What follows belongs to an exercise in optimizing a design on an open flow for small area and a short achievable clock period; a production flow would make more cautious choices. RTL that was checked went through simulation tests only; none was proved equivalent to the original. Some runs may be left out. An edit can pass the tests and still lose a function that they never use. The RTL of runs 1 to 9, 12 and 13 was laid out without a check of its function. No activity file was given, so power comes from the tool's default toggle rates.

File: flow/config.mk
export PLATFORM = sky130hd
export DESIGN_NAME = alu_stage
export DESIGN_NICKNAME = alu_stage
export VERILOG_FILES = /design/flow/design.v
export SDC_FILE = /design/flow/constraint.sdc
export NUM_CORES = 4
export LEC_CHECK = 0
export ABC_AREA = 1
export CAP_MARGIN = 20
export CORE_MARGIN = 2
export CORE_UTILIZATION = 40
export SLEW_MARGIN = 70
File: flow/constraint.sdc
create_clock -name core_clock -period 15.0 [get_ports {clk}]
set_input_delay 3.0000 -clock core_clock [delete_from_list [all_inputs] [get_ports {clk}]]
set_output_delay 3.0000 -clock core_clock [all_outputs]
set_load 0.01 [all_outputs]
File: flow/design.v
module Adder32Bit(a, b, s);
	input [31:0] a, b;
	output [31:0] s;
	assign s = a + b;
endmodule
module SignExtender(sign, _sign);
	input [9:0] sign;
	output [31:0] _sign;
	assign _sign[9:0] = sign[9:0]; 
	genvar i;
	for(i=10; i<32; i=i+1)
		assign _sign[i] = sign[9];
endmodule
module ALUEncode(readData1, readData2, sign_extended, aluSrc, aluControl, one, two, inv, k0, cr);
	input [31:0] readData1, readData2, sign_extended;
	input aluSrc;
	input [2:0] aluControl;
	output [15:0] one, two, inv;
	output k0;
	output [31:0] cr;
	wire [31:0] a = readData1;
	wire [31:0] b = readData2;
	wire [31:0] op2 = aluSrc ? sign_extended : readData2;
	wire is_add = aluControl == 3'b000;
	wire is_sub = aluControl == 3'b001;
	wire is_neg = aluControl == 3'b010;
	wire is_mul = aluControl == 3'b011;
	wire is_and = aluControl == 3'b100;
	wire is_or  = aluControl == 3'b101;
	wire is_xor = aluControl == 3'b110;
	wire is_not = aluControl == 3'b111;
	assign cr = ({32{is_add}} & op2) | ({32{is_sub}} & ~op2) |
		({32{is_and}} & (a & b)) | ({32{is_or}} & (a | b)) | ({32{is_xor}} & (a ^ b));
	wire [32:0] bx = {b, 1'b0};
	assign k0 = is_mul ? bx[2] : (is_neg | is_sub);
	genvar i;
	generate
		for (i = 0; i < 16; i = i + 1) begin : enc
			wire b0 = bx[2*i], b1 = bx[2*i+1], b2 = bx[2*i+2];
			if (i == 0) begin : d0
				assign one[i] = is_mul ? (b1 ^ b0) : (is_add | is_sub | is_neg | is_not);
				assign two[i] = is_mul & ((b2 & ~b1 & ~b0) | (~b2 & b1 & b0));
				assign inv[i] = is_mul ? b2 : (is_neg | is_not);
			end else begin : dn
				assign one[i] = is_mul & (b1 ^ b0);
				assign two[i] = is_mul & ((b2 & ~b1 & ~b0) | (~b2 & b1 & b0));
				assign inv[i] = is_mul & b2;
			end
		end
	endgenerate
endmodule
module ALU(a, one, two, inv, k0, cr, result);
	input [31:0] a;
	input [15:0] one, two, inv;
	input k0;
	input [31:0] cr;
	output [31:0] result;
	wire [31:0] pp0 = ((({32{one[0]}} & a[31:0]) | ({32{two[0]}} & {a[30:0], 1'b0})) ^ {32{inv[0]}});
	wire [29:0] pp1 = ((({30{one[1]}} & a[29:0]) | ({30{two[1]}} & {a[28:0], 1'b0})) ^ {30{inv[1]}});
	wire [27:0] pp2 = ((({28{one[2]}} & a[27:0]) | ({28{two[2]}} & {a[26:0], 1'b0})) ^ {28{inv[2]}});
	wire [25:0] pp3 = ((({26{one[3]}} & a[25:0]) | ({26{two[3]}} & {a[24:0], 1'b0})) ^ {26{inv[3]}});
	wire [23:0] pp4 = ((({24{one[4]}} & a[23:0]) | ({24{two[4]}} & {a[22:0], 1'b0})) ^ {24{inv[4]}});
	wire [21:0] pp5 = ((({22{one[5]}} & a[21:0]) | ({22{two[5]}} & {a[20:0], 1'b0})) ^ {22{inv[5]}});
	wire [19:0] pp6 = ((({20{one[6]}} & a[19:0]) | ({20{two[6]}} & {a[18:0], 1'b0})) ^ {20{inv[6]}});
	wire [17:0] pp7 = ((({18{one[7]}} & a[17:0]) | ({18{two[7]}} & {a[16:0], 1'b0})) ^ {18{inv[7]}});
	wire [15:0] pp8 = ((({16{one[8]}} & a[15:0]) | ({16{two[8]}} & {a[14:0], 1'b0})) ^ {16{inv[8]}});
	wire [13:0] pp9 = ((({14{one[9]}} & a[13:0]) | ({14{two[9]}} & {a[12:0], 1'b0})) ^ {14{inv[9]}});
	wire [11:0] pp10 = ((({12{one[10]}} & a[11:0]) | ({12{two[10]}} & {a[10:0], 1'b0})) ^ {12{inv[10]}});
	wire [9:0] pp11 = ((({10{one[11]}} & a[9:0]) | ({10{two[11]}} & {a[8:0], 1'b0})) ^ {10{inv[11]}});
	wire [7:0] pp12 = ((({8{one[12]}} & a[7:0]) | ({8{two[12]}} & {a[6:0], 1'b0})) ^ {8{inv[12]}});
	wire [5:0] pp13 = ((({6{one[13]}} & a[5:0]) | ({6{two[13]}} & {a[4:0], 1'b0})) ^ {6{inv[13]}});
	wire [3:0] pp14 = ((({4{one[14]}} & a[3:0]) | ({4{two[14]}} & {a[2:0], 1'b0})) ^ {4{inv[14]}});
	wire [1:0] pp15 = ((({2{one[15]}} & a[1:0]) | ({2{two[15]}} & {a[0:0], 1'b0})) ^ {2{inv[15]}});
	wire s0, t0, s1, t1, s2, t2, s3, t3, s4, t4, s5, t5, s6, t6, s7, t7;
	wire s8, t8, s9, t9, s10, t10, s11, t11, s12, t12, s13, t13, s14, t14, s15, t15;
	wire s16, t16, s17, t17, s18, t18, s19, t19, s20, t20, s21, t21, s22, t22, s23, t23;
	wire s24, t24, s25, s26, s27, s28, s29, s30, t30, s31, t31, s32, t32, s33, t33, s34;
	wire t34, s35, t35, s36, t36, s37, t37, s38, t38, s39, t39, s40, t40, s41, t41, s42;
	wire t42, s43, t43, s44, t44, s45, t45, s46, t46, s47, t47, s48, t48, s49, t49, s50;
	wire t50, s51, t51, s52, t52, s53, t53, s54, t54, s55, t55, s56, t56, s57, t57, s58;
	wire t58, s59, t59, s60, t60, s61, t61, s62, t62, s63, t63, s64, t64, s65, t65, s66;
	wire t66, s67, t67, s68, t68, s69, t69, s70, t70, s71, t71, s72, t72, s73, t73, s74;
	wire t74, s75, t75, s76, t76, s77, t77, s78, t78, s79, t79, s80, t80, s81, t81, s82;
	wire t82, s83, t83, s84, t84, s85, t85, s86, s87, s88, s89, s90, t90, s91, t91, s92;
	wire t92, s93, t93, s94, t94, s95, t95, s96, t96, s97, t97, s98, t98, s99, t99, s100;
	wire t100, s101, t101, s102, t102, s103, t103, s104, t104, s105, t105, s106, t106, s107, t107, s108;
	wire t108, s109, t109, s110, t110, s111, t111, s112, t112, s113, t113, s114, t114, s115, t115, s116;
	wire t116, s117, t117, s118, t118, s119, t119, s120, t120, s121, t121, s122, t122, s123, t123, s124;
	wire t124, s125, t125, s126, t126, s127, t127, s128, t128, s129, t129, s130, t130, s131, t131, s132;
	wire t132, s133, t133, s134, t134, s135, t135, s136, t136, s137, t137, s138, t138, s139, t139, s140;
	wire t140, s141, t141, s142, t142, s143, t143, s144, t144, s145, t145, s146, t146, s147, t147, s148;
	wire t148, s149, t149, s150, t150, s151, t151, s152, t152, s153, s154, s155, s156, t156, s157, t157;
	wire s158, t158, s159, t159, s160, t160, s161, t161, s162, t162, s163, t163, s164, t164, s165, t165;
	wire s166, t166, s167, t167, s168, t168, s169, t169, s170, t170, s171, t171, s172, t172, s173, t173;
	wire s174, t174, s175, t175, s176, t176, s177, t177, s178, t178, s179, t179, s180, t180, s181, t181;
	wire s182, t182, s183, t183, s184, t184, s185, t185, s186, t186, s187, t187, s188, t188, s189, t189;
	wire s190, t190, s191, t191, s192, t192, s193, t193, s194, t194, s195, t195, s196, t196, s197, t197;
	wire s198, t198, s199, t199, s200, t200, s201, t201, s202, t202, s203, t203, s204, t204, s205, t205;
	wire s206, t206, s207, t207, s208, s209, s210, t210, s211, t211, s212, t212, s213, t213, s214, t214;
	wire s215, t215, s216, t216, s217, t217, s218, t218, s219, t219, s220, t220, s221, t221, s222, t222;
	wire s223, t223, s224, t224, s225, t225, s226, t226, s227, t227, s228, t228, s229, t229, s230, t230;
	wire s231, t231, s232, t232, s233, t233, s234, t234, s235, t235, s236, t236, s237, t237, s238, t238;
	wire s239, s240, t240, s241, t241, s242, t242, s243, t243, s244, t244, s245, t245, s246, t246, s247;
	wire t247, s248, t248, s249, t249, s250, t250, s251, t251, s252, t252, s253, t253, s254, t254, s255;
	wire t255, s256, t256, s257, t257, s258, t258, s259, t259, s260, t260, s261, t261, s262, t262, s263;
	wire t263, s264, t264, s265, t265, s266, t266, s267, t267, s268, t268, s269, t269, s270, t270, s271;
	assign s0 = inv[11] ^ cr[22];
	assign t0 = inv[11] & cr[22];
	assign s1 = cr[23] ^ pp0[23];
	assign t1 = cr[23] & pp0[23];
	assign s2 = inv[12] ^ cr[24] ^ pp0[24];
	assign t2 = (inv[12] & cr[24]) | (inv[12] & pp0[24]) | (cr[24] & pp0[24]);
	assign s3 = pp1[22] ^ pp2[20];
	assign t3 = pp1[22] & pp2[20];
	assign s4 = cr[25] ^ pp0[25] ^ pp1[23];
	assign t4 = (cr[25] & pp0[25]) | (cr[25] & pp1[23]) | (pp0[25] & pp1[23]);
	assign s5 = pp2[21] ^ pp3[19];
	assign t5 = pp2[21] & pp3[19];
	assign s6 = inv[13] ^ cr[26] ^ pp0[26];
	assign t6 = (inv[13] & cr[26]) | (inv[13] & pp0[26]) | (cr[26] & pp0[26]);
	assign s7 = pp1[24] ^ pp2[22] ^ pp3[20];
	assign t7 = (pp1[24] & pp2[22]) | (pp1[24] & pp3[20]) | (pp2[22] & pp3[20]);
	assign s8 = pp4[18] ^ pp5[16];
	assign t8 = pp4[18] & pp5[16];
	assign s9 = cr[27] ^ pp0[27] ^ pp1[25];
	assign t9 = (cr[27] & pp0[27]) | (cr[27] & pp1[25]) | (pp0[27] & pp1[25]);
	assign s10 = pp2[23] ^ pp3[21] ^ pp4[19];
	assign t10 = (pp2[23] & pp3[21]) | (pp2[23] & pp4[19]) | (pp3[21] & pp4[19]);
	assign s11 = pp5[17] ^ pp6[15];
	assign t11 = pp5[17] & pp6[15];
	assign s12 = inv[14] ^ cr[28] ^ pp0[28];
	assign t12 = (inv[14] & cr[28]) | (inv[14] & pp0[28]) | (cr[28] & pp0[28]);
	assign s13 = pp1[26] ^ pp2[24] ^ pp3[22];
	assign t13 = (pp1[26] & pp2[24]) | (pp1[26] & pp3[22]) | (pp2[24] & pp3[22]);
	assign s14 = pp4[20] ^ pp5[18] ^ pp6[16];
	assign t14 = (pp4[20] & pp5[18]) | (pp4[20] & pp6[16]) | (pp5[18] & pp6[16]);
	assign s15 = pp7[14] ^ pp8[12];
	assign t15 = pp7[14] & pp8[12];
	assign s16 = cr[29] ^ pp0[29] ^ pp1[27];
	assign t16 = (cr[29] & pp0[29]) | (cr[29] & pp1[27]) | (pp0[29] & pp1[27]);
	assign s17 = pp2[25] ^ pp3[23] ^ pp4[21];
	assign t17 = (pp2[25] & pp3[23]) | (pp2[25] & pp4[21]) | (pp3[23] & pp4[21]);
	assign s18 = pp5[19] ^ pp6[17] ^ pp7[15];
	assign t18 = (pp5[19] & pp6[17]) | (pp5[19] & pp7[15]) | (pp6[17] & pp7[15]);
	assign s19 = pp8[13] ^ pp9[11];
	assign t19 = pp8[13] & pp9[11];
	assign s20 = inv[15] ^ cr[30] ^ pp0[30];
	assign t20 = (inv[15] & cr[30]) | (inv[15] & pp0[30]) | (cr[30] & pp0[30]);
	assign s21 = pp1[28] ^ pp2[26] ^ pp3[24];
	assign t21 = (pp1[28] & pp2[26]) | (pp1[28] & pp3[24]) | (pp2[26] & pp3[24]);
	assign s22 = pp4[22] ^ pp5[20] ^ pp6[18];
	assign t22 = (pp4[22] & pp5[20]) | (pp4[22] & pp6[18]) | (pp5[20] & pp6[18]);
	assign s23 = pp7[16] ^ pp8[14] ^ pp9[12];
	assign t23 = (pp7[16] & pp8[14]) | (pp7[16] & pp9[12]) | (pp8[14] & pp9[12]);
	assign s24 = pp10[10] ^ pp11[8];
	assign t24 = pp10[10] & pp11[8];
	assign s25 = cr[31] ^ pp0[31] ^ pp1[29];
	assign s26 = pp2[27] ^ pp3[25] ^ pp4[23];
	assign s27 = pp5[21] ^ pp6[19] ^ pp7[17];
	assign s28 = pp8[15] ^ pp9[13] ^ pp10[11];
	assign s29 = pp11[9] ^ pp12[7];
	assign s30 = inv[7] ^ cr[14];
	assign t30 = inv[7] & cr[14];
	assign s31 = cr[15] ^ pp0[15];
	assign t31 = cr[15] & pp0[15];
	assign s32 = inv[8] ^ cr[16] ^ pp0[16];
	assign t32 = (inv[8] & cr[16]) | (inv[8] & pp0[16]) | (cr[16] & pp0[16]);
	assign s33 = pp1[14] ^ pp2[12];
	assign t33 = pp1[14] & pp2[12];
	assign s34 = cr[17] ^ pp0[17] ^ pp1[15];
	assign t34 = (cr[17] & pp0[17]) | (cr[17] & pp1[15]) | (pp0[17] & pp1[15]);
	assign s35 = pp2[13] ^ pp3[11];
	assign t35 = pp2[13] & pp3[11];
	assign s36 = inv[9] ^ cr[18] ^ pp0[18];
	assign t36 = (inv[9] & cr[18]) | (inv[9] & pp0[18]) | (cr[18] & pp0[18]);
	assign s37 = pp1[16] ^ pp2[14] ^ pp3[12];
	assign t37 = (pp1[16] & pp2[14]) | (pp1[16] & pp3[12]) | (pp2[14] & pp3[12]);
	assign s38 = pp4[10] ^ pp5[8];
	assign t38 = pp4[10] & pp5[8];
	assign s39 = cr[19] ^ pp0[19] ^ pp1[17];
	assign t39 = (cr[19] & pp0[19]) | (cr[19] & pp1[17]) | (pp0[19] & pp1[17]);
	assign s40 = pp2[15] ^ pp3[13] ^ pp4[11];
	assign t40 = (pp2[15] & pp3[13]) | (pp2[15] & pp4[11]) | (pp3[13] & pp4[11]);
	assign s41 = pp5[9] ^ pp6[7];
	assign t41 = pp5[9] & pp6[7];
	assign s42 = inv[10] ^ cr[20] ^ pp0[20];
	assign t42 = (inv[10] & cr[20]) | (inv[10] & pp0[20]) | (cr[20] & pp0[20]);
	assign s43 = pp1[18] ^ pp2[16] ^ pp3[14];
	assign t43 = (pp1[18] & pp2[16]) | (pp1[18] & pp3[14]) | (pp2[16] & pp3[14]);
	assign s44 = pp4[12] ^ pp5[10] ^ pp6[8];
	assign t44 = (pp4[12] & pp5[10]) | (pp4[12] & pp6[8]) | (pp5[10] & pp6[8]);
	assign s45 = pp7[6] ^ pp8[4];
	assign t45 = pp7[6] & pp8[4];
	assign s46 = cr[21] ^ pp0[21] ^ pp1[19];
	assign t46 = (cr[21] & pp0[21]) | (cr[21] & pp1[19]) | (pp0[21] & pp1[19]);
	assign s47 = pp2[17] ^ pp3[15] ^ pp4[13];
	assign t47 = (pp2[17] & pp3[15]) | (pp2[17] & pp4[13]) | (pp3[15] & pp4[13]);
	assign s48 = pp5[11] ^ pp6[9] ^ pp7[7];
	assign t48 = (pp5[11] & pp6[9]) | (pp5[11] & pp7[7]) | (pp6[9] & pp7[7]);
	assign s49 = pp8[5] ^ pp9[3];
	assign t49 = pp8[5] & pp9[3];
	assign s50 = s0 ^ pp0[22] ^ pp1[20];
	assign t50 = (s0 & pp0[22]) | (s0 & pp1[20]) | (pp0[22] & pp1[20]);
	assign s51 = pp2[18] ^ pp3[16] ^ pp4[14];
	assign t51 = (pp2[18] & pp3[16]) | (pp2[18] & pp4[14]) | (pp3[16] & pp4[14]);
	assign s52 = pp5[12] ^ pp6[10] ^ pp7[8];
	assign t52 = (pp5[12] & pp6[10]) | (pp5[12] & pp7[8]) | (pp6[10] & pp7[8]);
	assign s53 = pp8[6] ^ pp9[4] ^ pp10[2];
	assign t53 = (pp8[6] & pp9[4]) | (pp8[6] & pp10[2]) | (pp9[4] & pp10[2]);
	assign s54 = t0 ^ pp1[21] ^ pp2[19];
	assign t54 = (t0 & pp1[21]) | (t0 & pp2[19]) | (pp1[21] & pp2[19]);
	assign s55 = pp3[17] ^ pp4[15] ^ pp5[13];
	assign t55 = (pp3[17] & pp4[15]) | (pp3[17] & pp5[13]) | (pp4[15] & pp5[13]);
	assign s56 = pp6[11] ^ pp7[9] ^ pp8[7];
	assign t56 = (pp6[11] & pp7[9]) | (pp6[11] & pp8[7]) | (pp7[9] & pp8[7]);
	assign s57 = pp9[5] ^ pp10[3] ^ pp11[1];
	assign t57 = (pp9[5] & pp10[3]) | (pp9[5] & pp11[1]) | (pp10[3] & pp11[1]);
	assign s58 = pp3[18] ^ pp4[16] ^ pp5[14];
	assign t58 = (pp3[18] & pp4[16]) | (pp3[18] & pp5[14]) | (pp4[16] & pp5[14]);
	assign s59 = pp6[12] ^ pp7[10] ^ pp8[8];
	assign t59 = (pp6[12] & pp7[10]) | (pp6[12] & pp8[8]) | (pp7[10] & pp8[8]);
	assign s60 = pp9[6] ^ pp10[4] ^ pp11[2];
	assign t60 = (pp9[6] & pp10[4]) | (pp9[6] & pp11[2]) | (pp10[4] & pp11[2]);
	assign s61 = pp12[0] ^ t1 ^ s2;
	assign t61 = (pp12[0] & t1) | (pp12[0] & s2) | (t1 & s2);
	assign s62 = pp4[17] ^ pp5[15] ^ pp6[13];
	assign t62 = (pp4[17] & pp5[15]) | (pp4[17] & pp6[13]) | (pp5[15] & pp6[13]);
	assign s63 = pp7[11] ^ pp8[9] ^ pp9[7];
	assign t63 = (pp7[11] & pp8[9]) | (pp7[11] & pp9[7]) | (pp8[9] & pp9[7]);
	assign s64 = pp10[5] ^ pp11[3] ^ pp12[1];
	assign t64 = (pp10[5] & pp11[3]) | (pp10[5] & pp12[1]) | (pp11[3] & pp12[1]);
	assign s65 = t2 ^ t3 ^ s4;
	assign t65 = (t2 & t3) | (t2 & s4) | (t3 & s4);
	assign s66 = pp6[14] ^ pp7[12] ^ pp8[10];
	assign t66 = (pp6[14] & pp7[12]) | (pp6[14] & pp8[10]) | (pp7[12] & pp8[10]);
	assign s67 = pp9[8] ^ pp10[6] ^ pp11[4];
	assign t67 = (pp9[8] & pp10[6]) | (pp9[8] & pp11[4]) | (pp10[6] & pp11[4]);
	assign s68 = pp12[2] ^ pp13[0] ^ t4;
	assign t68 = (pp12[2] & pp13[0]) | (pp12[2] & t4) | (pp13[0] & t4);
	assign s69 = t5 ^ s6 ^ s7;
	assign t69 = (t5 & s6) | (t5 & s7) | (s6 & s7);
	assign s70 = pp7[13] ^ pp8[11] ^ pp9[9];
	assign t70 = (pp7[13] & pp8[11]) | (pp7[13] & pp9[9]) | (pp8[11] & pp9[9]);
	assign s71 = pp10[7] ^ pp11[5] ^ pp12[3];
	assign t71 = (pp10[7] & pp11[5]) | (pp10[7] & pp12[3]) | (pp11[5] & pp12[3]);
	assign s72 = pp13[1] ^ t6 ^ t7;
	assign t72 = (pp13[1] & t6) | (pp13[1] & t7) | (t6 & t7);
	assign s73 = t8 ^ s9 ^ s10;
	assign t73 = (t8 & s9) | (t8 & s10) | (s9 & s10);
	assign s74 = pp9[10] ^ pp10[8] ^ pp11[6];
	assign t74 = (pp9[10] & pp10[8]) | (pp9[10] & pp11[6]) | (pp10[8] & pp11[6]);
	assign s75 = pp12[4] ^ pp13[2] ^ pp14[0];
	assign t75 = (pp12[4] & pp13[2]) | (pp12[4] & pp14[0]) | (pp13[2] & pp14[0]);
	assign s76 = t9 ^ t10 ^ t11;
	assign t76 = (t9 & t10) | (t9 & t11) | (t10 & t11);
	assign s77 = s12 ^ s13 ^ s14;
	assign t77 = (s12 & s13) | (s12 & s14) | (s13 & s14);
	assign s78 = pp10[9] ^ pp11[7] ^ pp12[5];
	assign t78 = (pp10[9] & pp11[7]) | (pp10[9] & pp12[5]) | (pp11[7] & pp12[5]);
	assign s79 = pp13[3] ^ pp14[1] ^ t12;
	assign t79 = (pp13[3] & pp14[1]) | (pp13[3] & t12) | (pp14[1] & t12);
	assign s80 = t13 ^ t14 ^ t15;
	assign t80 = (t13 & t14) | (t13 & t15) | (t14 & t15);
	assign s81 = s16 ^ s17 ^ s18;
	assign t81 = (s16 & s17) | (s16 & s18) | (s17 & s18);
	assign s82 = pp12[6] ^ pp13[4] ^ pp14[2];
	assign t82 = (pp12[6] & pp13[4]) | (pp12[6] & pp14[2]) | (pp13[4] & pp14[2]);
	assign s83 = pp15[0] ^ t16 ^ t17;
	assign t83 = (pp15[0] & t16) | (pp15[0] & t17) | (t16 & t17);
	assign s84 = t18 ^ t19 ^ s20;
	assign t84 = (t18 & t19) | (t18 & s20) | (t19 & s20);
	assign s85 = s21 ^ s22 ^ s23;
	assign t85 = (s21 & s22) | (s21 & s23) | (s22 & s23);
	assign s86 = pp13[5] ^ pp14[3] ^ pp15[1];
	assign s87 = t20 ^ t21 ^ t22;
	assign s88 = t23 ^ t24 ^ s25;
	assign s89 = s26 ^ s27 ^ s28;
	assign s90 = inv[4] ^ cr[8];
	assign t90 = inv[4] & cr[8];
	assign s91 = cr[9] ^ pp0[9];
	assign t91 = cr[9] & pp0[9];
	assign s92 = inv[5] ^ cr[10] ^ pp0[10];
	assign t92 = (inv[5] & cr[10]) | (inv[5] & pp0[10]) | (cr[10] & pp0[10]);
	assign s93 = pp1[8] ^ pp2[6];
	assign t93 = pp1[8] & pp2[6];
	assign s94 = cr[11] ^ pp0[11] ^ pp1[9];
	assign t94 = (cr[11] & pp0[11]) | (cr[11] & pp1[9]) | (pp0[11] & pp1[9]);
	assign s95 = pp2[7] ^ pp3[5];
	assign t95 = pp2[7] & pp3[5];
	assign s96 = inv[6] ^ cr[12] ^ pp0[12];
	assign t96 = (inv[6] & cr[12]) | (inv[6] & pp0[12]) | (cr[12] & pp0[12]);
	assign s97 = pp1[10] ^ pp2[8] ^ pp3[6];
	assign t97 = (pp1[10] & pp2[8]) | (pp1[10] & pp3[6]) | (pp2[8] & pp3[6]);
	assign s98 = pp4[4] ^ pp5[2];
	assign t98 = pp4[4] & pp5[2];
	assign s99 = cr[13] ^ pp0[13] ^ pp1[11];
	assign t99 = (cr[13] & pp0[13]) | (cr[13] & pp1[11]) | (pp0[13] & pp1[11]);
	assign s100 = pp2[9] ^ pp3[7] ^ pp4[5];
	assign t100 = (pp2[9] & pp3[7]) | (pp2[9] & pp4[5]) | (pp3[7] & pp4[5]);
	assign s101 = pp5[3] ^ pp6[1];
	assign t101 = pp5[3] & pp6[1];
	assign s102 = s30 ^ pp0[14] ^ pp1[12];
	assign t102 = (s30 & pp0[14]) | (s30 & pp1[12]) | (pp0[14] & pp1[12]);
	assign s103 = pp2[10] ^ pp3[8] ^ pp4[6];
	assign t103 = (pp2[10] & pp3[8]) | (pp2[10] & pp4[6]) | (pp3[8] & pp4[6]);
	assign s104 = pp5[4] ^ pp6[2] ^ pp7[0];
	assign t104 = (pp5[4] & pp6[2]) | (pp5[4] & pp7[0]) | (pp6[2] & pp7[0]);
	assign s105 = t30 ^ pp1[13] ^ pp2[11];
	assign t105 = (t30 & pp1[13]) | (t30 & pp2[11]) | (pp1[13] & pp2[11]);
	assign s106 = pp3[9] ^ pp4[7] ^ pp5[5];
	assign t106 = (pp3[9] & pp4[7]) | (pp3[9] & pp5[5]) | (pp4[7] & pp5[5]);
	assign s107 = pp6[3] ^ pp7[1] ^ s31;
	assign t107 = (pp6[3] & pp7[1]) | (pp6[3] & s31) | (pp7[1] & s31);
	assign s108 = pp3[10] ^ pp4[8] ^ pp5[6];
	assign t108 = (pp3[10] & pp4[8]) | (pp3[10] & pp5[6]) | (pp4[8] & pp5[6]);
	assign s109 = pp6[4] ^ pp7[2] ^ pp8[0];
	assign t109 = (pp6[4] & pp7[2]) | (pp6[4] & pp8[0]) | (pp7[2] & pp8[0]);
	assign s110 = t31 ^ s32 ^ s33;
	assign t110 = (t31 & s32) | (t31 & s33) | (s32 & s33);
	assign s111 = pp4[9] ^ pp5[7] ^ pp6[5];
	assign t111 = (pp4[9] & pp5[7]) | (pp4[9] & pp6[5]) | (pp5[7] & pp6[5]);
	assign s112 = pp7[3] ^ pp8[1] ^ t32;
	assign t112 = (pp7[3] & pp8[1]) | (pp7[3] & t32) | (pp8[1] & t32);
	assign s113 = t33 ^ s34 ^ s35;
	assign t113 = (t33 & s34) | (t33 & s35) | (s34 & s35);
	assign s114 = pp6[6] ^ pp7[4] ^ pp8[2];
	assign t114 = (pp6[6] & pp7[4]) | (pp6[6] & pp8[2]) | (pp7[4] & pp8[2]);
	assign s115 = pp9[0] ^ t34 ^ t35;
	assign t115 = (pp9[0] & t34) | (pp9[0] & t35) | (t34 & t35);
	assign s116 = s36 ^ s37 ^ s38;
	assign t116 = (s36 & s37) | (s36 & s38) | (s37 & s38);
	assign s117 = pp7[5] ^ pp8[3] ^ pp9[1];
	assign t117 = (pp7[5] & pp8[3]) | (pp7[5] & pp9[1]) | (pp8[3] & pp9[1]);
	assign s118 = t36 ^ t37 ^ t38;
	assign t118 = (t36 & t37) | (t36 & t38) | (t37 & t38);
	assign s119 = s39 ^ s40 ^ s41;
	assign t119 = (s39 & s40) | (s39 & s41) | (s40 & s41);
	assign s120 = pp9[2] ^ pp10[0] ^ t39;
	assign t120 = (pp9[2] & pp10[0]) | (pp9[2] & t39) | (pp10[0] & t39);
	assign s121 = t40 ^ t41 ^ s42;
	assign t121 = (t40 & t41) | (t40 & s42) | (t41 & s42);
	assign s122 = s43 ^ s44 ^ s45;
	assign t122 = (s43 & s44) | (s43 & s45) | (s44 & s45);
	assign s123 = pp10[1] ^ t42 ^ t43;
	assign t123 = (pp10[1] & t42) | (pp10[1] & t43) | (t42 & t43);
	assign s124 = t44 ^ t45 ^ s46;
	assign t124 = (t44 & t45) | (t44 & s46) | (t45 & s46);
	assign s125 = s47 ^ s48 ^ s49;
	assign t125 = (s47 & s48) | (s47 & s49) | (s48 & s49);
	assign s126 = pp11[0] ^ t46 ^ t47;
	assign t126 = (pp11[0] & t46) | (pp11[0] & t47) | (t46 & t47);
	assign s127 = t48 ^ t49 ^ s50;
	assign t127 = (t48 & t49) | (t48 & s50) | (t49 & s50);
	assign s128 = s51 ^ s52 ^ s53;
	assign t128 = (s51 & s52) | (s51 & s53) | (s52 & s53);
	assign s129 = t50 ^ t51 ^ t52;
	assign t129 = (t50 & t51) | (t50 & t52) | (t51 & t52);
	assign s130 = t53 ^ s54 ^ s55;
	assign t130 = (t53 & s54) | (t53 & s55) | (s54 & s55);
	assign s131 = s56 ^ s57 ^ s1;
	assign t131 = (s56 & s57) | (s56 & s1) | (s57 & s1);
	assign s132 = t54 ^ t55 ^ t56;
	assign t132 = (t54 & t55) | (t54 & t56) | (t55 & t56);
	assign s133 = t57 ^ s58 ^ s59;
	assign t133 = (t57 & s58) | (t57 & s59) | (s58 & s59);
	assign s134 = s60 ^ s3 ^ s61;
	assign t134 = (s60 & s3) | (s60 & s61) | (s3 & s61);
	assign s135 = t58 ^ t59 ^ t60;
	assign t135 = (t58 & t59) | (t58 & t60) | (t59 & t60);
	assign s136 = s62 ^ s63 ^ s64;
	assign t136 = (s62 & s63) | (s62 & s64) | (s63 & s64);
	assign s137 = s5 ^ t61 ^ s65;
	assign t137 = (s5 & t61) | (s5 & s65) | (t61 & s65);
	assign s138 = t62 ^ t63 ^ t64;
	assign t138 = (t62 & t63) | (t62 & t64) | (t63 & t64);
	assign s139 = s66 ^ s67 ^ s8;
	assign t139 = (s66 & s67) | (s66 & s8) | (s67 & s8);
	assign s140 = s68 ^ t65 ^ s69;
	assign t140 = (s68 & t65) | (s68 & s69) | (t65 & s69);
	assign s141 = t66 ^ t67 ^ s70;
	assign t141 = (t66 & t67) | (t66 & s70) | (t67 & s70);
	assign s142 = s71 ^ s11 ^ t68;
	assign t142 = (s71 & s11) | (s71 & t68) | (s11 & t68);
	assign s143 = s72 ^ t69 ^ s73;
	assign t143 = (s72 & t69) | (s72 & s73) | (t69 & s73);
	assign s144 = t70 ^ t71 ^ s74;
	assign t144 = (t70 & t71) | (t70 & s74) | (t71 & s74);
	assign s145 = s75 ^ s15 ^ t72;
	assign t145 = (s75 & s15) | (s75 & t72) | (s15 & t72);
	assign s146 = s76 ^ t73 ^ s77;
	assign t146 = (s76 & t73) | (s76 & s77) | (t73 & s77);
	assign s147 = t74 ^ t75 ^ s78;
	assign t147 = (t74 & t75) | (t74 & s78) | (t75 & s78);
	assign s148 = s19 ^ t76 ^ s79;
	assign t148 = (s19 & t76) | (s19 & s79) | (t76 & s79);
	assign s149 = s80 ^ t77 ^ s81;
	assign t149 = (s80 & t77) | (s80 & s81) | (t77 & s81);
	assign s150 = t78 ^ s82 ^ s24;
	assign t150 = (t78 & s82) | (t78 & s24) | (s82 & s24);
	assign s151 = t79 ^ t80 ^ s83;
	assign t151 = (t79 & t80) | (t79 & s83) | (t80 & s83);
	assign s152 = t81 ^ s84 ^ s85;
	assign t152 = (t81 & s84) | (t81 & s85) | (s84 & s85);
	assign s153 = t82 ^ s86 ^ s29;
	assign s154 = t83 ^ s87 ^ t84;
	assign s155 = t85 ^ s88 ^ s89;
	assign s156 = inv[2] ^ cr[4];
	assign t156 = inv[2] & cr[4];
	assign s157 = cr[5] ^ pp0[5];
	assign t157 = cr[5] & pp0[5];
	assign s158 = inv[3] ^ cr[6] ^ pp0[6];
	assign t158 = (inv[3] & cr[6]) | (inv[3] & pp0[6]) | (cr[6] & pp0[6]);
	assign s159 = pp1[4] ^ pp2[2];
	assign t159 = pp1[4] & pp2[2];
	assign s160 = cr[7] ^ pp0[7] ^ pp1[5];
	assign t160 = (cr[7] & pp0[7]) | (cr[7] & pp1[5]) | (pp0[7] & pp1[5]);
	assign s161 = pp2[3] ^ pp3[1];
	assign t161 = pp2[3] & pp3[1];
	assign s162 = s90 ^ pp0[8] ^ pp1[6];
	assign t162 = (s90 & pp0[8]) | (s90 & pp1[6]) | (pp0[8] & pp1[6]);
	assign s163 = pp2[4] ^ pp3[2] ^ pp4[0];
	assign t163 = (pp2[4] & pp3[2]) | (pp2[4] & pp4[0]) | (pp3[2] & pp4[0]);
	assign s164 = t90 ^ pp1[7] ^ pp2[5];
	assign t164 = (t90 & pp1[7]) | (t90 & pp2[5]) | (pp1[7] & pp2[5]);
	assign s165 = pp3[3] ^ pp4[1] ^ s91;
	assign t165 = (pp3[3] & pp4[1]) | (pp3[3] & s91) | (pp4[1] & s91);
	assign s166 = pp3[4] ^ pp4[2] ^ pp5[0];
	assign t166 = (pp3[4] & pp4[2]) | (pp3[4] & pp5[0]) | (pp4[2] & pp5[0]);
	assign s167 = t91 ^ s92 ^ s93;
	assign t167 = (t91 & s92) | (t91 & s93) | (s92 & s93);
	assign s168 = pp4[3] ^ pp5[1] ^ t92;
	assign t168 = (pp4[3] & pp5[1]) | (pp4[3] & t92) | (pp5[1] & t92);
	assign s169 = t93 ^ s94 ^ s95;
	assign t169 = (t93 & s94) | (t93 & s95) | (s94 & s95);
	assign s170 = pp6[0] ^ t94 ^ t95;
	assign t170 = (pp6[0] & t94) | (pp6[0] & t95) | (t94 & t95);
	assign s171 = s96 ^ s97 ^ s98;
	assign t171 = (s96 & s97) | (s96 & s98) | (s97 & s98);
	assign s172 = t96 ^ t97 ^ t98;
	assign t172 = (t96 & t97) | (t96 & t98) | (t97 & t98);
	assign s173 = s99 ^ s100 ^ s101;
	assign t173 = (s99 & s100) | (s99 & s101) | (s100 & s101);
	assign s174 = t99 ^ t100 ^ t101;
	assign t174 = (t99 & t100) | (t99 & t101) | (t100 & t101);
	assign s175 = s102 ^ s103 ^ s104;
	assign t175 = (s102 & s103) | (s102 & s104) | (s103 & s104);
	assign s176 = t102 ^ t103 ^ t104;
	assign t176 = (t102 & t103) | (t102 & t104) | (t103 & t104);
	assign s177 = s105 ^ s106 ^ s107;
	assign t177 = (s105 & s106) | (s105 & s107) | (s106 & s107);
	assign s178 = t105 ^ t106 ^ s108;
	assign t178 = (t105 & t106) | (t105 & s108) | (t106 & s108);
	assign s179 = s109 ^ t107 ^ s110;
	assign t179 = (s109 & t107) | (s109 & s110) | (t107 & s110);
	assign s180 = t108 ^ t109 ^ s111;
	assign t180 = (t108 & t109) | (t108 & s111) | (t109 & s111);
	assign s181 = s112 ^ t110 ^ s113;
	assign t181 = (s112 & t110) | (s112 & s113) | (t110 & s113);
	assign s182 = t111 ^ s114 ^ t112;
	assign t182 = (t111 & s114) | (t111 & t112) | (s114 & t112);
	assign s183 = s115 ^ t113 ^ s116;
	assign t183 = (s115 & t113) | (s115 & s116) | (t113 & s116);
	assign s184 = t114 ^ s117 ^ t115;
	assign t184 = (t114 & s117) | (t114 & t115) | (s117 & t115);
	assign s185 = s118 ^ t116 ^ s119;
	assign t185 = (s118 & t116) | (s118 & s119) | (t116 & s119);
	assign s186 = t117 ^ t118 ^ s120;
	assign t186 = (t117 & t118) | (t117 & s120) | (t118 & s120);
	assign s187 = t119 ^ s121 ^ s122;
	assign t187 = (t119 & s121) | (t119 & s122) | (s121 & s122);
	assign s188 = t120 ^ s123 ^ t121;
	assign t188 = (t120 & s123) | (t120 & t121) | (s123 & t121);
	assign s189 = t122 ^ s124 ^ s125;
	assign t189 = (t122 & s124) | (t122 & s125) | (s124 & s125);
	assign s190 = t123 ^ s126 ^ t124;
	assign t190 = (t123 & s126) | (t123 & t124) | (s126 & t124);
	assign s191 = t125 ^ s127 ^ s128;
	assign t191 = (t125 & s127) | (t125 & s128) | (s127 & s128);
	assign s192 = t126 ^ s129 ^ t127;
	assign t192 = (t126 & s129) | (t126 & t127) | (s129 & t127);
	assign s193 = t128 ^ s130 ^ s131;
	assign t193 = (t128 & s130) | (t128 & s131) | (s130 & s131);
	assign s194 = t129 ^ s132 ^ t130;
	assign t194 = (t129 & s132) | (t129 & t130) | (s132 & t130);
	assign s195 = t131 ^ s133 ^ s134;
	assign t195 = (t131 & s133) | (t131 & s134) | (s133 & s134);
	assign s196 = t132 ^ s135 ^ t133;
	assign t196 = (t132 & s135) | (t132 & t133) | (s135 & t133);
	assign s197 = s136 ^ t134 ^ s137;
	assign t197 = (s136 & t134) | (s136 & s137) | (t134 & s137);
	assign s198 = t135 ^ s138 ^ t136;
	assign t198 = (t135 & s138) | (t135 & t136) | (s138 & t136);
	assign s199 = s139 ^ t137 ^ s140;
	assign t199 = (s139 & t137) | (s139 & s140) | (t137 & s140);
	assign s200 = t138 ^ t139 ^ s141;
	assign t200 = (t138 & t139) | (t138 & s141) | (t139 & s141);
	assign s201 = s142 ^ t140 ^ s143;
	assign t201 = (s142 & t140) | (s142 & s143) | (t140 & s143);
	assign s202 = t141 ^ s144 ^ t142;
	assign t202 = (t141 & s144) | (t141 & t142) | (s144 & t142);
	assign s203 = s145 ^ t143 ^ s146;
	assign t203 = (s145 & t143) | (s145 & s146) | (t143 & s146);
	assign s204 = t144 ^ s147 ^ t145;
	assign t204 = (t144 & s147) | (t144 & t145) | (s147 & t145);
	assign s205 = t146 ^ s148 ^ s149;
	assign t205 = (t146 & s148) | (t146 & s149) | (s148 & s149);
	assign s206 = t147 ^ s150 ^ t148;
	assign t206 = (t147 & s150) | (t147 & t148) | (s150 & t148);
	assign s207 = t149 ^ s151 ^ s152;
	assign t207 = (t149 & s151) | (t149 & s152) | (s151 & s152);
	assign s208 = t150 ^ s153 ^ t151;
	assign s209 = t152 ^ s154 ^ s155;
	assign s210 = inv[1] ^ cr[2];
	assign t210 = inv[1] & cr[2];
	assign s211 = cr[3] ^ pp0[3];
	assign t211 = cr[3] & pp0[3];
	assign s212 = s156 ^ pp0[4] ^ pp1[2];
	assign t212 = (s156 & pp0[4]) | (s156 & pp1[2]) | (pp0[4] & pp1[2]);
	assign s213 = t156 ^ pp1[3] ^ pp2[1];
	assign t213 = (t156 & pp1[3]) | (t156 & pp2[1]) | (pp1[3] & pp2[1]);
	assign s214 = pp3[0] ^ t157 ^ s158;
	assign t214 = (pp3[0] & t157) | (pp3[0] & s158) | (t157 & s158);
	assign s215 = t158 ^ t159 ^ s160;
	assign t215 = (t158 & t159) | (t158 & s160) | (t159 & s160);
	assign s216 = t160 ^ t161 ^ s162;
	assign t216 = (t160 & t161) | (t160 & s162) | (t161 & s162);
	assign s217 = t162 ^ t163 ^ s164;
	assign t217 = (t162 & t163) | (t162 & s164) | (t163 & s164);
	assign s218 = t164 ^ s166 ^ t165;
	assign t218 = (t164 & s166) | (t164 & t165) | (s166 & t165);
	assign s219 = t166 ^ s168 ^ t167;
	assign t219 = (t166 & s168) | (t166 & t167) | (s168 & t167);
	assign s220 = t168 ^ s170 ^ t169;
	assign t220 = (t168 & s170) | (t168 & t169) | (s170 & t169);
	assign s221 = t170 ^ s172 ^ t171;
	assign t221 = (t170 & s172) | (t170 & t171) | (s172 & t171);
	assign s222 = t172 ^ s174 ^ t173;
	assign t222 = (t172 & s174) | (t172 & t173) | (s174 & t173);
	assign s223 = t174 ^ s176 ^ t175;
	assign t223 = (t174 & s176) | (t174 & t175) | (s176 & t175);
	assign s224 = t176 ^ s178 ^ t177;
	assign t224 = (t176 & s178) | (t176 & t177) | (s178 & t177);
	assign s225 = t178 ^ s180 ^ t179;
	assign t225 = (t178 & s180) | (t178 & t179) | (s180 & t179);
	assign s226 = t180 ^ s182 ^ t181;
	assign t226 = (t180 & s182) | (t180 & t181) | (s182 & t181);
	assign s227 = t182 ^ s184 ^ t183;
	assign t227 = (t182 & s184) | (t182 & t183) | (s184 & t183);
	assign s228 = t184 ^ t185 ^ s186;
	assign t228 = (t184 & t185) | (t184 & s186) | (t185 & s186);
	assign s229 = t186 ^ t187 ^ s188;
	assign t229 = (t186 & t187) | (t186 & s188) | (t187 & s188);
	assign s230 = t188 ^ t189 ^ s190;
	assign t230 = (t188 & t189) | (t188 & s190) | (t189 & s190);
	assign s231 = t190 ^ t191 ^ s192;
	assign t231 = (t190 & t191) | (t190 & s192) | (t191 & s192);
	assign s232 = t192 ^ t193 ^ s194;
	assign t232 = (t192 & t193) | (t192 & s194) | (t193 & s194);
	assign s233 = t194 ^ s196 ^ t195;
	assign t233 = (t194 & s196) | (t194 & t195) | (s196 & t195);
	assign s234 = t196 ^ s198 ^ t197;
	assign t234 = (t196 & s198) | (t196 & t197) | (s198 & t197);
	assign s235 = t198 ^ s200 ^ t199;
	assign t235 = (t198 & s200) | (t198 & t199) | (s200 & t199);
	assign s236 = t200 ^ s202 ^ t201;
	assign t236 = (t200 & s202) | (t200 & t201) | (s202 & t201);
	assign s237 = t202 ^ s204 ^ t203;
	assign t237 = (t202 & s204) | (t202 & t203) | (s204 & t203);
	assign s238 = t204 ^ s206 ^ t205;
	assign t238 = (t204 & s206) | (t204 & t205) | (s206 & t205);
	assign s239 = t206 ^ s208 ^ t207;
	assign s240 = k0 ^ cr[0];
	assign t240 = k0 & cr[0];
	assign s241 = cr[1] ^ pp0[1];
	assign t241 = cr[1] & pp0[1];
	assign s242 = s210 ^ pp0[2] ^ pp1[0];
	assign t242 = (s210 & pp0[2]) | (s210 & pp1[0]) | (pp0[2] & pp1[0]);
	assign s243 = t210 ^ pp1[1] ^ s211;
	assign t243 = (t210 & pp1[1]) | (t210 & s211) | (pp1[1] & s211);
	assign s244 = pp2[0] ^ t211 ^ s212;
	assign t244 = (pp2[0] & t211) | (pp2[0] & s212) | (t211 & s212);
	assign s245 = t212 ^ s213 ^ s157;
	assign t245 = (t212 & s213) | (t212 & s157) | (s213 & s157);
	assign s246 = t213 ^ s159 ^ s214;
	assign t246 = (t213 & s159) | (t213 & s214) | (s159 & s214);
	assign s247 = s161 ^ t214 ^ s215;
	assign t247 = (s161 & t214) | (s161 & s215) | (t214 & s215);
	assign s248 = s163 ^ t215 ^ s216;
	assign t248 = (s163 & t215) | (s163 & s216) | (t215 & s216);
	assign s249 = t216 ^ s217 ^ s165;
	assign t249 = (t216 & s217) | (t216 & s165) | (s217 & s165);
	assign s250 = t217 ^ s167 ^ s218;
	assign t250 = (t217 & s167) | (t217 & s218) | (s167 & s218);
	assign s251 = s169 ^ t218 ^ s219;
	assign t251 = (s169 & t218) | (s169 & s219) | (t218 & s219);
	assign s252 = s171 ^ t219 ^ s220;
	assign t252 = (s171 & t219) | (s171 & s220) | (t219 & s220);
	assign s253 = s173 ^ t220 ^ s221;
	assign t253 = (s173 & t220) | (s173 & s221) | (t220 & s221);
	assign s254 = s175 ^ t221 ^ s222;
	assign t254 = (s175 & t221) | (s175 & s222) | (t221 & s222);
	assign s255 = t222 ^ s223 ^ s177;
	assign t255 = (t222 & s223) | (t222 & s177) | (s223 & s177);
	assign s256 = t223 ^ s179 ^ s224;
	assign t256 = (t223 & s179) | (t223 & s224) | (s179 & s224);
	assign s257 = s181 ^ t224 ^ s225;
	assign t257 = (s181 & t224) | (s181 & s225) | (t224 & s225);
	assign s258 = s183 ^ t225 ^ s226;
	assign t258 = (s183 & t225) | (s183 & s226) | (t225 & s226);
	assign s259 = s185 ^ t226 ^ s227;
	assign t259 = (s185 & t226) | (s185 & s227) | (t226 & s227);
	assign s260 = s187 ^ t227 ^ s228;
	assign t260 = (s187 & t227) | (s187 & s228) | (t227 & s228);
	assign s261 = s189 ^ t228 ^ s229;
	assign t261 = (s189 & t228) | (s189 & s229) | (t228 & s229);
	assign s262 = s191 ^ t229 ^ s230;
	assign t262 = (s191 & t229) | (s191 & s230) | (t229 & s230);
	assign s263 = s193 ^ t230 ^ s231;
	assign t263 = (s193 & t230) | (s193 & s231) | (t230 & s231);
	assign s264 = t231 ^ s232 ^ s195;
	assign t264 = (t231 & s232) | (t231 & s195) | (s232 & s195);
	assign s265 = t232 ^ s197 ^ s233;
	assign t265 = (t232 & s197) | (t232 & s233) | (s197 & s233);
	assign s266 = s199 ^ t233 ^ s234;
	assign t266 = (s199 & t233) | (s199 & s234) | (t233 & s234);
	assign s267 = s201 ^ t234 ^ s235;
	assign t267 = (s201 & t234) | (s201 & s235) | (t234 & s235);
	assign s268 = s203 ^ t235 ^ s236;
	assign t268 = (s203 & t235) | (s203 & s236) | (t235 & s236);
	assign s269 = s205 ^ t236 ^ s237;
	assign t269 = (s205 & t236) | (s205 & s237) | (t236 & s237);
	assign s270 = s207 ^ t237 ^ s238;
	assign t270 = (s207 & t237) | (s207 & s238) | (t237 & s238);
	assign s271 = s209 ^ t238 ^ s239;
	wire [31:0] x = {t270, t269, t268, t267, t266, t265, t264, t263, t262, t261, t260, t259, t258, t257, t256, t255, t254, t253, t252, t251, t250, t249, t248, t247, t246, t245, t244, t243, t242, t241, t240, s240};
	wire [31:0] y = {s271, s270, s269, s268, s267, s266, s265, s264, s263, s262, s261, s260, s259, s258, s257, s256, s255, s254, s253, s252, s251, s250, s249, s248, s247, s246, s245, s244, s243, s242, s241, pp0[0]};
	Adder32Bit cpa(x, y, result);
endmodule
module alu_stage(clk, a, b, imm, alu_src, alu_ctl, result, zero);
	input clk;
	input [31:0] a, b;
	input [9:0] imm;
	input alu_src;
	input [2:0] alu_ctl;
	output reg [31:0] result;
	output zero;
	wire [31:0] imm_ext;
	wire [15:0] one, two, inv;
	wire k0;
	wire [31:0] cr;
	wire [31:0] alu_result;
	reg [31:0] a_q, cr_q;
	reg [15:0] one_q, two_q, inv_q;
	reg k0_q;
	SignExtender se(imm, imm_ext);
	ALUEncode enc(a, b, imm_ext, alu_src, alu_ctl, one, two, inv, k0, cr);
	always@(posedge clk) begin
		a_q <= a;
		cr_q <= cr;
		one_q <= one;
		two_q <= two;
		inv_q <= inv;
		k0_q <= k0;
		result <= alu_result;
	end
	assign zero = (result == 32'b0);
	ALU alu(a_q, one_q, two_q, inv_q, k0_q, cr_q, alu_result);
endmodule
File: flow/run.sh
#!/bin/bash
# synth_recipe.tcl (not shown) runs the flow's synth.tcl, then flattens the netlist and writes it again
# the make line also repeats each setting of config.mk as NAME=value (left out here)
make -C /OpenROAD-flow-scripts/flow DESIGN_CONFIG=/design/flow/config.mk WORK_HOME=/design/flow/orfs CLKGATE_MAP_FILE= SYNTH_SCRIPT=/design/flow/synth_recipe.tcl finish
Figure 1. Placement density heat map (run 1).
22 x 22 tiles, from dark purple (low) to yellow (high), 0 to 100% covered.
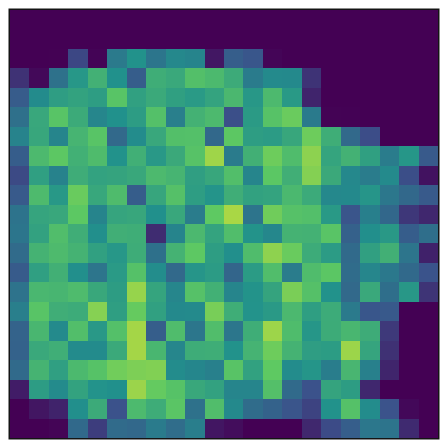
- fullest tile: 87%
- nearly empty tiles: 20%
- mean over tiles: 42%
core area: 0.0464 mm²
fin util: 45.1%
Starting Density: 40.4%

Figure 2. The clock network (run 1).
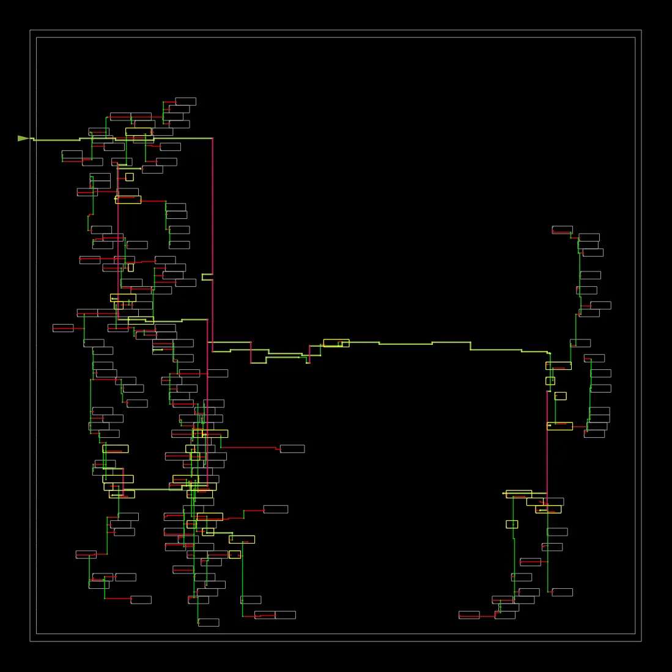
Clock Skew: 11.9 ps
clock sink count: 145
number of buffers created by CTS: 17
sequential cells: 145

==> out/metrics.csv, run 1 <==
metric;value;unit
hold-path-endpoint;result[0];
drc;0;
crit_required;15390;ps
cp.arrival;6100;ps
via_per_inst;5.63;
synth-edff-count;0;
synth_compound_area_share;15.8;%
use_met2;40.9;%
drive_gt1_share;5.82;%
fin_cells;2943;
hp-class;flip-flop to flip-flop;
synthAdderAreaFrac;32.6;%
period_minus_slack;5720;ps
regToRegSetupSlack;9280;ps
hold_viol_final;0;
clock_latency;460;ps
worstSetupStartpointType;flip-flop;
ys_ff_latch;145;
vias;16572;
cts_tree;yes;
dp_slack;9390;ps
drtIter0Drc;1586;
io_buffer_count;111;
crit_start;inv_q[0];
synth-xor-area-share;13.9;%
multi_input_area;0.0136;mm²
synth_top_flop_cell;dfxtp_1;
tightest_slew;441;ps
top_usage_layer;met2;
final_common_cell;inv_1;
syn_area;0.0187;mm²
cp-end-kind;flip-flop;
outcome;timing/DRC/antenna clean;
grt_max_degree;37;
drv_cap;0;
Figure 3. Supply network (run 1).
Pins as bars on the die edge. Tap cells in grey.
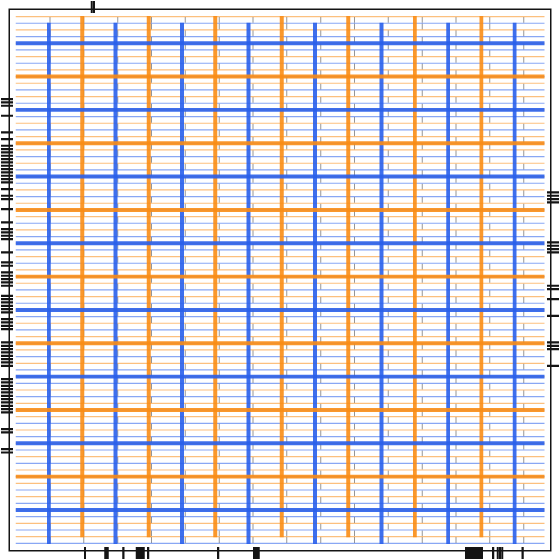
- orange: VDD
- blue: VSS
- met1 rails: 80
- rows: 79
- signal pins: 112
- met5 straps: 15
- tap cells: 607
Worst VDD drop: 157 µV
Die Height: 220 µm

Figure 4. Close-up of the layout (run 1).
The bar under the picture is 10 µm long. Window x 98 to 123, y 98 to 123 µm. Cells in grey, sequential cells in the stronger grey; small squares are vias.
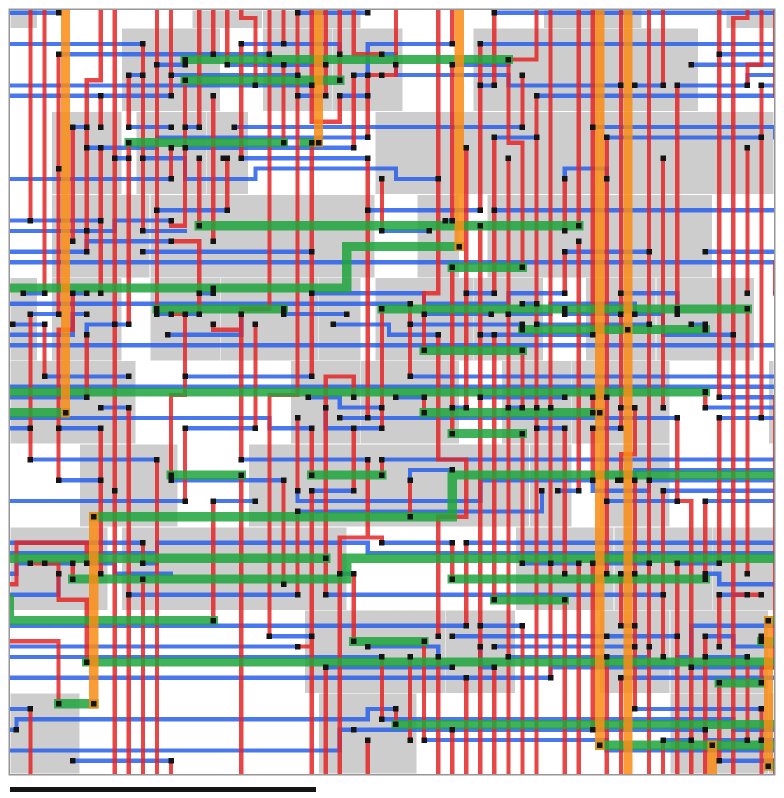
- orange: M4
- red: M2
- blue: M1
- green: M3
- sequential cells in the window: 0
- cells with their middle in the window: 43
- most frequent: xor2_1 (15), o22ai_1 (14), fa_1 (6)

run 1: synth_stat cells (3+ instances only):
cell         n  share of area [%]
inv_1      426                8.5
xor2_1     282                 13
nand2_1    276                5.5
o22ai_1    244                8.2
fa_1       226                 24
dfxtp_1    145                 16
ha_1       126                8.4
a21oi_1     96                2.6
clkbuf_1    71                1.4
nor2_1      66                1.3
nand3_1     64                1.7
o21ai_0     39                1.0
buf_2       20               0.54
nor3_1      20               0.54
a221o_1     15               0.80
buf_1       15               0.30
clkinv_1    15               0.30
o221ai_1    15               0.70
xnor2_1     15               0.70
inv_2       14               0.28
a21o_1      10               0.40
o211ai_1    10               0.40
a221oi_1     8               0.37
buf_6        8               0.48
nor4_1       8               0.27
nand2_2      6               0.20
nand4_1      6               0.20
a31oi_1      5               0.17
o2111ai_1    5               0.23
o21ai_1      5               0.13
o21ai_2      5               0.23
a21boi_2     3               0.18
a21oi_2      3               0.14
buf_4        3               0.12
run 1: flip-flops by register name, indices dropped and copies added (netlist names):
name	cells
a_q	32
cr_q	32
inv_q	16
k0_q	1
one_q	16
result	32
two_q	16
run 1: cells by family (layout without fill, tap and decap cells):
family / Yosys count / after routing
buf+inv: 575 / 621
compound gates: 468 / 468
simple gates: 453 / 453
fa+ha+maj: 352 / 352
xor+xnor: 297 / 297
flops: 145 / 145
run 1: critical path, stage by stage, from the launching register on:
cell      delay, ps
dfxtp_1         330
buf_6           310
clkinv_2        410
xor2_1          300
fa_1            530
fa_1            510
fa_1            490
inv_1            50
fa_1            360
inv_1            80
fa_1            420
fa_1            550
inv_1            70
ha_1            360
inv_1            70
nor3_1          230
nand2_1          70
inv_1            70
nand3_1          60
o211ai_1        210
xor2_1          150
run 1: report_power, final:
| group | leakage [nW] | total, mW | internal (mW) | switching (mW) |
|---|---|---|---|---|
| combinational | 8.45 | 2.37 | 0.920 | 1.45 |
| clock | 0.290 | 0.430 | 0.236 | 0.194 |
| sequential | 1.21 | 0.527 | 0.480 | 0.0472 |
| total | 9.95 | 3.32 | 1.64 | 1.69 |
run 1: area by class of cell:
type | count | area share, %
tap | 607 | 3.63
timing repair buffer | 131 | 6.09
sequential | 145 | 14.0
clock inverter | 15 | 0.790
multi-input combinational | 1570 | 64.9
inverter | 458 | 8.57
clock buffer | 17 | 2.03
==> run 2: a larger rewrite; changed files in full <==
removed: flow/run.sh
==> flow/design.v <==
module Adder32Bit(a, b, s);
	input [31:0] a, b;
	output [31:0] s;
	assign s = a + b;
endmodule
module SignExtender(sign, _sign);
	input [9:0] sign;
	output [31:0] _sign;
	assign _sign[9:0] = sign[9:0]; 
	genvar i;
	for(i=10; i<32; i=i+1)
		assign _sign[i] = sign[9];
endmodule
module fullAdder(cin, x, y, cout, s);
	input cin, x, y;
	output cout, s;
	assign cout = (x&y) | (x&cin) | (y&cin);
	assign s = x^y^cin;
endmodule
module halfAdder(x, y, cout, s);
	input x, y;
	output cout, s;
	assign cout = x & y;
	assign s = x ^ y;
endmodule
module boothSel(onen, twon, inv, an1, an0, pp);
	input onen, twon, inv, an1, an0;
	output pp;
	assign pp = ~((onen | an1) & (twon | an0)) ^ inv;
endmodule
module boothSel0(onen, inv, an1, pp);
	input onen, inv, an1;
	output pp;
	assign pp = ~(onen | an1) ^ inv;
endmodule
module alu_stage(clk, a, b, imm, alu_src, alu_ctl, result, zero);
	input clk;
	input [31:0] a, b;
	input [9:0] imm;
	input alu_src;
	input [2:0] alu_ctl;
	output [31:0] result;
	output zero;
	wire [31:0] se = {{22{imm[9]}}, imm};
	wire is_add = alu_ctl == 3'b000;
	wire is_sub = alu_ctl == 3'b001;
	wire is_neg = alu_ctl == 3'b010;
	wire is_mul = alu_ctl == 3'b011;
	wire is_and = alu_ctl == 3'b100;
	wire is_or  = alu_ctl == 3'b101;
	wire is_xor = alu_ctl == 3'b110;
	wire is_not = alu_ctl == 3'b111;
	wire [31:0] u = (alu_src & (is_add | is_sub)) ? se : b;
	wire p1 = is_add | is_or, q1 = is_and, r1 = is_xor;
	wire p0 = is_sub, q0 = is_or | is_xor;
	wire [31:0] cr = (u & ({32{p1}} | ({32{q1}} & a) | ({32{r1}} & ~a))) |
		(~u & ({32{p0}} | ({32{q0}} & a)));
	wire [15:0] one, two, inv;
	wire [32:0] bx = {b, 1'b0};
	wire k0 = is_mul ? bx[2] : (is_neg | is_sub);
	genvar i;
	generate
		for (i = 0; i < 16; i = i + 1) begin : enc
			wire b0 = bx[2*i], b1 = bx[2*i+1], b2 = bx[2*i+2];
			if (i == 0) begin : d0
				assign one[i] = is_mul ? (b1 ^ b0) : (is_add | is_sub | is_neg | is_not);
				assign two[i] = is_mul & ((b2 & ~b1 & ~b0) | (~b2 & b1 & b0));
				assign inv[i] = is_mul ? b2 : (is_neg | is_not);
			end else begin : dn
				assign one[i] = is_mul & (b1 ^ b0);
				assign two[i] = is_mul & ((b2 & ~b1 & ~b0) | (~b2 & b1 & b0));
				assign inv[i] = is_mul & b2;
			end
		end
	endgenerate
	reg [31:0] an_q, cr_q;
	reg [15:0] onen_q, twon_q, inv_q;
	reg k0_q;
	always@(posedge clk) begin
		an_q <= ~a;
		cr_q <= cr;
		onen_q <= ~one;
		twon_q <= ~two;
		inv_q <= inv;
		k0_q <= k0;
	end
	wire [31:0] pp0;
	boothSel0 bs0_0(onen_q[0], inv_q[0], an_q[0], pp0[0]);
	boothSel bs0_1(onen_q[0], twon_q[0], inv_q[0], an_q[1], an_q[0], pp0[1]);
	boothSel bs0_2(onen_q[0], twon_q[0], inv_q[0], an_q[2], an_q[1], pp0[2]);
	boothSel bs0_3(onen_q[0], twon_q[0], inv_q[0], an_q[3], an_q[2], pp0[3]);
	boothSel bs0_4(onen_q[0], twon_q[0], inv_q[0], an_q[4], an_q[3], pp0[4]);
	boothSel bs0_5(onen_q[0], twon_q[0], inv_q[0], an_q[5], an_q[4], pp0[5]);
	boothSel bs0_6(onen_q[0], twon_q[0], inv_q[0], an_q[6], an_q[5], pp0[6]);
	boothSel bs0_7(onen_q[0], twon_q[0], inv_q[0], an_q[7], an_q[6], pp0[7]);
	boothSel bs0_8(onen_q[0], twon_q[0], inv_q[0], an_q[8], an_q[7], pp0[8]);
	boothSel bs0_9(onen_q[0], twon_q[0], inv_q[0], an_q[9], an_q[8], pp0[9]);
	boothSel bs0_10(onen_q[0], twon_q[0], inv_q[0], an_q[10], an_q[9], pp0[10]);
	boothSel bs0_11(onen_q[0], twon_q[0], inv_q[0], an_q[11], an_q[10], pp0[11]);
	boothSel bs0_12(onen_q[0], twon_q[0], inv_q[0], an_q[12], an_q[11], pp0[12]);
	boothSel bs0_13(onen_q[0], twon_q[0], inv_q[0], an_q[13], an_q[12], pp0[13]);
	boothSel bs0_14(onen_q[0], twon_q[0], inv_q[0], an_q[14], an_q[13], pp0[14]);
	boothSel bs0_15(onen_q[0], twon_q[0], inv_q[0], an_q[15], an_q[14], pp0[15]);
	boothSel bs0_16(onen_q[0], twon_q[0], inv_q[0], an_q[16], an_q[15], pp0[16]);
	boothSel bs0_17(onen_q[0], twon_q[0], inv_q[0], an_q[17], an_q[16], pp0[17]);
	boothSel bs0_18(onen_q[0], twon_q[0], inv_q[0], an_q[18], an_q[17], pp0[18]);
	boothSel bs0_19(onen_q[0], twon_q[0], inv_q[0], an_q[19], an_q[18], pp0[19]);
	boothSel bs0_20(onen_q[0], twon_q[0], inv_q[0], an_q[20], an_q[19], pp0[20]);
	boothSel bs0_21(onen_q[0], twon_q[0], inv_q[0], an_q[21], an_q[20], pp0[21]);
	boothSel bs0_22(onen_q[0], twon_q[0], inv_q[0], an_q[22], an_q[21], pp0[22]);
	boothSel bs0_23(onen_q[0], twon_q[0], inv_q[0], an_q[23], an_q[22], pp0[23]);
	boothSel bs0_24(onen_q[0], twon_q[0], inv_q[0], an_q[24], an_q[23], pp0[24]);
	boothSel bs0_25(onen_q[0], twon_q[0], inv_q[0], an_q[25], an_q[24], pp0[25]);
	boothSel bs0_26(onen_q[0], twon_q[0], inv_q[0], an_q[26], an_q[25], pp0[26]);
	boothSel bs0_27(onen_q[0], twon_q[0], inv_q[0], an_q[27], an_q[26], pp0[27]);
	boothSel bs0_28(onen_q[0], twon_q[0], inv_q[0], an_q[28], an_q[27], pp0[28]);
	boothSel bs0_29(onen_q[0], twon_q[0], inv_q[0], an_q[29], an_q[28], pp0[29]);
	boothSel bs0_30(onen_q[0], twon_q[0], inv_q[0], an_q[30], an_q[29], pp0[30]);
	boothSel bs0_31(onen_q[0], twon_q[0], inv_q[0], an_q[31], an_q[30], pp0[31]);
	wire [29:0] pp1;
	boothSel0 bs1_0(onen_q[1], inv_q[1], an_q[0], pp1[0]);
	boothSel bs1_1(onen_q[1], twon_q[1], inv_q[1], an_q[1], an_q[0], pp1[1]);
	boothSel bs1_2(onen_q[1], twon_q[1], inv_q[1], an_q[2], an_q[1], pp1[2]);
	boothSel bs1_3(onen_q[1], twon_q[1], inv_q[1], an_q[3], an_q[2], pp1[3]);
	boothSel bs1_4(onen_q[1], twon_q[1], inv_q[1], an_q[4], an_q[3], pp1[4]);
	boothSel bs1_5(onen_q[1], twon_q[1], inv_q[1], an_q[5], an_q[4], pp1[5]);
	boothSel bs1_6(onen_q[1], twon_q[1], inv_q[1], an_q[6], an_q[5], pp1[6]);
	boothSel bs1_7(onen_q[1], twon_q[1], inv_q[1], an_q[7], an_q[6], pp1[7]);
	boothSel bs1_8(onen_q[1], twon_q[1], inv_q[1], an_q[8], an_q[7], pp1[8]);
	boothSel bs1_9(onen_q[1], twon_q[1], inv_q[1], an_q[9], an_q[8], pp1[9]);
	boothSel bs1_10(onen_q[1], twon_q[1], inv_q[1], an_q[10], an_q[9], pp1[10]);
	boothSel bs1_11(onen_q[1], twon_q[1], inv_q[1], an_q[11], an_q[10], pp1[11]);
	boothSel bs1_12(onen_q[1], twon_q[1], inv_q[1], an_q[12], an_q[11], pp1[12]);
	boothSel bs1_13(onen_q[1], twon_q[1], inv_q[1], an_q[13], an_q[12], pp1[13]);
	boothSel bs1_14(onen_q[1], twon_q[1], inv_q[1], an_q[14], an_q[13], pp1[14]);
	boothSel bs1_15(onen_q[1], twon_q[1], inv_q[1], an_q[15], an_q[14], pp1[15]);
	boothSel bs1_16(onen_q[1], twon_q[1], inv_q[1], an_q[16], an_q[15], pp1[16]);
	boothSel bs1_17(onen_q[1], twon_q[1], inv_q[1], an_q[17], an_q[16], pp1[17]);
	boothSel bs1_18(onen_q[1], twon_q[1], inv_q[1], an_q[18], an_q[17], pp1[18]);
	boothSel bs1_19(onen_q[1], twon_q[1], inv_q[1], an_q[19], an_q[18], pp1[19]);
	boothSel bs1_20(onen_q[1], twon_q[1], inv_q[1], an_q[20], an_q[19], pp1[20]);
	boothSel bs1_21(onen_q[1], twon_q[1], inv_q[1], an_q[21], an_q[20], pp1[21]);
	boothSel bs1_22(onen_q[1], twon_q[1], inv_q[1], an_q[22], an_q[21], pp1[22]);
	boothSel bs1_23(onen_q[1], twon_q[1], inv_q[1], an_q[23], an_q[22], pp1[23]);
	boothSel bs1_24(onen_q[1], twon_q[1], inv_q[1], an_q[24], an_q[23], pp1[24]);
	boothSel bs1_25(onen_q[1], twon_q[1], inv_q[1], an_q[25], an_q[24], pp1[25]);
	boothSel bs1_26(onen_q[1], twon_q[1], inv_q[1], an_q[26], an_q[25], pp1[26]);
	boothSel bs1_27(onen_q[1], twon_q[1], inv_q[1], an_q[27], an_q[26], pp1[27]);
	boothSel bs1_28(onen_q[1], twon_q[1], inv_q[1], an_q[28], an_q[27], pp1[28]);
	boothSel bs1_29(onen_q[1], twon_q[1], inv_q[1], an_q[29], an_q[28], pp1[29]);
	wire [27:0] pp2;
	boothSel0 bs2_0(onen_q[2], inv_q[2], an_q[0], pp2[0]);
	boothSel bs2_1(onen_q[2], twon_q[2], inv_q[2], an_q[1], an_q[0], pp2[1]);
	boothSel bs2_2(onen_q[2], twon_q[2], inv_q[2], an_q[2], an_q[1], pp2[2]);
	boothSel bs2_3(onen_q[2], twon_q[2], inv_q[2], an_q[3], an_q[2], pp2[3]);
	boothSel bs2_4(onen_q[2], twon_q[2], inv_q[2], an_q[4], an_q[3], pp2[4]);
	boothSel bs2_5(onen_q[2], twon_q[2], inv_q[2], an_q[5], an_q[4], pp2[5]);
	boothSel bs2_6(onen_q[2], twon_q[2], inv_q[2], an_q[6], an_q[5], pp2[6]);
	boothSel bs2_7(onen_q[2], twon_q[2], inv_q[2], an_q[7], an_q[6], pp2[7]);
	boothSel bs2_8(onen_q[2], twon_q[2], inv_q[2], an_q[8], an_q[7], pp2[8]);
	boothSel bs2_9(onen_q[2], twon_q[2], inv_q[2], an_q[9], an_q[8], pp2[9]);
	boothSel bs2_10(onen_q[2], twon_q[2], inv_q[2], an_q[10], an_q[9], pp2[10]);
	boothSel bs2_11(onen_q[2], twon_q[2], inv_q[2], an_q[11], an_q[10], pp2[11]);
	boothSel bs2_12(onen_q[2], twon_q[2], inv_q[2], an_q[12], an_q[11], pp2[12]);
	boothSel bs2_13(onen_q[2], twon_q[2], inv_q[2], an_q[13], an_q[12], pp2[13]);
	boothSel bs2_14(onen_q[2], twon_q[2], inv_q[2], an_q[14], an_q[13], pp2[14]);
	boothSel bs2_15(onen_q[2], twon_q[2], inv_q[2], an_q[15], an_q[14], pp2[15]);
	boothSel bs2_16(onen_q[2], twon_q[2], inv_q[2], an_q[16], an_q[15], pp2[16]);
	boothSel bs2_17(onen_q[2], twon_q[2], inv_q[2], an_q[17], an_q[16], pp2[17]);
	boothSel bs2_18(onen_q[2], twon_q[2], inv_q[2], an_q[18], an_q[17], pp2[18]);
	boothSel bs2_19(onen_q[2], twon_q[2], inv_q[2], an_q[19], an_q[18], pp2[19]);
	boothSel bs2_20(onen_q[2], twon_q[2], inv_q[2], an_q[20], an_q[19], pp2[20]);
	boothSel bs2_21(onen_q[2], twon_q[2], inv_q[2], an_q[21], an_q[20], pp2[21]);
	boothSel bs2_22(onen_q[2], twon_q[2], inv_q[2], an_q[22], an_q[21], pp2[22]);
	boothSel bs2_23(onen_q[2], twon_q[2], inv_q[2], an_q[23], an_q[22], pp2[23]);
	boothSel bs2_24(onen_q[2], twon_q[2], inv_q[2], an_q[24], an_q[23], pp2[24]);
	boothSel bs2_25(onen_q[2], twon_q[2], inv_q[2], an_q[25], an_q[24], pp2[25]);
	boothSel bs2_26(onen_q[2], twon_q[2], inv_q[2], an_q[26], an_q[25], pp2[26]);
	boothSel bs2_27(onen_q[2], twon_q[2], inv_q[2], an_q[27], an_q[26], pp2[27]);
	wire [25:0] pp3;
	boothSel0 bs3_0(onen_q[3], inv_q[3], an_q[0], pp3[0]);
	boothSel bs3_1(onen_q[3], twon_q[3], inv_q[3], an_q[1], an_q[0], pp3[1]);
	boothSel bs3_2(onen_q[3], twon_q[3], inv_q[3], an_q[2], an_q[1], pp3[2]);
	boothSel bs3_3(onen_q[3], twon_q[3], inv_q[3], an_q[3], an_q[2], pp3[3]);
	boothSel bs3_4(onen_q[3], twon_q[3], inv_q[3], an_q[4], an_q[3], pp3[4]);
	boothSel bs3_5(onen_q[3], twon_q[3], inv_q[3], an_q[5], an_q[4], pp3[5]);
	boothSel bs3_6(onen_q[3], twon_q[3], inv_q[3], an_q[6], an_q[5], pp3[6]);
	boothSel bs3_7(onen_q[3], twon_q[3], inv_q[3], an_q[7], an_q[6], pp3[7]);
	boothSel bs3_8(onen_q[3], twon_q[3], inv_q[3], an_q[8], an_q[7], pp3[8]);
	boothSel bs3_9(onen_q[3], twon_q[3], inv_q[3], an_q[9], an_q[8], pp3[9]);
	boothSel bs3_10(onen_q[3], twon_q[3], inv_q[3], an_q[10], an_q[9], pp3[10]);
	boothSel bs3_11(onen_q[3], twon_q[3], inv_q[3], an_q[11], an_q[10], pp3[11]);
	boothSel bs3_12(onen_q[3], twon_q[3], inv_q[3], an_q[12], an_q[11], pp3[12]);
	boothSel bs3_13(onen_q[3], twon_q[3], inv_q[3], an_q[13], an_q[12], pp3[13]);
	boothSel bs3_14(onen_q[3], twon_q[3], inv_q[3], an_q[14], an_q[13], pp3[14]);
	boothSel bs3_15(onen_q[3], twon_q[3], inv_q[3], an_q[15], an_q[14], pp3[15]);
	boothSel bs3_16(onen_q[3], twon_q[3], inv_q[3], an_q[16], an_q[15], pp3[16]);
	boothSel bs3_17(onen_q[3], twon_q[3], inv_q[3], an_q[17], an_q[16], pp3[17]);
	boothSel bs3_18(onen_q[3], twon_q[3], inv_q[3], an_q[18], an_q[17], pp3[18]);
	boothSel bs3_19(onen_q[3], twon_q[3], inv_q[3], an_q[19], an_q[18], pp3[19]);
	boothSel bs3_20(onen_q[3], twon_q[3], inv_q[3], an_q[20], an_q[19], pp3[20]);
	boothSel bs3_21(onen_q[3], twon_q[3], inv_q[3], an_q[21], an_q[20], pp3[21]);
	boothSel bs3_22(onen_q[3], twon_q[3], inv_q[3], an_q[22], an_q[21], pp3[22]);
	boothSel bs3_23(onen_q[3], twon_q[3], inv_q[3], an_q[23], an_q[22], pp3[23]);
	boothSel bs3_24(onen_q[3], twon_q[3], inv_q[3], an_q[24], an_q[23], pp3[24]);
	boothSel bs3_25(onen_q[3], twon_q[3], inv_q[3], an_q[25], an_q[24], pp3[25]);
	wire [23:0] pp4;
	boothSel0 bs4_0(onen_q[4], inv_q[4], an_q[0], pp4[0]);
	boothSel bs4_1(onen_q[4], twon_q[4], inv_q[4], an_q[1], an_q[0], pp4[1]);
	boothSel bs4_2(onen_q[4], twon_q[4], inv_q[4], an_q[2], an_q[1], pp4[2]);
	boothSel bs4_3(onen_q[4], twon_q[4], inv_q[4], an_q[3], an_q[2], pp4[3]);
	boothSel bs4_4(onen_q[4], twon_q[4], inv_q[4], an_q[4], an_q[3], pp4[4]);
	boothSel bs4_5(onen_q[4], twon_q[4], inv_q[4], an_q[5], an_q[4], pp4[5]);
	boothSel bs4_6(onen_q[4], twon_q[4], inv_q[4], an_q[6], an_q[5], pp4[6]);
	boothSel bs4_7(onen_q[4], twon_q[4], inv_q[4], an_q[7], an_q[6], pp4[7]);
	boothSel bs4_8(onen_q[4], twon_q[4], inv_q[4], an_q[8], an_q[7], pp4[8]);
	boothSel bs4_9(onen_q[4], twon_q[4], inv_q[4], an_q[9], an_q[8], pp4[9]);
	boothSel bs4_10(onen_q[4], twon_q[4], inv_q[4], an_q[10], an_q[9], pp4[10]);
	boothSel bs4_11(onen_q[4], twon_q[4], inv_q[4], an_q[11], an_q[10], pp4[11]);
	boothSel bs4_12(onen_q[4], twon_q[4], inv_q[4], an_q[12], an_q[11], pp4[12]);
	boothSel bs4_13(onen_q[4], twon_q[4], inv_q[4], an_q[13], an_q[12], pp4[13]);
	boothSel bs4_14(onen_q[4], twon_q[4], inv_q[4], an_q[14], an_q[13], pp4[14]);
	boothSel bs4_15(onen_q[4], twon_q[4], inv_q[4], an_q[15], an_q[14], pp4[15]);
	boothSel bs4_16(onen_q[4], twon_q[4], inv_q[4], an_q[16], an_q[15], pp4[16]);
	boothSel bs4_17(onen_q[4], twon_q[4], inv_q[4], an_q[17], an_q[16], pp4[17]);
	boothSel bs4_18(onen_q[4], twon_q[4], inv_q[4], an_q[18], an_q[17], pp4[18]);
	boothSel bs4_19(onen_q[4], twon_q[4], inv_q[4], an_q[19], an_q[18], pp4[19]);
	boothSel bs4_20(onen_q[4], twon_q[4], inv_q[4], an_q[20], an_q[19], pp4[20]);
	boothSel bs4_21(onen_q[4], twon_q[4], inv_q[4], an_q[21], an_q[20], pp4[21]);
	boothSel bs4_22(onen_q[4], twon_q[4], inv_q[4], an_q[22], an_q[21], pp4[22]);
	boothSel bs4_23(onen_q[4], twon_q[4], inv_q[4], an_q[23], an_q[22], pp4[23]);
	wire [21:0] pp5;
	boothSel0 bs5_0(onen_q[5], inv_q[5], an_q[0], pp5[0]);
	boothSel bs5_1(onen_q[5], twon_q[5], inv_q[5], an_q[1], an_q[0], pp5[1]);
	boothSel bs5_2(onen_q[5], twon_q[5], inv_q[5], an_q[2], an_q[1], pp5[2]);
	boothSel bs5_3(onen_q[5], twon_q[5], inv_q[5], an_q[3], an_q[2], pp5[3]);
	boothSel bs5_4(onen_q[5], twon_q[5], inv_q[5], an_q[4], an_q[3], pp5[4]);
	boothSel bs5_5(onen_q[5], twon_q[5], inv_q[5], an_q[5], an_q[4], pp5[5]);
	boothSel bs5_6(onen_q[5], twon_q[5], inv_q[5], an_q[6], an_q[5], pp5[6]);
	boothSel bs5_7(onen_q[5], twon_q[5], inv_q[5], an_q[7], an_q[6], pp5[7]);
	boothSel bs5_8(onen_q[5], twon_q[5], inv_q[5], an_q[8], an_q[7], pp5[8]);
	boothSel bs5_9(onen_q[5], twon_q[5], inv_q[5], an_q[9], an_q[8], pp5[9]);
	boothSel bs5_10(onen_q[5], twon_q[5], inv_q[5], an_q[10], an_q[9], pp5[10]);
	boothSel bs5_11(onen_q[5], twon_q[5], inv_q[5], an_q[11], an_q[10], pp5[11]);
	boothSel bs5_12(onen_q[5], twon_q[5], inv_q[5], an_q[12], an_q[11], pp5[12]);
	boothSel bs5_13(onen_q[5], twon_q[5], inv_q[5], an_q[13], an_q[12], pp5[13]);
	boothSel bs5_14(onen_q[5], twon_q[5], inv_q[5], an_q[14], an_q[13], pp5[14]);
	boothSel bs5_15(onen_q[5], twon_q[5], inv_q[5], an_q[15], an_q[14], pp5[15]);
	boothSel bs5_16(onen_q[5], twon_q[5], inv_q[5], an_q[16], an_q[15], pp5[16]);
	boothSel bs5_17(onen_q[5], twon_q[5], inv_q[5], an_q[17], an_q[16], pp5[17]);
	boothSel bs5_18(onen_q[5], twon_q[5], inv_q[5], an_q[18], an_q[17], pp5[18]);
	boothSel bs5_19(onen_q[5], twon_q[5], inv_q[5], an_q[19], an_q[18], pp5[19]);
	boothSel bs5_20(onen_q[5], twon_q[5], inv_q[5], an_q[20], an_q[19], pp5[20]);
	boothSel bs5_21(onen_q[5], twon_q[5], inv_q[5], an_q[21], an_q[20], pp5[21]);
	wire [19:0] pp6;
	boothSel0 bs6_0(onen_q[6], inv_q[6], an_q[0], pp6[0]);
	boothSel bs6_1(onen_q[6], twon_q[6], inv_q[6], an_q[1], an_q[0], pp6[1]);
	boothSel bs6_2(onen_q[6], twon_q[6], inv_q[6], an_q[2], an_q[1], pp6[2]);
	boothSel bs6_3(onen_q[6], twon_q[6], inv_q[6], an_q[3], an_q[2], pp6[3]);
	boothSel bs6_4(onen_q[6], twon_q[6], inv_q[6], an_q[4], an_q[3], pp6[4]);
	boothSel bs6_5(onen_q[6], twon_q[6], inv_q[6], an_q[5], an_q[4], pp6[5]);
	boothSel bs6_6(onen_q[6], twon_q[6], inv_q[6], an_q[6], an_q[5], pp6[6]);
	boothSel bs6_7(onen_q[6], twon_q[6], inv_q[6], an_q[7], an_q[6], pp6[7]);
	boothSel bs6_8(onen_q[6], twon_q[6], inv_q[6], an_q[8], an_q[7], pp6[8]);
	boothSel bs6_9(onen_q[6], twon_q[6], inv_q[6], an_q[9], an_q[8], pp6[9]);
	boothSel bs6_10(onen_q[6], twon_q[6], inv_q[6], an_q[10], an_q[9], pp6[10]);
	boothSel bs6_11(onen_q[6], twon_q[6], inv_q[6], an_q[11], an_q[10], pp6[11]);
	boothSel bs6_12(onen_q[6], twon_q[6], inv_q[6], an_q[12], an_q[11], pp6[12]);
	boothSel bs6_13(onen_q[6], twon_q[6], inv_q[6], an_q[13], an_q[12], pp6[13]);
	boothSel bs6_14(onen_q[6], twon_q[6], inv_q[6], an_q[14], an_q[13], pp6[14]);
	boothSel bs6_15(onen_q[6], twon_q[6], inv_q[6], an_q[15], an_q[14], pp6[15]);
	boothSel bs6_16(onen_q[6], twon_q[6], inv_q[6], an_q[16], an_q[15], pp6[16]);
	boothSel bs6_17(onen_q[6], twon_q[6], inv_q[6], an_q[17], an_q[16], pp6[17]);
	boothSel bs6_18(onen_q[6], twon_q[6], inv_q[6], an_q[18], an_q[17], pp6[18]);
	boothSel bs6_19(onen_q[6], twon_q[6], inv_q[6], an_q[19], an_q[18], pp6[19]);
	wire [17:0] pp7;
	boothSel0 bs7_0(onen_q[7], inv_q[7], an_q[0], pp7[0]);
	boothSel bs7_1(onen_q[7], twon_q[7], inv_q[7], an_q[1], an_q[0], pp7[1]);
	boothSel bs7_2(onen_q[7], twon_q[7], inv_q[7], an_q[2], an_q[1], pp7[2]);
	boothSel bs7_3(onen_q[7], twon_q[7], inv_q[7], an_q[3], an_q[2], pp7[3]);
	boothSel bs7_4(onen_q[7], twon_q[7], inv_q[7], an_q[4], an_q[3], pp7[4]);
	boothSel bs7_5(onen_q[7], twon_q[7], inv_q[7], an_q[5], an_q[4], pp7[5]);
	boothSel bs7_6(onen_q[7], twon_q[7], inv_q[7], an_q[6], an_q[5], pp7[6]);
	boothSel bs7_7(onen_q[7], twon_q[7], inv_q[7], an_q[7], an_q[6], pp7[7]);
	boothSel bs7_8(onen_q[7], twon_q[7], inv_q[7], an_q[8], an_q[7], pp7[8]);
	boothSel bs7_9(onen_q[7], twon_q[7], inv_q[7], an_q[9], an_q[8], pp7[9]);
	boothSel bs7_10(onen_q[7], twon_q[7], inv_q[7], an_q[10], an_q[9], pp7[10]);
	boothSel bs7_11(onen_q[7], twon_q[7], inv_q[7], an_q[11], an_q[10], pp7[11]);
	boothSel bs7_12(onen_q[7], twon_q[7], inv_q[7], an_q[12], an_q[11], pp7[12]);
	boothSel bs7_13(onen_q[7], twon_q[7], inv_q[7], an_q[13], an_q[12], pp7[13]);
	boothSel bs7_14(onen_q[7], twon_q[7], inv_q[7], an_q[14], an_q[13], pp7[14]);
	boothSel bs7_15(onen_q[7], twon_q[7], inv_q[7], an_q[15], an_q[14], pp7[15]);
	boothSel bs7_16(onen_q[7], twon_q[7], inv_q[7], an_q[16], an_q[15], pp7[16]);
	boothSel bs7_17(onen_q[7], twon_q[7], inv_q[7], an_q[17], an_q[16], pp7[17]);
	wire [15:0] pp8;
	boothSel0 bs8_0(onen_q[8], inv_q[8], an_q[0], pp8[0]);
	boothSel bs8_1(onen_q[8], twon_q[8], inv_q[8], an_q[1], an_q[0], pp8[1]);
	boothSel bs8_2(onen_q[8], twon_q[8], inv_q[8], an_q[2], an_q[1], pp8[2]);
	boothSel bs8_3(onen_q[8], twon_q[8], inv_q[8], an_q[3], an_q[2], pp8[3]);
	boothSel bs8_4(onen_q[8], twon_q[8], inv_q[8], an_q[4], an_q[3], pp8[4]);
	boothSel bs8_5(onen_q[8], twon_q[8], inv_q[8], an_q[5], an_q[4], pp8[5]);
	boothSel bs8_6(onen_q[8], twon_q[8], inv_q[8], an_q[6], an_q[5], pp8[6]);
	boothSel bs8_7(onen_q[8], twon_q[8], inv_q[8], an_q[7], an_q[6], pp8[7]);
	boothSel bs8_8(onen_q[8], twon_q[8], inv_q[8], an_q[8], an_q[7], pp8[8]);
	boothSel bs8_9(onen_q[8], twon_q[8], inv_q[8], an_q[9], an_q[8], pp8[9]);
	boothSel bs8_10(onen_q[8], twon_q[8], inv_q[8], an_q[10], an_q[9], pp8[10]);
	boothSel bs8_11(onen_q[8], twon_q[8], inv_q[8], an_q[11], an_q[10], pp8[11]);
	boothSel bs8_12(onen_q[8], twon_q[8], inv_q[8], an_q[12], an_q[11], pp8[12]);
	boothSel bs8_13(onen_q[8], twon_q[8], inv_q[8], an_q[13], an_q[12], pp8[13]);
	boothSel bs8_14(onen_q[8], twon_q[8], inv_q[8], an_q[14], an_q[13], pp8[14]);
	boothSel bs8_15(onen_q[8], twon_q[8], inv_q[8], an_q[15], an_q[14], pp8[15]);
	wire [13:0] pp9;
	boothSel0 bs9_0(onen_q[9], inv_q[9], an_q[0], pp9[0]);
	boothSel bs9_1(onen_q[9], twon_q[9], inv_q[9], an_q[1], an_q[0], pp9[1]);
	boothSel bs9_2(onen_q[9], twon_q[9], inv_q[9], an_q[2], an_q[1], pp9[2]);
	boothSel bs9_3(onen_q[9], twon_q[9], inv_q[9], an_q[3], an_q[2], pp9[3]);
	boothSel bs9_4(onen_q[9], twon_q[9], inv_q[9], an_q[4], an_q[3], pp9[4]);
	boothSel bs9_5(onen_q[9], twon_q[9], inv_q[9], an_q[5], an_q[4], pp9[5]);
	boothSel bs9_6(onen_q[9], twon_q[9], inv_q[9], an_q[6], an_q[5], pp9[6]);
	boothSel bs9_7(onen_q[9], twon_q[9], inv_q[9], an_q[7], an_q[6], pp9[7]);
	boothSel bs9_8(onen_q[9], twon_q[9], inv_q[9], an_q[8], an_q[7], pp9[8]);
	boothSel bs9_9(onen_q[9], twon_q[9], inv_q[9], an_q[9], an_q[8], pp9[9]);
	boothSel bs9_10(onen_q[9], twon_q[9], inv_q[9], an_q[10], an_q[9], pp9[10]);
	boothSel bs9_11(onen_q[9], twon_q[9], inv_q[9], an_q[11], an_q[10], pp9[11]);
	boothSel bs9_12(onen_q[9], twon_q[9], inv_q[9], an_q[12], an_q[11], pp9[12]);
	boothSel bs9_13(onen_q[9], twon_q[9], inv_q[9], an_q[13], an_q[12], pp9[13]);
	wire [11:0] pp10;
	boothSel0 bs10_0(onen_q[10], inv_q[10], an_q[0], pp10[0]);
	boothSel bs10_1(onen_q[10], twon_q[10], inv_q[10], an_q[1], an_q[0], pp10[1]);
	boothSel bs10_2(onen_q[10], twon_q[10], inv_q[10], an_q[2], an_q[1], pp10[2]);
	boothSel bs10_3(onen_q[10], twon_q[10], inv_q[10], an_q[3], an_q[2], pp10[3]);
	boothSel bs10_4(onen_q[10], twon_q[10], inv_q[10], an_q[4], an_q[3], pp10[4]);
	boothSel bs10_5(onen_q[10], twon_q[10], inv_q[10], an_q[5], an_q[4], pp10[5]);
	boothSel bs10_6(onen_q[10], twon_q[10], inv_q[10], an_q[6], an_q[5], pp10[6]);
	boothSel bs10_7(onen_q[10], twon_q[10], inv_q[10], an_q[7], an_q[6], pp10[7]);
	boothSel bs10_8(onen_q[10], twon_q[10], inv_q[10], an_q[8], an_q[7], pp10[8]);
	boothSel bs10_9(onen_q[10], twon_q[10], inv_q[10], an_q[9], an_q[8], pp10[9]);
	boothSel bs10_10(onen_q[10], twon_q[10], inv_q[10], an_q[10], an_q[9], pp10[10]);
	boothSel bs10_11(onen_q[10], twon_q[10], inv_q[10], an_q[11], an_q[10], pp10[11]);
	wire [9:0] pp11;
	boothSel0 bs11_0(onen_q[11], inv_q[11], an_q[0], pp11[0]);
	boothSel bs11_1(onen_q[11], twon_q[11], inv_q[11], an_q[1], an_q[0], pp11[1]);
	boothSel bs11_2(onen_q[11], twon_q[11], inv_q[11], an_q[2], an_q[1], pp11[2]);
	boothSel bs11_3(onen_q[11], twon_q[11], inv_q[11], an_q[3], an_q[2], pp11[3]);
	boothSel bs11_4(onen_q[11], twon_q[11], inv_q[11], an_q[4], an_q[3], pp11[4]);
	boothSel bs11_5(onen_q[11], twon_q[11], inv_q[11], an_q[5], an_q[4], pp11[5]);
	boothSel bs11_6(onen_q[11], twon_q[11], inv_q[11], an_q[6], an_q[5], pp11[6]);
	boothSel bs11_7(onen_q[11], twon_q[11], inv_q[11], an_q[7], an_q[6], pp11[7]);
	boothSel bs11_8(onen_q[11], twon_q[11], inv_q[11], an_q[8], an_q[7], pp11[8]);
	boothSel bs11_9(onen_q[11], twon_q[11], inv_q[11], an_q[9], an_q[8], pp11[9]);
	wire [7:0] pp12;
	boothSel0 bs12_0(onen_q[12], inv_q[12], an_q[0], pp12[0]);
	boothSel bs12_1(onen_q[12], twon_q[12], inv_q[12], an_q[1], an_q[0], pp12[1]);
	boothSel bs12_2(onen_q[12], twon_q[12], inv_q[12], an_q[2], an_q[1], pp12[2]);
	boothSel bs12_3(onen_q[12], twon_q[12], inv_q[12], an_q[3], an_q[2], pp12[3]);
	boothSel bs12_4(onen_q[12], twon_q[12], inv_q[12], an_q[4], an_q[3], pp12[4]);
	boothSel bs12_5(onen_q[12], twon_q[12], inv_q[12], an_q[5], an_q[4], pp12[5]);
	boothSel bs12_6(onen_q[12], twon_q[12], inv_q[12], an_q[6], an_q[5], pp12[6]);
	boothSel bs12_7(onen_q[12], twon_q[12], inv_q[12], an_q[7], an_q[6], pp12[7]);
	wire [5:0] pp13;
	boothSel0 bs13_0(onen_q[13], inv_q[13], an_q[0], pp13[0]);
	boothSel bs13_1(onen_q[13], twon_q[13], inv_q[13], an_q[1], an_q[0], pp13[1]);
	boothSel bs13_2(onen_q[13], twon_q[13], inv_q[13], an_q[2], an_q[1], pp13[2]);
	boothSel bs13_3(onen_q[13], twon_q[13], inv_q[13], an_q[3], an_q[2], pp13[3]);
	boothSel bs13_4(onen_q[13], twon_q[13], inv_q[13], an_q[4], an_q[3], pp13[4]);
	boothSel bs13_5(onen_q[13], twon_q[13], inv_q[13], an_q[5], an_q[4], pp13[5]);
	wire [3:0] pp14;
	boothSel0 bs14_0(onen_q[14], inv_q[14], an_q[0], pp14[0]);
	boothSel bs14_1(onen_q[14], twon_q[14], inv_q[14], an_q[1], an_q[0], pp14[1]);
	boothSel bs14_2(onen_q[14], twon_q[14], inv_q[14], an_q[2], an_q[1], pp14[2]);
	boothSel bs14_3(onen_q[14], twon_q[14], inv_q[14], an_q[3], an_q[2], pp14[3]);
	wire [1:0] pp15;
	boothSel0 bs15_0(onen_q[15], inv_q[15], an_q[0], pp15[0]);
	boothSel bs15_1(onen_q[15], twon_q[15], inv_q[15], an_q[1], an_q[0], pp15[1]);
	wire s0, t0, s1, t1, s2, t2, s3, t3, s4, t4, s5, t5, s6, t6, s7, t7;
	wire s8, t8, s9, t9, s10, t10, s11, t11, s12, t12, s13, t13, s14, t14, s15, t15;
	wire s16, t16, s17, t17, s18, t18, s19, t19, s20, t20, s21, t21, s22, t22, s23, t23;
	wire s24, t24, s25, s26, s27, s28, s29, s30, t30, s31, t31, s32, t32, s33, t33, s34;
	wire t34, s35, t35, s36, t36, s37, t37, s38, t38, s39, t39, s40, t40, s41, t41, s42;
	wire t42, s43, t43, s44, t44, s45, t45, s46, t46, s47, t47, s48, t48, s49, t49, s50;
	wire t50, s51, t51, s52, t52, s53, t53, s54, t54, s55, t55, s56, t56, s57, t57, s58;
	wire t58, s59, t59, s60, t60, s61, t61, s62, t62, s63, t63, s64, t64, s65, t65, s66;
	wire t66, s67, t67, s68, t68, s69, t69, s70, t70, s71, t71, s72, t72, s73, t73, s74;
	wire t74, s75, t75, s76, t76, s77, t77, s78, t78, s79, t79, s80, t80, s81, t81, s82;
	wire t82, s83, t83, s84, t84, s85, t85, s86, s87, s88, s89, s90, t90, s91, t91, s92;
	wire t92, s93, t93, s94, t94, s95, t95, s96, t96, s97, t97, s98, t98, s99, t99, s100;
	wire t100, s101, t101, s102, t102, s103, t103, s104, t104, s105, t105, s106, t106, s107, t107, s108;
	wire t108, s109, t109, s110, t110, s111, t111, s112, t112, s113, t113, s114, t114, s115, t115, s116;
	wire t116, s117, t117, s118, t118, s119, t119, s120, t120, s121, t121, s122, t122, s123, t123, s124;
	wire t124, s125, t125, s126, t126, s127, t127, s128, t128, s129, t129, s130, t130, s131, t131, s132;
	wire t132, s133, t133, s134, t134, s135, t135, s136, t136, s137, t137, s138, t138, s139, t139, s140;
	wire t140, s141, t141, s142, t142, s143, t143, s144, t144, s145, t145, s146, t146, s147, t147, s148;
	wire t148, s149, t149, s150, t150, s151, t151, s152, t152, s153, s154, s155, s156, t156, s157, t157;
	wire s158, t158, s159, t159, s160, t160, s161, t161, s162, t162, s163, t163, s164, t164, s165, t165;
	wire s166, t166, s167, t167, s168, t168, s169, t169, s170, t170, s171, t171, s172, t172, s173, t173;
	wire s174, t174, s175, t175, s176, t176, s177, t177, s178, t178, s179, t179, s180, t180, s181, t181;
	wire s182, t182, s183, t183, s184, t184, s185, t185, s186, t186, s187, t187, s188, t188, s189, t189;
	wire s190, t190, s191, t191, s192, t192, s193, t193, s194, t194, s195, t195, s196, t196, s197, t197;
	wire s198, t198, s199, t199, s200, t200, s201, t201, s202, t202, s203, t203, s204, t204, s205, t205;
	wire s206, t206, s207, t207, s208, s209, s210, t210, s211, t211, s212, t212, s213, t213, s214, t214;
	wire s215, t215, s216, t216, s217, t217, s218, t218, s219, t219, s220, t220, s221, t221, s222, t222;
	wire s223, t223, s224, t224, s225, t225, s226, t226, s227, t227, s228, t228, s229, t229, s230, t230;
	wire s231, t231, s232, t232, s233, t233, s234, t234, s235, t235, s236, t236, s237, t237, s238, t238;
	wire s239, s240, t240, s241, t241, s242, t242, s243, t243, s244, t244, s245, t245, s246, t246, s247;
	wire t247, s248, t248, s249, t249, s250, t250, s251, t251, s252, t252, s253, t253, s254, t254, s255;
	wire t255, s256, t256, s257, t257, s258, t258, s259, t259, s260, t260, s261, t261, s262, t262, s263;
	wire t263, s264, t264, s265, t265, s266, t266, s267, t267, s268, t268, s269, t269, s270, t270, s271;
	halfAdder ha0(inv_q[11], cr_q[22], t0, s0);
	halfAdder ha1(cr_q[23], pp0[23], t1, s1);
	fullAdder fa2(pp0[24], inv_q[12], cr_q[24], t2, s2);
	halfAdder ha3(pp1[22], pp2[20], t3, s3);
	fullAdder fa4(pp1[23], cr_q[25], pp0[25], t4, s4);
	halfAdder ha5(pp2[21], pp3[19], t5, s5);
	fullAdder fa6(pp0[26], inv_q[13], cr_q[26], t6, s6);
	fullAdder fa7(pp3[20], pp1[24], pp2[22], t7, s7);
	halfAdder ha8(pp4[18], pp5[16], t8, s8);
	fullAdder fa9(pp1[25], cr_q[27], pp0[27], t9, s9);
	fullAdder fa10(pp4[19], pp2[23], pp3[21], t10, s10);
	halfAdder ha11(pp5[17], pp6[15], t11, s11);
	fullAdder fa12(pp0[28], inv_q[14], cr_q[28], t12, s12);
	fullAdder fa13(pp3[22], pp1[26], pp2[24], t13, s13);
	fullAdder fa14(pp6[16], pp4[20], pp5[18], t14, s14);
	halfAdder ha15(pp7[14], pp8[12], t15, s15);
	fullAdder fa16(pp1[27], cr_q[29], pp0[29], t16, s16);
	fullAdder fa17(pp4[21], pp2[25], pp3[23], t17, s17);
	fullAdder fa18(pp7[15], pp5[19], pp6[17], t18, s18);
	halfAdder ha19(pp8[13], pp9[11], t19, s19);
	fullAdder fa20(pp0[30], inv_q[15], cr_q[30], t20, s20);
	fullAdder fa21(pp3[24], pp1[28], pp2[26], t21, s21);
	fullAdder fa22(pp6[18], pp4[22], pp5[20], t22, s22);
	fullAdder fa23(pp9[12], pp7[16], pp8[14], t23, s23);
	halfAdder ha24(pp10[10], pp11[8], t24, s24);
	assign s25 = cr_q[31] ^ pp0[31] ^ pp1[29];
	assign s26 = pp2[27] ^ pp3[25] ^ pp4[23];
	assign s27 = pp5[21] ^ pp6[19] ^ pp7[17];
	assign s28 = pp8[15] ^ pp9[13] ^ pp10[11];
	assign s29 = pp11[9] ^ pp12[7];
	halfAdder ha30(inv_q[7], cr_q[14], t30, s30);
	halfAdder ha31(cr_q[15], pp0[15], t31, s31);
	fullAdder fa32(pp0[16], inv_q[8], cr_q[16], t32, s32);
	halfAdder ha33(pp1[14], pp2[12], t33, s33);
	fullAdder fa34(pp1[15], cr_q[17], pp0[17], t34, s34);
	halfAdder ha35(pp2[13], pp3[11], t35, s35);
	fullAdder fa36(pp0[18], inv_q[9], cr_q[18], t36, s36);
	fullAdder fa37(pp3[12], pp1[16], pp2[14], t37, s37);
	halfAdder ha38(pp4[10], pp5[8], t38, s38);
	fullAdder fa39(pp1[17], cr_q[19], pp0[19], t39, s39);
	fullAdder fa40(pp4[11], pp2[15], pp3[13], t40, s40);
	halfAdder ha41(pp5[9], pp6[7], t41, s41);
	fullAdder fa42(pp0[20], inv_q[10], cr_q[20], t42, s42);
	fullAdder fa43(pp3[14], pp1[18], pp2[16], t43, s43);
	fullAdder fa44(pp6[8], pp4[12], pp5[10], t44, s44);
	halfAdder ha45(pp7[6], pp8[4], t45, s45);
	fullAdder fa46(pp1[19], cr_q[21], pp0[21], t46, s46);
	fullAdder fa47(pp4[13], pp2[17], pp3[15], t47, s47);
	fullAdder fa48(pp7[7], pp5[11], pp6[9], t48, s48);
	halfAdder ha49(pp8[5], pp9[3], t49, s49);
	fullAdder fa50(pp1[20], s0, pp0[22], t50, s50);
	fullAdder fa51(pp4[14], pp2[18], pp3[16], t51, s51);
	fullAdder fa52(pp7[8], pp5[12], pp6[10], t52, s52);
	fullAdder fa53(pp10[2], pp8[6], pp9[4], t53, s53);
	fullAdder fa54(pp2[19], t0, pp1[21], t54, s54);
	fullAdder fa55(pp5[13], pp3[17], pp4[15], t55, s55);
	fullAdder fa56(pp8[7], pp6[11], pp7[9], t56, s56);
	fullAdder fa57(pp11[1], pp9[5], pp10[3], t57, s57);
	fullAdder fa58(pp5[14], pp3[18], pp4[16], t58, s58);
	fullAdder fa59(pp8[8], pp6[12], pp7[10], t59, s59);
	fullAdder fa60(pp11[2], pp9[6], pp10[4], t60, s60);
	fullAdder fa61(s2, pp12[0], t1, t61, s61);
	fullAdder fa62(pp6[13], pp4[17], pp5[15], t62, s62);
	fullAdder fa63(pp9[7], pp7[11], pp8[9], t63, s63);
	fullAdder fa64(pp12[1], pp10[5], pp11[3], t64, s64);
	fullAdder fa65(s4, t2, t3, t65, s65);
	fullAdder fa66(pp8[10], pp6[14], pp7[12], t66, s66);
	fullAdder fa67(pp11[4], pp9[8], pp10[6], t67, s67);
	fullAdder fa68(t4, pp12[2], pp13[0], t68, s68);
	fullAdder fa69(s7, t5, s6, t69, s69);
	fullAdder fa70(pp9[9], pp7[13], pp8[11], t70, s70);
	fullAdder fa71(pp12[3], pp10[7], pp11[5], t71, s71);
	fullAdder fa72(t7, pp13[1], t6, t72, s72);
	fullAdder fa73(s10, t8, s9, t73, s73);
	fullAdder fa74(pp11[6], pp9[10], pp10[8], t74, s74);
	fullAdder fa75(pp14[0], pp12[4], pp13[2], t75, s75);
	fullAdder fa76(t11, t9, t10, t76, s76);
	fullAdder fa77(s14, s12, s13, t77, s77);
	fullAdder fa78(pp12[5], pp10[9], pp11[7], t78, s78);
	fullAdder fa79(t12, pp13[3], pp14[1], t79, s79);
	fullAdder fa80(t15, t13, t14, t80, s80);
	fullAdder fa81(s18, s16, s17, t81, s81);
	fullAdder fa82(pp14[2], pp12[6], pp13[4], t82, s82);
	fullAdder fa83(t17, pp15[0], t16, t83, s83);
	fullAdder fa84(s20, t18, t19, t84, s84);
	fullAdder fa85(s23, s21, s22, t85, s85);
	assign s86 = pp13[5] ^ pp14[3] ^ pp15[1];
	assign s87 = t20 ^ t21 ^ t22;
	assign s88 = t23 ^ t24 ^ s25;
	assign s89 = s26 ^ s27 ^ s28;
	halfAdder ha90(inv_q[4], cr_q[8], t90, s90);
	halfAdder ha91(cr_q[9], pp0[9], t91, s91);
	fullAdder fa92(pp0[10], inv_q[5], cr_q[10], t92, s92);
	halfAdder ha93(pp1[8], pp2[6], t93, s93);
	fullAdder fa94(pp1[9], cr_q[11], pp0[11], t94, s94);
	halfAdder ha95(pp2[7], pp3[5], t95, s95);
	fullAdder fa96(pp0[12], inv_q[6], cr_q[12], t96, s96);
	fullAdder fa97(pp3[6], pp1[10], pp2[8], t97, s97);
	halfAdder ha98(pp4[4], pp5[2], t98, s98);
	fullAdder fa99(pp1[11], cr_q[13], pp0[13], t99, s99);
	fullAdder fa100(pp4[5], pp2[9], pp3[7], t100, s100);
	halfAdder ha101(pp5[3], pp6[1], t101, s101);
	fullAdder fa102(pp1[12], s30, pp0[14], t102, s102);
	fullAdder fa103(pp4[6], pp2[10], pp3[8], t103, s103);
	fullAdder fa104(pp7[0], pp5[4], pp6[2], t104, s104);
	fullAdder fa105(pp2[11], t30, pp1[13], t105, s105);
	fullAdder fa106(pp5[5], pp3[9], pp4[7], t106, s106);
	fullAdder fa107(s31, pp6[3], pp7[1], t107, s107);
	fullAdder fa108(pp5[6], pp3[10], pp4[8], t108, s108);
	fullAdder fa109(pp8[0], pp6[4], pp7[2], t109, s109);
	fullAdder fa110(s33, t31, s32, t110, s110);
	fullAdder fa111(pp6[5], pp4[9], pp5[7], t111, s111);
	fullAdder fa112(t32, pp7[3], pp8[1], t112, s112);
	fullAdder fa113(s35, t33, s34, t113, s113);
	fullAdder fa114(pp8[2], pp6[6], pp7[4], t114, s114);
	fullAdder fa115(t35, pp9[0], t34, t115, s115);
	fullAdder fa116(s38, s36, s37, t116, s116);
	fullAdder fa117(pp9[1], pp7[5], pp8[3], t117, s117);
	fullAdder fa118(t38, t36, t37, t118, s118);
	fullAdder fa119(s41, s39, s40, t119, s119);
	fullAdder fa120(t39, pp9[2], pp10[0], t120, s120);
	fullAdder fa121(s42, t40, t41, t121, s121);
	fullAdder fa122(s45, s43, s44, t122, s122);
	fullAdder fa123(t43, pp10[1], t42, t123, s123);
	fullAdder fa124(s46, t44, t45, t124, s124);
	fullAdder fa125(s49, s47, s48, t125, s125);
	fullAdder fa126(t47, pp11[0], t46, t126, s126);
	fullAdder fa127(s50, t48, t49, t127, s127);
	fullAdder fa128(s53, s51, s52, t128, s128);
	fullAdder fa129(t52, t50, t51, t129, s129);
	fullAdder fa130(s55, t53, s54, t130, s130);
	fullAdder fa131(s1, s56, s57, t131, s131);
	fullAdder fa132(t56, t54, t55, t132, s132);
	fullAdder fa133(s59, t57, s58, t133, s133);
	fullAdder fa134(s61, s60, s3, t134, s134);
	fullAdder fa135(t60, t58, t59, t135, s135);
	fullAdder fa136(s64, s62, s63, t136, s136);
	fullAdder fa137(s65, s5, t61, t137, s137);
	fullAdder fa138(t64, t62, t63, t138, s138);
	fullAdder fa139(s8, s66, s67, t139, s139);
	fullAdder fa140(s69, s68, t65, t140, s140);
	fullAdder fa141(s70, t66, t67, t141, s141);
	fullAdder fa142(t68, s71, s11, t142, s142);
	fullAdder fa143(s73, s72, t69, t143, s143);
	fullAdder fa144(s74, t70, t71, t144, s144);
	fullAdder fa145(t72, s75, s15, t145, s145);
	fullAdder fa146(s77, s76, t73, t146, s146);
	fullAdder fa147(s78, t74, t75, t147, s147);
	fullAdder fa148(s79, s19, t76, t148, s148);
	fullAdder fa149(s81, s80, t77, t149, s149);
	fullAdder fa150(s24, t78, s82, t150, s150);
	fullAdder fa151(s83, t79, t80, t151, s151);
	fullAdder fa152(s85, t81, s84, t152, s152);
	assign s153 = t82 ^ s86 ^ s29;
	assign s154 = t83 ^ s87 ^ t84;
	assign s155 = t85 ^ s88 ^ s89;
	halfAdder ha156(inv_q[2], cr_q[4], t156, s156);
	halfAdder ha157(cr_q[5], pp0[5], t157, s157);
	fullAdder fa158(pp0[6], inv_q[3], cr_q[6], t158, s158);
	halfAdder ha159(pp1[4], pp2[2], t159, s159);
	fullAdder fa160(pp1[5], cr_q[7], pp0[7], t160, s160);
	halfAdder ha161(pp2[3], pp3[1], t161, s161);
	fullAdder fa162(pp1[6], s90, pp0[8], t162, s162);
	fullAdder fa163(pp4[0], pp2[4], pp3[2], t163, s163);
	fullAdder fa164(pp2[5], t90, pp1[7], t164, s164);
	fullAdder fa165(s91, pp3[3], pp4[1], t165, s165);
	fullAdder fa166(pp5[0], pp3[4], pp4[2], t166, s166);
	fullAdder fa167(s93, t91, s92, t167, s167);
	fullAdder fa168(t92, pp4[3], pp5[1], t168, s168);
	fullAdder fa169(s95, t93, s94, t169, s169);
	fullAdder fa170(t95, pp6[0], t94, t170, s170);
	fullAdder fa171(s98, s96, s97, t171, s171);
	fullAdder fa172(t98, t96, t97, t172, s172);
	fullAdder fa173(s101, s99, s100, t173, s173);
	fullAdder fa174(t101, t99, t100, t174, s174);
	fullAdder fa175(s104, s102, s103, t175, s175);
	fullAdder fa176(t104, t102, t103, t176, s176);
	fullAdder fa177(s107, s105, s106, t177, s177);
	fullAdder fa178(s108, t105, t106, t178, s178);
	fullAdder fa179(s110, s109, t107, t179, s179);
	fullAdder fa180(s111, t108, t109, t180, s180);
	fullAdder fa181(s113, s112, t110, t181, s181);
	fullAdder fa182(t112, t111, s114, t182, s182);
	fullAdder fa183(s116, s115, t113, t183, s183);
	fullAdder fa184(t115, t114, s117, t184, s184);
	fullAdder fa185(s119, s118, t116, t185, s185);
	fullAdder fa186(s120, t117, t118, t186, s186);
	fullAdder fa187(s122, t119, s121, t187, s187);
	fullAdder fa188(t121, t120, s123, t188, s188);
	fullAdder fa189(s125, t122, s124, t189, s189);
	fullAdder fa190(t124, t123, s126, t190, s190);
	fullAdder fa191(s128, t125, s127, t191, s191);
	fullAdder fa192(t127, t126, s129, t192, s192);
	fullAdder fa193(s131, t128, s130, t193, s193);
	fullAdder fa194(t130, t129, s132, t194, s194);
	fullAdder fa195(s134, t131, s133, t195, s195);
	fullAdder fa196(t133, t132, s135, t196, s196);
	fullAdder fa197(s137, s136, t134, t197, s197);
	fullAdder fa198(t136, t135, s138, t198, s198);
	fullAdder fa199(s140, s139, t137, t199, s199);
	fullAdder fa200(s141, t138, t139, t200, s200);
	fullAdder fa201(s143, s142, t140, t201, s201);
	fullAdder fa202(t142, t141, s144, t202, s202);
	fullAdder fa203(s146, s145, t143, t203, s203);
	fullAdder fa204(t145, t144, s147, t204, s204);
	fullAdder fa205(s149, t146, s148, t205, s205);
	fullAdder fa206(t148, t147, s150, t206, s206);
	fullAdder fa207(s152, t149, s151, t207, s207);
	assign s208 = t150 ^ s153 ^ t151;
	assign s209 = t152 ^ s154 ^ s155;
	halfAdder ha210(inv_q[1], cr_q[2], t210, s210);
	halfAdder ha211(cr_q[3], pp0[3], t211, s211);
	fullAdder fa212(pp1[2], s156, pp0[4], t212, s212);
	fullAdder fa213(pp2[1], t156, pp1[3], t213, s213);
	fullAdder fa214(s158, pp3[0], t157, t214, s214);
	fullAdder fa215(s160, t158, t159, t215, s215);
	fullAdder fa216(s162, t160, t161, t216, s216);
	fullAdder fa217(s164, t162, t163, t217, s217);
	fullAdder fa218(t165, t164, s166, t218, s218);
	fullAdder fa219(t167, t166, s168, t219, s219);
	fullAdder fa220(t169, t168, s170, t220, s220);
	fullAdder fa221(t171, t170, s172, t221, s221);
	fullAdder fa222(t173, t172, s174, t222, s222);
	fullAdder fa223(t175, t174, s176, t223, s223);
	fullAdder fa224(t177, t176, s178, t224, s224);
	fullAdder fa225(t179, t178, s180, t225, s225);
	fullAdder fa226(t181, t180, s182, t226, s226);
	fullAdder fa227(t183, t182, s184, t227, s227);
	fullAdder fa228(s186, t184, t185, t228, s228);
	fullAdder fa229(s188, t186, t187, t229, s229);
	fullAdder fa230(s190, t188, t189, t230, s230);
	fullAdder fa231(s192, t190, t191, t231, s231);
	fullAdder fa232(s194, t192, t193, t232, s232);
	fullAdder fa233(t195, t194, s196, t233, s233);
	fullAdder fa234(t197, t196, s198, t234, s234);
	fullAdder fa235(t199, t198, s200, t235, s235);
	fullAdder fa236(t201, t200, s202, t236, s236);
	fullAdder fa237(t203, t202, s204, t237, s237);
	fullAdder fa238(t205, t204, s206, t238, s238);
	assign s239 = t206 ^ s208 ^ t207;
	halfAdder ha240(k0_q, cr_q[0], t240, s240);
	halfAdder ha241(cr_q[1], pp0[1], t241, s241);
	fullAdder fa242(pp1[0], s210, pp0[2], t242, s242);
	fullAdder fa243(s211, t210, pp1[1], t243, s243);
	fullAdder fa244(s212, pp2[0], t211, t244, s244);
	fullAdder fa245(s157, t212, s213, t245, s245);
	fullAdder fa246(s214, t213, s159, t246, s246);
	fullAdder fa247(s215, s161, t214, t247, s247);
	fullAdder fa248(s216, s163, t215, t248, s248);
	fullAdder fa249(s165, t216, s217, t249, s249);
	fullAdder fa250(s218, t217, s167, t250, s250);
	fullAdder fa251(s219, s169, t218, t251, s251);
	fullAdder fa252(s220, s171, t219, t252, s252);
	fullAdder fa253(s221, s173, t220, t253, s253);
	fullAdder fa254(s222, s175, t221, t254, s254);
	fullAdder fa255(s177, t222, s223, t255, s255);
	fullAdder fa256(s224, t223, s179, t256, s256);
	fullAdder fa257(s225, s181, t224, t257, s257);
	fullAdder fa258(s226, s183, t225, t258, s258);
	fullAdder fa259(s227, s185, t226, t259, s259);
	fullAdder fa260(s228, s187, t227, t260, s260);
	fullAdder fa261(s229, s189, t228, t261, s261);
	fullAdder fa262(s230, s191, t229, t262, s262);
	fullAdder fa263(s231, s193, t230, t263, s263);
	fullAdder fa264(s195, t231, s232, t264, s264);
	fullAdder fa265(s233, t232, s197, t265, s265);
	fullAdder fa266(s234, s199, t233, t266, s266);
	fullAdder fa267(s235, s201, t234, t267, s267);
	fullAdder fa268(s236, s203, t235, t268, s268);
	fullAdder fa269(s237, s205, t236, t269, s269);
	fullAdder fa270(s238, s207, t237, t270, s270);
	assign s271 = s209 ^ t238 ^ s239;
	wire [31:0] x = {t270, t269, t268, t267, t266, t265, t264, t263, t262, t261, t260, t259, t258, t257, t256, t255, t254, t253, t252, t251, t250, t249, t248, t247, t246, t245, t244, t243, t242, t241, t240, s240};
	wire [31:0] y = {s271, s270, s269, s268, s267, s266, s265, s264, s263, s262, s261, s260, s259, s258, s257, s256, s255, s254, s253, s252, s251, s250, s249, s248, s247, s246, s245, s244, s243, s242, s241, pp0[0]};
	wire [20:0] lo = x[19:0] + y[19:0];
	reg [19:0] lo_q;
	reg c_q;
	reg [11:0] xh_q, yh_q;
	always@(posedge clk) begin
		lo_q <= lo[19:0];
		c_q <= lo[20];
		xh_q <= x[31:20];
		yh_q <= y[31:20];
	end
	wire [12:0] hs = {xh_q, 1'b1} + {yh_q, c_q};
	wire [11:0] hi = hs[12:1];
	assign result = {hi, lo_q};
	wire [11:0] hx = xh_q ^ yh_q;
	wire [11:0] hc = {xh_q[10:0] | yh_q[10:0], c_q};
	assign zero = (lo_q == 20'b0) & (hx == hc);
endmodule
==> flow/flow/run.sh <==
#!/bin/bash
# Layout flow: the standard flow (standard.sh), except that
#  - the arithmetic primitive modules (full/half adders, Booth selectors) are
#    synthesized as the library cells given in flow/cells.v (the rest of the
#    design goes through the standard synthesis unchanged), each module kept
#    whole until the final flatten;
#  - ports are buffered with buf_4 cells.
set -euo pipefail
python3 flow/map.py design.v flow/cells.v design_mapped.v > map.log 2>&1
bash standard.sh VERILOG_FILES="$PWD/design_mapped.v" \
  BUFFER_PORTS_ARGS="-buffer_cell sky130_fd_sc_hd__buf_4" finish > standard.log 2>&1
==> flow/flow/cells.v <==
// Cell-level bodies for the design's arithmetic primitive modules. map.py puts
// these in place of the RTL bodies of the modules of the same names.
module fullAdder(cin, x, y, cout, s);
	input cin, x, y;
	output cout, s;
	sky130_fd_sc_hd__fa_1 c(.A(x), .B(y), .CIN(cin), .COUT(cout), .SUM(s));
endmodule
module halfAdder(x, y, cout, s);
	input x, y;
	output cout, s;
	sky130_fd_sc_hd__ha_1 c(.A(x), .B(y), .COUT(cout), .SUM(s));
endmodule
module boothSel(onen, twon, inv, an1, an0, pp);
	input onen, twon, inv, an1, an0;
	output pp;
	wire n;
	sky130_fd_sc_hd__o22ai_1 c0(.A1(onen), .A2(an1), .B1(twon), .B2(an0), .Y(n));
	sky130_fd_sc_hd__xor2_1 c1(.A(n), .B(inv), .X(pp));
endmodule
module boothSel0(onen, inv, an1, pp);
	input onen, inv, an1;
	output pp;
	wire n;
	sky130_fd_sc_hd__nor2_1 c0(.A(onen), .B(an1), .Y(n));
	sky130_fd_sc_hd__xor2_1 c1(.A(n), .B(inv), .X(pp));
endmodule
==> flow/flow/map.py <==
#!/usr/bin/env python3
"""map.py DESIGN CELLS OUT: copy DESIGN to OUT with the body of every module
that CELLS also defines replaced by CELLS's cell-level body."""
import re, sys
design, cells, out = sys.argv[1:4]
mod = re.compile(r'^\s*module\s+(\w+).*?^\s*endmodule\b', re.S | re.M)
repl = {m.group(1): m.group(0) for m in mod.finditer(open(cells).read())}
done = set()
def sub(m):
    name = m.group(1)
    if name in repl:
        done.add(name)
        return repl[name]
    return m.group(0)
text = mod.sub(sub, open(design).read())
missing = set(repl) - done
if missing:
    sys.exit(f"map.py: modules not found in {design}: {sorted(missing)}")
open(out, 'w').write(text)
==> flow/standard.sh <==
#!/bin/bash
# synth_recipe.tcl (not shown) runs the flow's synth.tcl, then flattens the netlist and writes it again
# the make line also repeats each setting of config.mk as NAME=value (left out here)
make -C /OpenROAD-flow-scripts/flow DESIGN_CONFIG=/design/flow/config.mk WORK_HOME=/design/flow/orfs CLKGATE_MAP_FILE= SYNTH_SCRIPT=/design/flow/synth_recipe.tcl "${@:-finish}"
==> flow/config.mk <==
export PLATFORM = sky130hd
export DESIGN_NAME = alu_stage
export DESIGN_NICKNAME = alu_stage
export VERILOG_FILES = /design/flow/design.v
export SDC_FILE = /design/flow/constraint.sdc
export NUM_CORES = 4
export LEC_CHECK = 0
export ABC_AREA = 1
export CAP_MARGIN = 20
export CORE_MARGIN = 2
export CORE_UTILIZATION = 40
export SLEW_MARGIN = 70
export SYNTH_HIERARCHICAL = 1
export SYNTH_MINIMUM_KEEP_SIZE = 0
Figure 5. The clock network (run 2).
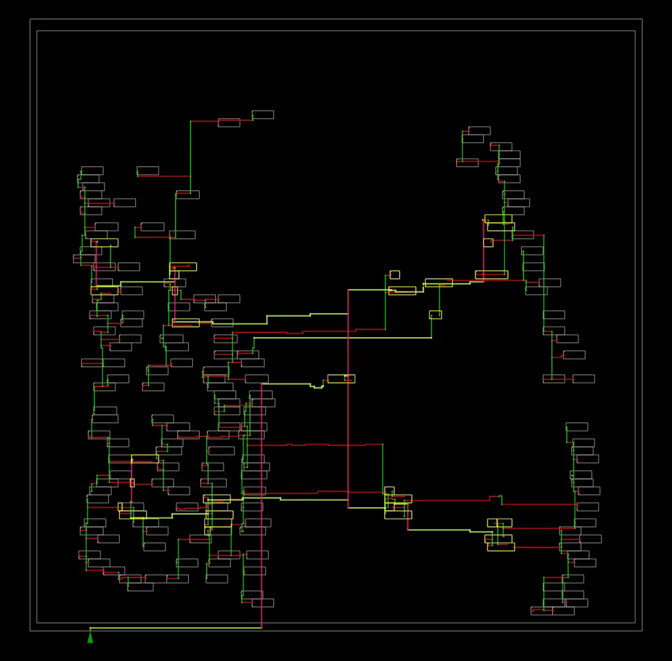
Clock Skew: 17.6 ps
sequential cells: 158

Figure 6. Placed cells, one colour a class (run 2).
Fill, decap, tap and diode cells in grey.
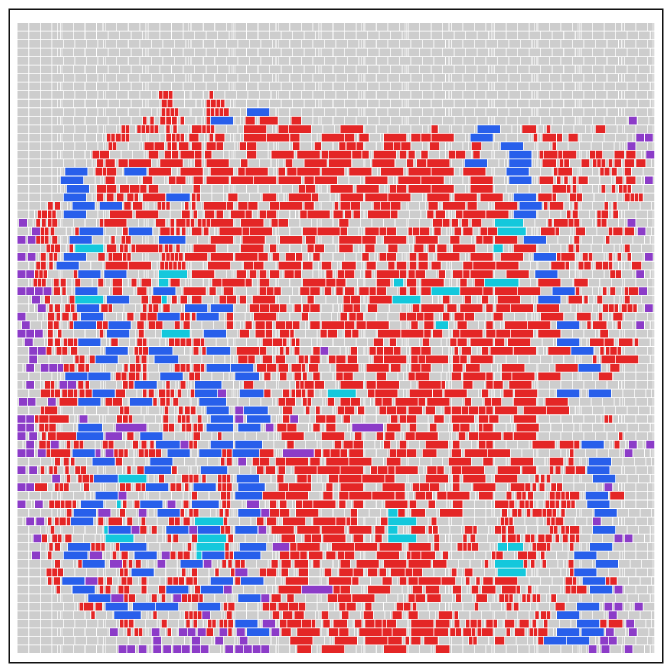
- blue: sequential cells (cells 158; share of their area 18%)
- red: remaining logic cells (cells 1633; share of their area 72%)
- cyan: clock drivers and dummy loads (cells 31; share of their area 3.1%)
- purple: remaining buffers and delay cells (cells 153; share of their area 6.9%)
Finished Cell Area: 0.0191 mm²
sequential share of cell area: 17.0%
core area: 0.0409 mm²
fin util: 46.6%

==> out/metrics.csv, run 2 <==
metric;value;unit;change
outcome;timing/DRC/antenna clean;;
fin_cells;2507;;-15%
cts.sinks;158;;+9.0%
clock_latency;460;ps;about the same
via_per_inst;5.82;;+3.4%
synth_common_cells;xor2_1, o22ai_1, fa_1, nand2_1, dfxtp_1;;
start_util;40.7;%;+0.31 points
worstSetupStartpointType;flip-flop;;
hold_viol_final;0;;unchanged
gp_congestion;0.899;;
cp.arrival;2380;ps;-3720 ps
drive_gt1_share;12.0;%;+6.2 points
final_common_cell;xor2_1;;
async_reset_ff_share;0;%;
period_minus_slack;5380;ps;-337 ps
path_cells;inv_1 > fa_1 > inv_1 > a211oi_1 > nand2_1 > nor2_1 > nand2_1 > nor3_1 > buf_4;;
vias;14596;;-12%
cts_tree;yes;;
post-cts-setup-buffer-count;0;;
dp_slack;10080;ps;+686 ps
regToRegSetupSlack;10270;ps;+990 ps
ctsHoldBuffers;0;;
max_stage_delay;540;ps;about the same
finalSetupViolCount;0;;
synth_top_cell_area_share;27.3;%;+3.1 points
syn_area;0.0166;mm²;-11%
crit_fanout;3;;
synth_top_flop_cell;dfxtp_1;;
hp-class;flip-flop to flip-flop;;
grt_max_degree;38;;+2.7%
cp-end-kind;output port;;
yosys-top-cells-area;fa_1, dfxtp_1, xor2_1;;
rows;74;;
crit_required;12000;ps;-3390 ps
die_height;208;µm;-5.6%
yosysMostFrequentCell;xor2_1;;
synth_area_leader_cell;fa_1;;
htreeDepth;4;;
drtIter0Drc;1407;;-11%
ys_ff_latch;158;;+9.0%
cts_buffers;17;;unchanged
crit_path_top_delay_cell;fa_1;;
irDropWorstVdd;74.3;µV;-53%
synth-edff-count;0;;unchanged
ioPinCount;112;;
tightest_slew;447;ps;+5.31 ps
drv_cap;0;;unchanged
io_buffer_count;111;;unchanged
drc;0;;unchanged
fin_ws;9620;ps;
reg_top3;an_q x32, cr_q x32, lo_q x20;;
max_freq;186;MHz;
Figure 7. Close-up of the layout (run 2).
The bar under the picture is 10 µm long. Window x 91 to 116, y 91 to 116 µm. Cells in grey, sequential cells in the stronger grey; small squares are vias.
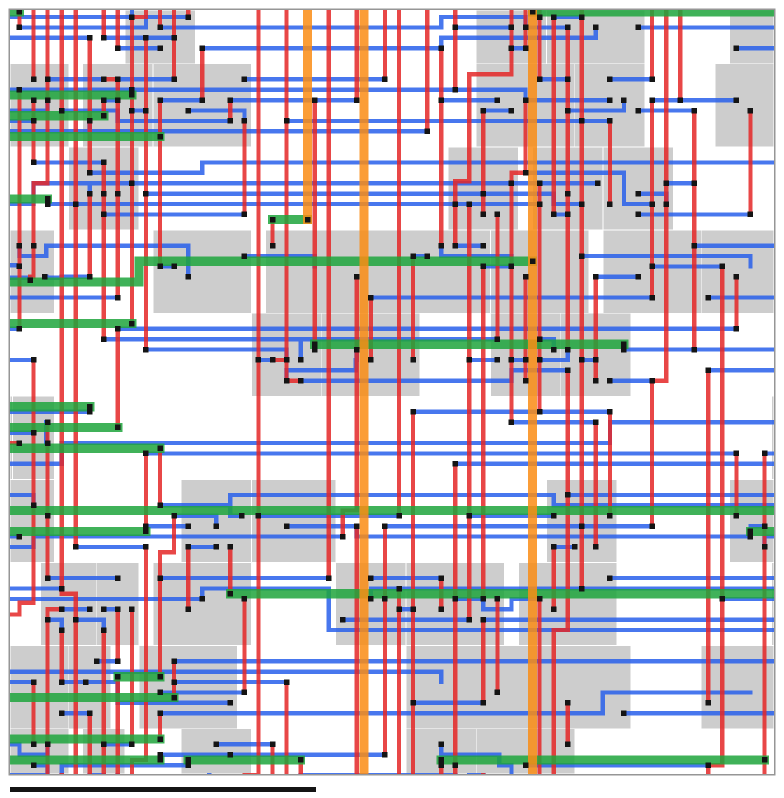
- orange: M4
- red: M2
- blue: M1
- green: M3
- most frequent: o22ai_1 (20), xor2_1 (13), nand2_1 (3)
- cells with their middle in the window: 43
- sequential cells in the window: 0

-- run 2: cell count changes in the layout (fill, tap and decap cells not counted), sizes merged, moves of 16 or more --
cell / change
nor3: -16
nand2: -68
nor2: +21
clkdlybuf4s50: -111
o21ai: +91
ha: -53
buf: +133
a21oi: -69
a31oi: +31
inv: -306
xor2: +17
-- run 2: worst max-delay path, delay by kind of cell (launching register included) --
family / cells / cell delay, ps
and+or+nand+nor: 4 / 490
AOI/OAI and AO/OA: 1 / 290
DFF: 1 / 310
buffers and inverters: 3 / 290
adders and majority gates: 1 / 540
-- run 2: metal layers --
layer / share of wire, % / wire (µm) / global-route usage (%)
met4: 2.6 / 1440 / 8.24
met3: 8.7 / 4850 / 5.30
met1: 45 / 25100 / 36.5
met5: 0 / 0 / 0
met2: 44 / 24500 / 39.4
-- run 2: modules after synthesis, one instance, submodules excluded --
module / flops+latches / area, µm² / cells / copies in the design
fullAdder: 0 / 20.0 / 1 / 225
boothSel0: 0 / 12.5 / 2 / 16
boothSel: 0 / 15.0 / 2 / 256
halfAdder: 0 / 12.5 / 1 / 31
alu_stage: 158 / 7710 / 1021 / 1
-- run 2: logic make-up (layout without fill, tap and decap cells) --
logic type / after synthesis / in the layout / synth area share (%)
flip-flops: 158 / 158 / 19.0
buffers and inverters: 172 / 326 / 4.58
AND/OR/NAND/NOR: 399 / 399 / 10.3
adder cells (fa/ha/maj): 300 / 300 / 32.8
AO/OA/AOI/OAI: 475 / 475 / 16.7
XOR/XNOR: 317 / 317 / 16.7
-- run 2: path summary, 6_finish.rpt --
path	cells past startpoint	endpoint	start
worst max-delay path	9	zero	c_q
worst min-delay path	2	lo_q[0]	cr_q[0]
worst min register to register	2	lo_q[0]	cr_q[0]
worst max register to register	14	lo_q[18]	twon_q[0]
-- run 2: power by group --
part           internal, mW  switching, mW  leakage [nW]
Combinational         0.754           1.01          8.38
Clock                 0.245          0.195         0.285
Sequential            0.522         0.0741          1.32
-- run 2: area by class of cell --
type | count | area, µm²
Inverter | 142 | 551
Clock inverter | 10 | 104
Timing Repair Buffer | 153 | 1270
Tap cell | 532 | 666
Multi-Input combinational cell | 1491 | 12800
Fill cell | 3917 | 21900
Sequential cell | 158 | 3240
Clock buffer | 21 | 472
==> run 3: changes to the inputs <==
==> flow/flow/run.sh (replaced) <==
#!/bin/bash
# Layout flow: the standard flow (standard.sh), except that
#  - the arithmetic primitive modules (full/half adders, Booth selectors) are
#    synthesized as the library cells given in flow/cells.v (the rest of the
#    design goes through the standard synthesis unchanged), each module kept
#    whole until the final flatten;
#  - ports are buffered with buf_4 cells;
#  - flip-flops driving many pins are upsized before the placement repair.
set -euo pipefail
python3 flow/map.py design.v flow/cells.v design_mapped.v > map.log 2>&1
bash standard.sh VERILOG_FILES="$PWD/design_mapped.v" \
  BUFFER_PORTS_ARGS="-buffer_cell sky130_fd_sc_hd__buf_4" \
  PRE_RESIZE_TCL="$PWD/flow/pre_resize.tcl" finish > standard.log 2>&1
==> flow/flow/pre_resize.tcl (new file) <==
# Before the placement repair: flip-flops whose output drives many pins get
# the library's strongest version of their own cell type.
set n 0
foreach inst [get_cells *] {
  set ref [get_property $inst ref_name]
  if {$ref ne "sky130_fd_sc_hd__dfxtp_1"} { continue }
  set q [get_pins -of_objects $inst -filter "direction == output"]
  set net [get_nets -of_objects $q]
  set fo [llength [get_pins -of_objects $net -filter "direction == input"]]
  if {$fo >= 8} {
    replace_cell $inst sky130_fd_sc_hd__dfxtp_4
    incr n
  }
}
puts "pre_resize: $n flip-flops upsized"
Figure 8. Placed cells, one colour a class (run 3).
Fill, decap, tap and diode cells in grey.
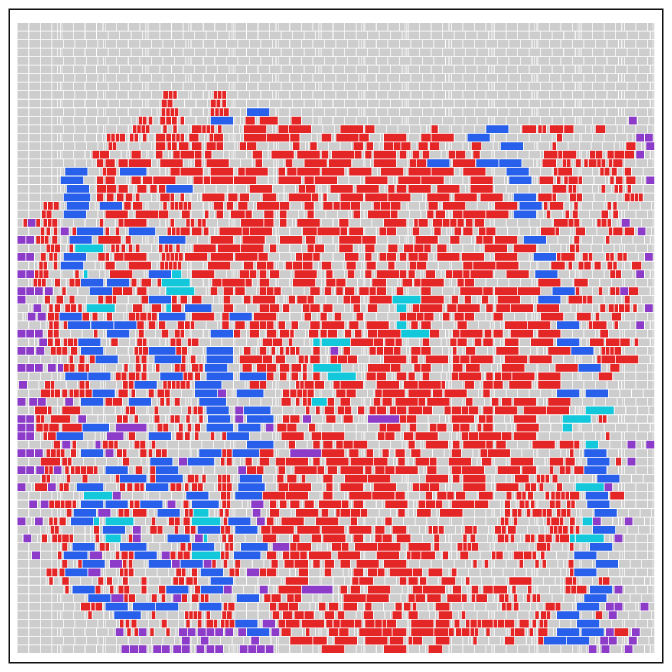
- red: remaining logic cells (cells 1633; share of their area 72%)
- cyan: clock drivers and dummy loads (cells 32; share of their area 3.0%)
- blue: sequential cells (cells 158; share of their area 18%)
- purple: remaining buffers and delay cells (cells 153; share of their area 6.9%)
Core Rows: 74
sequential share of cell area: 17.3%
fin util: 46.6%

Figure 9. Close-up of the layout (run 3).
The bar under the picture is 10 µm long. Window x 91 to 116, y 91 to 116 µm. Cells in grey, sequential cells in the stronger grey; small squares are vias.
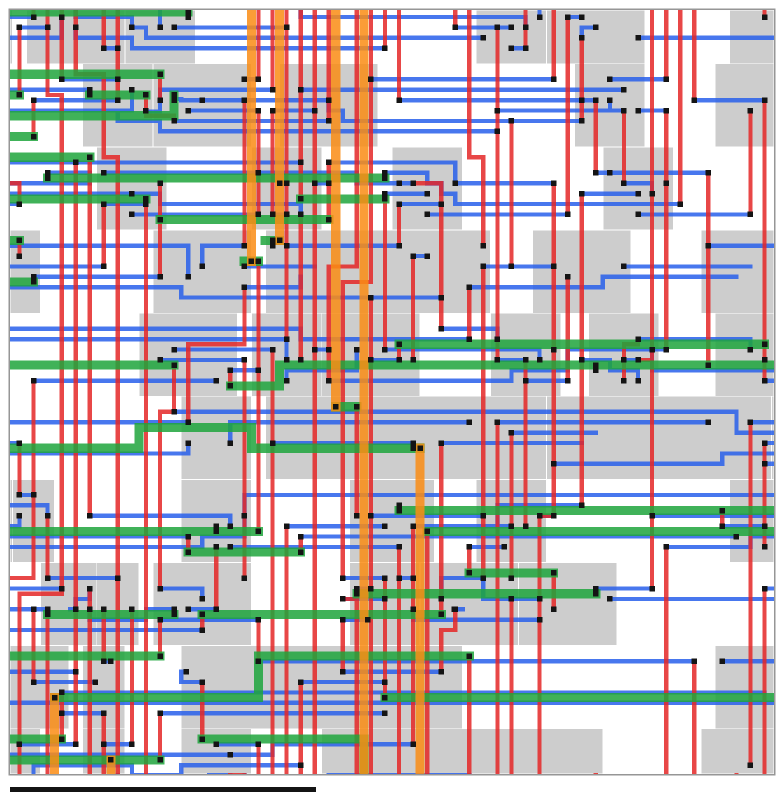
- red: M2
- orange: M4
- green: M3
- blue: M1
- cells with their middle in the window: 43
- most frequent: o22ai_1 (16), xor2_1 (14)
- sequential cells in the window: 0

==> out/metrics.csv, run 3 <==
metric;value;unit;change
synth-xor-area-share;16.7;%;unchanged
fin_area;0.0191;mm²;+0.15%
yosys-top-cells-area;fa_1, dfxtp_1, xor2_1;;
outcome;timing/DRC/antenna clean;;
tightest_slew;442;ps;-4.27 ps
synthAdderAreaFrac;32.8;%;unchanged
via_per_inst;5.80;;-0.34%
reg_top3;an_q x32, cr_q x32, lo_q x20;;
drc;0;;unchanged
hold_viol_final;0;;unchanged
synth_top_flop_cell;dfxtp_1;;
cts_buffers;17;;unchanged
regArea;0.00330;mm²;+1.7%
yosys.cell_types.count;42;;
cp.arrival;2290;ps;-90 ps
synthCells;1821;;
gp_congestion;0.899;;unchanged
vias;14552;;-0.30%
drv_cap;0;;unchanged
cts.sinks;158;;unchanged
max_freq;189;MHz;+1.7%
fin_skew;16.1;ps;-1.51 ps
yosysMostFrequentCell;xor2_1;;
drtIter0Drc;1624;;+15%
multi_input_area;0.0128;mm²;unchanged
post-cts-setup-buffer-count;0;;unchanged
grt_max_degree;38;;unchanged
report.final.slew_viol_count;0;;
crit_fanout;3;;unchanged
drive_gt1_share;12.3;%;+0.30 points
synth-edff-count;0;;unchanged
yosys-mux-area-fraction;0;%;unchanged
synthSimpleGateAreaFrac;10.3;%;unchanged
synth_common_cells;xor2_1, o22ai_1, fa_1, nand2_1, dfxtp_1;;
ctsHoldBuffers;0;;unchanged
start_util;40.7;%;unchanged
synth_compound_area_share;16.7;%;unchanged
crit_required;12000;ps;about the same
finalSetupViolCount;0;;unchanged
final_common_cell;xor2_1;;
fin_cells;2508;;+0.040%
htreeDepth;4;;unchanged
synth_top_cell_area_share;27.3;%;unchanged
core_area;0.0409;mm²;unchanged
dp_slack;10110;ps;+30.2 ps
period_minus_slack;5290;ps;-88.5 ps
async_reset_ff_share;0;%;unchanged
ioPinCount;112;;unchanged
fill_cells;3941;;+0.61%
cp-end-kind;output port;;
Figure 10. Supply network (run 3).
Pins as bars on the die edge. Tap cells in grey.
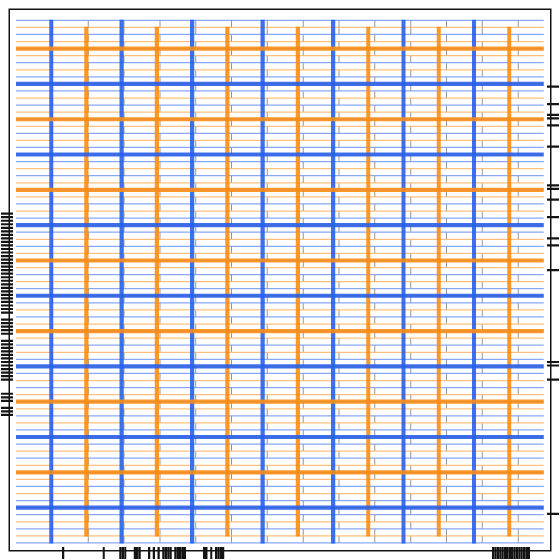
- blue: VSS
- orange: VDD
- signal pins: 112
- rows: 74
- met4 straps: 14
- met1 rails: 75
Die Height: 208 µm
die width: 208 µm

==> run 3: worst max-delay path: stages (launching register included) <==
cell,delay [ps]
dfxtp_1,300
inv_1,80
fa_1,540
inv_1,50
a211oi_1,270
nand2_1,80
nor2_1,160
nand2_1,70
nor3_1,140
buf_4,150
==> run 3: area by class of cell <==
class / count / area share [%]
Multi-Input combinational cell: 1491 / 66.8
Timing Repair Buffer: 153 / 6.65
Inverter: 142 / 2.88
Clock inverter: 10 / 0.400
Clock buffer: 22 / 2.48
Tap cell: 532 / 3.49
Sequential cell: 158 / 17.3
==> run 3: cells by family after synthesis <==
group	Yosys count
AOI/OAI and AO/OA	475
and+or+nand+nor	399
xor gates and xnor gates	317
adders and majority gates	300
buffers and inverters	172
DFF	158
==> run 3: final timing paths <==
path | depth (start not counted) | startpoint | to | slack [ps]
worst max-delay path | 9 | c_q | zero | 9710
worst min-delay path | 2 | cr_q[0] | lo_q[0] | 830
worst max register to register | 14 | twon_q[0] | lo_q[19] | 10380
worst min register to register | 2 | cr_q[0] | lo_q[0] | 830
==> run 3: stage by stage <==
step                      utilization (%)  power, mW  hold WS (ps)
after floorplan                         -       1.76           530
after global placement               44.4       2.33           814
after detailed placement             45.3       2.36           793
after CTS                            46.6       2.77           822
after global routing                 46.6       3.02           836
final                                46.6       2.76           829
==> run 3: Yosys stat by module, one instance, submodules excluded <==
module	flops+latches	area [µm²]	times used
boothSel	0	15.0	256
halfAdder	0	12.5	31
alu_stage	158	7710	1
fullAdder	0	20.0	225
boothSel0	0	12.5	16
==> run 3: metal layers <==
layer | vias to the layer above | global-route usage (%) | part of all wire (%)
li1 | 6590 | - | -
met2 | 780 | 39.6 | 44
met5 | - | 0 | 0
met4 | 0 | 7.65 | 2.4
met3 | 90 | 4.71 | 9.2
met1 | 7092 | 36.8 | 44
==> run 3: report_power, final <==
| group | total [mW] | switching, mW | internal [mW] | leakage (nW) |
|---|---|---|---|---|
| combinational | 1.76 | 1.00 | 0.751 | 8.38 |
| sequential | 0.594 | 0.0743 | 0.520 | 1.33 |
| clock | 0.413 | 0.186 | 0.227 | 0.278 |
==> run 4: changes to the inputs <==
--- a/flow/design.v
+++ b/flow/design.v
@@ -679,20 +679,20 @@
 	assign s271 = s209 ^ t238 ^ s239;
 	wire [31:0] x = {t270, t269, t268, t267, t266, t265, t264, t263, t262, t261, t260, t259, t258, t257, t256, t255, t254, t253, t252, t251, t250, t249, t248, t247, t246, t245, t244, t243, t242, t241, t240, s240};
 	wire [31:0] y = {s271, s270, s269, s268, s267, s266, s265, s264, s263, s262, s261, s260, s259, s258, s257, s256, s255, s254, s253, s252, s251, s250, s249, s248, s247, s246, s245, s244, s243, s242, s241, pp0[0]};
-	wire [20:0] lo = x[19:0] + y[19:0];
-	reg [19:0] lo_q;
+	wire [24:0] lo = x[23:0] + y[23:0];
+	reg [23:0] lo_q;
 	reg c_q;
-	reg [11:0] xh_q, yh_q;
+	reg [7:0] xh_q, yh_q;
 	always@(posedge clk) begin
-		lo_q <= lo[19:0];
-		c_q <= lo[20];
-		xh_q <= x[31:20];
-		yh_q <= y[31:20];
+		lo_q <= lo[23:0];
+		c_q <= lo[24];
+		xh_q <= x[31:24];
+		yh_q <= y[31:24];
 	end
-	wire [12:0] hs = {xh_q, 1'b1} + {yh_q, c_q};
-	wire [11:0] hi = hs[12:1];
+	wire [8:0] hs = {xh_q, 1'b1} + {yh_q, c_q};
+	wire [7:0] hi = hs[8:1];
 	assign result = {hi, lo_q};
-	wire [11:0] hx = xh_q ^ yh_q;
-	wire [11:0] hc = {xh_q[10:0] | yh_q[10:0], c_q};
-	assign zero = (lo_q == 20'b0) & (hx == hc);
+	wire [7:0] hx = xh_q ^ yh_q;
+	wire [7:0] hc = {xh_q[6:0] | yh_q[6:0], c_q};
+	assign zero = (lo_q == 24'b0) & (hx == hc);
 endmodule
Figure 11. Close-up of the layout (run 4).
The bar under the picture is 10 µm long. Window x 91 to 116, y 91 to 116 µm. Cells in grey, sequential cells in the stronger grey; small squares are vias.
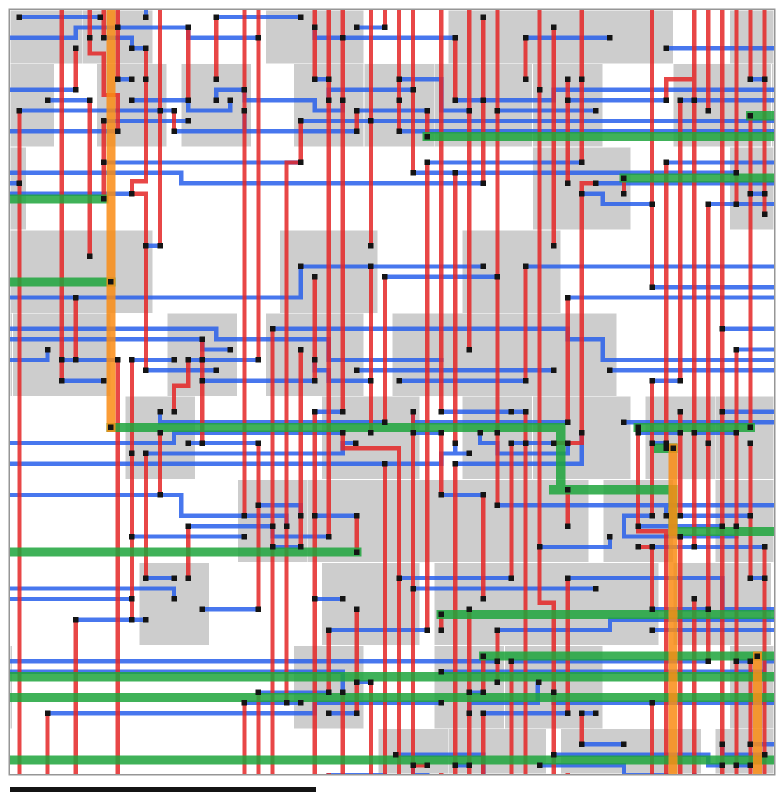
- orange: M4
- blue: M1
- red: M2
- green: M3
- cells with their middle in the window: 40
- sequential cells in the window: 0
- most frequent: o22ai_1 (18), xor2_1 (16), fa_1 (4)

Figure 12. Supply network (run 4).
Pins as bars on the die edge. Tap cells in grey.
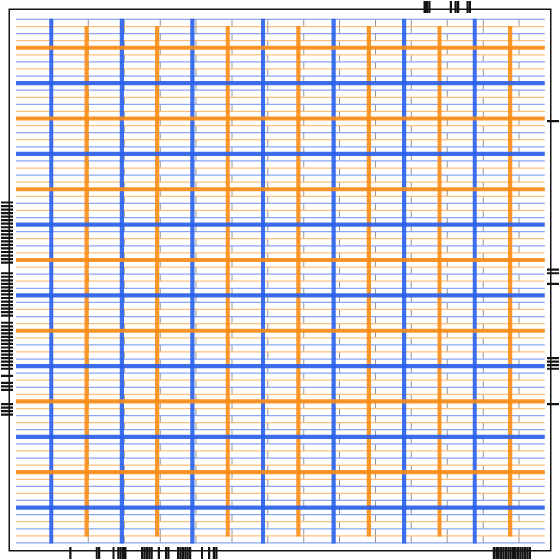
- blue: VSS
- orange: VDD
- met5 straps: 14
- signal pins: 112
- met1 rails: 75
- met4 straps: 14
Worst VDD drop: 84.2 µV
die width: 208 µm
Die Height: 208 µm

==> out/metrics.csv, run 4 <==
metric;value;unit;change
outcome;timing/DRC/antenna clean;;
cts_buffers;17;;unchanged
gp_congestion;0.995;;+11%
crit_path_top_delay_cell;ha_1;;
period_minus_slack;5100;ps;-188 ps
p_sw_share;48.0;%;+2.2 points
reg_top3;an_q x32, cr_q x32, lo_q x24;;
cp-end-kind;output port;;
path_cells;inv_1 > ha_1 > a21oi_1 > o21ai_0 > a41oi_1 > xor2_1 > buf_4;;
grt_max_degree;38;;unchanged
yosysMostFrequentCell;xor2_1;;
yosys.cell_types.count;47;;+12%
comb_power_share;65.6;%;+2.1 points
max_freq;196;MHz;+3.7%
max_stage_delay;380;ps;-160 ps
start_util;40.5;%;-0.14 points
p_int;1.55;mW;+3.5%
clkPwrFrac;15.0;%;about the same
synth_common_cells;xor2_1, o22ai_1, fa_1, nand2_1, dfxtp_1;;
final_common_cell;xor2_1;;
tightest_slew;461;ps;+18.2 ps
finalSetupViolCount;0;;unchanged
drv_cap;0;;unchanged
via_per_inst;5.88;;+1.3%
yosys-top-cells-area;fa_1, dfxtp_1, xor2_1;;
Figure 13. The clock network (run 4).
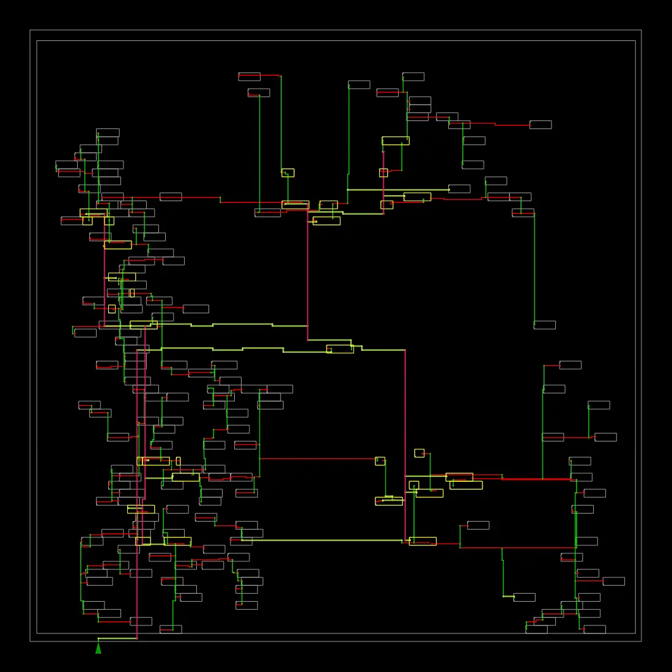
Clock Skew: 16.9 ps
clock buffers: 20

==> run 4: per-layer routing <==
layer	wire length, µm	track usage (%)	vias to the layer above
met2	26200	42.7	870
met5	0	0	-
li1	-	-	6640
met3	5150	5.14	163
met1	24700	37.4	7166
met4	2410	11.3	0
==> run 4: per-module statistics from Yosys (local to each module, per instance) <==
module     flip-flops and latches  area [µm²]  cells inside  times used
boothSel                        0        15.0             2         256
boothSel0                       0        12.5             2          16
alu_stage                     154        7650          1030           1
halfAdder                       0        12.5             1          31
fullAdder                       0        20.0             1         225
==> run 4: cells by family (layout without fill, tap and decap cells) <==
logic type	Yosys count	in the layout	synth area share, %
XOR/XNOR	315	315	16.6
buffers and inverters	164	326	4.31
adder cells (fa/ha/maj)	296	296	32.6
AO/OA/AOI/OAI	480	480	17.1
flip-flops	154	154	18.6
AND/OR/NAND/NOR	421	421	10.8
==> run 4: cell type report <==
class	instances	area (µm²)	area share (%)
clock buffer	20	447	2.34
timing repair buffer	161	1330	6.98
tap	532	666	3.49
clock inverter	12	131	0.689
inverter	133	517	2.71
multi-input combinational	1512	12800	67.1
sequential	154	3180	16.7
==> run 4: worst paths after layout <==
path | startpoint | endpoint | slack (ps) | cells after the start
worst max-delay path | xh_q[3] | result[28] | 9900 | 7
worst min register to register | cr_q[1] | lo_q[1] | 830 | 2
worst min-delay path | cr_q[1] | lo_q[1] | 830 | 2
worst max register to register | onen_q[0] | lo_q[21] | 10150 | 14
==> run 4: stage by stage <==
step / cell area, µm² / utilization [%] / hold WS [ps] / total power [mW] / setup slack [ps]
6_report: 19100 / 46.6 / 834 / 2.98 / 9900
5_1_grt: 19100 / 46.6 / 847 / 3.26 / 9730
4_1_cts: 19100 / 46.6 / 833 / 3.00 / 9790
3_5_place_dp: 18500 / 45.2 / 820 / 2.55 / 10210
3_3_place_gp: 18200 / 44.5 / 823 / 2.52 / 10070
2_1_floorplan: 16600 / - / 530 / 1.90 / 10080
==> run 4: critical path: cells and delay by family, from the launching register on <==
kind                       cells  cell delay [ps]
AOI/OAI and AO/OA              3              570
xor gates and xnor gates       1              190
adders and majority gates      1              380
buffers and inverters          2              190
DFF                            1              330
==> run 5: changes to the inputs <==
--- a/flow/design.v
+++ b/flow/design.v
@@ -679,20 +679,20 @@
 	assign s271 = s209 ^ t238 ^ s239;
 	wire [31:0] x = {t270, t269, t268, t267, t266, t265, t264, t263, t262, t261, t260, t259, t258, t257, t256, t255, t254, t253, t252, t251, t250, t249, t248, t247, t246, t245, t244, t243, t242, t241, t240, s240};
 	wire [31:0] y = {s271, s270, s269, s268, s267, s266, s265, s264, s263, s262, s261, s260, s259, s258, s257, s256, s255, s254, s253, s252, s251, s250, s249, s248, s247, s246, s245, s244, s243, s242, s241, pp0[0]};
-	wire [24:0] lo = x[23:0] + y[23:0];
-	reg [23:0] lo_q;
+	wire [26:0] lo = x[25:0] + y[25:0];
+	reg [25:0] lo_q;
 	reg c_q;
-	reg [7:0] xh_q, yh_q;
+	reg [5:0] xh_q, yh_q;
 	always@(posedge clk) begin
-		lo_q <= lo[23:0];
-		c_q <= lo[24];
-		xh_q <= x[31:24];
-		yh_q <= y[31:24];
+		lo_q <= lo[25:0];
+		c_q <= lo[26];
+		xh_q <= x[31:26];
+		yh_q <= y[31:26];
 	end
-	wire [8:0] hs = {xh_q, 1'b1} + {yh_q, c_q};
-	wire [7:0] hi = hs[8:1];
+	wire [6:0] hs = {xh_q, 1'b1} + {yh_q, c_q};
+	wire [5:0] hi = hs[6:1];
 	assign result = {hi, lo_q};
-	wire [7:0] hx = xh_q ^ yh_q;
-	wire [7:0] hc = {xh_q[6:0] | yh_q[6:0], c_q};
-	assign zero = (lo_q == 24'b0) & (hx == hc);
+	wire [5:0] hx = xh_q ^ yh_q;
+	wire [5:0] hc = {xh_q[4:0] | yh_q[4:0], c_q};
+	assign zero = (lo_q == 26'b0) & (hx == hc);
 endmodule
Figure 14. Supply network (run 5).
Pins as bars on the die edge. Tap cells in grey.
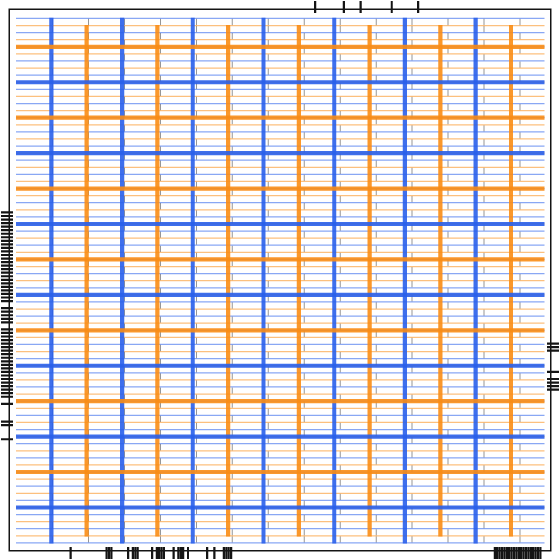
- orange: VDD
- blue: VSS
- rows: 74
- met1 rails: 75
- met5 straps: 14
- signal pins: 112
- tap cells: 532
Worst VDD drop: 85.3 µV
die width: 207 µm
core area: 0.0408 mm²
Die Height: 207 µm

Figure 15. Placed cells, one colour a class (run 5).
Fill, decap, tap and diode cells in grey.
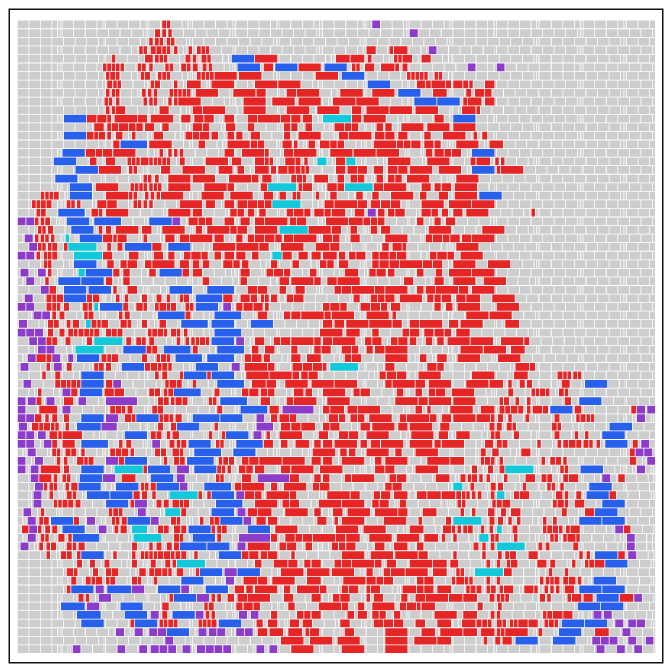
- purple: remaining buffers and delay cells (cells 157; share of their area 7.1%)
- cyan: clock drivers and dummy loads (cells 31; share of their area 3.0%)
- blue: sequential cells (cells 152; share of their area 17%)
- red: remaining logic cells (cells 1680; share of their area 73%)
sequential share of cell area: 16.5%
fin util: 46.7%
Finished Cell Area: 0.0191 mm²

==> out/metrics.csv, run 5 <==
metric;value;unit;change
drv_cap;0;;unchanged
fill_cells;3906;;
ioPinCount;112;;
crit_required;12000;ps;
total_power;3.09;mW;+3.8%
finalSetupViolCount;0;;unchanged
via_per_inst;5.86;;-0.36%
outcome;timing/DRC/antenna clean;;
min_path_cells;2;;unchanged
worstRegToRegCells;14;;unchanged
fin_skew;17.3;ps;+0.387 ps
final_common_cell;xor2_1;;
clock_tree.root_cell;clkbuf_16;;
wl;57800;µm;
synth-edff-count;0;;
reg_top3;an_q x32, cr_q x32, lo_q x26;;
regArea;0.00315;mm²;-0.75%
synth_top_cell_area_share;27.5;%;
yosysMostFrequentCell;xor2_1;;
n_antenna_cell;0;;
tightest_slew;478;ps;+17.3 ps
synth_common_cells;xor2_1, o22ai_1, nand2_1, fa_1, dfxtp_1;;
multi_input_area;0.0129;mm²;+0.50%
dp_slack;9890;ps;-318 ps
yosys.cell_types.count;40;;-15%
place_hpwl;41100;µm;
synth_nets;2233;;
yosys-top-cells-area;fa_1, dfxtp_1, xor2_1;;
cts_buffers;17;;unchanged
cp-end-kind;output port;;
hp-class;flip-flop to flip-flop;;
fin_ws;9690;ps;-207 ps
layout_common_cells;xor2_1, o22ai_1, nand2_1, fa_1, buf_4;;
grt_max_degree;38;;unchanged
max_freq;188;MHz;-3.9%
period_minus_slack;5310;ps;+207 ps
cts.reportedPaths.clkPinSlew;70;ps;
synth_top_flop_cell;dfxtp_1;;
gp_congestion;0.874;;-12%
vias;14950;;
die_area;0.0430;mm²;
Figure 16. Placement density heat map (run 5).
21 x 21 tiles, from dark purple (low) to yellow (high), 0 to 100% covered.
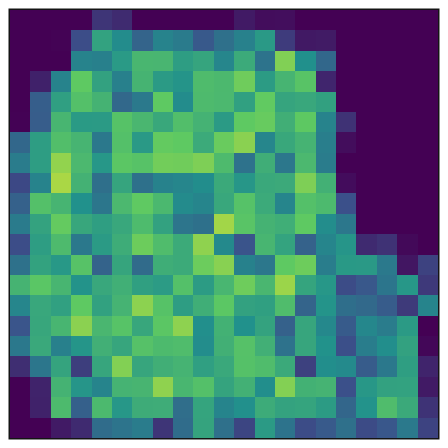
- fullest tile: 87%
- nearly empty tiles: 18%
- emptiest ninth of the die: top right
- mean over tiles: 43%
- tiles over 75% full: 6.8%
Starting Density: 40.5%

run 5: per-layer routing:
| metal | share of wire (%) | track usage [%] | vias up |
|---|---|---|---|
| li1 | - | - | 6723 |
| met1 | 42 | 35.9 | 7270 |
| met2 | 45 | 42.5 | 809 |
| met3 | 9.8 | 7.13 | 148 |
| met4 | 3.4 | 10.6 | 0 |
| met5 | 0 | 0 | - |
run 5: power by group:
part	internal, mW	total [mW]	switching, mW
clock network	0.230	0.424	0.193
registers	0.503	0.569	0.0662
logic	0.840	2.10	1.26
run 5: Yosys stat by module, one instance, submodules excluded:
module	flops+latches	cell area, µm²	cells	copies in the design
boothSel	0	15.0	2	256
boothSel0	0	12.5	2	16
halfAdder	0	12.5	1	31
fullAdder	0	20.0	1	225
alu_stage	152	7590	1060	1
run 5: path summary, 6_finish.rpt:
path	from	end	slack [ps]
max	c_q	result[31]	9690
min	cr_q[0]	lo_q[0]	790
max reg2reg	twon_q[0]	c_q	9990
min reg2reg	cr_q[0]	lo_q[0]	790
run 5: cell families (layout without fill, tap and decap cells):
logic type / after synthesis / in the layout / share of synthesized area (%)
adders and majority gates: 294 / 294 / 32.6
and+or+nand+nor: 460 / 460 / 11.7
AOI/OAI and AO/OA: 480 / 480 / 16.9
buffers and inverters: 163 / 323 / 3.93
DFF: 152 / 152 / 18.4
xor gates and xnor gates: 311 / 311 / 16.5
run 5: worst max-delay path: stages, from the launching register on:
cell     delay (ps)
dfxtp_1         340
inv_1            60
fa_1            480
o21ai_0         380
a21oi_1         120
nor2_1          120
nor2_1           60
xor2_1          140
buf_4           160
run 5: cell type report:
cell class                 instances  area share (%)
clock buffer                      22            2.55
clock inverter                     9           0.354
inverter                         135            2.72
multi-input combinational       1545            67.5
sequential                       152            16.5
tap                              532            3.49
timing repair buffer             157            6.86
run 5: per-stage QoR:
stage | util [%] | std cells | hold slack, ps | instance area [µm²]
final | 46.7 | 2552 | 794 | 19100
after global routing | 46.7 | 2552 | 828 | 19100
after CTS | 46.6 | 2552 | 774 | 19000
after detailed placement | 45.3 | 2521 | 763 | 18500
after global placement | 44.6 | 2515 | 772 | 18200
after floorplan | - | 1860 | 530 | 16500
==> run 6: changes to the inputs <==
--- a/flow/design.v
+++ b/flow/design.v
@@ -375,36 +375,37 @@
 	wire s0, t0, s1, t1, s2, t2, s3, t3, s4, t4, s5, t5, s6, t6, s7, t7;
 	wire s8, t8, s9, t9, s10, t10, s11, t11, s12, t12, s13, t13, s14, t14, s15, t15;
 	wire s16, t16, s17, t17, s18, t18, s19, t19, s20, t20, s21, t21, s22, t22, s23, t23;
-	wire s24, t24, s25, s26, s27, s28, s29, s30, t30, s31, t31, s32, t32, s33, t33, s34;
-	wire t34, s35, t35, s36, t36, s37, t37, s38, t38, s39, t39, s40, t40, s41, t41, s42;
-	wire t42, s43, t43, s44, t44, s45, t45, s46, t46, s47, t47, s48, t48, s49, t49, s50;
-	wire t50, s51, t51, s52, t52, s53, t53, s54, t54, s55, t55, s56, t56, s57, t57, s58;
-	wire t58, s59, t59, s60, t60, s61, t61, s62, t62, s63, t63, s64, t64, s65, t65, s66;
-	wire t66, s67, t67, s68, t68, s69, t69, s70, t70, s71, t71, s72, t72, s73, t73, s74;
-	wire t74, s75, t75, s76, t76, s77, t77, s78, t78, s79, t79, s80, t80, s81, t81, s82;
-	wire t82, s83, t83, s84, t84, s85, t85, s86, s87, s88, s89, s90, t90, s91, t91, s92;
-	wire t92, s93, t93, s94, t94, s95, t95, s96, t96, s97, t97, s98, t98, s99, t99, s100;
-	wire t100, s101, t101, s102, t102, s103, t103, s104, t104, s105, t105, s106, t106, s107, t107, s108;
-	wire t108, s109, t109, s110, t110, s111, t111, s112, t112, s113, t113, s114, t114, s115, t115, s116;
-	wire t116, s117, t117, s118, t118, s119, t119, s120, t120, s121, t121, s122, t122, s123, t123, s124;
-	wire t124, s125, t125, s126, t126, s127, t127, s128, t128, s129, t129, s130, t130, s131, t131, s132;
-	wire t132, s133, t133, s134, t134, s135, t135, s136, t136, s137, t137, s138, t138, s139, t139, s140;
-	wire t140, s141, t141, s142, t142, s143, t143, s144, t144, s145, t145, s146, t146, s147, t147, s148;
-	wire t148, s149, t149, s150, t150, s151, t151, s152, t152, s153, s154, s155, s156, t156, s157, t157;
-	wire s158, t158, s159, t159, s160, t160, s161, t161, s162, t162, s163, t163, s164, t164, s165, t165;
-	wire s166, t166, s167, t167, s168, t168, s169, t169, s170, t170, s171, t171, s172, t172, s173, t173;
-	wire s174, t174, s175, t175, s176, t176, s177, t177, s178, t178, s179, t179, s180, t180, s181, t181;
-	wire s182, t182, s183, t183, s184, t184, s185, t185, s186, t186, s187, t187, s188, t188, s189, t189;
-	wire s190, t190, s191, t191, s192, t192, s193, t193, s194, t194, s195, t195, s196, t196, s197, t197;
-	wire s198, t198, s199, t199, s200, t200, s201, t201, s202, t202, s203, t203, s204, t204, s205, t205;
-	wire s206, t206, s207, t207, s208, s209, s210, t210, s211, t211, s212, t212, s213, t213, s214, t214;
-	wire s215, t215, s216, t216, s217, t217, s218, t218, s219, t219, s220, t220, s221, t221, s222, t222;
-	wire s223, t223, s224, t224, s225, t225, s226, t226, s227, t227, s228, t228, s229, t229, s230, t230;
-	wire s231, t231, s232, t232, s233, t233, s234, t234, s235, t235, s236, t236, s237, t237, s238, t238;
-	wire s239, s240, t240, s241, t241, s242, t242, s243, t243, s244, t244, s245, t245, s246, t246, s247;
-	wire t247, s248, t248, s249, t249, s250, t250, s251, t251, s252, t252, s253, t253, s254, t254, s255;
-	wire t255, s256, t256, s257, t257, s258, t258, s259, t259, s260, t260, s261, t261, s262, t262, s263;
-	wire t263, s264, t264, s265, t265, s266, t266, s267, t267, s268, t268, s269, t269, s270, t270, s271;
+	wire s24, t24, s25, nc25, s26, nc26, s27, nc27, s28, nc28, s29, nc29, s30, t30, s31, t31;
+	wire s32, t32, s33, t33, s34, t34, s35, t35, s36, t36, s37, t37, s38, t38, s39, t39;
+	wire s40, t40, s41, t41, s42, t42, s43, t43, s44, t44, s45, t45, s46, t46, s47, t47;
+	wire s48, t48, s49, t49, s50, t50, s51, t51, s52, t52, s53, t53, s54, t54, s55, t55;
+	wire s56, t56, s57, t57, s58, t58, s59, t59, s60, t60, s61, t61, s62, t62, s63, t63;
+	wire s64, t64, s65, t65, s66, t66, s67, t67, s68, t68, s69, t69, s70, t70, s71, t71;
+	wire s72, t72, s73, t73, s74, t74, s75, t75, s76, t76, s77, t77, s78, t78, s79, t79;
+	wire s80, t80, s81, t81, s82, t82, s83, t83, s84, t84, s85, t85, s86, nc86, s87, nc87;
+	wire s88, nc88, s89, nc89, s90, t90, s91, t91, s92, t92, s93, t93, s94, t94, s95, t95;
+	wire s96, t96, s97, t97, s98, t98, s99, t99, s100, t100, s101, t101, s102, t102, s103, t103;
+	wire s104, t104, s105, t105, s106, t106, s107, t107, s108, t108, s109, t109, s110, t110, s111, t111;
+	wire s112, t112, s113, t113, s114, t114, s115, t115, s116, t116, s117, t117, s118, t118, s119, t119;
+	wire s120, t120, s121, t121, s122, t122, s123, t123, s124, t124, s125, t125, s126, t126, s127, t127;
+	wire s128, t128, s129, t129, s130, t130, s131, t131, s132, t132, s133, t133, s134, t134, s135, t135;
+	wire s136, t136, s137, t137, s138, t138, s139, t139, s140, t140, s141, t141, s142, t142, s143, t143;
+	wire s144, t144, s145, t145, s146, t146, s147, t147, s148, t148, s149, t149, s150, t150, s151, t151;
+	wire s152, t152, s153, nc153, s154, nc154, s155, nc155, s156, t156, s157, t157, s158, t158, s159, t159;
+	wire s160, t160, s161, t161, s162, t162, s163, t163, s164, t164, s165, t165, s166, t166, s167, t167;
+	wire s168, t168, s169, t169, s170, t170, s171, t171, s172, t172, s173, t173, s174, t174, s175, t175;
+	wire s176, t176, s177, t177, s178, t178, s179, t179, s180, t180, s181, t181, s182, t182, s183, t183;
+	wire s184, t184, s185, t185, s186, t186, s187, t187, s188, t188, s189, t189, s190, t190, s191, t191;
+	wire s192, t192, s193, t193, s194, t194, s195, t195, s196, t196, s197, t197, s198, t198, s199, t199;
+	wire s200, t200, s201, t201, s202, t202, s203, t203, s204, t204, s205, t205, s206, t206, s207, t207;
+	wire s208, nc208, s209, nc209, s210, t210, s211, t211, s212, t212, s213, t213, s214, t214, s215, t215;
+	wire s216, t216, s217, t217, s218, t218, s219, t219, s220, t220, s221, t221, s222, t222, s223, t223;
+	wire s224, t224, s225, t225, s226, t226, s227, t227, s228, t228, s229, t229, s230, t230, s231, t231;
+	wire s232, t232, s233, t233, s234, t234, s235, t235, s236, t236, s237, t237, s238, t238, s239, nc239;
+	wire s240, t240, s241, t241, s242, t242, s243, t243, s244, t244, s245, t245, s246, t246, s247, t247;
+	wire s248, t248, s249, t249, s250, t250, s251, t251, s252, t252, s253, t253, s254, t254, s255, t255;
+	wire s256, t256, s257, t257, s258, t258, s259, t259, s260, t260, s261, t261, s262, t262, s263, t263;
+	wire s264, t264, s265, t265, s266, t266, s267, t267, s268, t268, s269, t269, s270, t270, s271, nc271;
 	halfAdder ha0(inv_q[11], cr_q[22], t0, s0);
 	halfAdder ha1(cr_q[23], pp0[23], t1, s1);
 	fullAdder fa2(pp0[24], inv_q[12], cr_q[24], t2, s2);
@@ -430,11 +431,11 @@
 	fullAdder fa22(pp6[18], pp4[22], pp5[20], t22, s22);
 	fullAdder fa23(pp9[12], pp7[16], pp8[14], t23, s23);
 	halfAdder ha24(pp10[10], pp11[8], t24, s24);
-	assign s25 = cr_q[31] ^ pp0[31] ^ pp1[29];
-	assign s26 = pp2[27] ^ pp3[25] ^ pp4[23];
-	assign s27 = pp5[21] ^ pp6[19] ^ pp7[17];
-	assign s28 = pp8[15] ^ pp9[13] ^ pp10[11];
-	assign s29 = pp11[9] ^ pp12[7];
+	fullAdder fa25(pp1[29], cr_q[31], pp0[31], nc25, s25);
+	fullAdder fa26(pp4[23], pp2[27], pp3[25], nc26, s26);
+	fullAdder fa27(pp7[17], pp5[21], pp6[19], nc27, s27);
+	fullAdder fa28(pp10[11], pp8[15], pp9[13], nc28, s28);
+	halfAdder ha29(pp11[9], pp12[7], nc29, s29);
 	halfAdder ha30(inv_q[7], cr_q[14], t30, s30);
 	halfAdder ha31(cr_q[15], pp0[15], t31, s31);
 	fullAdder fa32(pp0[16], inv_q[8], cr_q[16], t32, s32);
@@ -491,10 +492,10 @@
 	fullAdder fa83(t17, pp15[0], t16, t83, s83);
 	fullAdder fa84(s20, t18, t19, t84, s84);
 	fullAdder fa85(s23, s21, s22, t85, s85);
-	assign s86 = pp13[5] ^ pp14[3] ^ pp15[1];
-	assign s87 = t20 ^ t21 ^ t22;
-	assign s88 = t23 ^ t24 ^ s25;
-	assign s89 = s26 ^ s27 ^ s28;
+	fullAdder fa86(pp15[1], pp13[5], pp14[3], nc86, s86);
+	fullAdder fa87(t22, t20, t21, nc87, s87);
+	fullAdder fa88(s25, t23, t24, nc88, s88);
+	fullAdder fa89(s28, s26, s27, nc89, s89);
 	halfAdder ha90(inv_q[4], cr_q[8], t90, s90);
 	halfAdder ha91(cr_q[9], pp0[9], t91, s91);
 	fullAdder fa92(pp0[10], inv_q[5], cr_q[10], t92, s92);
@@ -558,9 +559,9 @@
 	fullAdder fa150(s24, t78, s82, t150, s150);
 	fullAdder fa151(s83, t79, t80, t151, s151);
 	fullAdder fa152(s85, t81, s84, t152, s152);
-	assign s153 = t82 ^ s86 ^ s29;
-	assign s154 = t83 ^ s87 ^ t84;
-	assign s155 = t85 ^ s88 ^ s89;
+	fullAdder fa153(s29, t82, s86, nc153, s153);
+	fullAdder fa154(t84, t83, s87, nc154, s154);
+	fullAdder fa155(s89, t85, s88, nc155, s155);
 	halfAdder ha156(inv_q[2], cr_q[4], t156, s156);
 	halfAdder ha157(cr_q[5], pp0[5], t157, s157);
 	fullAdder fa158(pp0[6], inv_q[3], cr_q[6], t158, s158);
@@ -613,8 +614,8 @@
 	fullAdder fa205(s149, t146, s148, t205, s205);
 	fullAdder fa206(t148, t147, s150, t206, s206);
 	fullAdder fa207(s152, t149, s151, t207, s207);
-	assign s208 = t150 ^ s153 ^ t151;
-	assign s209 = t152 ^ s154 ^ s155;
+	fullAdder fa208(t151, t150, s153, nc208, s208);
+	fullAdder fa209(s155, t152, s154, nc209, s209);
 	halfAdder ha210(inv_q[1], cr_q[2], t210, s210);
 	halfAdder ha211(cr_q[3], pp0[3], t211, s211);
 	fullAdder fa212(pp1[2], s156, pp0[4], t212, s212);
@@ -644,7 +645,7 @@
 	fullAdder fa236(t201, t200, s202, t236, s236);
 	fullAdder fa237(t203, t202, s204, t237, s237);
 	fullAdder fa238(t205, t204, s206, t238, s238);
-	assign s239 = t206 ^ s208 ^ t207;
+	fullAdder fa239(t207, t206, s208, nc239, s239);
 	halfAdder ha240(k0_q, cr_q[0], t240, s240);
 	halfAdder ha241(cr_q[1], pp0[1], t241, s241);
 	fullAdder fa242(pp1[0], s210, pp0[2], t242, s242);
@@ -676,23 +677,43 @@
 	fullAdder fa268(s236, s203, t235, t268, s268);
 	fullAdder fa269(s237, s205, t236, t269, s269);
 	fullAdder fa270(s238, s207, t237, t270, s270);
-	assign s271 = s209 ^ t238 ^ s239;
+	fullAdder fa271(s239, s209, t238, nc271, s271);
 	wire [31:0] x = {t270, t269, t268, t267, t266, t265, t264, t263, t262, t261, t260, t259, t258, t257, t256, t255, t254, t253, t252, t251, t250, t249, t248, t247, t246, t245, t244, t243, t242, t241, t240, s240};
 	wire [31:0] y = {s271, s270, s269, s268, s267, s266, s265, s264, s263, s262, s261, s260, s259, s258, s257, s256, s255, s254, s253, s252, s251, s250, s249, s248, s247, s246, s245, s244, s243, s242, s241, pp0[0]};
-	wire [26:0] lo = x[25:0] + y[25:0];
-	reg [25:0] lo_q;
+	wire [24:0] lo = x[23:0] + y[23:0];
+	wire [7:0] hp, hg;
+	halfAdder hpg0(x[24], y[24], hg[0], hp[0]);
+	halfAdder hpg1(x[25], y[25], hg[1], hp[1]);
+	halfAdder hpg2(x[26], y[26], hg[2], hp[2]);
+	halfAdder hpg3(x[27], y[27], hg[3], hp[3]);
+	halfAdder hpg4(x[28], y[28], hg[4], hp[4]);
+	halfAdder hpg5(x[29], y[29], hg[5], hp[5]);
+	halfAdder hpg6(x[30], y[30], hg[6], hp[6]);
+	halfAdder hpg7(x[31], y[31], hg[7], hp[7]);
+	reg [23:0] lo_q;
 	reg c_q;
-	reg [5:0] xh_q, yh_q;
+	reg [7:0] p_q;
+	reg [6:0] g_q;
 	always@(posedge clk) begin
-		lo_q <= lo[25:0];
-		c_q <= lo[26];
-		xh_q <= x[31:26];
-		yh_q <= y[31:26];
+		lo_q <= lo[23:0];
+		c_q <= lo[24];
+		p_q <= hp;
+		g_q <= hg[6:0];
 	end
-	wire [6:0] hs = {xh_q, 1'b1} + {yh_q, c_q};
-	wire [5:0] hi = hs[6:1];
-	assign result = {hi, lo_q};
-	wire [5:0] hx = xh_q ^ yh_q;
-	wire [5:0] hc = {xh_q[4:0] | yh_q[4:0], c_q};
-	assign zero = (lo_q == 26'b0) & (hx == hc);
+	wire hg0_0 = g_q[0] | (p_q[0] & c_q);
+	wire hg1_1 = g_q[1] | (p_q[1] & hg0_0);
+	wire hg1_3 = g_q[3] | (p_q[3] & g_q[2]);
+	wire hp1_3 = p_q[3] & p_q[2];
+	wire hg1_5 = g_q[5] | (p_q[5] & g_q[4]);
+	wire hp1_5 = p_q[5] & p_q[4];
+	wire hg2_2 = g_q[2] | (p_q[2] & hg1_1);
+	wire hg2_3 = hg1_3 | (hp1_3 & hg1_1);
+	wire hg2_6 = g_q[6] | (p_q[6] & hg1_5);
+	wire hp2_6 = p_q[6] & hp1_5;
+	wire hg3_4 = g_q[4] | (p_q[4] & hg2_3);
+	wire hg3_5 = hg1_5 | (hp1_5 & hg2_3);
+	wire hg3_6 = hg2_6 | (hp2_6 & hg2_3);
+	wire [7:0] hcy = {hg3_6, hg3_5, hg3_4, hg2_3, hg2_2, hg1_1, hg0_0, c_q};
+	assign result = {p_q ^ hcy, lo_q};
+	assign zero = (lo_q == 24'b0) & (p_q == {g_q | p_q[6:0], c_q});
 endmodule
Figure 17. Placement density heat map (run 6).
21 x 21 tiles, from dark purple (low) to yellow (high), 0 to 100% covered.
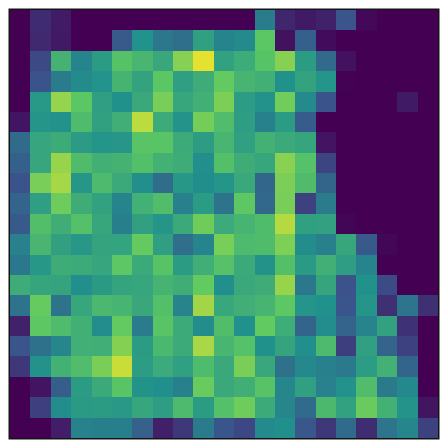
- tiles over 75% full: 8.2%
- emptiest ninth of the die: top right
- nearly empty tiles: 19%
- mean over tiles: 43%
fin util: 46.4%
Starting Density: 40.3%
core area: 0.0406 mm²

Figure 18. The clock network (run 6).
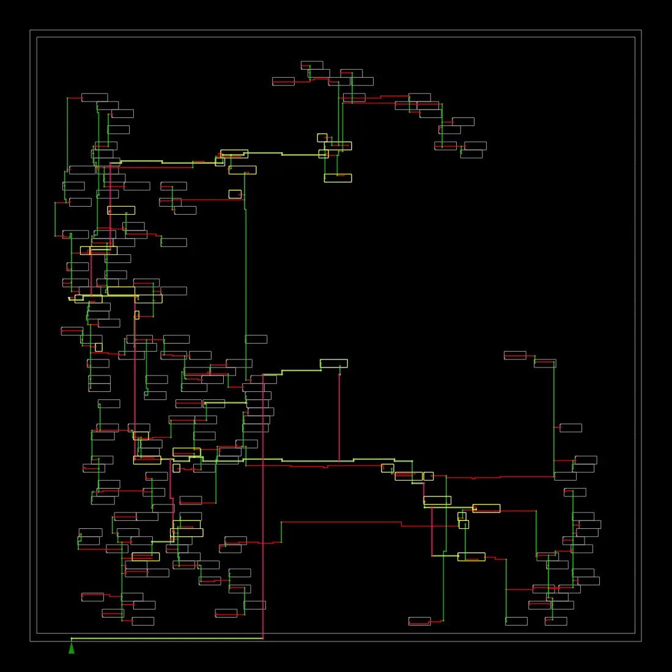
worst skew pair latency: 460 ps
clock sink count: 153
clk pwr: 0.453 mW
sequential cells: 153
Clock Skew: 15.2 ps

==> out/metrics.csv, run 6 <==
metric;value;unit;change
crit_required;12000;ps;about the same
grt_max_degree;38;;unchanged
path_cells;ha_1 > or2_2 > ha_1 > or2_2 > nand3_1 > nand2_1 > ha_1 > nor2_1 > xor2_1 > buf_4;;
synth_nets;2219;;-0.63%
worstHoldStart;k0_q;;
synth_common_cells;xor2_1, nand2_1, o22ai_1, fa_1, dfxtp_1;;
reg2reg_from;onen_q[1];;
cp_num_buf_inv;1;;-1
regArea;0.00316;mm²;+0.36%
cts.reportedPaths.clkPinSlew;70;ps;about the same
synth_top_cell_area_share;29.4;%;+1.9 points
max_stage_delay;320;ps;-160 ps
tightest_slew;462;ps;-16.3 ps
ioPinCount;112;;unchanged
seq_power_share;19.4;%;+1.0 points
yosysMostFrequentCell;xor2_1;;
critPathTopFamily;simple AND/OR/NAND/NOR gates;;
final_common_cell;xor2_1;;
synth_area_leader_cell;fa_1;;
crit_start;p_q[0];;
postPlaceCellArea;0.0182;mm²;-1.3%
yosys-top-cells-area;fa_1, dfxtp_1, xor2_1;;
die_area;0.0426;mm²;-0.80%
critPathMostFrequentCell;ha_1;;
fin_area;0.0189;mm²;-1.0%
period_minus_slack;5470;ps;+159 ps
clock_tree.root_cell;clkbuf_16;;
yosys.cell_types.count;30;;-25%
cts_buffers;17;;unchanged
total_power;2.95;mW;-4.5%
p_int;1.54;mW;-2.4%
wl;53700;µm;-7.2%
comb_power_share;65.3;%;-2.6 points
p_sw;1.42;mW;-6.7%
hp-class;flip-flop to flip-flop;;
place_hpwl;37900;µm;-7.9%
via_per_inst;5.70;;-2.7%
clkPwrFrac;15.3;%;+1.6 points
outcome;timing/DRC/antenna clean;;
gp_congestion;0.894;;+2.2%
grt.overflow.total;0;;
n_antenna_cell;0;;unchanged
finalSetupViolCount;0;;unchanged
drv_cap;0;;unchanged
synth-edff-count;0;;unchanged
reg_top3;an_q x32, cr_q x32, lo_q x24;;
max_freq;183;MHz;-2.9%
crit_path_top_delay_cell;dfxtp_1;;
grt_pass1_vias;14573;;
Figure 19. Supply network (run 6).
Pins as bars on the die edge. Tap cells in grey.
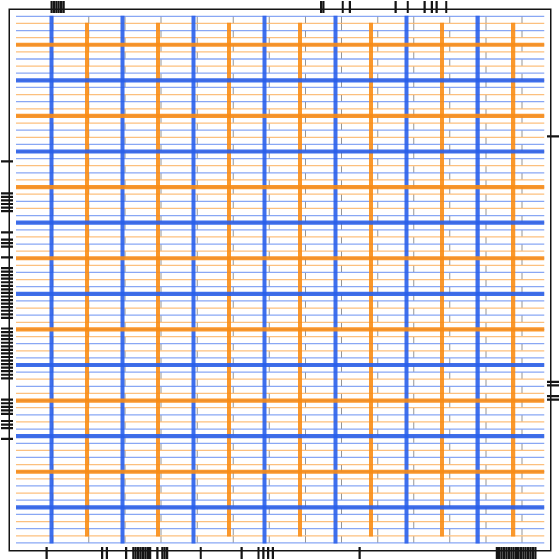
- blue: VSS
- orange: VDD
- signal pins: 112
- met1 rails: 75
- met4 straps: 14
- met5 straps: 14
- tap cells: 532
Worst VDD drop: 83.5 µV
die width: 206 µm
Die Height: 206 µm

## run 6: cell types whose count changed after synthesis, moves of 10 or more
cell     before  now
a21oi_1      38   81
o21ai_1      67   28
a31oi_1      32    0
nor2_1      103  121
inv_1       130  147
fa_1        227  241
xnor2_1      14    1
nand2_1     250  261
xor2_1      297  287
## run 6: metrics by stage
step           std cells  worst slack (ps)  util (%)
6_report            2524              9530      46.4
5_1_grt             2524              9360      46.4
4_1_cts             2523              9500      46.3
3_5_place_dp        2491             10010      44.9
3_3_place_gp        2491              9980      44.5
2_1_floorplan       1831             10150         -
## run 6: logic make-up after synthesis
| logic type | count (synthesis) | share of synthesized area, % |
|---|---|---|
| AO/OA/AOI/OAI | 436 | 15.3 |
| XOR/XNOR | 288 | 15.4 |
| adder cells (fa/ha/maj) | 309 | 34.6 |
| buffers and inverters | 175 | 4.22 |
| flip-flops | 153 | 18.7 |
| AND/OR/NAND/NOR | 470 | 11.7 |
## run 6: final timing paths
path | to | slack (ps) | depth (start not counted)
hold reg to reg | lo_q[0] | 750 | 2
hold / removal | lo_q[0] | 750 | 2
setup / recovery | result[29] | 9530 | 10
setup reg to reg | lo_q[20] | 10220 | 16
## run 6: cell type report
class	count	share of cell area, %
clock buffers	20	2.48
well taps	532	3.53
inverters	151	3.04
flip-flops and latches	153	16.8
repair buffers	153	6.40
multi-input cells	1503	67.1
clock inverters	12	0.663
## run 6: power groups by stage
stage                     logic, mW  clock network [mW]  registers (mW)
after global routing           2.23               0.476           0.583
after global placement         1.92                   0           0.584
after CTS                      1.95               0.459           0.574
after detailed placement       1.93                   0           0.583
final                          1.93               0.453           0.573
after floorplan                1.31                   0           0.595
## run 6: metal layers
metal	share of wire [%]	wire length (µm)	track usage, %
met3	9.0	4830	5.41
met1	43	23000	35.4
met4	3.2	1690	9.06
met5	0	0	0
met2	45	24200	40.4
## run 6: Yosys stat by module, one instance, submodules excluded
module     cells  flip-flops and latches  copies in the design
boothSel       2                       0                   256
fullAdder      1                       0                   240
boothSel0      2                       0                    16
alu_stage   1007                     153                     1
halfAdder      1                       0                    40
## run 6: worst min-delay path, delay by kind of cell (launching register included)
| family | cells | cell delay, ps |
|---|---|---|
| adder cells (fa/ha/maj) | 2 | 400 |
| flip-flops | 1 | 320 |
==> run 7: changes to the inputs <==
--- a/flow/design.v
+++ b/flow/design.v
@@ -680,25 +680,27 @@
 	fullAdder fa271(s239, s209, t238, nc271, s271);
 	wire [31:0] x = {t270, t269, t268, t267, t266, t265, t264, t263, t262, t261, t260, t259, t258, t257, t256, t255, t254, t253, t252, t251, t250, t249, t248, t247, t246, t245, t244, t243, t242, t241, t240, s240};
 	wire [31:0] y = {s271, s270, s269, s268, s267, s266, s265, s264, s263, s262, s261, s260, s259, s258, s257, s256, s255, s254, s253, s252, s251, s250, s249, s248, s247, s246, s245, s244, s243, s242, s241, pp0[0]};
-	wire [24:0] lo = x[23:0] + y[23:0];
-	wire [7:0] hp, hg;
-	halfAdder hpg0(x[24], y[24], hg[0], hp[0]);
-	halfAdder hpg1(x[25], y[25], hg[1], hp[1]);
-	halfAdder hpg2(x[26], y[26], hg[2], hp[2]);
-	halfAdder hpg3(x[27], y[27], hg[3], hp[3]);
-	halfAdder hpg4(x[28], y[28], hg[4], hp[4]);
-	halfAdder hpg5(x[29], y[29], hg[5], hp[5]);
-	halfAdder hpg6(x[30], y[30], hg[6], hp[6]);
-	halfAdder hpg7(x[31], y[31], hg[7], hp[7]);
-	reg [23:0] lo_q;
+	wire [22:0] lo = x[21:0] + y[21:0];
+	wire [9:0] hp, hg;
+	halfAdder hpg0(x[22], y[22], hg[0], hp[0]);
+	halfAdder hpg1(x[23], y[23], hg[1], hp[1]);
+	halfAdder hpg2(x[24], y[24], hg[2], hp[2]);
+	halfAdder hpg3(x[25], y[25], hg[3], hp[3]);
+	halfAdder hpg4(x[26], y[26], hg[4], hp[4]);
+	halfAdder hpg5(x[27], y[27], hg[5], hp[5]);
+	halfAdder hpg6(x[28], y[28], hg[6], hp[6]);
+	halfAdder hpg7(x[29], y[29], hg[7], hp[7]);
+	halfAdder hpg8(x[30], y[30], hg[8], hp[8]);
+	halfAdder hpg9(x[31], y[31], hg[9], hp[9]);
+	reg [21:0] lo_q;
 	reg c_q;
-	reg [7:0] p_q;
-	reg [6:0] g_q;
+	reg [9:0] p_q;
+	reg [8:0] g_q;
 	always@(posedge clk) begin
-		lo_q <= lo[23:0];
-		c_q <= lo[24];
+		lo_q <= lo[21:0];
+		c_q <= lo[22];
 		p_q <= hp;
-		g_q <= hg[6:0];
+		g_q <= hg[8:0];
 	end
 	wire hg0_0 = g_q[0] | (p_q[0] & c_q);
 	wire hg1_1 = g_q[1] | (p_q[1] & hg0_0);
@@ -706,14 +708,20 @@
 	wire hp1_3 = p_q[3] & p_q[2];
 	wire hg1_5 = g_q[5] | (p_q[5] & g_q[4]);
 	wire hp1_5 = p_q[5] & p_q[4];
+	wire hg1_7 = g_q[7] | (p_q[7] & g_q[6]);
+	wire hp1_7 = p_q[7] & p_q[6];
 	wire hg2_2 = g_q[2] | (p_q[2] & hg1_1);
 	wire hg2_3 = hg1_3 | (hp1_3 & hg1_1);
 	wire hg2_6 = g_q[6] | (p_q[6] & hg1_5);
 	wire hp2_6 = p_q[6] & hp1_5;
+	wire hg2_7 = hg1_7 | (hp1_7 & hg1_5);
+	wire hp2_7 = hp1_7 & hp1_5;
 	wire hg3_4 = g_q[4] | (p_q[4] & hg2_3);
 	wire hg3_5 = hg1_5 | (hp1_5 & hg2_3);
 	wire hg3_6 = hg2_6 | (hp2_6 & hg2_3);
-	wire [7:0] hcy = {hg3_6, hg3_5, hg3_4, hg2_3, hg2_2, hg1_1, hg0_0, c_q};
+	wire hg3_7 = hg2_7 | (hp2_7 & hg2_3);
+	wire hg4_8 = g_q[8] | (p_q[8] & hg3_7);
+	wire [9:0] hcy = {hg4_8, hg3_7, hg3_6, hg3_5, hg3_4, hg2_3, hg2_2, hg1_1, hg0_0, c_q};
 	assign result = {p_q ^ hcy, lo_q};
-	assign zero = (lo_q == 24'b0) & (p_q == {g_q | p_q[6:0], c_q});
+	assign zero = (lo_q == 22'b0) & (p_q == {g_q | p_q[8:0], c_q});
 endmodule
Figure 20. Placed cells, one colour a class (run 7).
Fill, decap, tap and diode cells in grey.
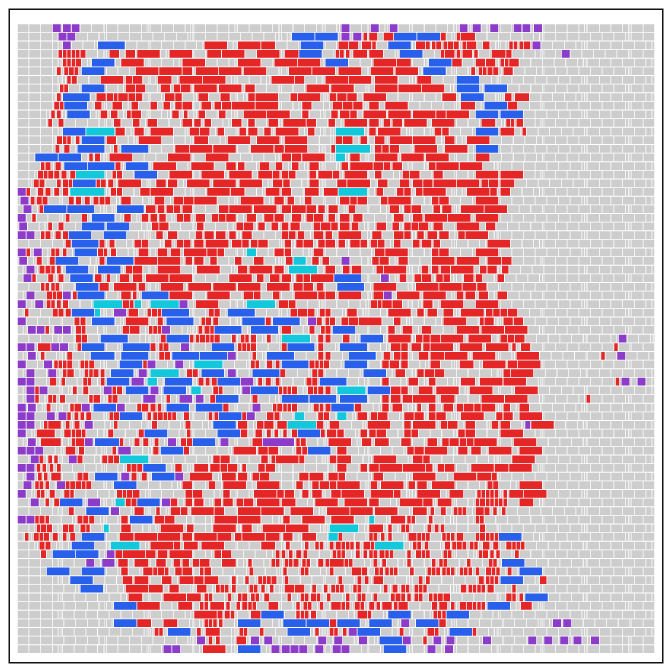
- blue: sequential cells (cells 155; share of their area 18%)
- cyan: clock drivers and dummy loads (cells 32; share of their area 3.3%)
- red: remaining logic cells (cells 1597; share of their area 72%)
- purple: remaining buffers and delay cells (cells 152; share of their area 6.6%)
Core Rows: 73
core area: 0.0399 mm²
Finished Cell Area: 0.0187 mm²
sequential share of cell area: 17.3%
fin util: 47.0%

Figure 21. Placement density heat map (run 7).
21 x 21 tiles, from dark purple (low) to yellow (high), 0 to 100% covered.
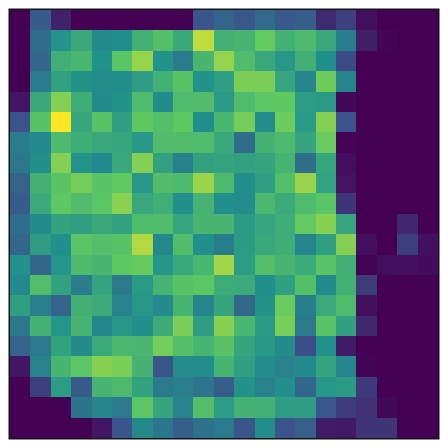
- fullest tile: 100%
- tiles over 75% full: 7.5%
- nearly empty tiles: 20%
- mean over tiles: 43%
Starting Density: 40.7%

==> out/metrics.csv, run 7 <==
metric;value;unit;change
clock_tree.root_cell;clkbuf_16;;
grt.overflow.total;0;;unchanged
dp_slack;9700;ps;-310 ps
critPathMostFrequentCell;ha_1;;
n_antenna_cell;0;;unchanged
die_area;0.0423;mm²;-0.77%
gp_congestion;0.867;;-3.0%
clkPwrFrac;15.7;%;+0.4 points
cp_num_buf_inv;1;;unchanged
synth-edff-count;0;;unchanged
grt_max_degree;38;;unchanged
cts_buffers;17;;unchanged
regArea;0.00324;mm²;+2.5%
synth_nets;2165;;-2.4%
wl;52200;µm;-2.9%
drv_cap;0;;unchanged
reg_top3;an_q x32, cr_q x32, lo_q x22;;
crit_required;12000;ps;about the same
ioPinCount;112;;unchanged
p_sw;1.32;mW;-6.9%
clock_latency;450;ps;about the same
yosysMostFrequentCell;xor2_1;;
max_stage_delay;320;ps;about the same
crit_path_top_delay_cell;dfxtp_1;;
critPathTopFamily;simple AND/OR/NAND/NOR gates;;
outcome;timing/DRC/antenna clean;;
fin_ws;9240;ps;-295 ps
synth_top_cell_area_share;29.7;%;+0.23 points
Figure 22. Supply network (run 7).
Pins as bars on the die edge. Tap cells in grey.
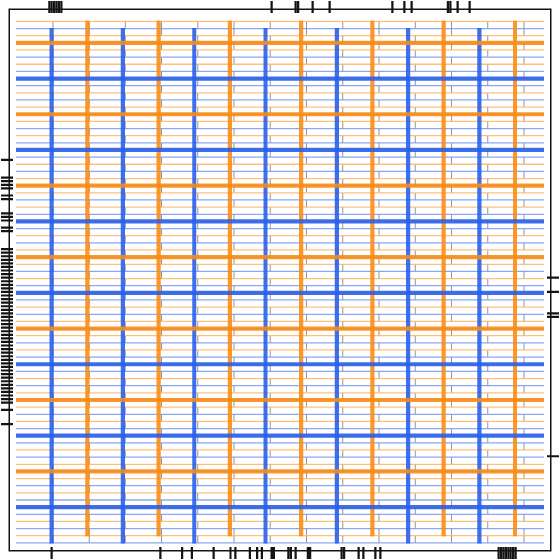
- blue: VSS
- orange: VDD
- tap cells: 525
- met1 rails: 74
Die Height: 206 µm
die width: 206 µm
Worst VDD drop: 81.0 µV

run 7: per-stage QoR:
step | std cells | instance area (µm²) | hold slack, ps | power, mW | util (%)
after detailed placement | 2428 | 18100 | 563 | 2.39 | 45.4
after global routing | 2461 | 18700 | 616 | 3.10 | 47.0
final | 2461 | 18700 | 577 | 2.82 | 47.0
after global placement | 2427 | 17900 | 564 | 2.38 | 44.9
after CTS | 2460 | 18700 | 585 | 2.84 | 46.9
after floorplan | 1776 | 16300 | 530 | 1.80 | -
run 7: worst min-delay path, delay by kind of cell, from the launching register on:
family	cells	cell delay [ps]
adder cells (fa/ha/maj)	2	240
flip-flops	1	310
run 7: logic make-up after synthesis:
logic type	count (synthesis)	synth area share [%]
DFF	155	19.1
xor gates and xnor gates	297	16.0
buffers and inverters	156	3.78
adders and majority gates	310	35.0
and+or+nand+nor	420	10.6
AOI/OAI and AO/OA	438	15.5
run 7: metal layers:
layer	GRT usage, %	part of all wire [%]
met2	38.7	44
met1	35.7	44
met5	0	0
met4	10.4	3.4
met3	3.82	8.7
run 7: per-module statistics from Yosys (local to each module, per instance):
module	flops+latches	cell area, µm²
alu_stage	155	6890
fullAdder	0	20.0
boothSel	0	15.0
boothSel0	0	12.5
halfAdder	0	12.5
run 7: final cells by class:
type                       count  area share [%]
clock inverter                15           0.868
inverter                     132            2.68
clock buffer                  17            2.27
sequential                   155            17.3
tap                          525            3.50
multi-input combinational   1465            67.0
timing repair buffer         152            6.34
run 7: power by group through the flow:
stage / Combinational (mW) / Sequential, mW / Clock [mW]
final: 1.80 / 0.581 / 0.443
after global routing: 2.04 / 0.590 / 0.464
after CTS: 1.81 / 0.581 / 0.449
after detailed placement: 1.80 / 0.590 / 0
after global placement: 1.78 / 0.591 / 0
after floorplan: 1.20 / 0.603 / 0
run 7: worst paths after layout:
check                               start         end  slack (ps)  depth (start not counted)
worst max-delay path               p_q[0]  result[31]        9240                         13
worst max register to register  twon_q[0]    lo_q[20]       10250                         15
worst min-delay path              cr_q[0]     lo_q[0]         580                          2
worst min register to register    cr_q[0]     lo_q[0]         580                          2
==> run 8: changes to the inputs <==
--- a/flow/design.v
+++ b/flow/design.v
@@ -33,6 +33,26 @@
 	output pp;
 	assign pp = ~(onen | an1) ^ inv;
 endmodule
+module gpCell(gh, ph, gl, g);
+	input gh, ph, gl;
+	output g;
+	assign g = gh | (ph & gl);
+endmodule
+module andCell(x, y, z);
+	input x, y;
+	output z;
+	assign z = x & y;
+endmodule
+module xorCell(x, y, z);
+	input x, y;
+	output z;
+	assign z = x ^ y;
+endmodule
+module xnorCell(x, y, z);
+	input x, y;
+	output z;
+	assign z = ~(x ^ y);
+endmodule
 module alu_stage(clk, a, b, imm, alu_src, alu_ctl, result, zero);
 	input clk;
 	input [31:0] a, b;
@@ -702,26 +722,67 @@
 		p_q <= hp;
 		g_q <= hg[8:0];
 	end
-	wire hg0_0 = g_q[0] | (p_q[0] & c_q);
-	wire hg1_1 = g_q[1] | (p_q[1] & hg0_0);
-	wire hg1_3 = g_q[3] | (p_q[3] & g_q[2]);
-	wire hp1_3 = p_q[3] & p_q[2];
-	wire hg1_5 = g_q[5] | (p_q[5] & g_q[4]);
-	wire hp1_5 = p_q[5] & p_q[4];
-	wire hg1_7 = g_q[7] | (p_q[7] & g_q[6]);
-	wire hp1_7 = p_q[7] & p_q[6];
-	wire hg2_2 = g_q[2] | (p_q[2] & hg1_1);
-	wire hg2_3 = hg1_3 | (hp1_3 & hg1_1);
-	wire hg2_6 = g_q[6] | (p_q[6] & hg1_5);
-	wire hp2_6 = p_q[6] & hp1_5;
-	wire hg2_7 = hg1_7 | (hp1_7 & hg1_5);
-	wire hp2_7 = hp1_7 & hp1_5;
-	wire hg3_4 = g_q[4] | (p_q[4] & hg2_3);
-	wire hg3_5 = hg1_5 | (hp1_5 & hg2_3);
-	wire hg3_6 = hg2_6 | (hp2_6 & hg2_3);
-	wire hg3_7 = hg2_7 | (hp2_7 & hg2_3);
-	wire hg4_8 = g_q[8] | (p_q[8] & hg3_7);
+	wire hg0_0;
+	gpCell gp0_0(g_q[0], p_q[0], c_q, hg0_0);
+	wire hg1_1;
+	gpCell gp1_1(g_q[1], p_q[1], hg0_0, hg1_1);
+	wire hg1_3;
+	gpCell gp1_3(g_q[3], p_q[3], g_q[2], hg1_3);
+	wire hp1_3;
+	andCell pa1_3(p_q[3], p_q[2], hp1_3);
+	wire hg1_5;
+	gpCell gp1_5(g_q[5], p_q[5], g_q[4], hg1_5);
+	wire hp1_5;
+	andCell pa1_5(p_q[5], p_q[4], hp1_5);
+	wire hg1_7;
+	gpCell gp1_7(g_q[7], p_q[7], g_q[6], hg1_7);
+	wire hp1_7;
+	andCell pa1_7(p_q[7], p_q[6], hp1_7);
+	wire hg2_2;
+	gpCell gp2_2(g_q[2], p_q[2], hg1_1, hg2_2);
+	wire hg2_3;
+	gpCell gp2_3(hg1_3, hp1_3, hg1_1, hg2_3);
+	wire hg2_6;
+	gpCell gp2_6(g_q[6], p_q[6], hg1_5, hg2_6);
+	wire hp2_6;
+	andCell pa2_6(p_q[6], hp1_5, hp2_6);
+	wire hg2_7;
+	gpCell gp2_7(hg1_7, hp1_7, hg1_5, hg2_7);
+	wire hp2_7;
+	andCell pa2_7(hp1_7, hp1_5, hp2_7);
+	wire hg3_4;
+	gpCell gp3_4(g_q[4], p_q[4], hg2_3, hg3_4);
+	wire hg3_5;
+	gpCell gp3_5(hg1_5, hp1_5, hg2_3, hg3_5);
+	wire hg3_6;
+	gpCell gp3_6(hg2_6, hp2_6, hg2_3, hg3_6);
+	wire hg3_7;
+	gpCell gp3_7(hg2_7, hp2_7, hg2_3, hg3_7);
+	wire hg4_8;
+	gpCell gp4_8(g_q[8], p_q[8], hg3_7, hg4_8);
 	wire [9:0] hcy = {hg4_8, hg3_7, hg3_6, hg3_5, hg3_4, hg2_3, hg2_2, hg1_1, hg0_0, c_q};
-	assign result = {p_q ^ hcy, lo_q};
-	assign zero = (lo_q == 22'b0) & (p_q == {g_q | p_q[8:0], c_q});
+	wire [9:0] hi, heq;
+	wire [9:0] he = {g_q | p_q[8:0], c_q};
+	xorCell hs0(p_q[0], hcy[0], hi[0]);
+	xorCell hs1(p_q[1], hcy[1], hi[1]);
+	xorCell hs2(p_q[2], hcy[2], hi[2]);
+	xorCell hs3(p_q[3], hcy[3], hi[3]);
+	xorCell hs4(p_q[4], hcy[4], hi[4]);
+	xorCell hs5(p_q[5], hcy[5], hi[5]);
+	xorCell hs6(p_q[6], hcy[6], hi[6]);
+	xorCell hs7(p_q[7], hcy[7], hi[7]);
+	xorCell hs8(p_q[8], hcy[8], hi[8]);
+	xorCell hs9(p_q[9], hcy[9], hi[9]);
+	xnorCell hz0(p_q[0], he[0], heq[0]);
+	xnorCell hz1(p_q[1], he[1], heq[1]);
+	xnorCell hz2(p_q[2], he[2], heq[2]);
+	xnorCell hz3(p_q[3], he[3], heq[3]);
+	xnorCell hz4(p_q[4], he[4], heq[4]);
+	xnorCell hz5(p_q[5], he[5], heq[5]);
+	xnorCell hz6(p_q[6], he[6], heq[6]);
+	xnorCell hz7(p_q[7], he[7], heq[7]);
+	xnorCell hz8(p_q[8], he[8], heq[8]);
+	xnorCell hz9(p_q[9], he[9], heq[9]);
+	assign result = {hi, lo_q};
+	assign zero = (lo_q == 22'b0) & (&heq);
 endmodule
--- a/flow/flow/cells.v
+++ b/flow/flow/cells.v
@@ -24,3 +24,23 @@
 	sky130_fd_sc_hd__nor2_1 c0(.A(onen), .B(an1), .Y(n));
 	sky130_fd_sc_hd__xor2_1 c1(.A(n), .B(inv), .X(pp));
 endmodule
+module gpCell(gh, ph, gl, g);
+	input gh, ph, gl;
+	output g;
+	sky130_fd_sc_hd__a21o_1 c(.A1(ph), .A2(gl), .B1(gh), .X(g));
+endmodule
+module andCell(x, y, z);
+	input x, y;
+	output z;
+	sky130_fd_sc_hd__and2_1 c(.A(x), .B(y), .X(z));
+endmodule
+module xorCell(x, y, z);
+	input x, y;
+	output z;
+	sky130_fd_sc_hd__xor2_1 c(.A(x), .B(y), .X(z));
+endmodule
+module xnorCell(x, y, z);
+	input x, y;
+	output z;
+	sky130_fd_sc_hd__xnor2_1 c(.A(x), .B(y), .Y(z));
+endmodule
Figure 23. Placed cells, one colour a class (run 8).
Fill, decap, tap and diode cells in grey.
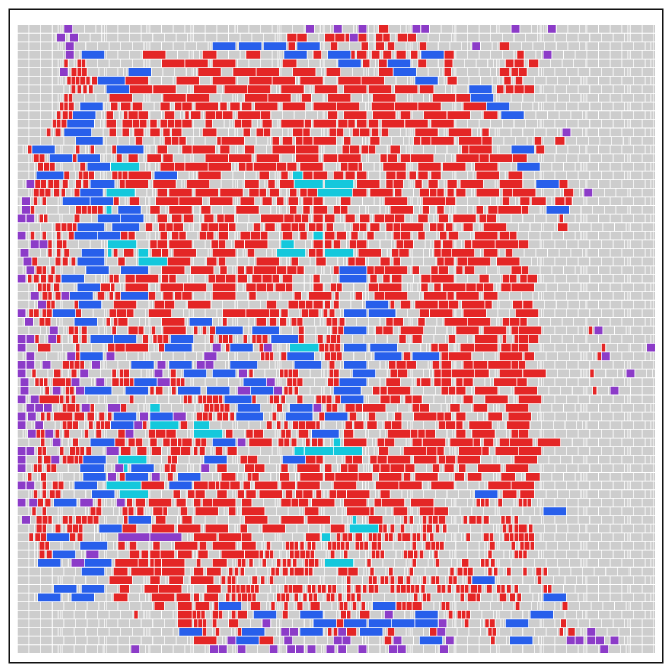
- cyan: clock drivers and dummy loads (cells 32; share of their area 3.2%)
- purple: remaining buffers and delay cells (cells 147; share of their area 6.5%)
- blue: sequential cells (cells 155; share of their area 18%)
- red: remaining logic cells (cells 1592; share of their area 72%)
fin util: 46.9%
Finished Cell Area: 0.0188 mm²

Figure 24. Close-up of the layout (run 8).
The bar under the picture is 10 µm long. Window x 90 to 115, y 90 to 115 µm. Cells in grey, sequential cells in the stronger grey; small squares are vias.
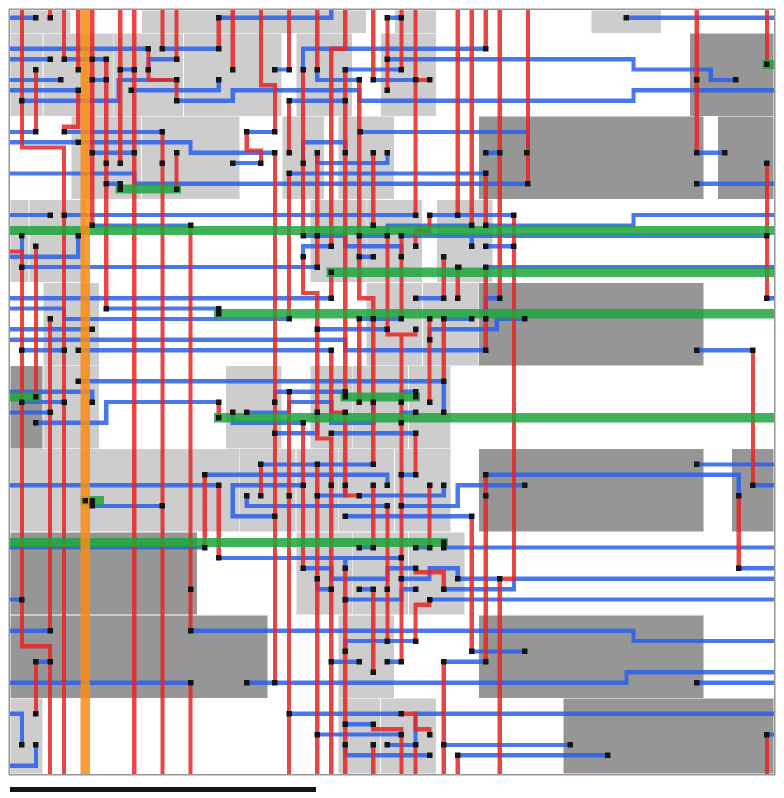
- green: M3
- blue: M1
- orange: M4
- red: M2
- most frequent: a21oi_1 (9), o21ai_0 (9)
- sequential cells in the window: 7
- netlist names of flops here include: cr_q (5)
- cells with their middle in the window: 40

==> out/metrics.csv, run 8 <==
metric;value;unit;change
fin_crit_sh;34.8;%;
reg_top3;an_q x32, cr_q x32, lo_q x22;;
rows;73;;unchanged
grt_max_degree;38;;unchanged
ioPinCount;112;;unchanged
total_power;2.80;mW;-0.68%
path_cells;a21o_1 > a21o_1 > a21o_1 > a21o_1 > a21o_1 > xor2_1 > buf_4;;
crit_path_top_delay_cell;dfxtp_1;;
n_antenna_cell;0;;unchanged
cp_num_buf_inv;1;;unchanged
fin_cells;2451;;-0.41%
post_drt_wl_per_cell;21.9;µm;
critPathMostFrequentCell;a21o_1;;
hold_viol_final;0;;
synth_nets;2155;;-0.46%
outcome;timing/DRC/antenna clean;;
synth_top_cell_area_share;29.6;%;-0.084 points
grt.overflow.total;0;;unchanged
worstSetupStartpointType;flip-flop;;
synth-edff-count;0;;unchanged
start_util;40.8;%;about the same
yosys.cell_types.count;31;;
wl;53600;µm;+2.8%
dp.cells;2419;;-0.37%
synth_common_cells;xor2_1, o22ai_1, fa_1, nand2_1, dfxtp_1;;
regArea;0.00323;mm²;-0.31%
critPathTopFamily;compound AO/OA/AOI/OAI gates;;
ys_seq_area_share;19.0;%;
crit_required;12000;ps;about the same
clock_tree.root_cell;clkbuf_16;;
gp_congestion;0.881;;+1.6%
cts_buffers;17;;unchanged
ctsHoldBuffers;0;;
multi_input_area;0.0126;mm²;
drv_cap;0;;unchanged
max_stage_delay;370;ps;+50 ps
yosysMostFrequentCell;xor2_1;;
die_area;0.0424;mm²;+0.28%
Figure 25. Supply network (run 8).
Pins as bars on the die edge. Tap cells in grey.
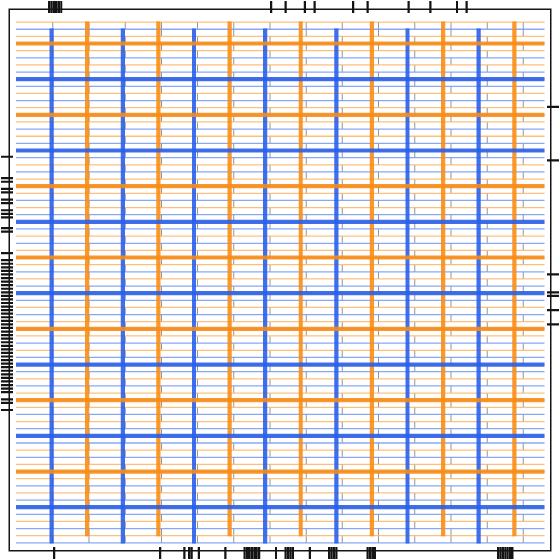
- blue: VSS
- orange: VDD
- met5 straps: 14
- tap cells: 525
- signal pins: 112
core area: 0.0400 mm²
Worst VDD drop: 82.9 µV
die width: 206 µm
Die Height: 206 µm

[run 8: cell count changes after synthesis, sizes merged, moves of 2 or more]
| cell | change |
|---|---|
| nor4 | +5 |
| a21oi | -4 |
| nand2 | -4 |
| inv | -2 |
| or2 | +6 |
| and2 | +5 |
| xor2 | +2 |
| a21o | +13 |
| nor2 | -22 |
| xnor2 | +4 |
| ha | -5 |
[run 8: metrics by stage]
step | setup WS (ps) | area, µm² | hold slack (ps) | utilization, %
final | 9780 | 18800 | 618 | 46.9
after global routing | 9670 | 18800 | 660 | 46.9
after CTS | 9710 | 18800 | 626 | 46.9
after detailed placement | 10180 | 18200 | 601 | 45.4
after global placement | 9820 | 17900 | 608 | 44.9
after floorplan | 10240 | 16300 | 530 | -
[run 8: area by class of cell]
class / count / area share, %
Inverter: 130 / 2.63
Clock buffer: 20 / 2.38
Clock inverter: 12 / 0.733
Multi-Input combinational cell: 1462 / 67.2
Tap cell: 525 / 3.50
Timing Repair Buffer: 147 / 6.27
Sequential cell: 155 / 17.2
[run 8: final timing paths]
| path | slack, ps | to | from | cells past startpoint |
|---|---|---|---|---|
| setup / recovery | 9780 | result[31] | c_q | 7 |
| hold reg to reg | 620 | lo_q[0] | cr_q[0] | 2 |
| hold / removal | 620 | lo_q[0] | cr_q[0] | 2 |
| setup reg to reg | 10200 | lo_q[20] | onen_q[1] | 15 |
[run 8: metal layers]
layer	GRT usage, %	routed length (µm)	vias to the layer above
met1	35.8	23200	6775
li1	-	-	6350
met5	0	0	-
met4	8.42	1580	0
met3	4.15	4520	105
met2	40.8	24400	770
[run 8: per-module statistics from Yosys, one instance, submodules excluded]
module	flip-flops and latches	cells	cell area, µm²
alu_stage	155	906	6620
fullAdder	0	1	20.0
boothSel	0	2	15.0
boothSel0	0	2	12.5
halfAdder	0	1	12.5
xnorCell	0	1	8.76
xorCell	0	1	8.76
gpCell	0	1	7.51
andCell	0	1	6.26
[run 8: cells by family after synthesis]
family	after synthesis	synth area share, %
buffers and inverters	154	3.72
AND/OR/NAND/NOR	407	10.5
flip-flops	155	19.0
adder cells (fa/ha/maj)	305	34.5
XOR/XNOR	303	16.3
AO/OA/AOI/OAI	447	16.0
[run 8: power by group]
part,switching (mW),internal [mW]
clock network,0.194,0.252
registers,0.0790,0.509
logic,1.02,0.748
==> run 9: changes to the inputs <==
--- a/flow/design.v
+++ b/flow/design.v
@@ -700,27 +700,25 @@
 	fullAdder fa271(s239, s209, t238, nc271, s271);
 	wire [31:0] x = {t270, t269, t268, t267, t266, t265, t264, t263, t262, t261, t260, t259, t258, t257, t256, t255, t254, t253, t252, t251, t250, t249, t248, t247, t246, t245, t244, t243, t242, t241, t240, s240};
 	wire [31:0] y = {s271, s270, s269, s268, s267, s266, s265, s264, s263, s262, s261, s260, s259, s258, s257, s256, s255, s254, s253, s252, s251, s250, s249, s248, s247, s246, s245, s244, s243, s242, s241, pp0[0]};
-	wire [22:0] lo = x[21:0] + y[21:0];
-	wire [9:0] hp, hg;
-	halfAdder hpg0(x[22], y[22], hg[0], hp[0]);
-	halfAdder hpg1(x[23], y[23], hg[1], hp[1]);
-	halfAdder hpg2(x[24], y[24], hg[2], hp[2]);
-	halfAdder hpg3(x[25], y[25], hg[3], hp[3]);
-	halfAdder hpg4(x[26], y[26], hg[4], hp[4]);
-	halfAdder hpg5(x[27], y[27], hg[5], hp[5]);
-	halfAdder hpg6(x[28], y[28], hg[6], hp[6]);
-	halfAdder hpg7(x[29], y[29], hg[7], hp[7]);
-	halfAdder hpg8(x[30], y[30], hg[8], hp[8]);
-	halfAdder hpg9(x[31], y[31], hg[9], hp[9]);
-	reg [21:0] lo_q;
+	wire [24:0] lo = x[23:0] + y[23:0];
+	wire [7:0] hp, hg;
+	halfAdder hpg0(x[24], y[24], hg[0], hp[0]);
+	halfAdder hpg1(x[25], y[25], hg[1], hp[1]);
+	halfAdder hpg2(x[26], y[26], hg[2], hp[2]);
+	halfAdder hpg3(x[27], y[27], hg[3], hp[3]);
+	halfAdder hpg4(x[28], y[28], hg[4], hp[4]);
+	halfAdder hpg5(x[29], y[29], hg[5], hp[5]);
+	halfAdder hpg6(x[30], y[30], hg[6], hp[6]);
+	halfAdder hpg7(x[31], y[31], hg[7], hp[7]);
+	reg [23:0] lo_q;
 	reg c_q;
-	reg [9:0] p_q;
-	reg [8:0] g_q;
+	reg [7:0] p_q;
+	reg [6:0] g_q;
 	always@(posedge clk) begin
-		lo_q <= lo[21:0];
-		c_q <= lo[22];
+		lo_q <= lo[23:0];
+		c_q <= lo[24];
 		p_q <= hp;
-		g_q <= hg[8:0];
+		g_q <= hg[6:0];
 	end
 	wire hg0_0;
 	gpCell gp0_0(g_q[0], p_q[0], c_q, hg0_0);
@@ -734,10 +732,6 @@
 	gpCell gp1_5(g_q[5], p_q[5], g_q[4], hg1_5);
 	wire hp1_5;
 	andCell pa1_5(p_q[5], p_q[4], hp1_5);
-	wire hg1_7;
-	gpCell gp1_7(g_q[7], p_q[7], g_q[6], hg1_7);
-	wire hp1_7;
-	andCell pa1_7(p_q[7], p_q[6], hp1_7);
 	wire hg2_2;
 	gpCell gp2_2(g_q[2], p_q[2], hg1_1, hg2_2);
 	wire hg2_3;
@@ -746,23 +740,15 @@
 	gpCell gp2_6(g_q[6], p_q[6], hg1_5, hg2_6);
 	wire hp2_6;
 	andCell pa2_6(p_q[6], hp1_5, hp2_6);
-	wire hg2_7;
-	gpCell gp2_7(hg1_7, hp1_7, hg1_5, hg2_7);
-	wire hp2_7;
-	andCell pa2_7(hp1_7, hp1_5, hp2_7);
 	wire hg3_4;
 	gpCell gp3_4(g_q[4], p_q[4], hg2_3, hg3_4);
 	wire hg3_5;
 	gpCell gp3_5(hg1_5, hp1_5, hg2_3, hg3_5);
 	wire hg3_6;
 	gpCell gp3_6(hg2_6, hp2_6, hg2_3, hg3_6);
-	wire hg3_7;
-	gpCell gp3_7(hg2_7, hp2_7, hg2_3, hg3_7);
-	wire hg4_8;
-	gpCell gp4_8(g_q[8], p_q[8], hg3_7, hg4_8);
-	wire [9:0] hcy = {hg4_8, hg3_7, hg3_6, hg3_5, hg3_4, hg2_3, hg2_2, hg1_1, hg0_0, c_q};
-	wire [9:0] hi, heq;
-	wire [9:0] he = {g_q | p_q[8:0], c_q};
+	wire [7:0] hcy = {hg3_6, hg3_5, hg3_4, hg2_3, hg2_2, hg1_1, hg0_0, c_q};
+	wire [7:0] hi, heq;
+	wire [7:0] he = {g_q | p_q[6:0], c_q};
 	xorCell hs0(p_q[0], hcy[0], hi[0]);
 	xorCell hs1(p_q[1], hcy[1], hi[1]);
 	xorCell hs2(p_q[2], hcy[2], hi[2]);
@@ -771,8 +757,6 @@
 	xorCell hs5(p_q[5], hcy[5], hi[5]);
 	xorCell hs6(p_q[6], hcy[6], hi[6]);
 	xorCell hs7(p_q[7], hcy[7], hi[7]);
-	xorCell hs8(p_q[8], hcy[8], hi[8]);
-	xorCell hs9(p_q[9], hcy[9], hi[9]);
 	xnorCell hz0(p_q[0], he[0], heq[0]);
 	xnorCell hz1(p_q[1], he[1], heq[1]);
 	xnorCell hz2(p_q[2], he[2], heq[2]);
@@ -781,8 +765,6 @@
 	xnorCell hz5(p_q[5], he[5], heq[5]);
 	xnorCell hz6(p_q[6], he[6], heq[6]);
 	xnorCell hz7(p_q[7], he[7], heq[7]);
-	xnorCell hz8(p_q[8], he[8], heq[8]);
-	xnorCell hz9(p_q[9], he[9], heq[9]);
 	assign result = {hi, lo_q};
-	assign zero = (lo_q == 22'b0) & (&heq);
+	assign zero = (lo_q == 24'b0) & (&heq);
 endmodule
Figure 26. Placement density heat map (run 9).
21 x 21 tiles, from dark purple (low) to yellow (high), 0 to 100% covered.
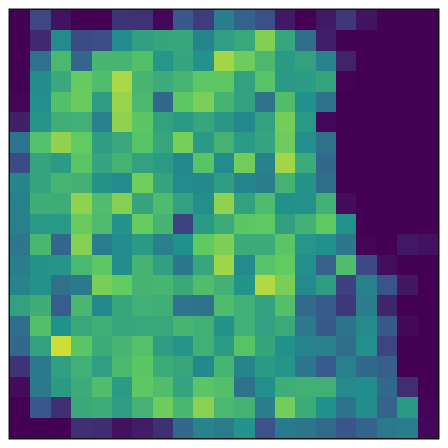
- mean over tiles: 43%
- fullest tile: 93%
- tiles over 75% full: 8.2%
- emptiest ninth of the die: top right
Starting Density: 40.3%
fin util: 46.5%

Figure 27. Placed cells, one colour a class (run 9).
Fill, decap, tap and diode cells in grey.
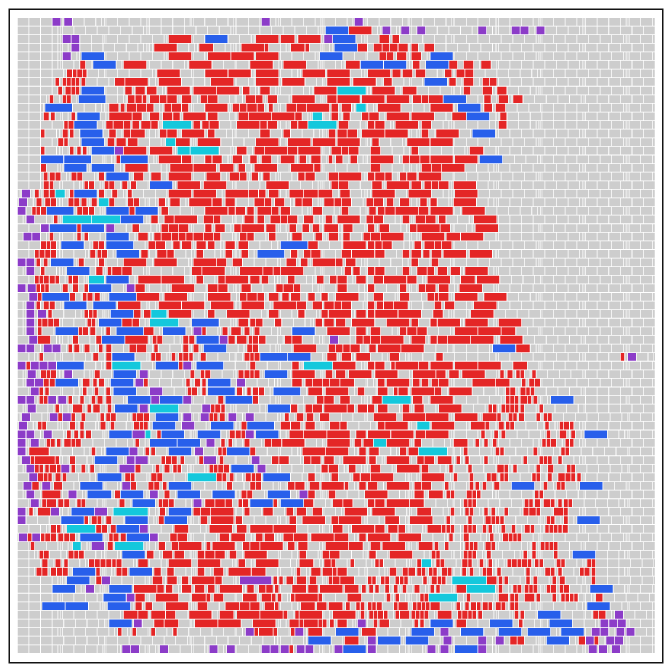
- cyan: clock drivers and dummy loads (cells 32; share of their area 3.4%)
- red: remaining logic cells (cells 1634; share of their area 73%)
- blue: sequential cells (cells 153; share of their area 17%)
- purple: remaining buffers and delay cells (cells 159; share of their area 6.8%)
sequential share of cell area: 16.6%
Core Rows: 74
Finished Cell Area: 0.0189 mm²
core area: 0.0406 mm²

==> out/metrics.csv, run 9 <==
metric;value;unit;change
outcome;timing/DRC/antenna clean;;
n_antenna_cell;0;;unchanged
wl;54900;µm;+2.4%
nFlopsAndLatches;153;;-1.3%
ioPinCount;112;;unchanged
fin_crit_sh;33.9;%;-0.91 points
ys_seq_area_share;18.7;%;-0.33 points
n_all_inverters;146;;+12%
crit_path_top_delay_cell;dfxtp_1;;
gp_congestion;0.909;;+3.1%
synth-edff-count;0;;unchanged
synth_common_cells;xor2_1, o22ai_1, nand2_1, fa_1, dfxtp_1;;
yosys.cell_types.count;29;;-6.5%
min_path_cells;2;;unchanged
die_height;206;µm;+0.23%
buf_share;6.59;%;+0.31 points
fin_ws;9910;ps;+137 ps
clock_cell_area_share;3.23;%;+0.12 points
signal_buffers;159;;+8.2%
irDropWorstVdd;95.3;µV;+15%
die_w;206;µm;+0.23%
post_drt_wl_per_cell;21.9;µm;about the same
multi_input_area;0.0127;mm²;+0.55%
multi_input_area_share;67.1;%;-0.17 points
synth_top_cell_area_share;29.5;%;-0.14 points
regArea;0.00315;mm²;-2.7%
ctsHoldBuffers;0;;unchanged
cts_buffers;17;;unchanged
yosysMostFrequentCell;xor2_1;;
clock_tree.root_cell;clkbuf_16;;
Figure 28. Close-up of the layout (run 9).
The bar under the picture is 10 µm long. Window x 91 to 116, y 91 to 116 µm. Cells in grey, sequential cells in the stronger grey; small squares are vias.
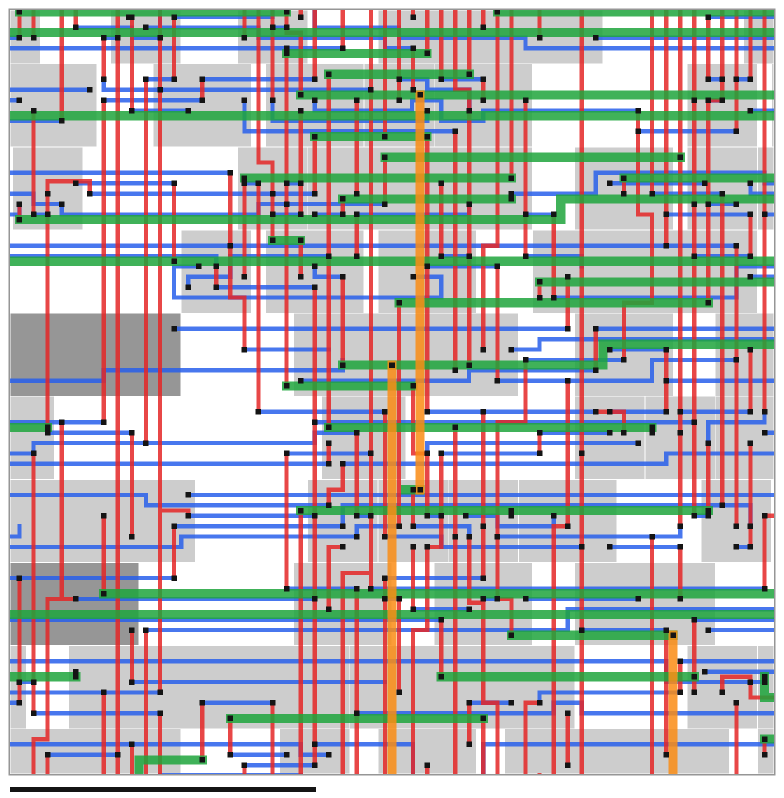
- orange: M4
- red: M2
- green: M3
- blue: M1
- most frequent: o22ai_1 (16), xor2_1 (14), fa_1 (8)
- netlist names of flops here include: cr_q (2)
- cells with their middle in the window: 43
- sequential cells in the window: 2

run 9: cell count changes after synthesis, sizes merged, moves of 2 or more:
cell,change
a21o,-4
and2,-3
dfxtp,-2
inv,+16
nand2,+29
nand3,+2
nand4,+3
nor2,+8
o21bai,-2
or2,-2
xnor2,-4
run 9: power breakdown:
group | switching (mW) | internal, mW
Sequential | 0.0714 | 0.504
Combinational | 1.17 | 0.801
Clock | 0.205 | 0.259
Total | 1.44 | 1.56
run 9: modules after synthesis (local to each module, per instance):
module     copies in the design  flops+latches  cells inside  area (µm²)
alu_stage                     1            153           958        6800
andCell                       3              0             1        6.26
boothSel                    256              0             2        15.0
boothSel0                    16              0             2        12.5
fullAdder                   240              0             1        20.0
gpCell                       10              0             1        7.51
halfAdder                    40              0             1        12.5
xnorCell                      8              0             1        8.76
xorCell                       8              0             1        8.76
run 9: worst paths after layout:
check | slack [ps] | start | end
worst max-delay path | 9910 | p_q[5] | zero
worst min-delay path | 670 | k0_q | lo_q[0]
worst max register to register | 10230 | onen_q[0] | lo_q[18]
worst min register to register | 670 | k0_q | lo_q[0]
run 9: per-layer routing:
metal | vias up | track usage [%] | wire length, µm
met5 | - | 0 | 0
met4 | 0 | 10.4 | 1940
met1 | 6917 | 35.4 | 23400
li1 | 6474 | - | -
met3 | 143 | 6.35 | 4930
met2 | 724 | 41.9 | 24600
run 9: worst reg2reg max path, cell delays in order (launching register included):
cell and delay (ps):
dfxtp_1 310, buf_4 370, o22ai_1 190, xor2_1 200, fa_1 480, fa_1 520
fa_1 410, fa_1 510, fa_1 420, ha_1 420, nand2_1 100, nor2_1 240
inv_1 90, nor3_1 140, nand2_1 100, nand3_1 80, nand2_1 70
run 9: cells by family (layout without fill, tap and decap cells):
| group | after synthesis | in the layout | share of synthesized area, % |
|---|---|---|---|
| compound gates | 439 | 439 | 15.6 |
| buf+inv | 170 | 337 | 4.11 |
| fa+ha+maj | 305 | 305 | 34.3 |
| flops | 153 | 153 | 18.7 |
| xor+xnor | 299 | 299 | 16.0 |
| simple gates | 445 | 445 | 11.3 |
run 9: through the flow:
stage               util, %  hold WS, ps  power [mW]
floorplan                 -          530        1.92
global placement       44.6          661        2.54
detailed placement     44.9          665        2.57
CTS                    46.4          683        3.04
global route           46.5          696        3.31
finish                 46.5          669        3.01
==> run 10: changes to the inputs <==
--- a/flow/design.v
+++ b/flow/design.v
@@ -53,6 +53,11 @@
 	output z;
 	assign z = ~(x ^ y);
 endmodule
+module norCell(x, y, z);
+	input x, y;
+	output z;
+	assign z = ~(x | y);
+endmodule
 module alu_stage(clk, a, b, imm, alu_src, alu_ctl, result, zero);
 	input clk;
 	input [31:0] a, b;
@@ -710,15 +715,32 @@
 	halfAdder hpg5(x[29], y[29], hg[5], hp[5]);
 	halfAdder hpg6(x[30], y[30], hg[6], hp[6]);
 	halfAdder hpg7(x[31], y[31], hg[7], hp[7]);
+	wire [7:1] heq, hn;
+	norCell hn1(x[24], y[24], hn[1]);
+	xorCell hz1(hp[1], hn[1], heq[1]);
+	norCell hn2(x[25], y[25], hn[2]);
+	xorCell hz2(hp[2], hn[2], heq[2]);
+	norCell hn3(x[26], y[26], hn[3]);
+	xorCell hz3(hp[3], hn[3], heq[3]);
+	norCell hn4(x[27], y[27], hn[4]);
+	xorCell hz4(hp[4], hn[4], heq[4]);
+	norCell hn5(x[28], y[28], hn[5]);
+	xorCell hz5(hp[5], hn[5], heq[5]);
+	norCell hn6(x[29], y[29], hn[6]);
+	xorCell hz6(hp[6], hn[6], heq[6]);
+	norCell hn7(x[30], y[30], hn[7]);
+	xorCell hz7(hp[7], hn[7], heq[7]);
 	reg [23:0] lo_q;
 	reg c_q;
 	reg [7:0] p_q;
 	reg [6:0] g_q;
+	reg zh_q;
 	always@(posedge clk) begin
 		lo_q <= lo[23:0];
 		c_q <= lo[24];
 		p_q <= hp;
 		g_q <= hg[6:0];
+		zh_q <= &heq;
 	end
 	wire hg0_0;
 	gpCell gp0_0(g_q[0], p_q[0], c_q, hg0_0);
@@ -747,8 +769,7 @@
 	wire hg3_6;
 	gpCell gp3_6(hg2_6, hp2_6, hg2_3, hg3_6);
 	wire [7:0] hcy = {hg3_6, hg3_5, hg3_4, hg2_3, hg2_2, hg1_1, hg0_0, c_q};
-	wire [7:0] hi, heq;
-	wire [7:0] he = {g_q | p_q[6:0], c_q};
+	wire [7:0] hi;
 	xorCell hs0(p_q[0], hcy[0], hi[0]);
 	xorCell hs1(p_q[1], hcy[1], hi[1]);
 	xorCell hs2(p_q[2], hcy[2], hi[2]);
@@ -757,14 +778,8 @@
 	xorCell hs5(p_q[5], hcy[5], hi[5]);
 	xorCell hs6(p_q[6], hcy[6], hi[6]);
 	xorCell hs7(p_q[7], hcy[7], hi[7]);
-	xnorCell hz0(p_q[0], he[0], heq[0]);
-	xnorCell hz1(p_q[1], he[1], heq[1]);
-	xnorCell hz2(p_q[2], he[2], heq[2]);
-	xnorCell hz3(p_q[3], he[3], heq[3]);
-	xnorCell hz4(p_q[4], he[4], heq[4]);
-	xnorCell hz5(p_q[5], he[5], heq[5]);
-	xnorCell hz6(p_q[6], he[6], heq[6]);
-	xnorCell hz7(p_q[7], he[7], heq[7]);
+	wire heq0;
+	xnorCell hz0(p_q[0], c_q, heq0);
 	assign result = {hi, lo_q};
-	assign zero = (lo_q == 24'b0) & (&heq);
+	assign zero = (lo_q == 24'b0) & zh_q & heq0;
 endmodule
--- a/flow/flow/cells.v
+++ b/flow/flow/cells.v
@@ -44,3 +44,8 @@
 	output z;
 	sky130_fd_sc_hd__xnor2_1 c(.A(x), .B(y), .Y(z));
 endmodule
+module norCell(x, y, z);
+	input x, y;
+	output z;
+	sky130_fd_sc_hd__nor2_1 c(.A(x), .B(y), .Y(z));
+endmodule
Figure 29. Placement density heat map (run 10).
21 x 21 tiles, from dark purple (low) to yellow (high), 0 to 100% covered.
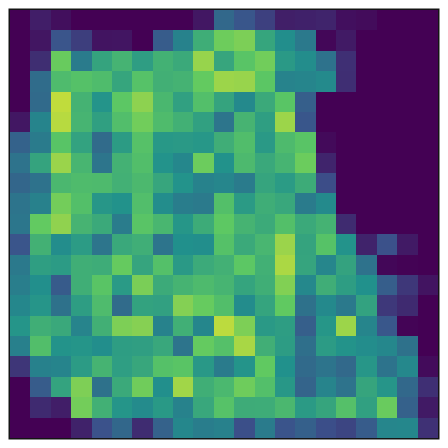
- mean over tiles: 43%
- emptiest ninth of the die: top right
- tiles over 75% full: 9.3%
Starting Density: 40.4%
fin util: 46.5%

Figure 30. Close-up of the layout (run 10).
The bar under the picture is 10 µm long. Window x 91 to 116, y 91 to 116 µm. Cells in grey, sequential cells in the stronger grey; small squares are vias.
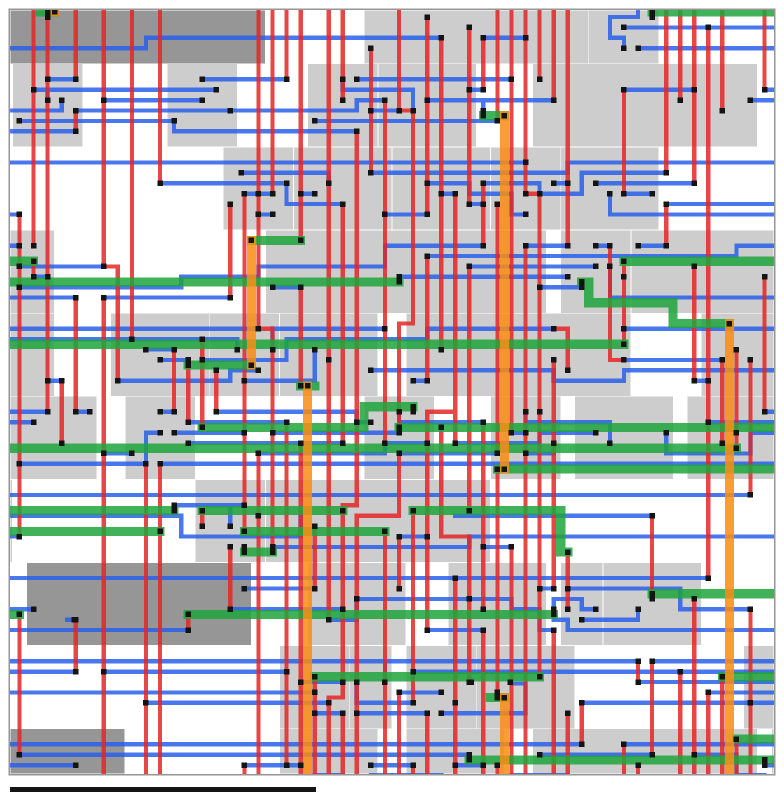
- orange: M4
- blue: M1
- green: M3
- red: M2
- cells with their middle in the window: 40
- sequential cells in the window: 2
- netlist names of flops here include: an_q (1), cr_q (1)
- most frequent: o22ai_1 (15), xor2_1 (14), fa_1 (6)

==> out/metrics.csv, run 10 <==
metric;value;unit;change
outcome;timing/DRC/antenna clean;;
ctsHoldBuffers;0;;unchanged
cts.reportedPaths.clkPinSlew;80;ps;
grt.overflow.total;0;;
ioPinCount;112;;unchanged
track_usage;26.4;%;
p_per_area;169;mW/mm²;
synth_compound_area_share;15.5;%;-0.053 points
synthCells;1819;;
ys_ff_latch;154;;
core_area;0.0406;mm²;unchanged
report.final.slew_viol_count;0;;
yosys.cell_types.count;30;;+3.4%
min_path_cells;2;;unchanged
max-clock-path-buffers;2;;
drt_pass1_iterations;5;;
ys_seq_area_share;18.8;%;+0.095 points
tightest_slew;457;ps;
period_minus_slack;4970;ps;
total_power;3.19;mW;+6.1%
gp_congestion;0.924;;+1.7%
grt_pass1_wl;85000;µm;
cts_buffers;17;;unchanged
fin_ws;10030;ps;+114 ps
fin_crit_sh;33.2;%;-0.76 points
rows;74;;unchanged
wl;54800;µm;-0.13%
synth-xor-area-share;16.0;%;-0.023 points
post_drt_wl_per_cell;21.8;µm;-0.21%
worstRegToRegCells;13;;
synth_top_cell_area_share;29.4;%;-0.043 points
n_antenna_cell;0;;unchanged
yosysMostFrequentCell;xor2_1;;
clock_tree.root_cell;clkbuf_16;;
synth_top_family_by_area;adder cells;;
yosys-mux-area-fraction;0;%;unchanged
synthAdderAreaFrac;34.3;%;-0.050 points
postRouteAntennaNets;0;;
synthSimpleGateAreaFrac;11.3;%;about the same
reg_top3;an_q x32, cr_q x32, lo_q x24;;
timing.hold.ws;708;ps;+39.0 ps
synth_common_cells;xor2_1, o22ai_1, nand2_1, fa_1, dfxtp_1;;
syn_area;0.0164;mm²;
drv_cap;0;;
synth-edff-count;0;;unchanged
Figure 31. Supply network (run 10).
Pins as bars on the die edge. Tap cells in grey.
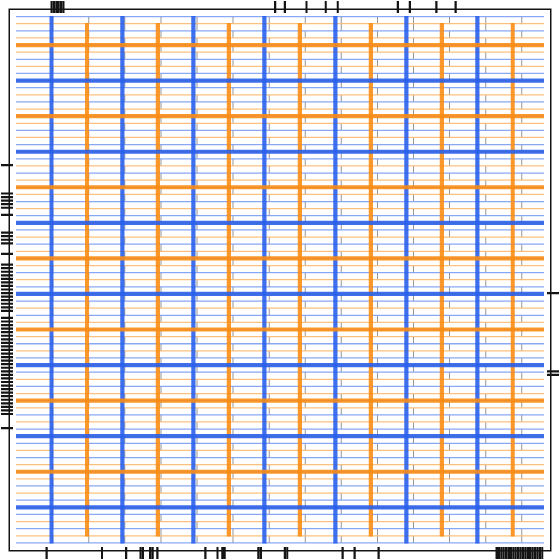
- blue: VSS
- orange: VDD
- met4 straps: 14
- tap cells: 532
- signal pins: 112
Die Height: 207 µm
Worst VDD drop: 127 µV
die width: 207 µm

## run 10: cell count changes after synthesis, sizes merged, moves of 2 or more
| cell | previous run | this run |
|---|---|---|
| xor2 | 291 | 298 |
| xnor2 | 8 | 1 |
| nand2 | 247 | 256 |
| nor2 | 104 | 110 |
| or2 | 11 | 4 |
| inv | 146 | 148 |
## run 10: power by group
group / internal [mW] / total (mW) / leakage, nW / switching, mW
Clock: 0.252 / 0.455 / 0.301 / 0.204
Combinational: 0.889 / 2.16 / 8.61 / 1.27
Sequential: 0.506 / 0.572 / 1.29 / 0.0660
Total: 1.65 / 3.19 / 10.2 / 1.54
## run 10: metrics by stage
step,area (µm²),util [%],instances
6_report,18900,46.5,2512
5_1_grt,18900,46.5,2512
4_1_cts,18900,46.5,2512
3_5_place_dp,18300,45.0,2480
3_3_place_gp,18100,44.5,2477
2_1_floorplan,16400,-,1819
## run 10: worst paths after layout
path | startpoint | to | slack [ps]
worst max-delay path | c_q | result[31] | 10030
worst min-delay path | cr_q[0] | lo_q[0] | 710
worst max register to register | twon_q[0] | zh_q | 10180
worst min register to register | cr_q[0] | lo_q[0] | 710
## run 10: layout make-up
type                    instances  area (µm²)  area share, %
clock buffers                  20         478           2.53
clock inverters                12         124          0.655
inverters                     148         563           2.98
multi-input cells            1493       12700           66.9
flip-flops and latches        154        3200           16.9
well taps                     532         666           3.52
repair buffers                153        1230           6.53
## run 10: cell families (layout without fill, tap and decap cells)
kind of cell	after synthesis	count (layout)
buffers and inverters	172	333
adder cells (fa/ha/maj)	305	305
AO/OA/AOI/OAI	438	438
XOR/XNOR	299	299
flip-flops	154	154
AND/OR/NAND/NOR	451	451
## run 10: critical path, stage by stage (launching register included)
cell and delay (ps):
dfxtp_1 360, a21o_1 210, a21o_1 210, a21o_1 240, a21o_1 210, xor2_1 140, buf_4 140
## run 10: routing by layer
| layer | wire length, µm | global-route usage, % | vias to the layer above |
|---|---|---|---|
| met5 | 0 | 0 | - |
| met4 | 1620 | 8.98 | 0 |
| met3 | 4790 | 5.27 | 109 |
| met2 | 25200 | 42.4 | 756 |
| met1 | 23300 | 35.5 | 6966 |
| li1 | - | - | 6480 |
## run 10: Yosys stat by module, one instance, submodules excluded
module,flops+latches,cells inside
alu_stage,154,959
andCell,0,1
boothSel,0,2
boothSel0,0,2
fullAdder,0,1
gpCell,0,1
halfAdder,0,1
norCell,0,1
xnorCell,0,1
xorCell,0,1
==> run 11: changes to the inputs <==
==> flow/flow/run.sh (replaced) <==
#!/bin/bash
# Layout flow: the standard flow (standard.sh), except that
#  - the arithmetic primitive modules (full/half adders, Booth selectors) are
#    synthesized as the library cells given in flow/cells.v (the rest of the
#    design goes through the standard synthesis unchanged), each module kept
#    whole until the final flatten;
#  - ports are buffered with buf_2 cells;
#  - flip-flops driving many pins are upsized before the placement repair.
set -euo pipefail
python3 flow/map.py design.v flow/cells.v design_mapped.v > map.log 2>&1
bash standard.sh VERILOG_FILES="$PWD/design_mapped.v" \
  BUFFER_PORTS_ARGS="-buffer_cell sky130_fd_sc_hd__buf_2" \
  PRE_RESIZE_TCL="$PWD/flow/pre_resize.tcl" finish > standard.log 2>&1
--- a/flow/config.mk
+++ b/flow/config.mk
@@ -9,6 +9,7 @@
 export CAP_MARGIN = 20
 export CORE_MARGIN = 2
 export CORE_UTILIZATION = 40
+export CTS_BUF_LIST = sky130_fd_sc_hd__clkbuf_8
 export SLEW_MARGIN = 70
 export SYNTH_HIERARCHICAL = 1
 export SYNTH_MINIMUM_KEEP_SIZE = 0
Figure 32. Close-up of the layout (run 11).
The bar under the picture is 10 µm long. Window x 91 to 116, y 91 to 116 µm. Cells in grey, sequential cells in the stronger grey; small squares are vias.
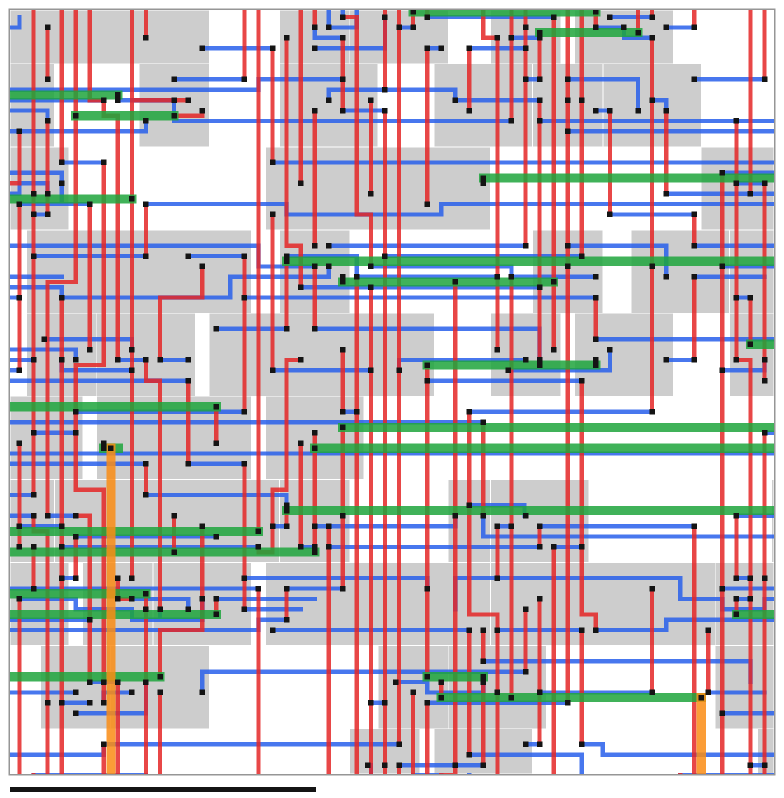
- orange: M4
- red: M2
- blue: M1
- green: M3
- most frequent: o22ai_1 (17), xor2_1 (17), fa_1 (7)
- sequential cells in the window: 0
- cells with their middle in the window: 43

Figure 33. Placed cells, one colour a class (run 11).
Fill, decap, tap and diode cells in grey.
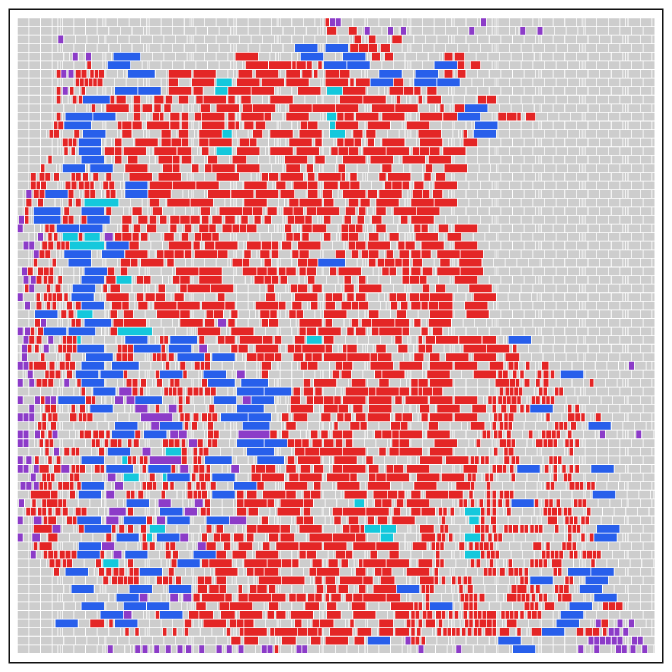
- purple: remaining buffers and delay cells (cells 153; share of their area 5.4%)
- blue: sequential cells (cells 154; share of their area 18%)
- red: remaining logic cells (cells 1641; share of their area 74%)
- cyan: clock drivers and dummy loads (cells 32; share of their area 2.3%)
Finished Cell Area: 0.0185 mm²
sequential share of cell area: 17.3%

==> out/metrics.csv, run 11 <==
metric;value;unit;change
power_leader;combinational cells;;
yosys-top-cells-area;fa_1, dfxtp_1, xor2_1;;
ctsHoldBuffers;0;;unchanged
n_antenna_cell;0;;unchanged
multi_input_area;0.0127;mm²;about the same
clkPwrFrac;11.8;%;-2.5 points
reg_top3;an_q x32, cr_q x32, lo_q x24;;
syn_area;0.0164;mm²;unchanged
comb_power_share;69.3;%;+1.5 points
seq_power;0.573;mW;about the same
ys_seq_area_share;18.8;%;unchanged
grt.overflow.total;0;;unchanged
post_drt_wl_per_cell;21.5;µm;-1.5%
synth_common_cells;xor2_1, o22ai_1, nand2_1, fa_1, dfxtp_1;;
regToRegSetupSlack;10220;ps;+40 ps
die_w;207;µm;unchanged
grt_pass1_wl;84100;µm;-1.0%
synth_top_cell_area_share;29.4;%;unchanged
drt_pass1_iterations;7;;+2
crit_start;c_q;;
cts.reportedPaths.clkPinSlew;110;ps;+30 ps
ys_ff_latch;154;;unchanged
cts_tree;yes;;
outcome;timing/DRC/antenna clean;;
seq_power_share;18.9;%;+1.0 points
p_sw_share;49.6;%;+1.2 points
endpoint;result[30];;
worstRegToRegCells;13;;unchanged
start_util;40.4;%;unchanged
max-clock-path-buffers;2;;unchanged
rsz0062_at_grt;no;;
p_sw;1.50;mW;-2.6%
postRouteAntennaNets;0;;unchanged
period_minus_slack;5030;ps;+53.4 ps
regArea;0.00320;mm²;+0.20%
synthCells;1819;;unchanged
irDropWorstVdd;144;µV;+14%
report.final.slew_viol_count;0;;unchanged
gp_congestion;0.905;;-2.0%
rows;74;;unchanged
crit_fanout;4;;
p_clk;0.358;mW;-21%
p_per_area;164;mW/mm²;-2.8%
cts_buffers;17;;unchanged
ioPinCount;112;;unchanged
p_int;1.53;mW;-7.3%
reg2reg_to;zh_q;;
tightest_slew;457;ps;-0.0674 ps
drv_cap;0;;unchanged
synth-edff-count;0;;unchanged
fin_crit_sh;33.5;%;+0.36 points
clock_tree.root_cell;clkbuf_8;;
avgSynthCellArea;9.02;µm²;
core_area;0.0406;mm²;unchanged
yosysMostFrequentCell;xor2_1;;
powerComb;2.10;mW;-3%
timing.hold.ws;759;ps;+50.5 ps
Figure 34. Placement density heat map (run 11).
21 x 21 tiles, from dark purple (low) to yellow (high), 0 to 100% covered.
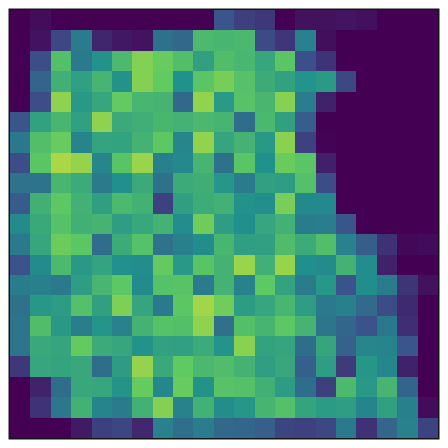
- tiles over 75% full: 7.7%
- mean over tiles: 42%
- nearly empty tiles: 18%
- emptiest ninth of the die: top right
- fullest tile: 87%
fin util: 45.5%

## run 11: how the worst min path moves through the flow
| stage | cells past startpoint | startpoint | end | slack (ps) |
|---|---|---|---|---|
| floorplan | 2 | cr_q[0] | lo_q[0] | 530 |
| finish | 2 | cr_q[0] | lo_q[0] | 760 |
| global route | 2 | cr_q[0] | lo_q[0] | 810 |
| global placement | 2 | cr_q[0] | lo_q[0] | 690 |
| CTS | 2 | cr_q[0] | lo_q[0] | 750 |
| detailed placement | 2 | k0_q | lo_q[0] | 740 |
## run 11: layer usage
metal | vias up | GRT usage [%] | share of wire (%) | routed length [µm]
met3 | 100 | 6.21 | 8.6 | 4640
met1 | 6983 | 35.1 | 43 | 23200
met4 | 0 | 9.16 | 2.9 | 1590
met2 | 693 | 41.5 | 46 | 24700
li1 | 6487 | - | - | -
met5 | - | 0 | 0 | 0
## run 11: metrics by stage
| step | std cells | cell area (µm²) | setup slack (ps) | power [mW] |
|---|---|---|---|---|
| finish | 2512 | 18500 | 9970 | 3.03 |
| global route | 2512 | 18500 | 9810 | 3.39 |
| CTS | 2512 | 18500 | 9880 | 3.06 |
| detailed placement | 2480 | 18100 | 10290 | 2.69 |
| global placement | 2475 | 17800 | 10060 | 2.67 |
| floorplan | 1819 | 16400 | 10110 | 2.10 |
## run 11: worst max-delay path, cell delays in order, from the launching register on
cell	delay, ps
dfxtp_1	370
a21o_1	210
a21o_1	210
a21o_1	240
a21o_1	200
xor2_1	130
buf_2	130
## run 11: area by class of cell
| type | instances | share of cell area, % |
|---|---|---|
| clock buffer | 18 | 1.34 |
| clock inverter | 14 | 0.921 |
| inverter | 148 | 3.05 |
| multi-input combinational | 1493 | 68.5 |
| sequential | 154 | 17.3 |
| tap | 532 | 3.60 |
| timing repair buffer | 153 | 5.24 |
## run 11: cells by family after synthesis
group | after synthesis | share of synthesized area (%)
compound gates | 438 | 15.5
xor+xnor | 299 | 16.0
buf+inv | 172 | 4.15
fa+ha+maj | 305 | 34.3
flops | 154 | 18.8
simple gates | 451 | 11.3
## run 11: Yosys stat by module (local to each module, per instance)
module / cells / times used
alu_stage: 959 / 1
andCell: 1 / 3
boothSel: 2 / 256
boothSel0: 2 / 16
fullAdder: 1 / 240
gpCell: 1 / 10
halfAdder: 1 / 40
norCell: 1 / 7
xnorCell: 1 / 1
xorCell: 1 / 15
==> run 12: changes to the inputs <==
--- a/flow/design.v
+++ b/flow/design.v
@@ -53,11 +53,6 @@
 	output z;
 	assign z = ~(x ^ y);
 endmodule
-module norCell(x, y, z);
-	input x, y;
-	output z;
-	assign z = ~(x | y);
-endmodule
 module alu_stage(clk, a, b, imm, alu_src, alu_ctl, result, zero);
 	input clk;
 	input [31:0] a, b;
@@ -715,61 +710,65 @@
 	halfAdder hpg5(x[29], y[29], hg[5], hp[5]);
 	halfAdder hpg6(x[30], y[30], hg[6], hp[6]);
 	halfAdder hpg7(x[31], y[31], hg[7], hp[7]);
-	wire [7:1] heq, hn;
-	norCell hn1(x[24], y[24], hn[1]);
-	xorCell hz1(hp[1], hn[1], heq[1]);
-	norCell hn2(x[25], y[25], hn[2]);
-	xorCell hz2(hp[2], hn[2], heq[2]);
-	norCell hn3(x[26], y[26], hn[3]);
-	xorCell hz3(hp[3], hn[3], heq[3]);
-	norCell hn4(x[27], y[27], hn[4]);
-	xorCell hz4(hp[4], hn[4], heq[4]);
-	norCell hn5(x[28], y[28], hn[5]);
-	xorCell hz5(hp[5], hn[5], heq[5]);
-	norCell hn6(x[29], y[29], hn[6]);
-	xorCell hz6(hp[6], hn[6], heq[6]);
-	norCell hn7(x[30], y[30], hn[7]);
-	xorCell hz7(hp[7], hn[7], heq[7]);
+	wire bg1_1, bp1_1;
+	gpCell bgc1_1(hg[1], hp[1], hg[0], bg1_1);
+	andCell bpc1_1(hp[1], hp[0], bp1_1);
+	wire bg1_3, bp1_3;
+	gpCell bgc1_3(hg[3], hp[3], hg[2], bg1_3);
+	andCell bpc1_3(hp[3], hp[2], bp1_3);
+	wire bg1_5, bp1_5;
+	gpCell bgc1_5(hg[5], hp[5], hg[4], bg1_5);
+	andCell bpc1_5(hp[5], hp[4], bp1_5);
+	wire bg2_2, bp2_2;
+	gpCell bgc2_2(hg[2], hp[2], bg1_1, bg2_2);
+	andCell bpc2_2(hp[2], bp1_1, bp2_2);
+	wire bg2_3, bp2_3;
+	gpCell bgc2_3(bg1_3, bp1_3, bg1_1, bg2_3);
+	andCell bpc2_3(bp1_3, bp1_1, bp2_3);
+	wire bg2_6, bp2_6;
+	gpCell bgc2_6(hg[6], hp[6], bg1_5, bg2_6);
+	andCell bpc2_6(hp[6], bp1_5, bp2_6);
+	wire bg3_4, bp3_4;
+	gpCell bgc3_4(hg[4], hp[4], bg2_3, bg3_4);
+	andCell bpc3_4(hp[4], bp2_3, bp3_4);
+	wire bg3_5, bp3_5;
+	gpCell bgc3_5(bg1_5, bp1_5, bg2_3, bg3_5);
+	andCell bpc3_5(bp1_5, bp2_3, bp3_5);
+	wire bg3_6, bp3_6;
+	gpCell bgc3_6(bg2_6, bp2_6, bg2_3, bg3_6);
+	andCell bpc3_6(bp2_6, bp2_3, bp3_6);
+	wire [6:0] bg = {bg3_6, bg3_5, bg3_4, bg2_3, bg2_2, bg1_1, hg[0]};
+	wire [6:0] bp = {bp3_6, bp3_5, bp3_4, bp2_3, bp2_2, bp1_1, hp[0]};
+	wire [7:1] heq;
+	xnorCell hz1(hp[1], hg[0] | hp[0], heq[1]);
+	xnorCell hz2(hp[2], hg[1] | hp[1], heq[2]);
+	xnorCell hz3(hp[3], hg[2] | hp[2], heq[3]);
+	xnorCell hz4(hp[4], hg[3] | hp[3], heq[4]);
+	xnorCell hz5(hp[5], hg[4] | hp[4], heq[5]);
+	xnorCell hz6(hp[6], hg[5] | hp[5], heq[6]);
+	xnorCell hz7(hp[7], hg[6] | hp[6], heq[7]);
 	reg [23:0] lo_q;
 	reg c_q;
 	reg [7:0] p_q;
-	reg [6:0] g_q;
+	reg [6:0] bg_q, bp_q;
 	reg zh_q;
 	always@(posedge clk) begin
 		lo_q <= lo[23:0];
 		c_q <= lo[24];
 		p_q <= hp;
-		g_q <= hg[6:0];
+		bg_q <= bg;
+		bp_q <= bp;
 		zh_q <= &heq;
 	end
-	wire hg0_0;
-	gpCell gp0_0(g_q[0], p_q[0], c_q, hg0_0);
-	wire hg1_1;
-	gpCell gp1_1(g_q[1], p_q[1], hg0_0, hg1_1);
-	wire hg1_3;
-	gpCell gp1_3(g_q[3], p_q[3], g_q[2], hg1_3);
-	wire hp1_3;
-	andCell pa1_3(p_q[3], p_q[2], hp1_3);
-	wire hg1_5;
-	gpCell gp1_5(g_q[5], p_q[5], g_q[4], hg1_5);
-	wire hp1_5;
-	andCell pa1_5(p_q[5], p_q[4], hp1_5);
-	wire hg2_2;
-	gpCell gp2_2(g_q[2], p_q[2], hg1_1, hg2_2);
-	wire hg2_3;
-	gpCell gp2_3(hg1_3, hp1_3, hg1_1, hg2_3);
-	wire hg2_6;
-	gpCell gp2_6(g_q[6], p_q[6], hg1_5, hg2_6);
-	wire hp2_6;
-	andCell pa2_6(p_q[6], hp1_5, hp2_6);
-	wire hg3_4;
-	gpCell gp3_4(g_q[4], p_q[4], hg2_3, hg3_4);
-	wire hg3_5;
-	gpCell gp3_5(hg1_5, hp1_5, hg2_3, hg3_5);
-	wire hg3_6;
-	gpCell gp3_6(hg2_6, hp2_6, hg2_3, hg3_6);
-	wire [7:0] hcy = {hg3_6, hg3_5, hg3_4, hg2_3, hg2_2, hg1_1, hg0_0, c_q};
-	wire [7:0] hi;
+	wire [7:0] hcy, hi;
+	assign hcy[0] = c_q;
+	gpCell hc1(bg_q[0], bp_q[0], c_q, hcy[1]);
+	gpCell hc2(bg_q[1], bp_q[1], c_q, hcy[2]);
+	gpCell hc3(bg_q[2], bp_q[2], c_q, hcy[3]);
+	gpCell hc4(bg_q[3], bp_q[3], c_q, hcy[4]);
+	gpCell hc5(bg_q[4], bp_q[4], c_q, hcy[5]);
+	gpCell hc6(bg_q[5], bp_q[5], c_q, hcy[6]);
+	gpCell hc7(bg_q[6], bp_q[6], c_q, hcy[7]);
 	xorCell hs0(p_q[0], hcy[0], hi[0]);
 	xorCell hs1(p_q[1], hcy[1], hi[1]);
 	xorCell hs2(p_q[2], hcy[2], hi[2]);
==> flow/flow/run.sh (replaced) <==
#!/bin/bash
# Layout flow: the standard flow (standard.sh), except that
#  - the arithmetic primitive modules (full/half adders, Booth selectors) are
#    synthesized as the library cells given in flow/cells.v (the rest of the
#    design goes through the standard synthesis unchanged), each module kept
#    whole until the final flatten;
#  - ports are buffered with buf_4 cells;
#  - flip-flops driving many pins are upsized before the placement repair.
set -euo pipefail
python3 flow/map.py design.v flow/cells.v design_mapped.v > map.log 2>&1
bash standard.sh VERILOG_FILES="$PWD/design_mapped.v" \
  BUFFER_PORTS_ARGS="-buffer_cell sky130_fd_sc_hd__buf_4" \
  PRE_RESIZE_TCL="$PWD/flow/pre_resize.tcl" finish > standard.log 2>&1
--- a/flow/flow/cells.v
+++ b/flow/flow/cells.v
@@ -44,8 +44,3 @@
 	output z;
 	sky130_fd_sc_hd__xnor2_1 c(.A(x), .B(y), .Y(z));
 endmodule
-module norCell(x, y, z);
-	input x, y;
-	output z;
-	sky130_fd_sc_hd__nor2_1 c(.A(x), .B(y), .Y(z));
-endmodule
--- a/flow/config.mk
+++ b/flow/config.mk
@@ -9,7 +9,6 @@
 export CAP_MARGIN = 20
 export CORE_MARGIN = 2
 export CORE_UTILIZATION = 40
-export CTS_BUF_LIST = sky130_fd_sc_hd__clkbuf_8
 export SLEW_MARGIN = 70
 export SYNTH_HIERARCHICAL = 1
 export SYNTH_MINIMUM_KEEP_SIZE = 0
Figure 35. Supply network (run 12).
Pins as bars on the die edge. Tap cells in grey.
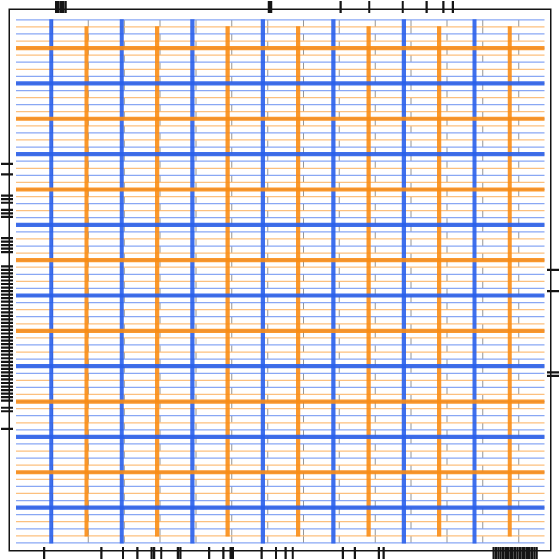
- orange: VDD
- blue: VSS
- met5 straps: 14
- met4 straps: 14
- rows: 74
- met1 rails: 75
Die Height: 208 µm
die width: 208 µm
Worst VDD drop: 230 µV
core area: 0.0409 mm²

Figure 36. Close-up of the layout (run 12).
The bar under the picture is 10 µm long. Window x 91 to 116, y 91 to 116 µm. Cells in grey, sequential cells in the stronger grey; small squares are vias.
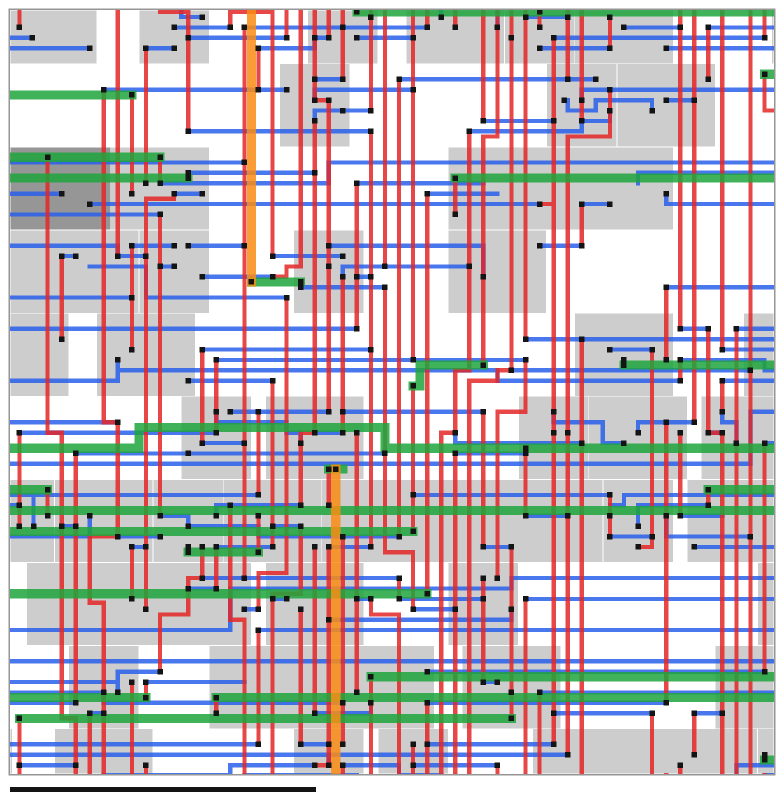
- green: M3
- red: M2
- orange: M4
- blue: M1
- sequential cells in the window: 0
- cells with their middle in the window: 37
- most frequent: o22ai_1 (16), xor2_1 (15), fa_1 (5)

==> out/metrics.csv, run 12 <==
metric;value;unit;change
reg_top3;an_q x32, cr_q x32, lo_q x24;;
synthSimpleGateAreaFrac;11.4;%;+0.11 points
drt_pass1_iterations;6;;-1
total_power;3.55;mW;+17%
regArea;0.00332;mm²;+3.5%
gp_congestion;0.906;;+0.12%
rsz0062_at_grt;no;;
regToRegSetupSlack;9810;ps;-410 ps
hold-path-endpoint;lo_q[0];;
ioPinCount;112;;unchanged
crit_fanout;25;;+21
worstRegToRegCells;14;;+1
n_antenna_cell;0;;unchanged
synthCells;1832;;+0.71%
drc;0;;
max-clock-path-buffers;2;;unchanged
reg2reg_to;zh_q;;
report.final.slew_viol_count;0;;unchanged
synthAdderAreaFrac;33.9;%;-0.42 points
outcome;timing/DRC/antenna clean;;
drv_cap;0;;unchanged
min_path_cells;2;;unchanged
grt.overflow.total;0;;unchanged
cts_buffers;17;;unchanged
yosysMostFrequentCell;xor2_1;;
period_minus_slack;5190;ps;+164 ps
crit_path_top_delay_cell;fa_1;;
yosys-top-cells-area;fa_1, dfxtp_1, xor2_1;;
yosys-mux-area-fraction;0;%;unchanged
p_per_area;185;mW/mm²;+13%
critPathMostFrequentCell;fa_1;;
cts_tree;yes;;
synth-edff-count;0;;unchanged
ys_seq_area_share;19.3;%;+0.49 points
fin_crit_sh;34.6;%;+1.1 points
worstHoldStart;k0_q;;
grt_pass1_wl;87400;µm;+3.9%
layout_common_cells;xor2_1, o22ai_1, nand2_1, fa_1;;
tightest_slew;461;ps;+4.09 ps
max_stage_delay;530;ps;+160 ps
ys_ff_latch;160;;+3.9%
postRouteAntennaNets;0;;unchanged
cts.reportedPaths.clkPinSlew;70;ps;-40 ps
rows;74;;unchanged
synth_compound_area_share;15.6;%;+0.11 points
ctsHoldBuffers;0;;unchanged
syn_area;0.0166;mm²;+1.2%
dp.cells;2494;;+0.56%
fin_cells;2526;;+0.56%
synth-xor-area-share;15.8;%;-0.20 points
start_util;40.6;%;+0.22 points
avgSynthCellArea;9.07;µm²;+0.52%
clock_tree.root_cell;clkbuf_16;;
timing.hold.ws;735;ps;-23.4 ps
synth_top_cell_area_share;29.0;%;-0.36 points
Figure 37. Placed cells, one colour a class (run 12).
Fill, decap, tap and diode cells in grey.
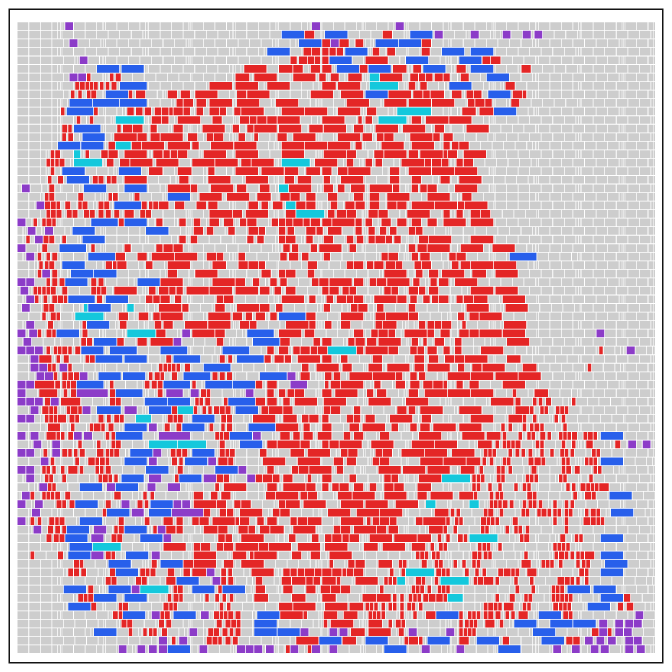
- red: remaining logic cells (cells 1648; share of their area 72%)
- cyan: clock drivers and dummy loads (cells 31; share of their area 3.1%)
- blue: sequential cells (cells 160; share of their area 18%)
- purple: remaining buffers and delay cells (cells 155; share of their area 6.9%)
Finished Cell Area: 0.0191 mm²
sequential share of cell area: 17.3%
fin util: 46.8%

-- run 12: worst max path at each step --
| stage | end | from | slack (ps) | depth (start not counted) |
|---|---|---|---|---|
| after detailed placement | zh_q | onen_q[1] | 9890 | 14 |
| after global routing | zh_q | onen_q[1] | 9600 | 14 |
| after floorplan | zh_q | inv_q[0] | 9800 | 12 |
| final | zh_q | onen_q[1] | 9810 | 14 |
| after global placement | zh_q | inv_q[1] | 9810 | 12 |
| after CTS | zh_q | onen_q[1] | 9870 | 14 |
-- run 12: logic make-up (layout without fill, tap and decap cells) --
logic type      Yosys count  count (layout)
buf+inv                 170             332
xor+xnor                299             299
compound gates          445             445
simple gates            453             453
fa+ha+maj               305             305
flops                   160             160
-- run 12: modules after synthesis (local to each module, per instance), excerpt --
module / cells / flops+latches / times used
halfAdder: 1 / 0 / 40
boothSel: 2 / 0 / 256
xorCell: 1 / 0 / 8
fullAdder: 1 / 0 / 240
boothSel0: 2 / 0 / 16
alu_stage: 967 / 160 / 1
-- run 12: per-stage QoR --
step,setup slack (ps),cell area [µm²]
after global placement,9810,18300
after CTS,9870,19100
after detailed placement,9890,18500
final,9810,19100
after floorplan,9800,16600
after global routing,9600,19100
-- run 12: report_power, final --
| part | internal, mW | switching, mW | total [mW] |
|---|---|---|---|
| Combinational | 1.07 | 1.42 | 2.50 |
| Clock | 0.248 | 0.203 | 0.451 |
| Sequential | 0.535 | 0.0647 | 0.600 |
-- run 12: area by class of cell --
| class | count | area share (%) |
|---|---|---|
| timing repair buffer | 155 | 6.63 |
| clock inverter | 9 | 0.490 |
| tap | 532 | 3.48 |
| clock buffer | 22 | 2.53 |
| sequential | 160 | 17.3 |
| multi-input combinational | 1502 | 66.7 |
| inverter | 146 | 2.90 |
-- run 12: per-layer routing --
layer | GRT usage (%) | part of all wire (%)
met1 | 35.9 | 43
met2 | 40.2 | 44
met3 | 5.75 | 9.3
met4 | 10.2 | 3.7
met5 | 0 | 0
-- run 12: critical path, delay by kind of cell (launching register included) --
kind	cells	cell delay, ps
xor gates and xnor gates	2	350
buffers and inverters	1	380
AOI/OAI and AO/OA	1	200
DFF	1	430
adders and majority gates	7	3170
and+or+nand+nor	3	590
--- run 13: outline of the changes from run 12 ---
flow/design.v: 784 -> 824 lines; modules unchanged: 10
  alu_stage: edited, 729 -> 769 lines
Figure 38. Supply network (run 13).
Pins as bars on the die edge. Tap cells in grey.
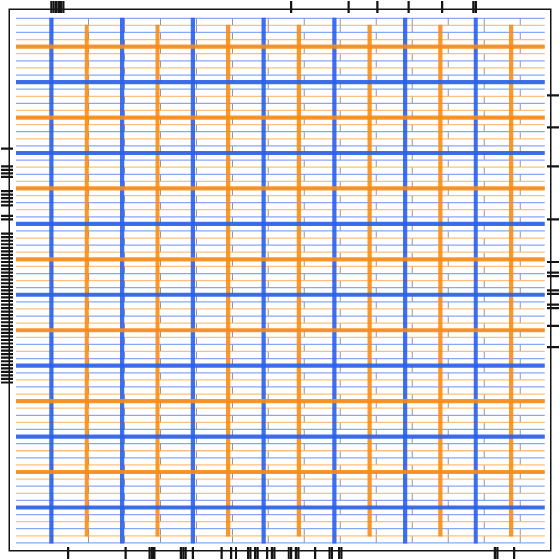
- orange: VDD
- blue: VSS
- met1 rails: 75
- met5 straps: 14
- signal pins: 112
- rows: 74
die width: 207 µm
core area: 0.0408 mm²
Die Height: 207 µm
Worst VDD drop: 243 µV

Figure 39. Close-up of the layout (run 13).
The bar under the picture is 10 µm long. Window x 91 to 116, y 91 to 116 µm. Cells in grey, sequential cells in the stronger grey; small squares are vias.
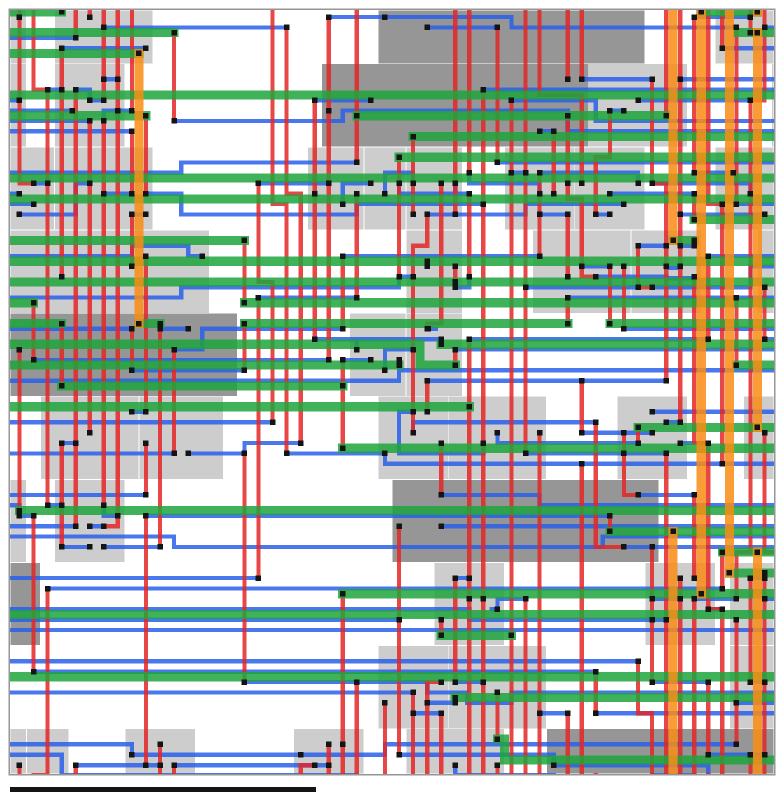
- green: M3
- orange: M4
- blue: M1
- red: M2
- netlist names of flops here include: an_q (5)
- cells with their middle in the window: 38
- most frequent: o22ai_1 (15), xor2_1 (9), dfxtp_4 (5)
- sequential cells in the window: 5

==> out/metrics.csv, run 13 <==
metric;value;unit;change
outcome;timing/DRC/antenna clean;;
drtIter0Drc;1144;;
grt_pass1_wl;83200;µm;-4.8%
grt_max_degree;38;;
drc;0;;unchanged
fin_ws;9720;ps;-85.3 ps
cts.sinks;168;;
cts.reportedPaths.clkPinSlew;70;ps;about the same
fin_crit_sh;35.2;%;+0.57 points
syn_area;0.0165;mm²;-0.58%
grt.overflow.total;0;;unchanged
cp_num_buf_inv;1;;unchanged
start_util;40.4;%;-0.14 points
n_antenna_cell;0;;unchanged
yosys-top-cells-area;fa_1, dfxtp_1, xor2_1;;
cts_tree;yes;;
criticalPathCategory;flip-flop to flip-flop;;
fin_skew;14.1;ps;
max_stage_delay;640;ps;+110 ps
clock_tree.root_cell;clkbuf_16;;
wl;53700;µm;
ys_ff_latch;168;;+5.0%
synth_top_cell_area_share;29.2;%;+0.17 points
fin_cells;2440;;-3.4%
final_common_cell;xor2_1;;
total_power;3.52;mW;-0.71%
gp_congestion;0.916;;+1.1%
reg_top3;an_q x32, cr_q x32, lo_q x20;;
rsz0062_at_grt;no;;
ioPinCount;112;;unchanged
rows;74;;unchanged
avgSynthCellArea;9.46;µm²;+4.3%
cts_buffers;17;;unchanged
synth_common_cells;xor2_1, o22ai_1, fa_1, nand2_1, dfxtp_1;;
track_usage;25.1;%;
worstSetupStartpointType;flip-flop;;
synth_area_leader_cell;fa_1;;
async_reset_ff_share;0;%;
report.final.slew_viol_count;0;;unchanged
dp.cells;2407;;-3.5%
crit_path_top_delay_cell;fa_1;;
crit_fanout;30;;+20%
hp-class;flip-flop to flip-flop;;
dp_slack;9810;ps;-81.7 ps
htreeDepth;4;;
drt_pass1_iterations;6;;unchanged
tightest_slew;476;ps;+15.6 ps
period_minus_slack;5280;ps;+85.3 ps
layout_common_cells;xor2_1, o22ai_1, fa_1, nand2_1, buf_4;;
yosysMostFrequentCell;xor2_1;;
postRouteAntennaNets;0;;unchanged
drv_cap;0;;unchanged
p_per_area;185;mW/mm²;-0.37%
ys_seq_area_share;20.4;%;+1.1 points
ctsHoldBuffers;0;;unchanged
critPathMostFrequentCell;fa_1;;
max-clock-path-buffers;2;;unchanged
critPathTopFamily;adder cells;;
synthCells;1746;;-4.7%
synth-edff-count;0;;unchanged
Figure 40. Placed cells, one colour a class (run 13).
Fill, decap, tap and diode cells in grey.
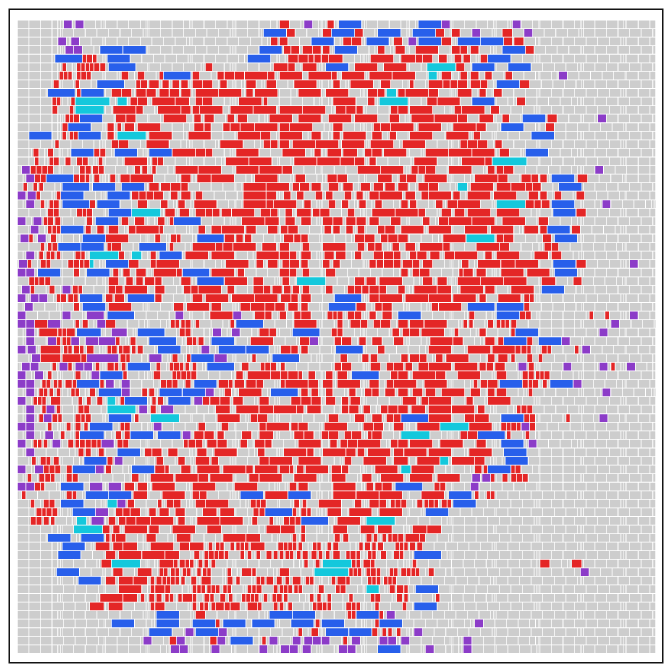
- purple: remaining buffers and delay cells (cells 154; share of their area 6.7%)
- cyan: clock drivers and dummy loads (cells 32; share of their area 3.3%)
- blue: sequential cells (cells 168; share of their area 19%)
- red: remaining logic cells (cells 1554; share of their area 71%)
sequential share of cell area: 18.3%
fin util: 46.7%
Finished Cell Area: 0.0191 mm²

run 13: changes by cell type after synthesis, sizes merged, moves of 4 or more:
| cell | delta |
|---|---|
| nor2 | -8 |
| a21o | +12 |
| nor4 | -4 |
| nand3 | -5 |
| and2 | +8 |
| inv | -48 |
| o21ai | +4 |
| dfxtp | +8 |
| xnor2 | +5 |
| or2 | +4 |
| nand2 | -68 |
run 13: Yosys stat by module, one instance, submodules excluded, excerpt:
module	copies in the design	cells inside	flops+latches	cell area, µm²
andCell	17	1	0	6.26
boothSel0	16	2	0	12.5
xorCell	12	1	0	8.76
alu_stage	1	849	168	6590
boothSel	256	2	0	15.0
halfAdder	44	1	0	12.5
run 13: layout make-up:
class,instances,area [µm²]
repair buffers,154,1230
fillers,3877,21800
inverters,98,375
well taps,532,666
flip-flops and latches,168,3500
clock inverters,15,189
clock buffers,17,425
multi-input cells,1456,12700
run 13: routing by layer:
metal	GRT usage, %	routed length [µm]
met5	0	0
met4	8.84	1580
met3	5.81	4730
met2	38.6	24000
met1	34.8	23400
run 13: stage by stage:
stage | hold WS [ps] | cell area, µm²
after floorplan | 530 | 16500
after global placement | 578 | 18200
after detailed placement | 581 | 18400
after CTS | 597 | 19000
after global routing | 612 | 19100
final | 585 | 19100
run 13: worst register-to-register path, stage by stage, from the launching register on:
cell and delay (ps):
dfxtp_1 310, buf_4 380, o22ai_1 190, xor2_1 210, fa_1 640, fa_1 460
fa_1 480, fa_1 400, fa_1 500, fa_1 420, ha_1 360, or2_2 320
xnor2_1 170, nand4_1 180, nor3_1 190
run 13: cell families after synthesis:
group                      count (synthesis)  share of synthesized area [%]
DFF                                      168                           20.4
and+or+nand+nor                          380                           9.90
xor gates and xnor gates                 305                           16.2
AOI/OAI and AO/OA                        466                           16.6
adders and majority gates                305                           34.1
buffers and inverters                    122                           2.93
run 13: power breakdown:
group | internal, mW | leakage (nW) | switching (mW)
logic | 1.11 | 8.42 | 1.30
registers | 0.561 | 1.41 | 0.0644
clock network | 0.266 | 0.291 | 0.215
run 13: path summary, 6_finish.rpt:
path	start	to	slack [ps]	cells after the start
setup / recovery	onen_q[1]	zh_q	9720	14
hold reg to reg	cr_q[0]	lo_q[0]	580	2
hold / removal	cr_q[0]	lo_q[0]	580	2
setup reg to reg	onen_q[1]	zh_q	9720	14

==> gallery <==
Placement density heat map.
21 x 21 tiles, from dark purple (low) to yellow (high), 0 to 100% covered.
(a)
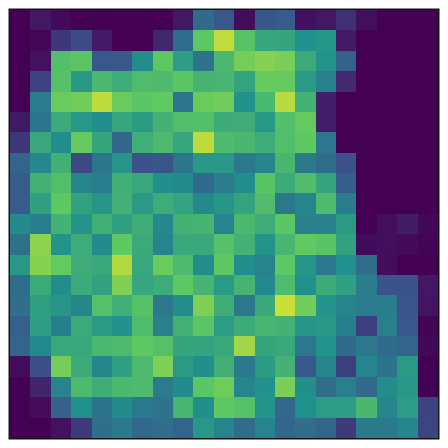
(b)
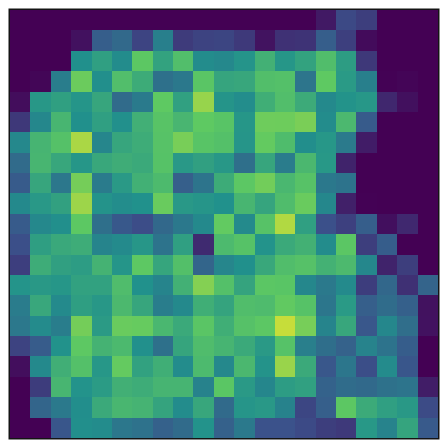
(c)
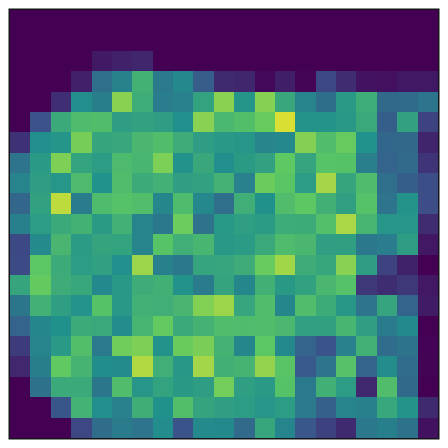
(d)
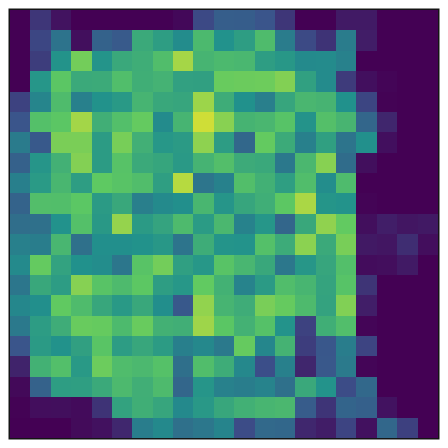
| from | picture |
|---|---|
| run 12 | (a) |
| run 2 | (c) |
| run 8 | (d) |
| run 4 | (b) |

Key to (c):
- nearly empty tiles: 18%
- tiles over 75% full: 7.7%
- mean over tiles: 43%
- fullest tile: 94%

-- static timing again, ports no longer ideal --
Ports are ideal in the flow. The routed layouts listed here were re-timed in OpenROAD.
Step 1 assumes that a clkbuf_16 drives the clock port and a buf_2 every other input.
Step 2 moves the port delays by t, midway between the first and last clock arrival at a register: inputs arrive t later, outputs are due t later. That takes back most of the time a late clock gives input paths.
Slacks: ideal ports / drivers / drivers and shift; pairs: ideal ports / drivers.
run | shift t [ns] | slack for setup (ns) | clock arrival spread, ns
run 1 | 0.510 | 9.284 / 9.284 / 9.284 | 0.012 / 0.013
run 2 | 0.504 | 9.622 / 9.570 / 10.074 | 0.017 / 0.018
run 3 | 0.491 | 9.710 / 9.659 / 10.150 | 0.017 / 0.016
run 4 | 0.504 | 9.898 / 9.846 / 10.149 | 0.021 / 0.021
run 5 | 0.507 | 9.691 / 9.641 / 9.988 | 0.017 / 0.018
run 6 | 0.506 | 9.532 / 9.481 / 9.987 | 0.016 / 0.016
run 7 | 0.497 | 9.237 / 9.187 / 9.685 | 0.013 / 0.013
run 8 | 0.483 | 9.776 / 9.724 / 10.197 | 0.017 / 0.017
run 9 | 0.507 | 9.913 / 9.862 / 10.233 | 0.016 / 0.016
run 10 | 0.514 | 10.027 / 9.974 / 10.178 | 0.013 / 0.014
run 11 | 0.556 | 9.974 / 9.927 / 10.218 | 0.027 / 0.027
run 12 | 0.521 | 9.810 / 9.810 / 9.810 | 0.019 / 0.018
run 13 | 0.524 | 9.725 / 9.725 / 9.725 | 0.015 / 0.015
After both steps every run listed still meets setup and hold.
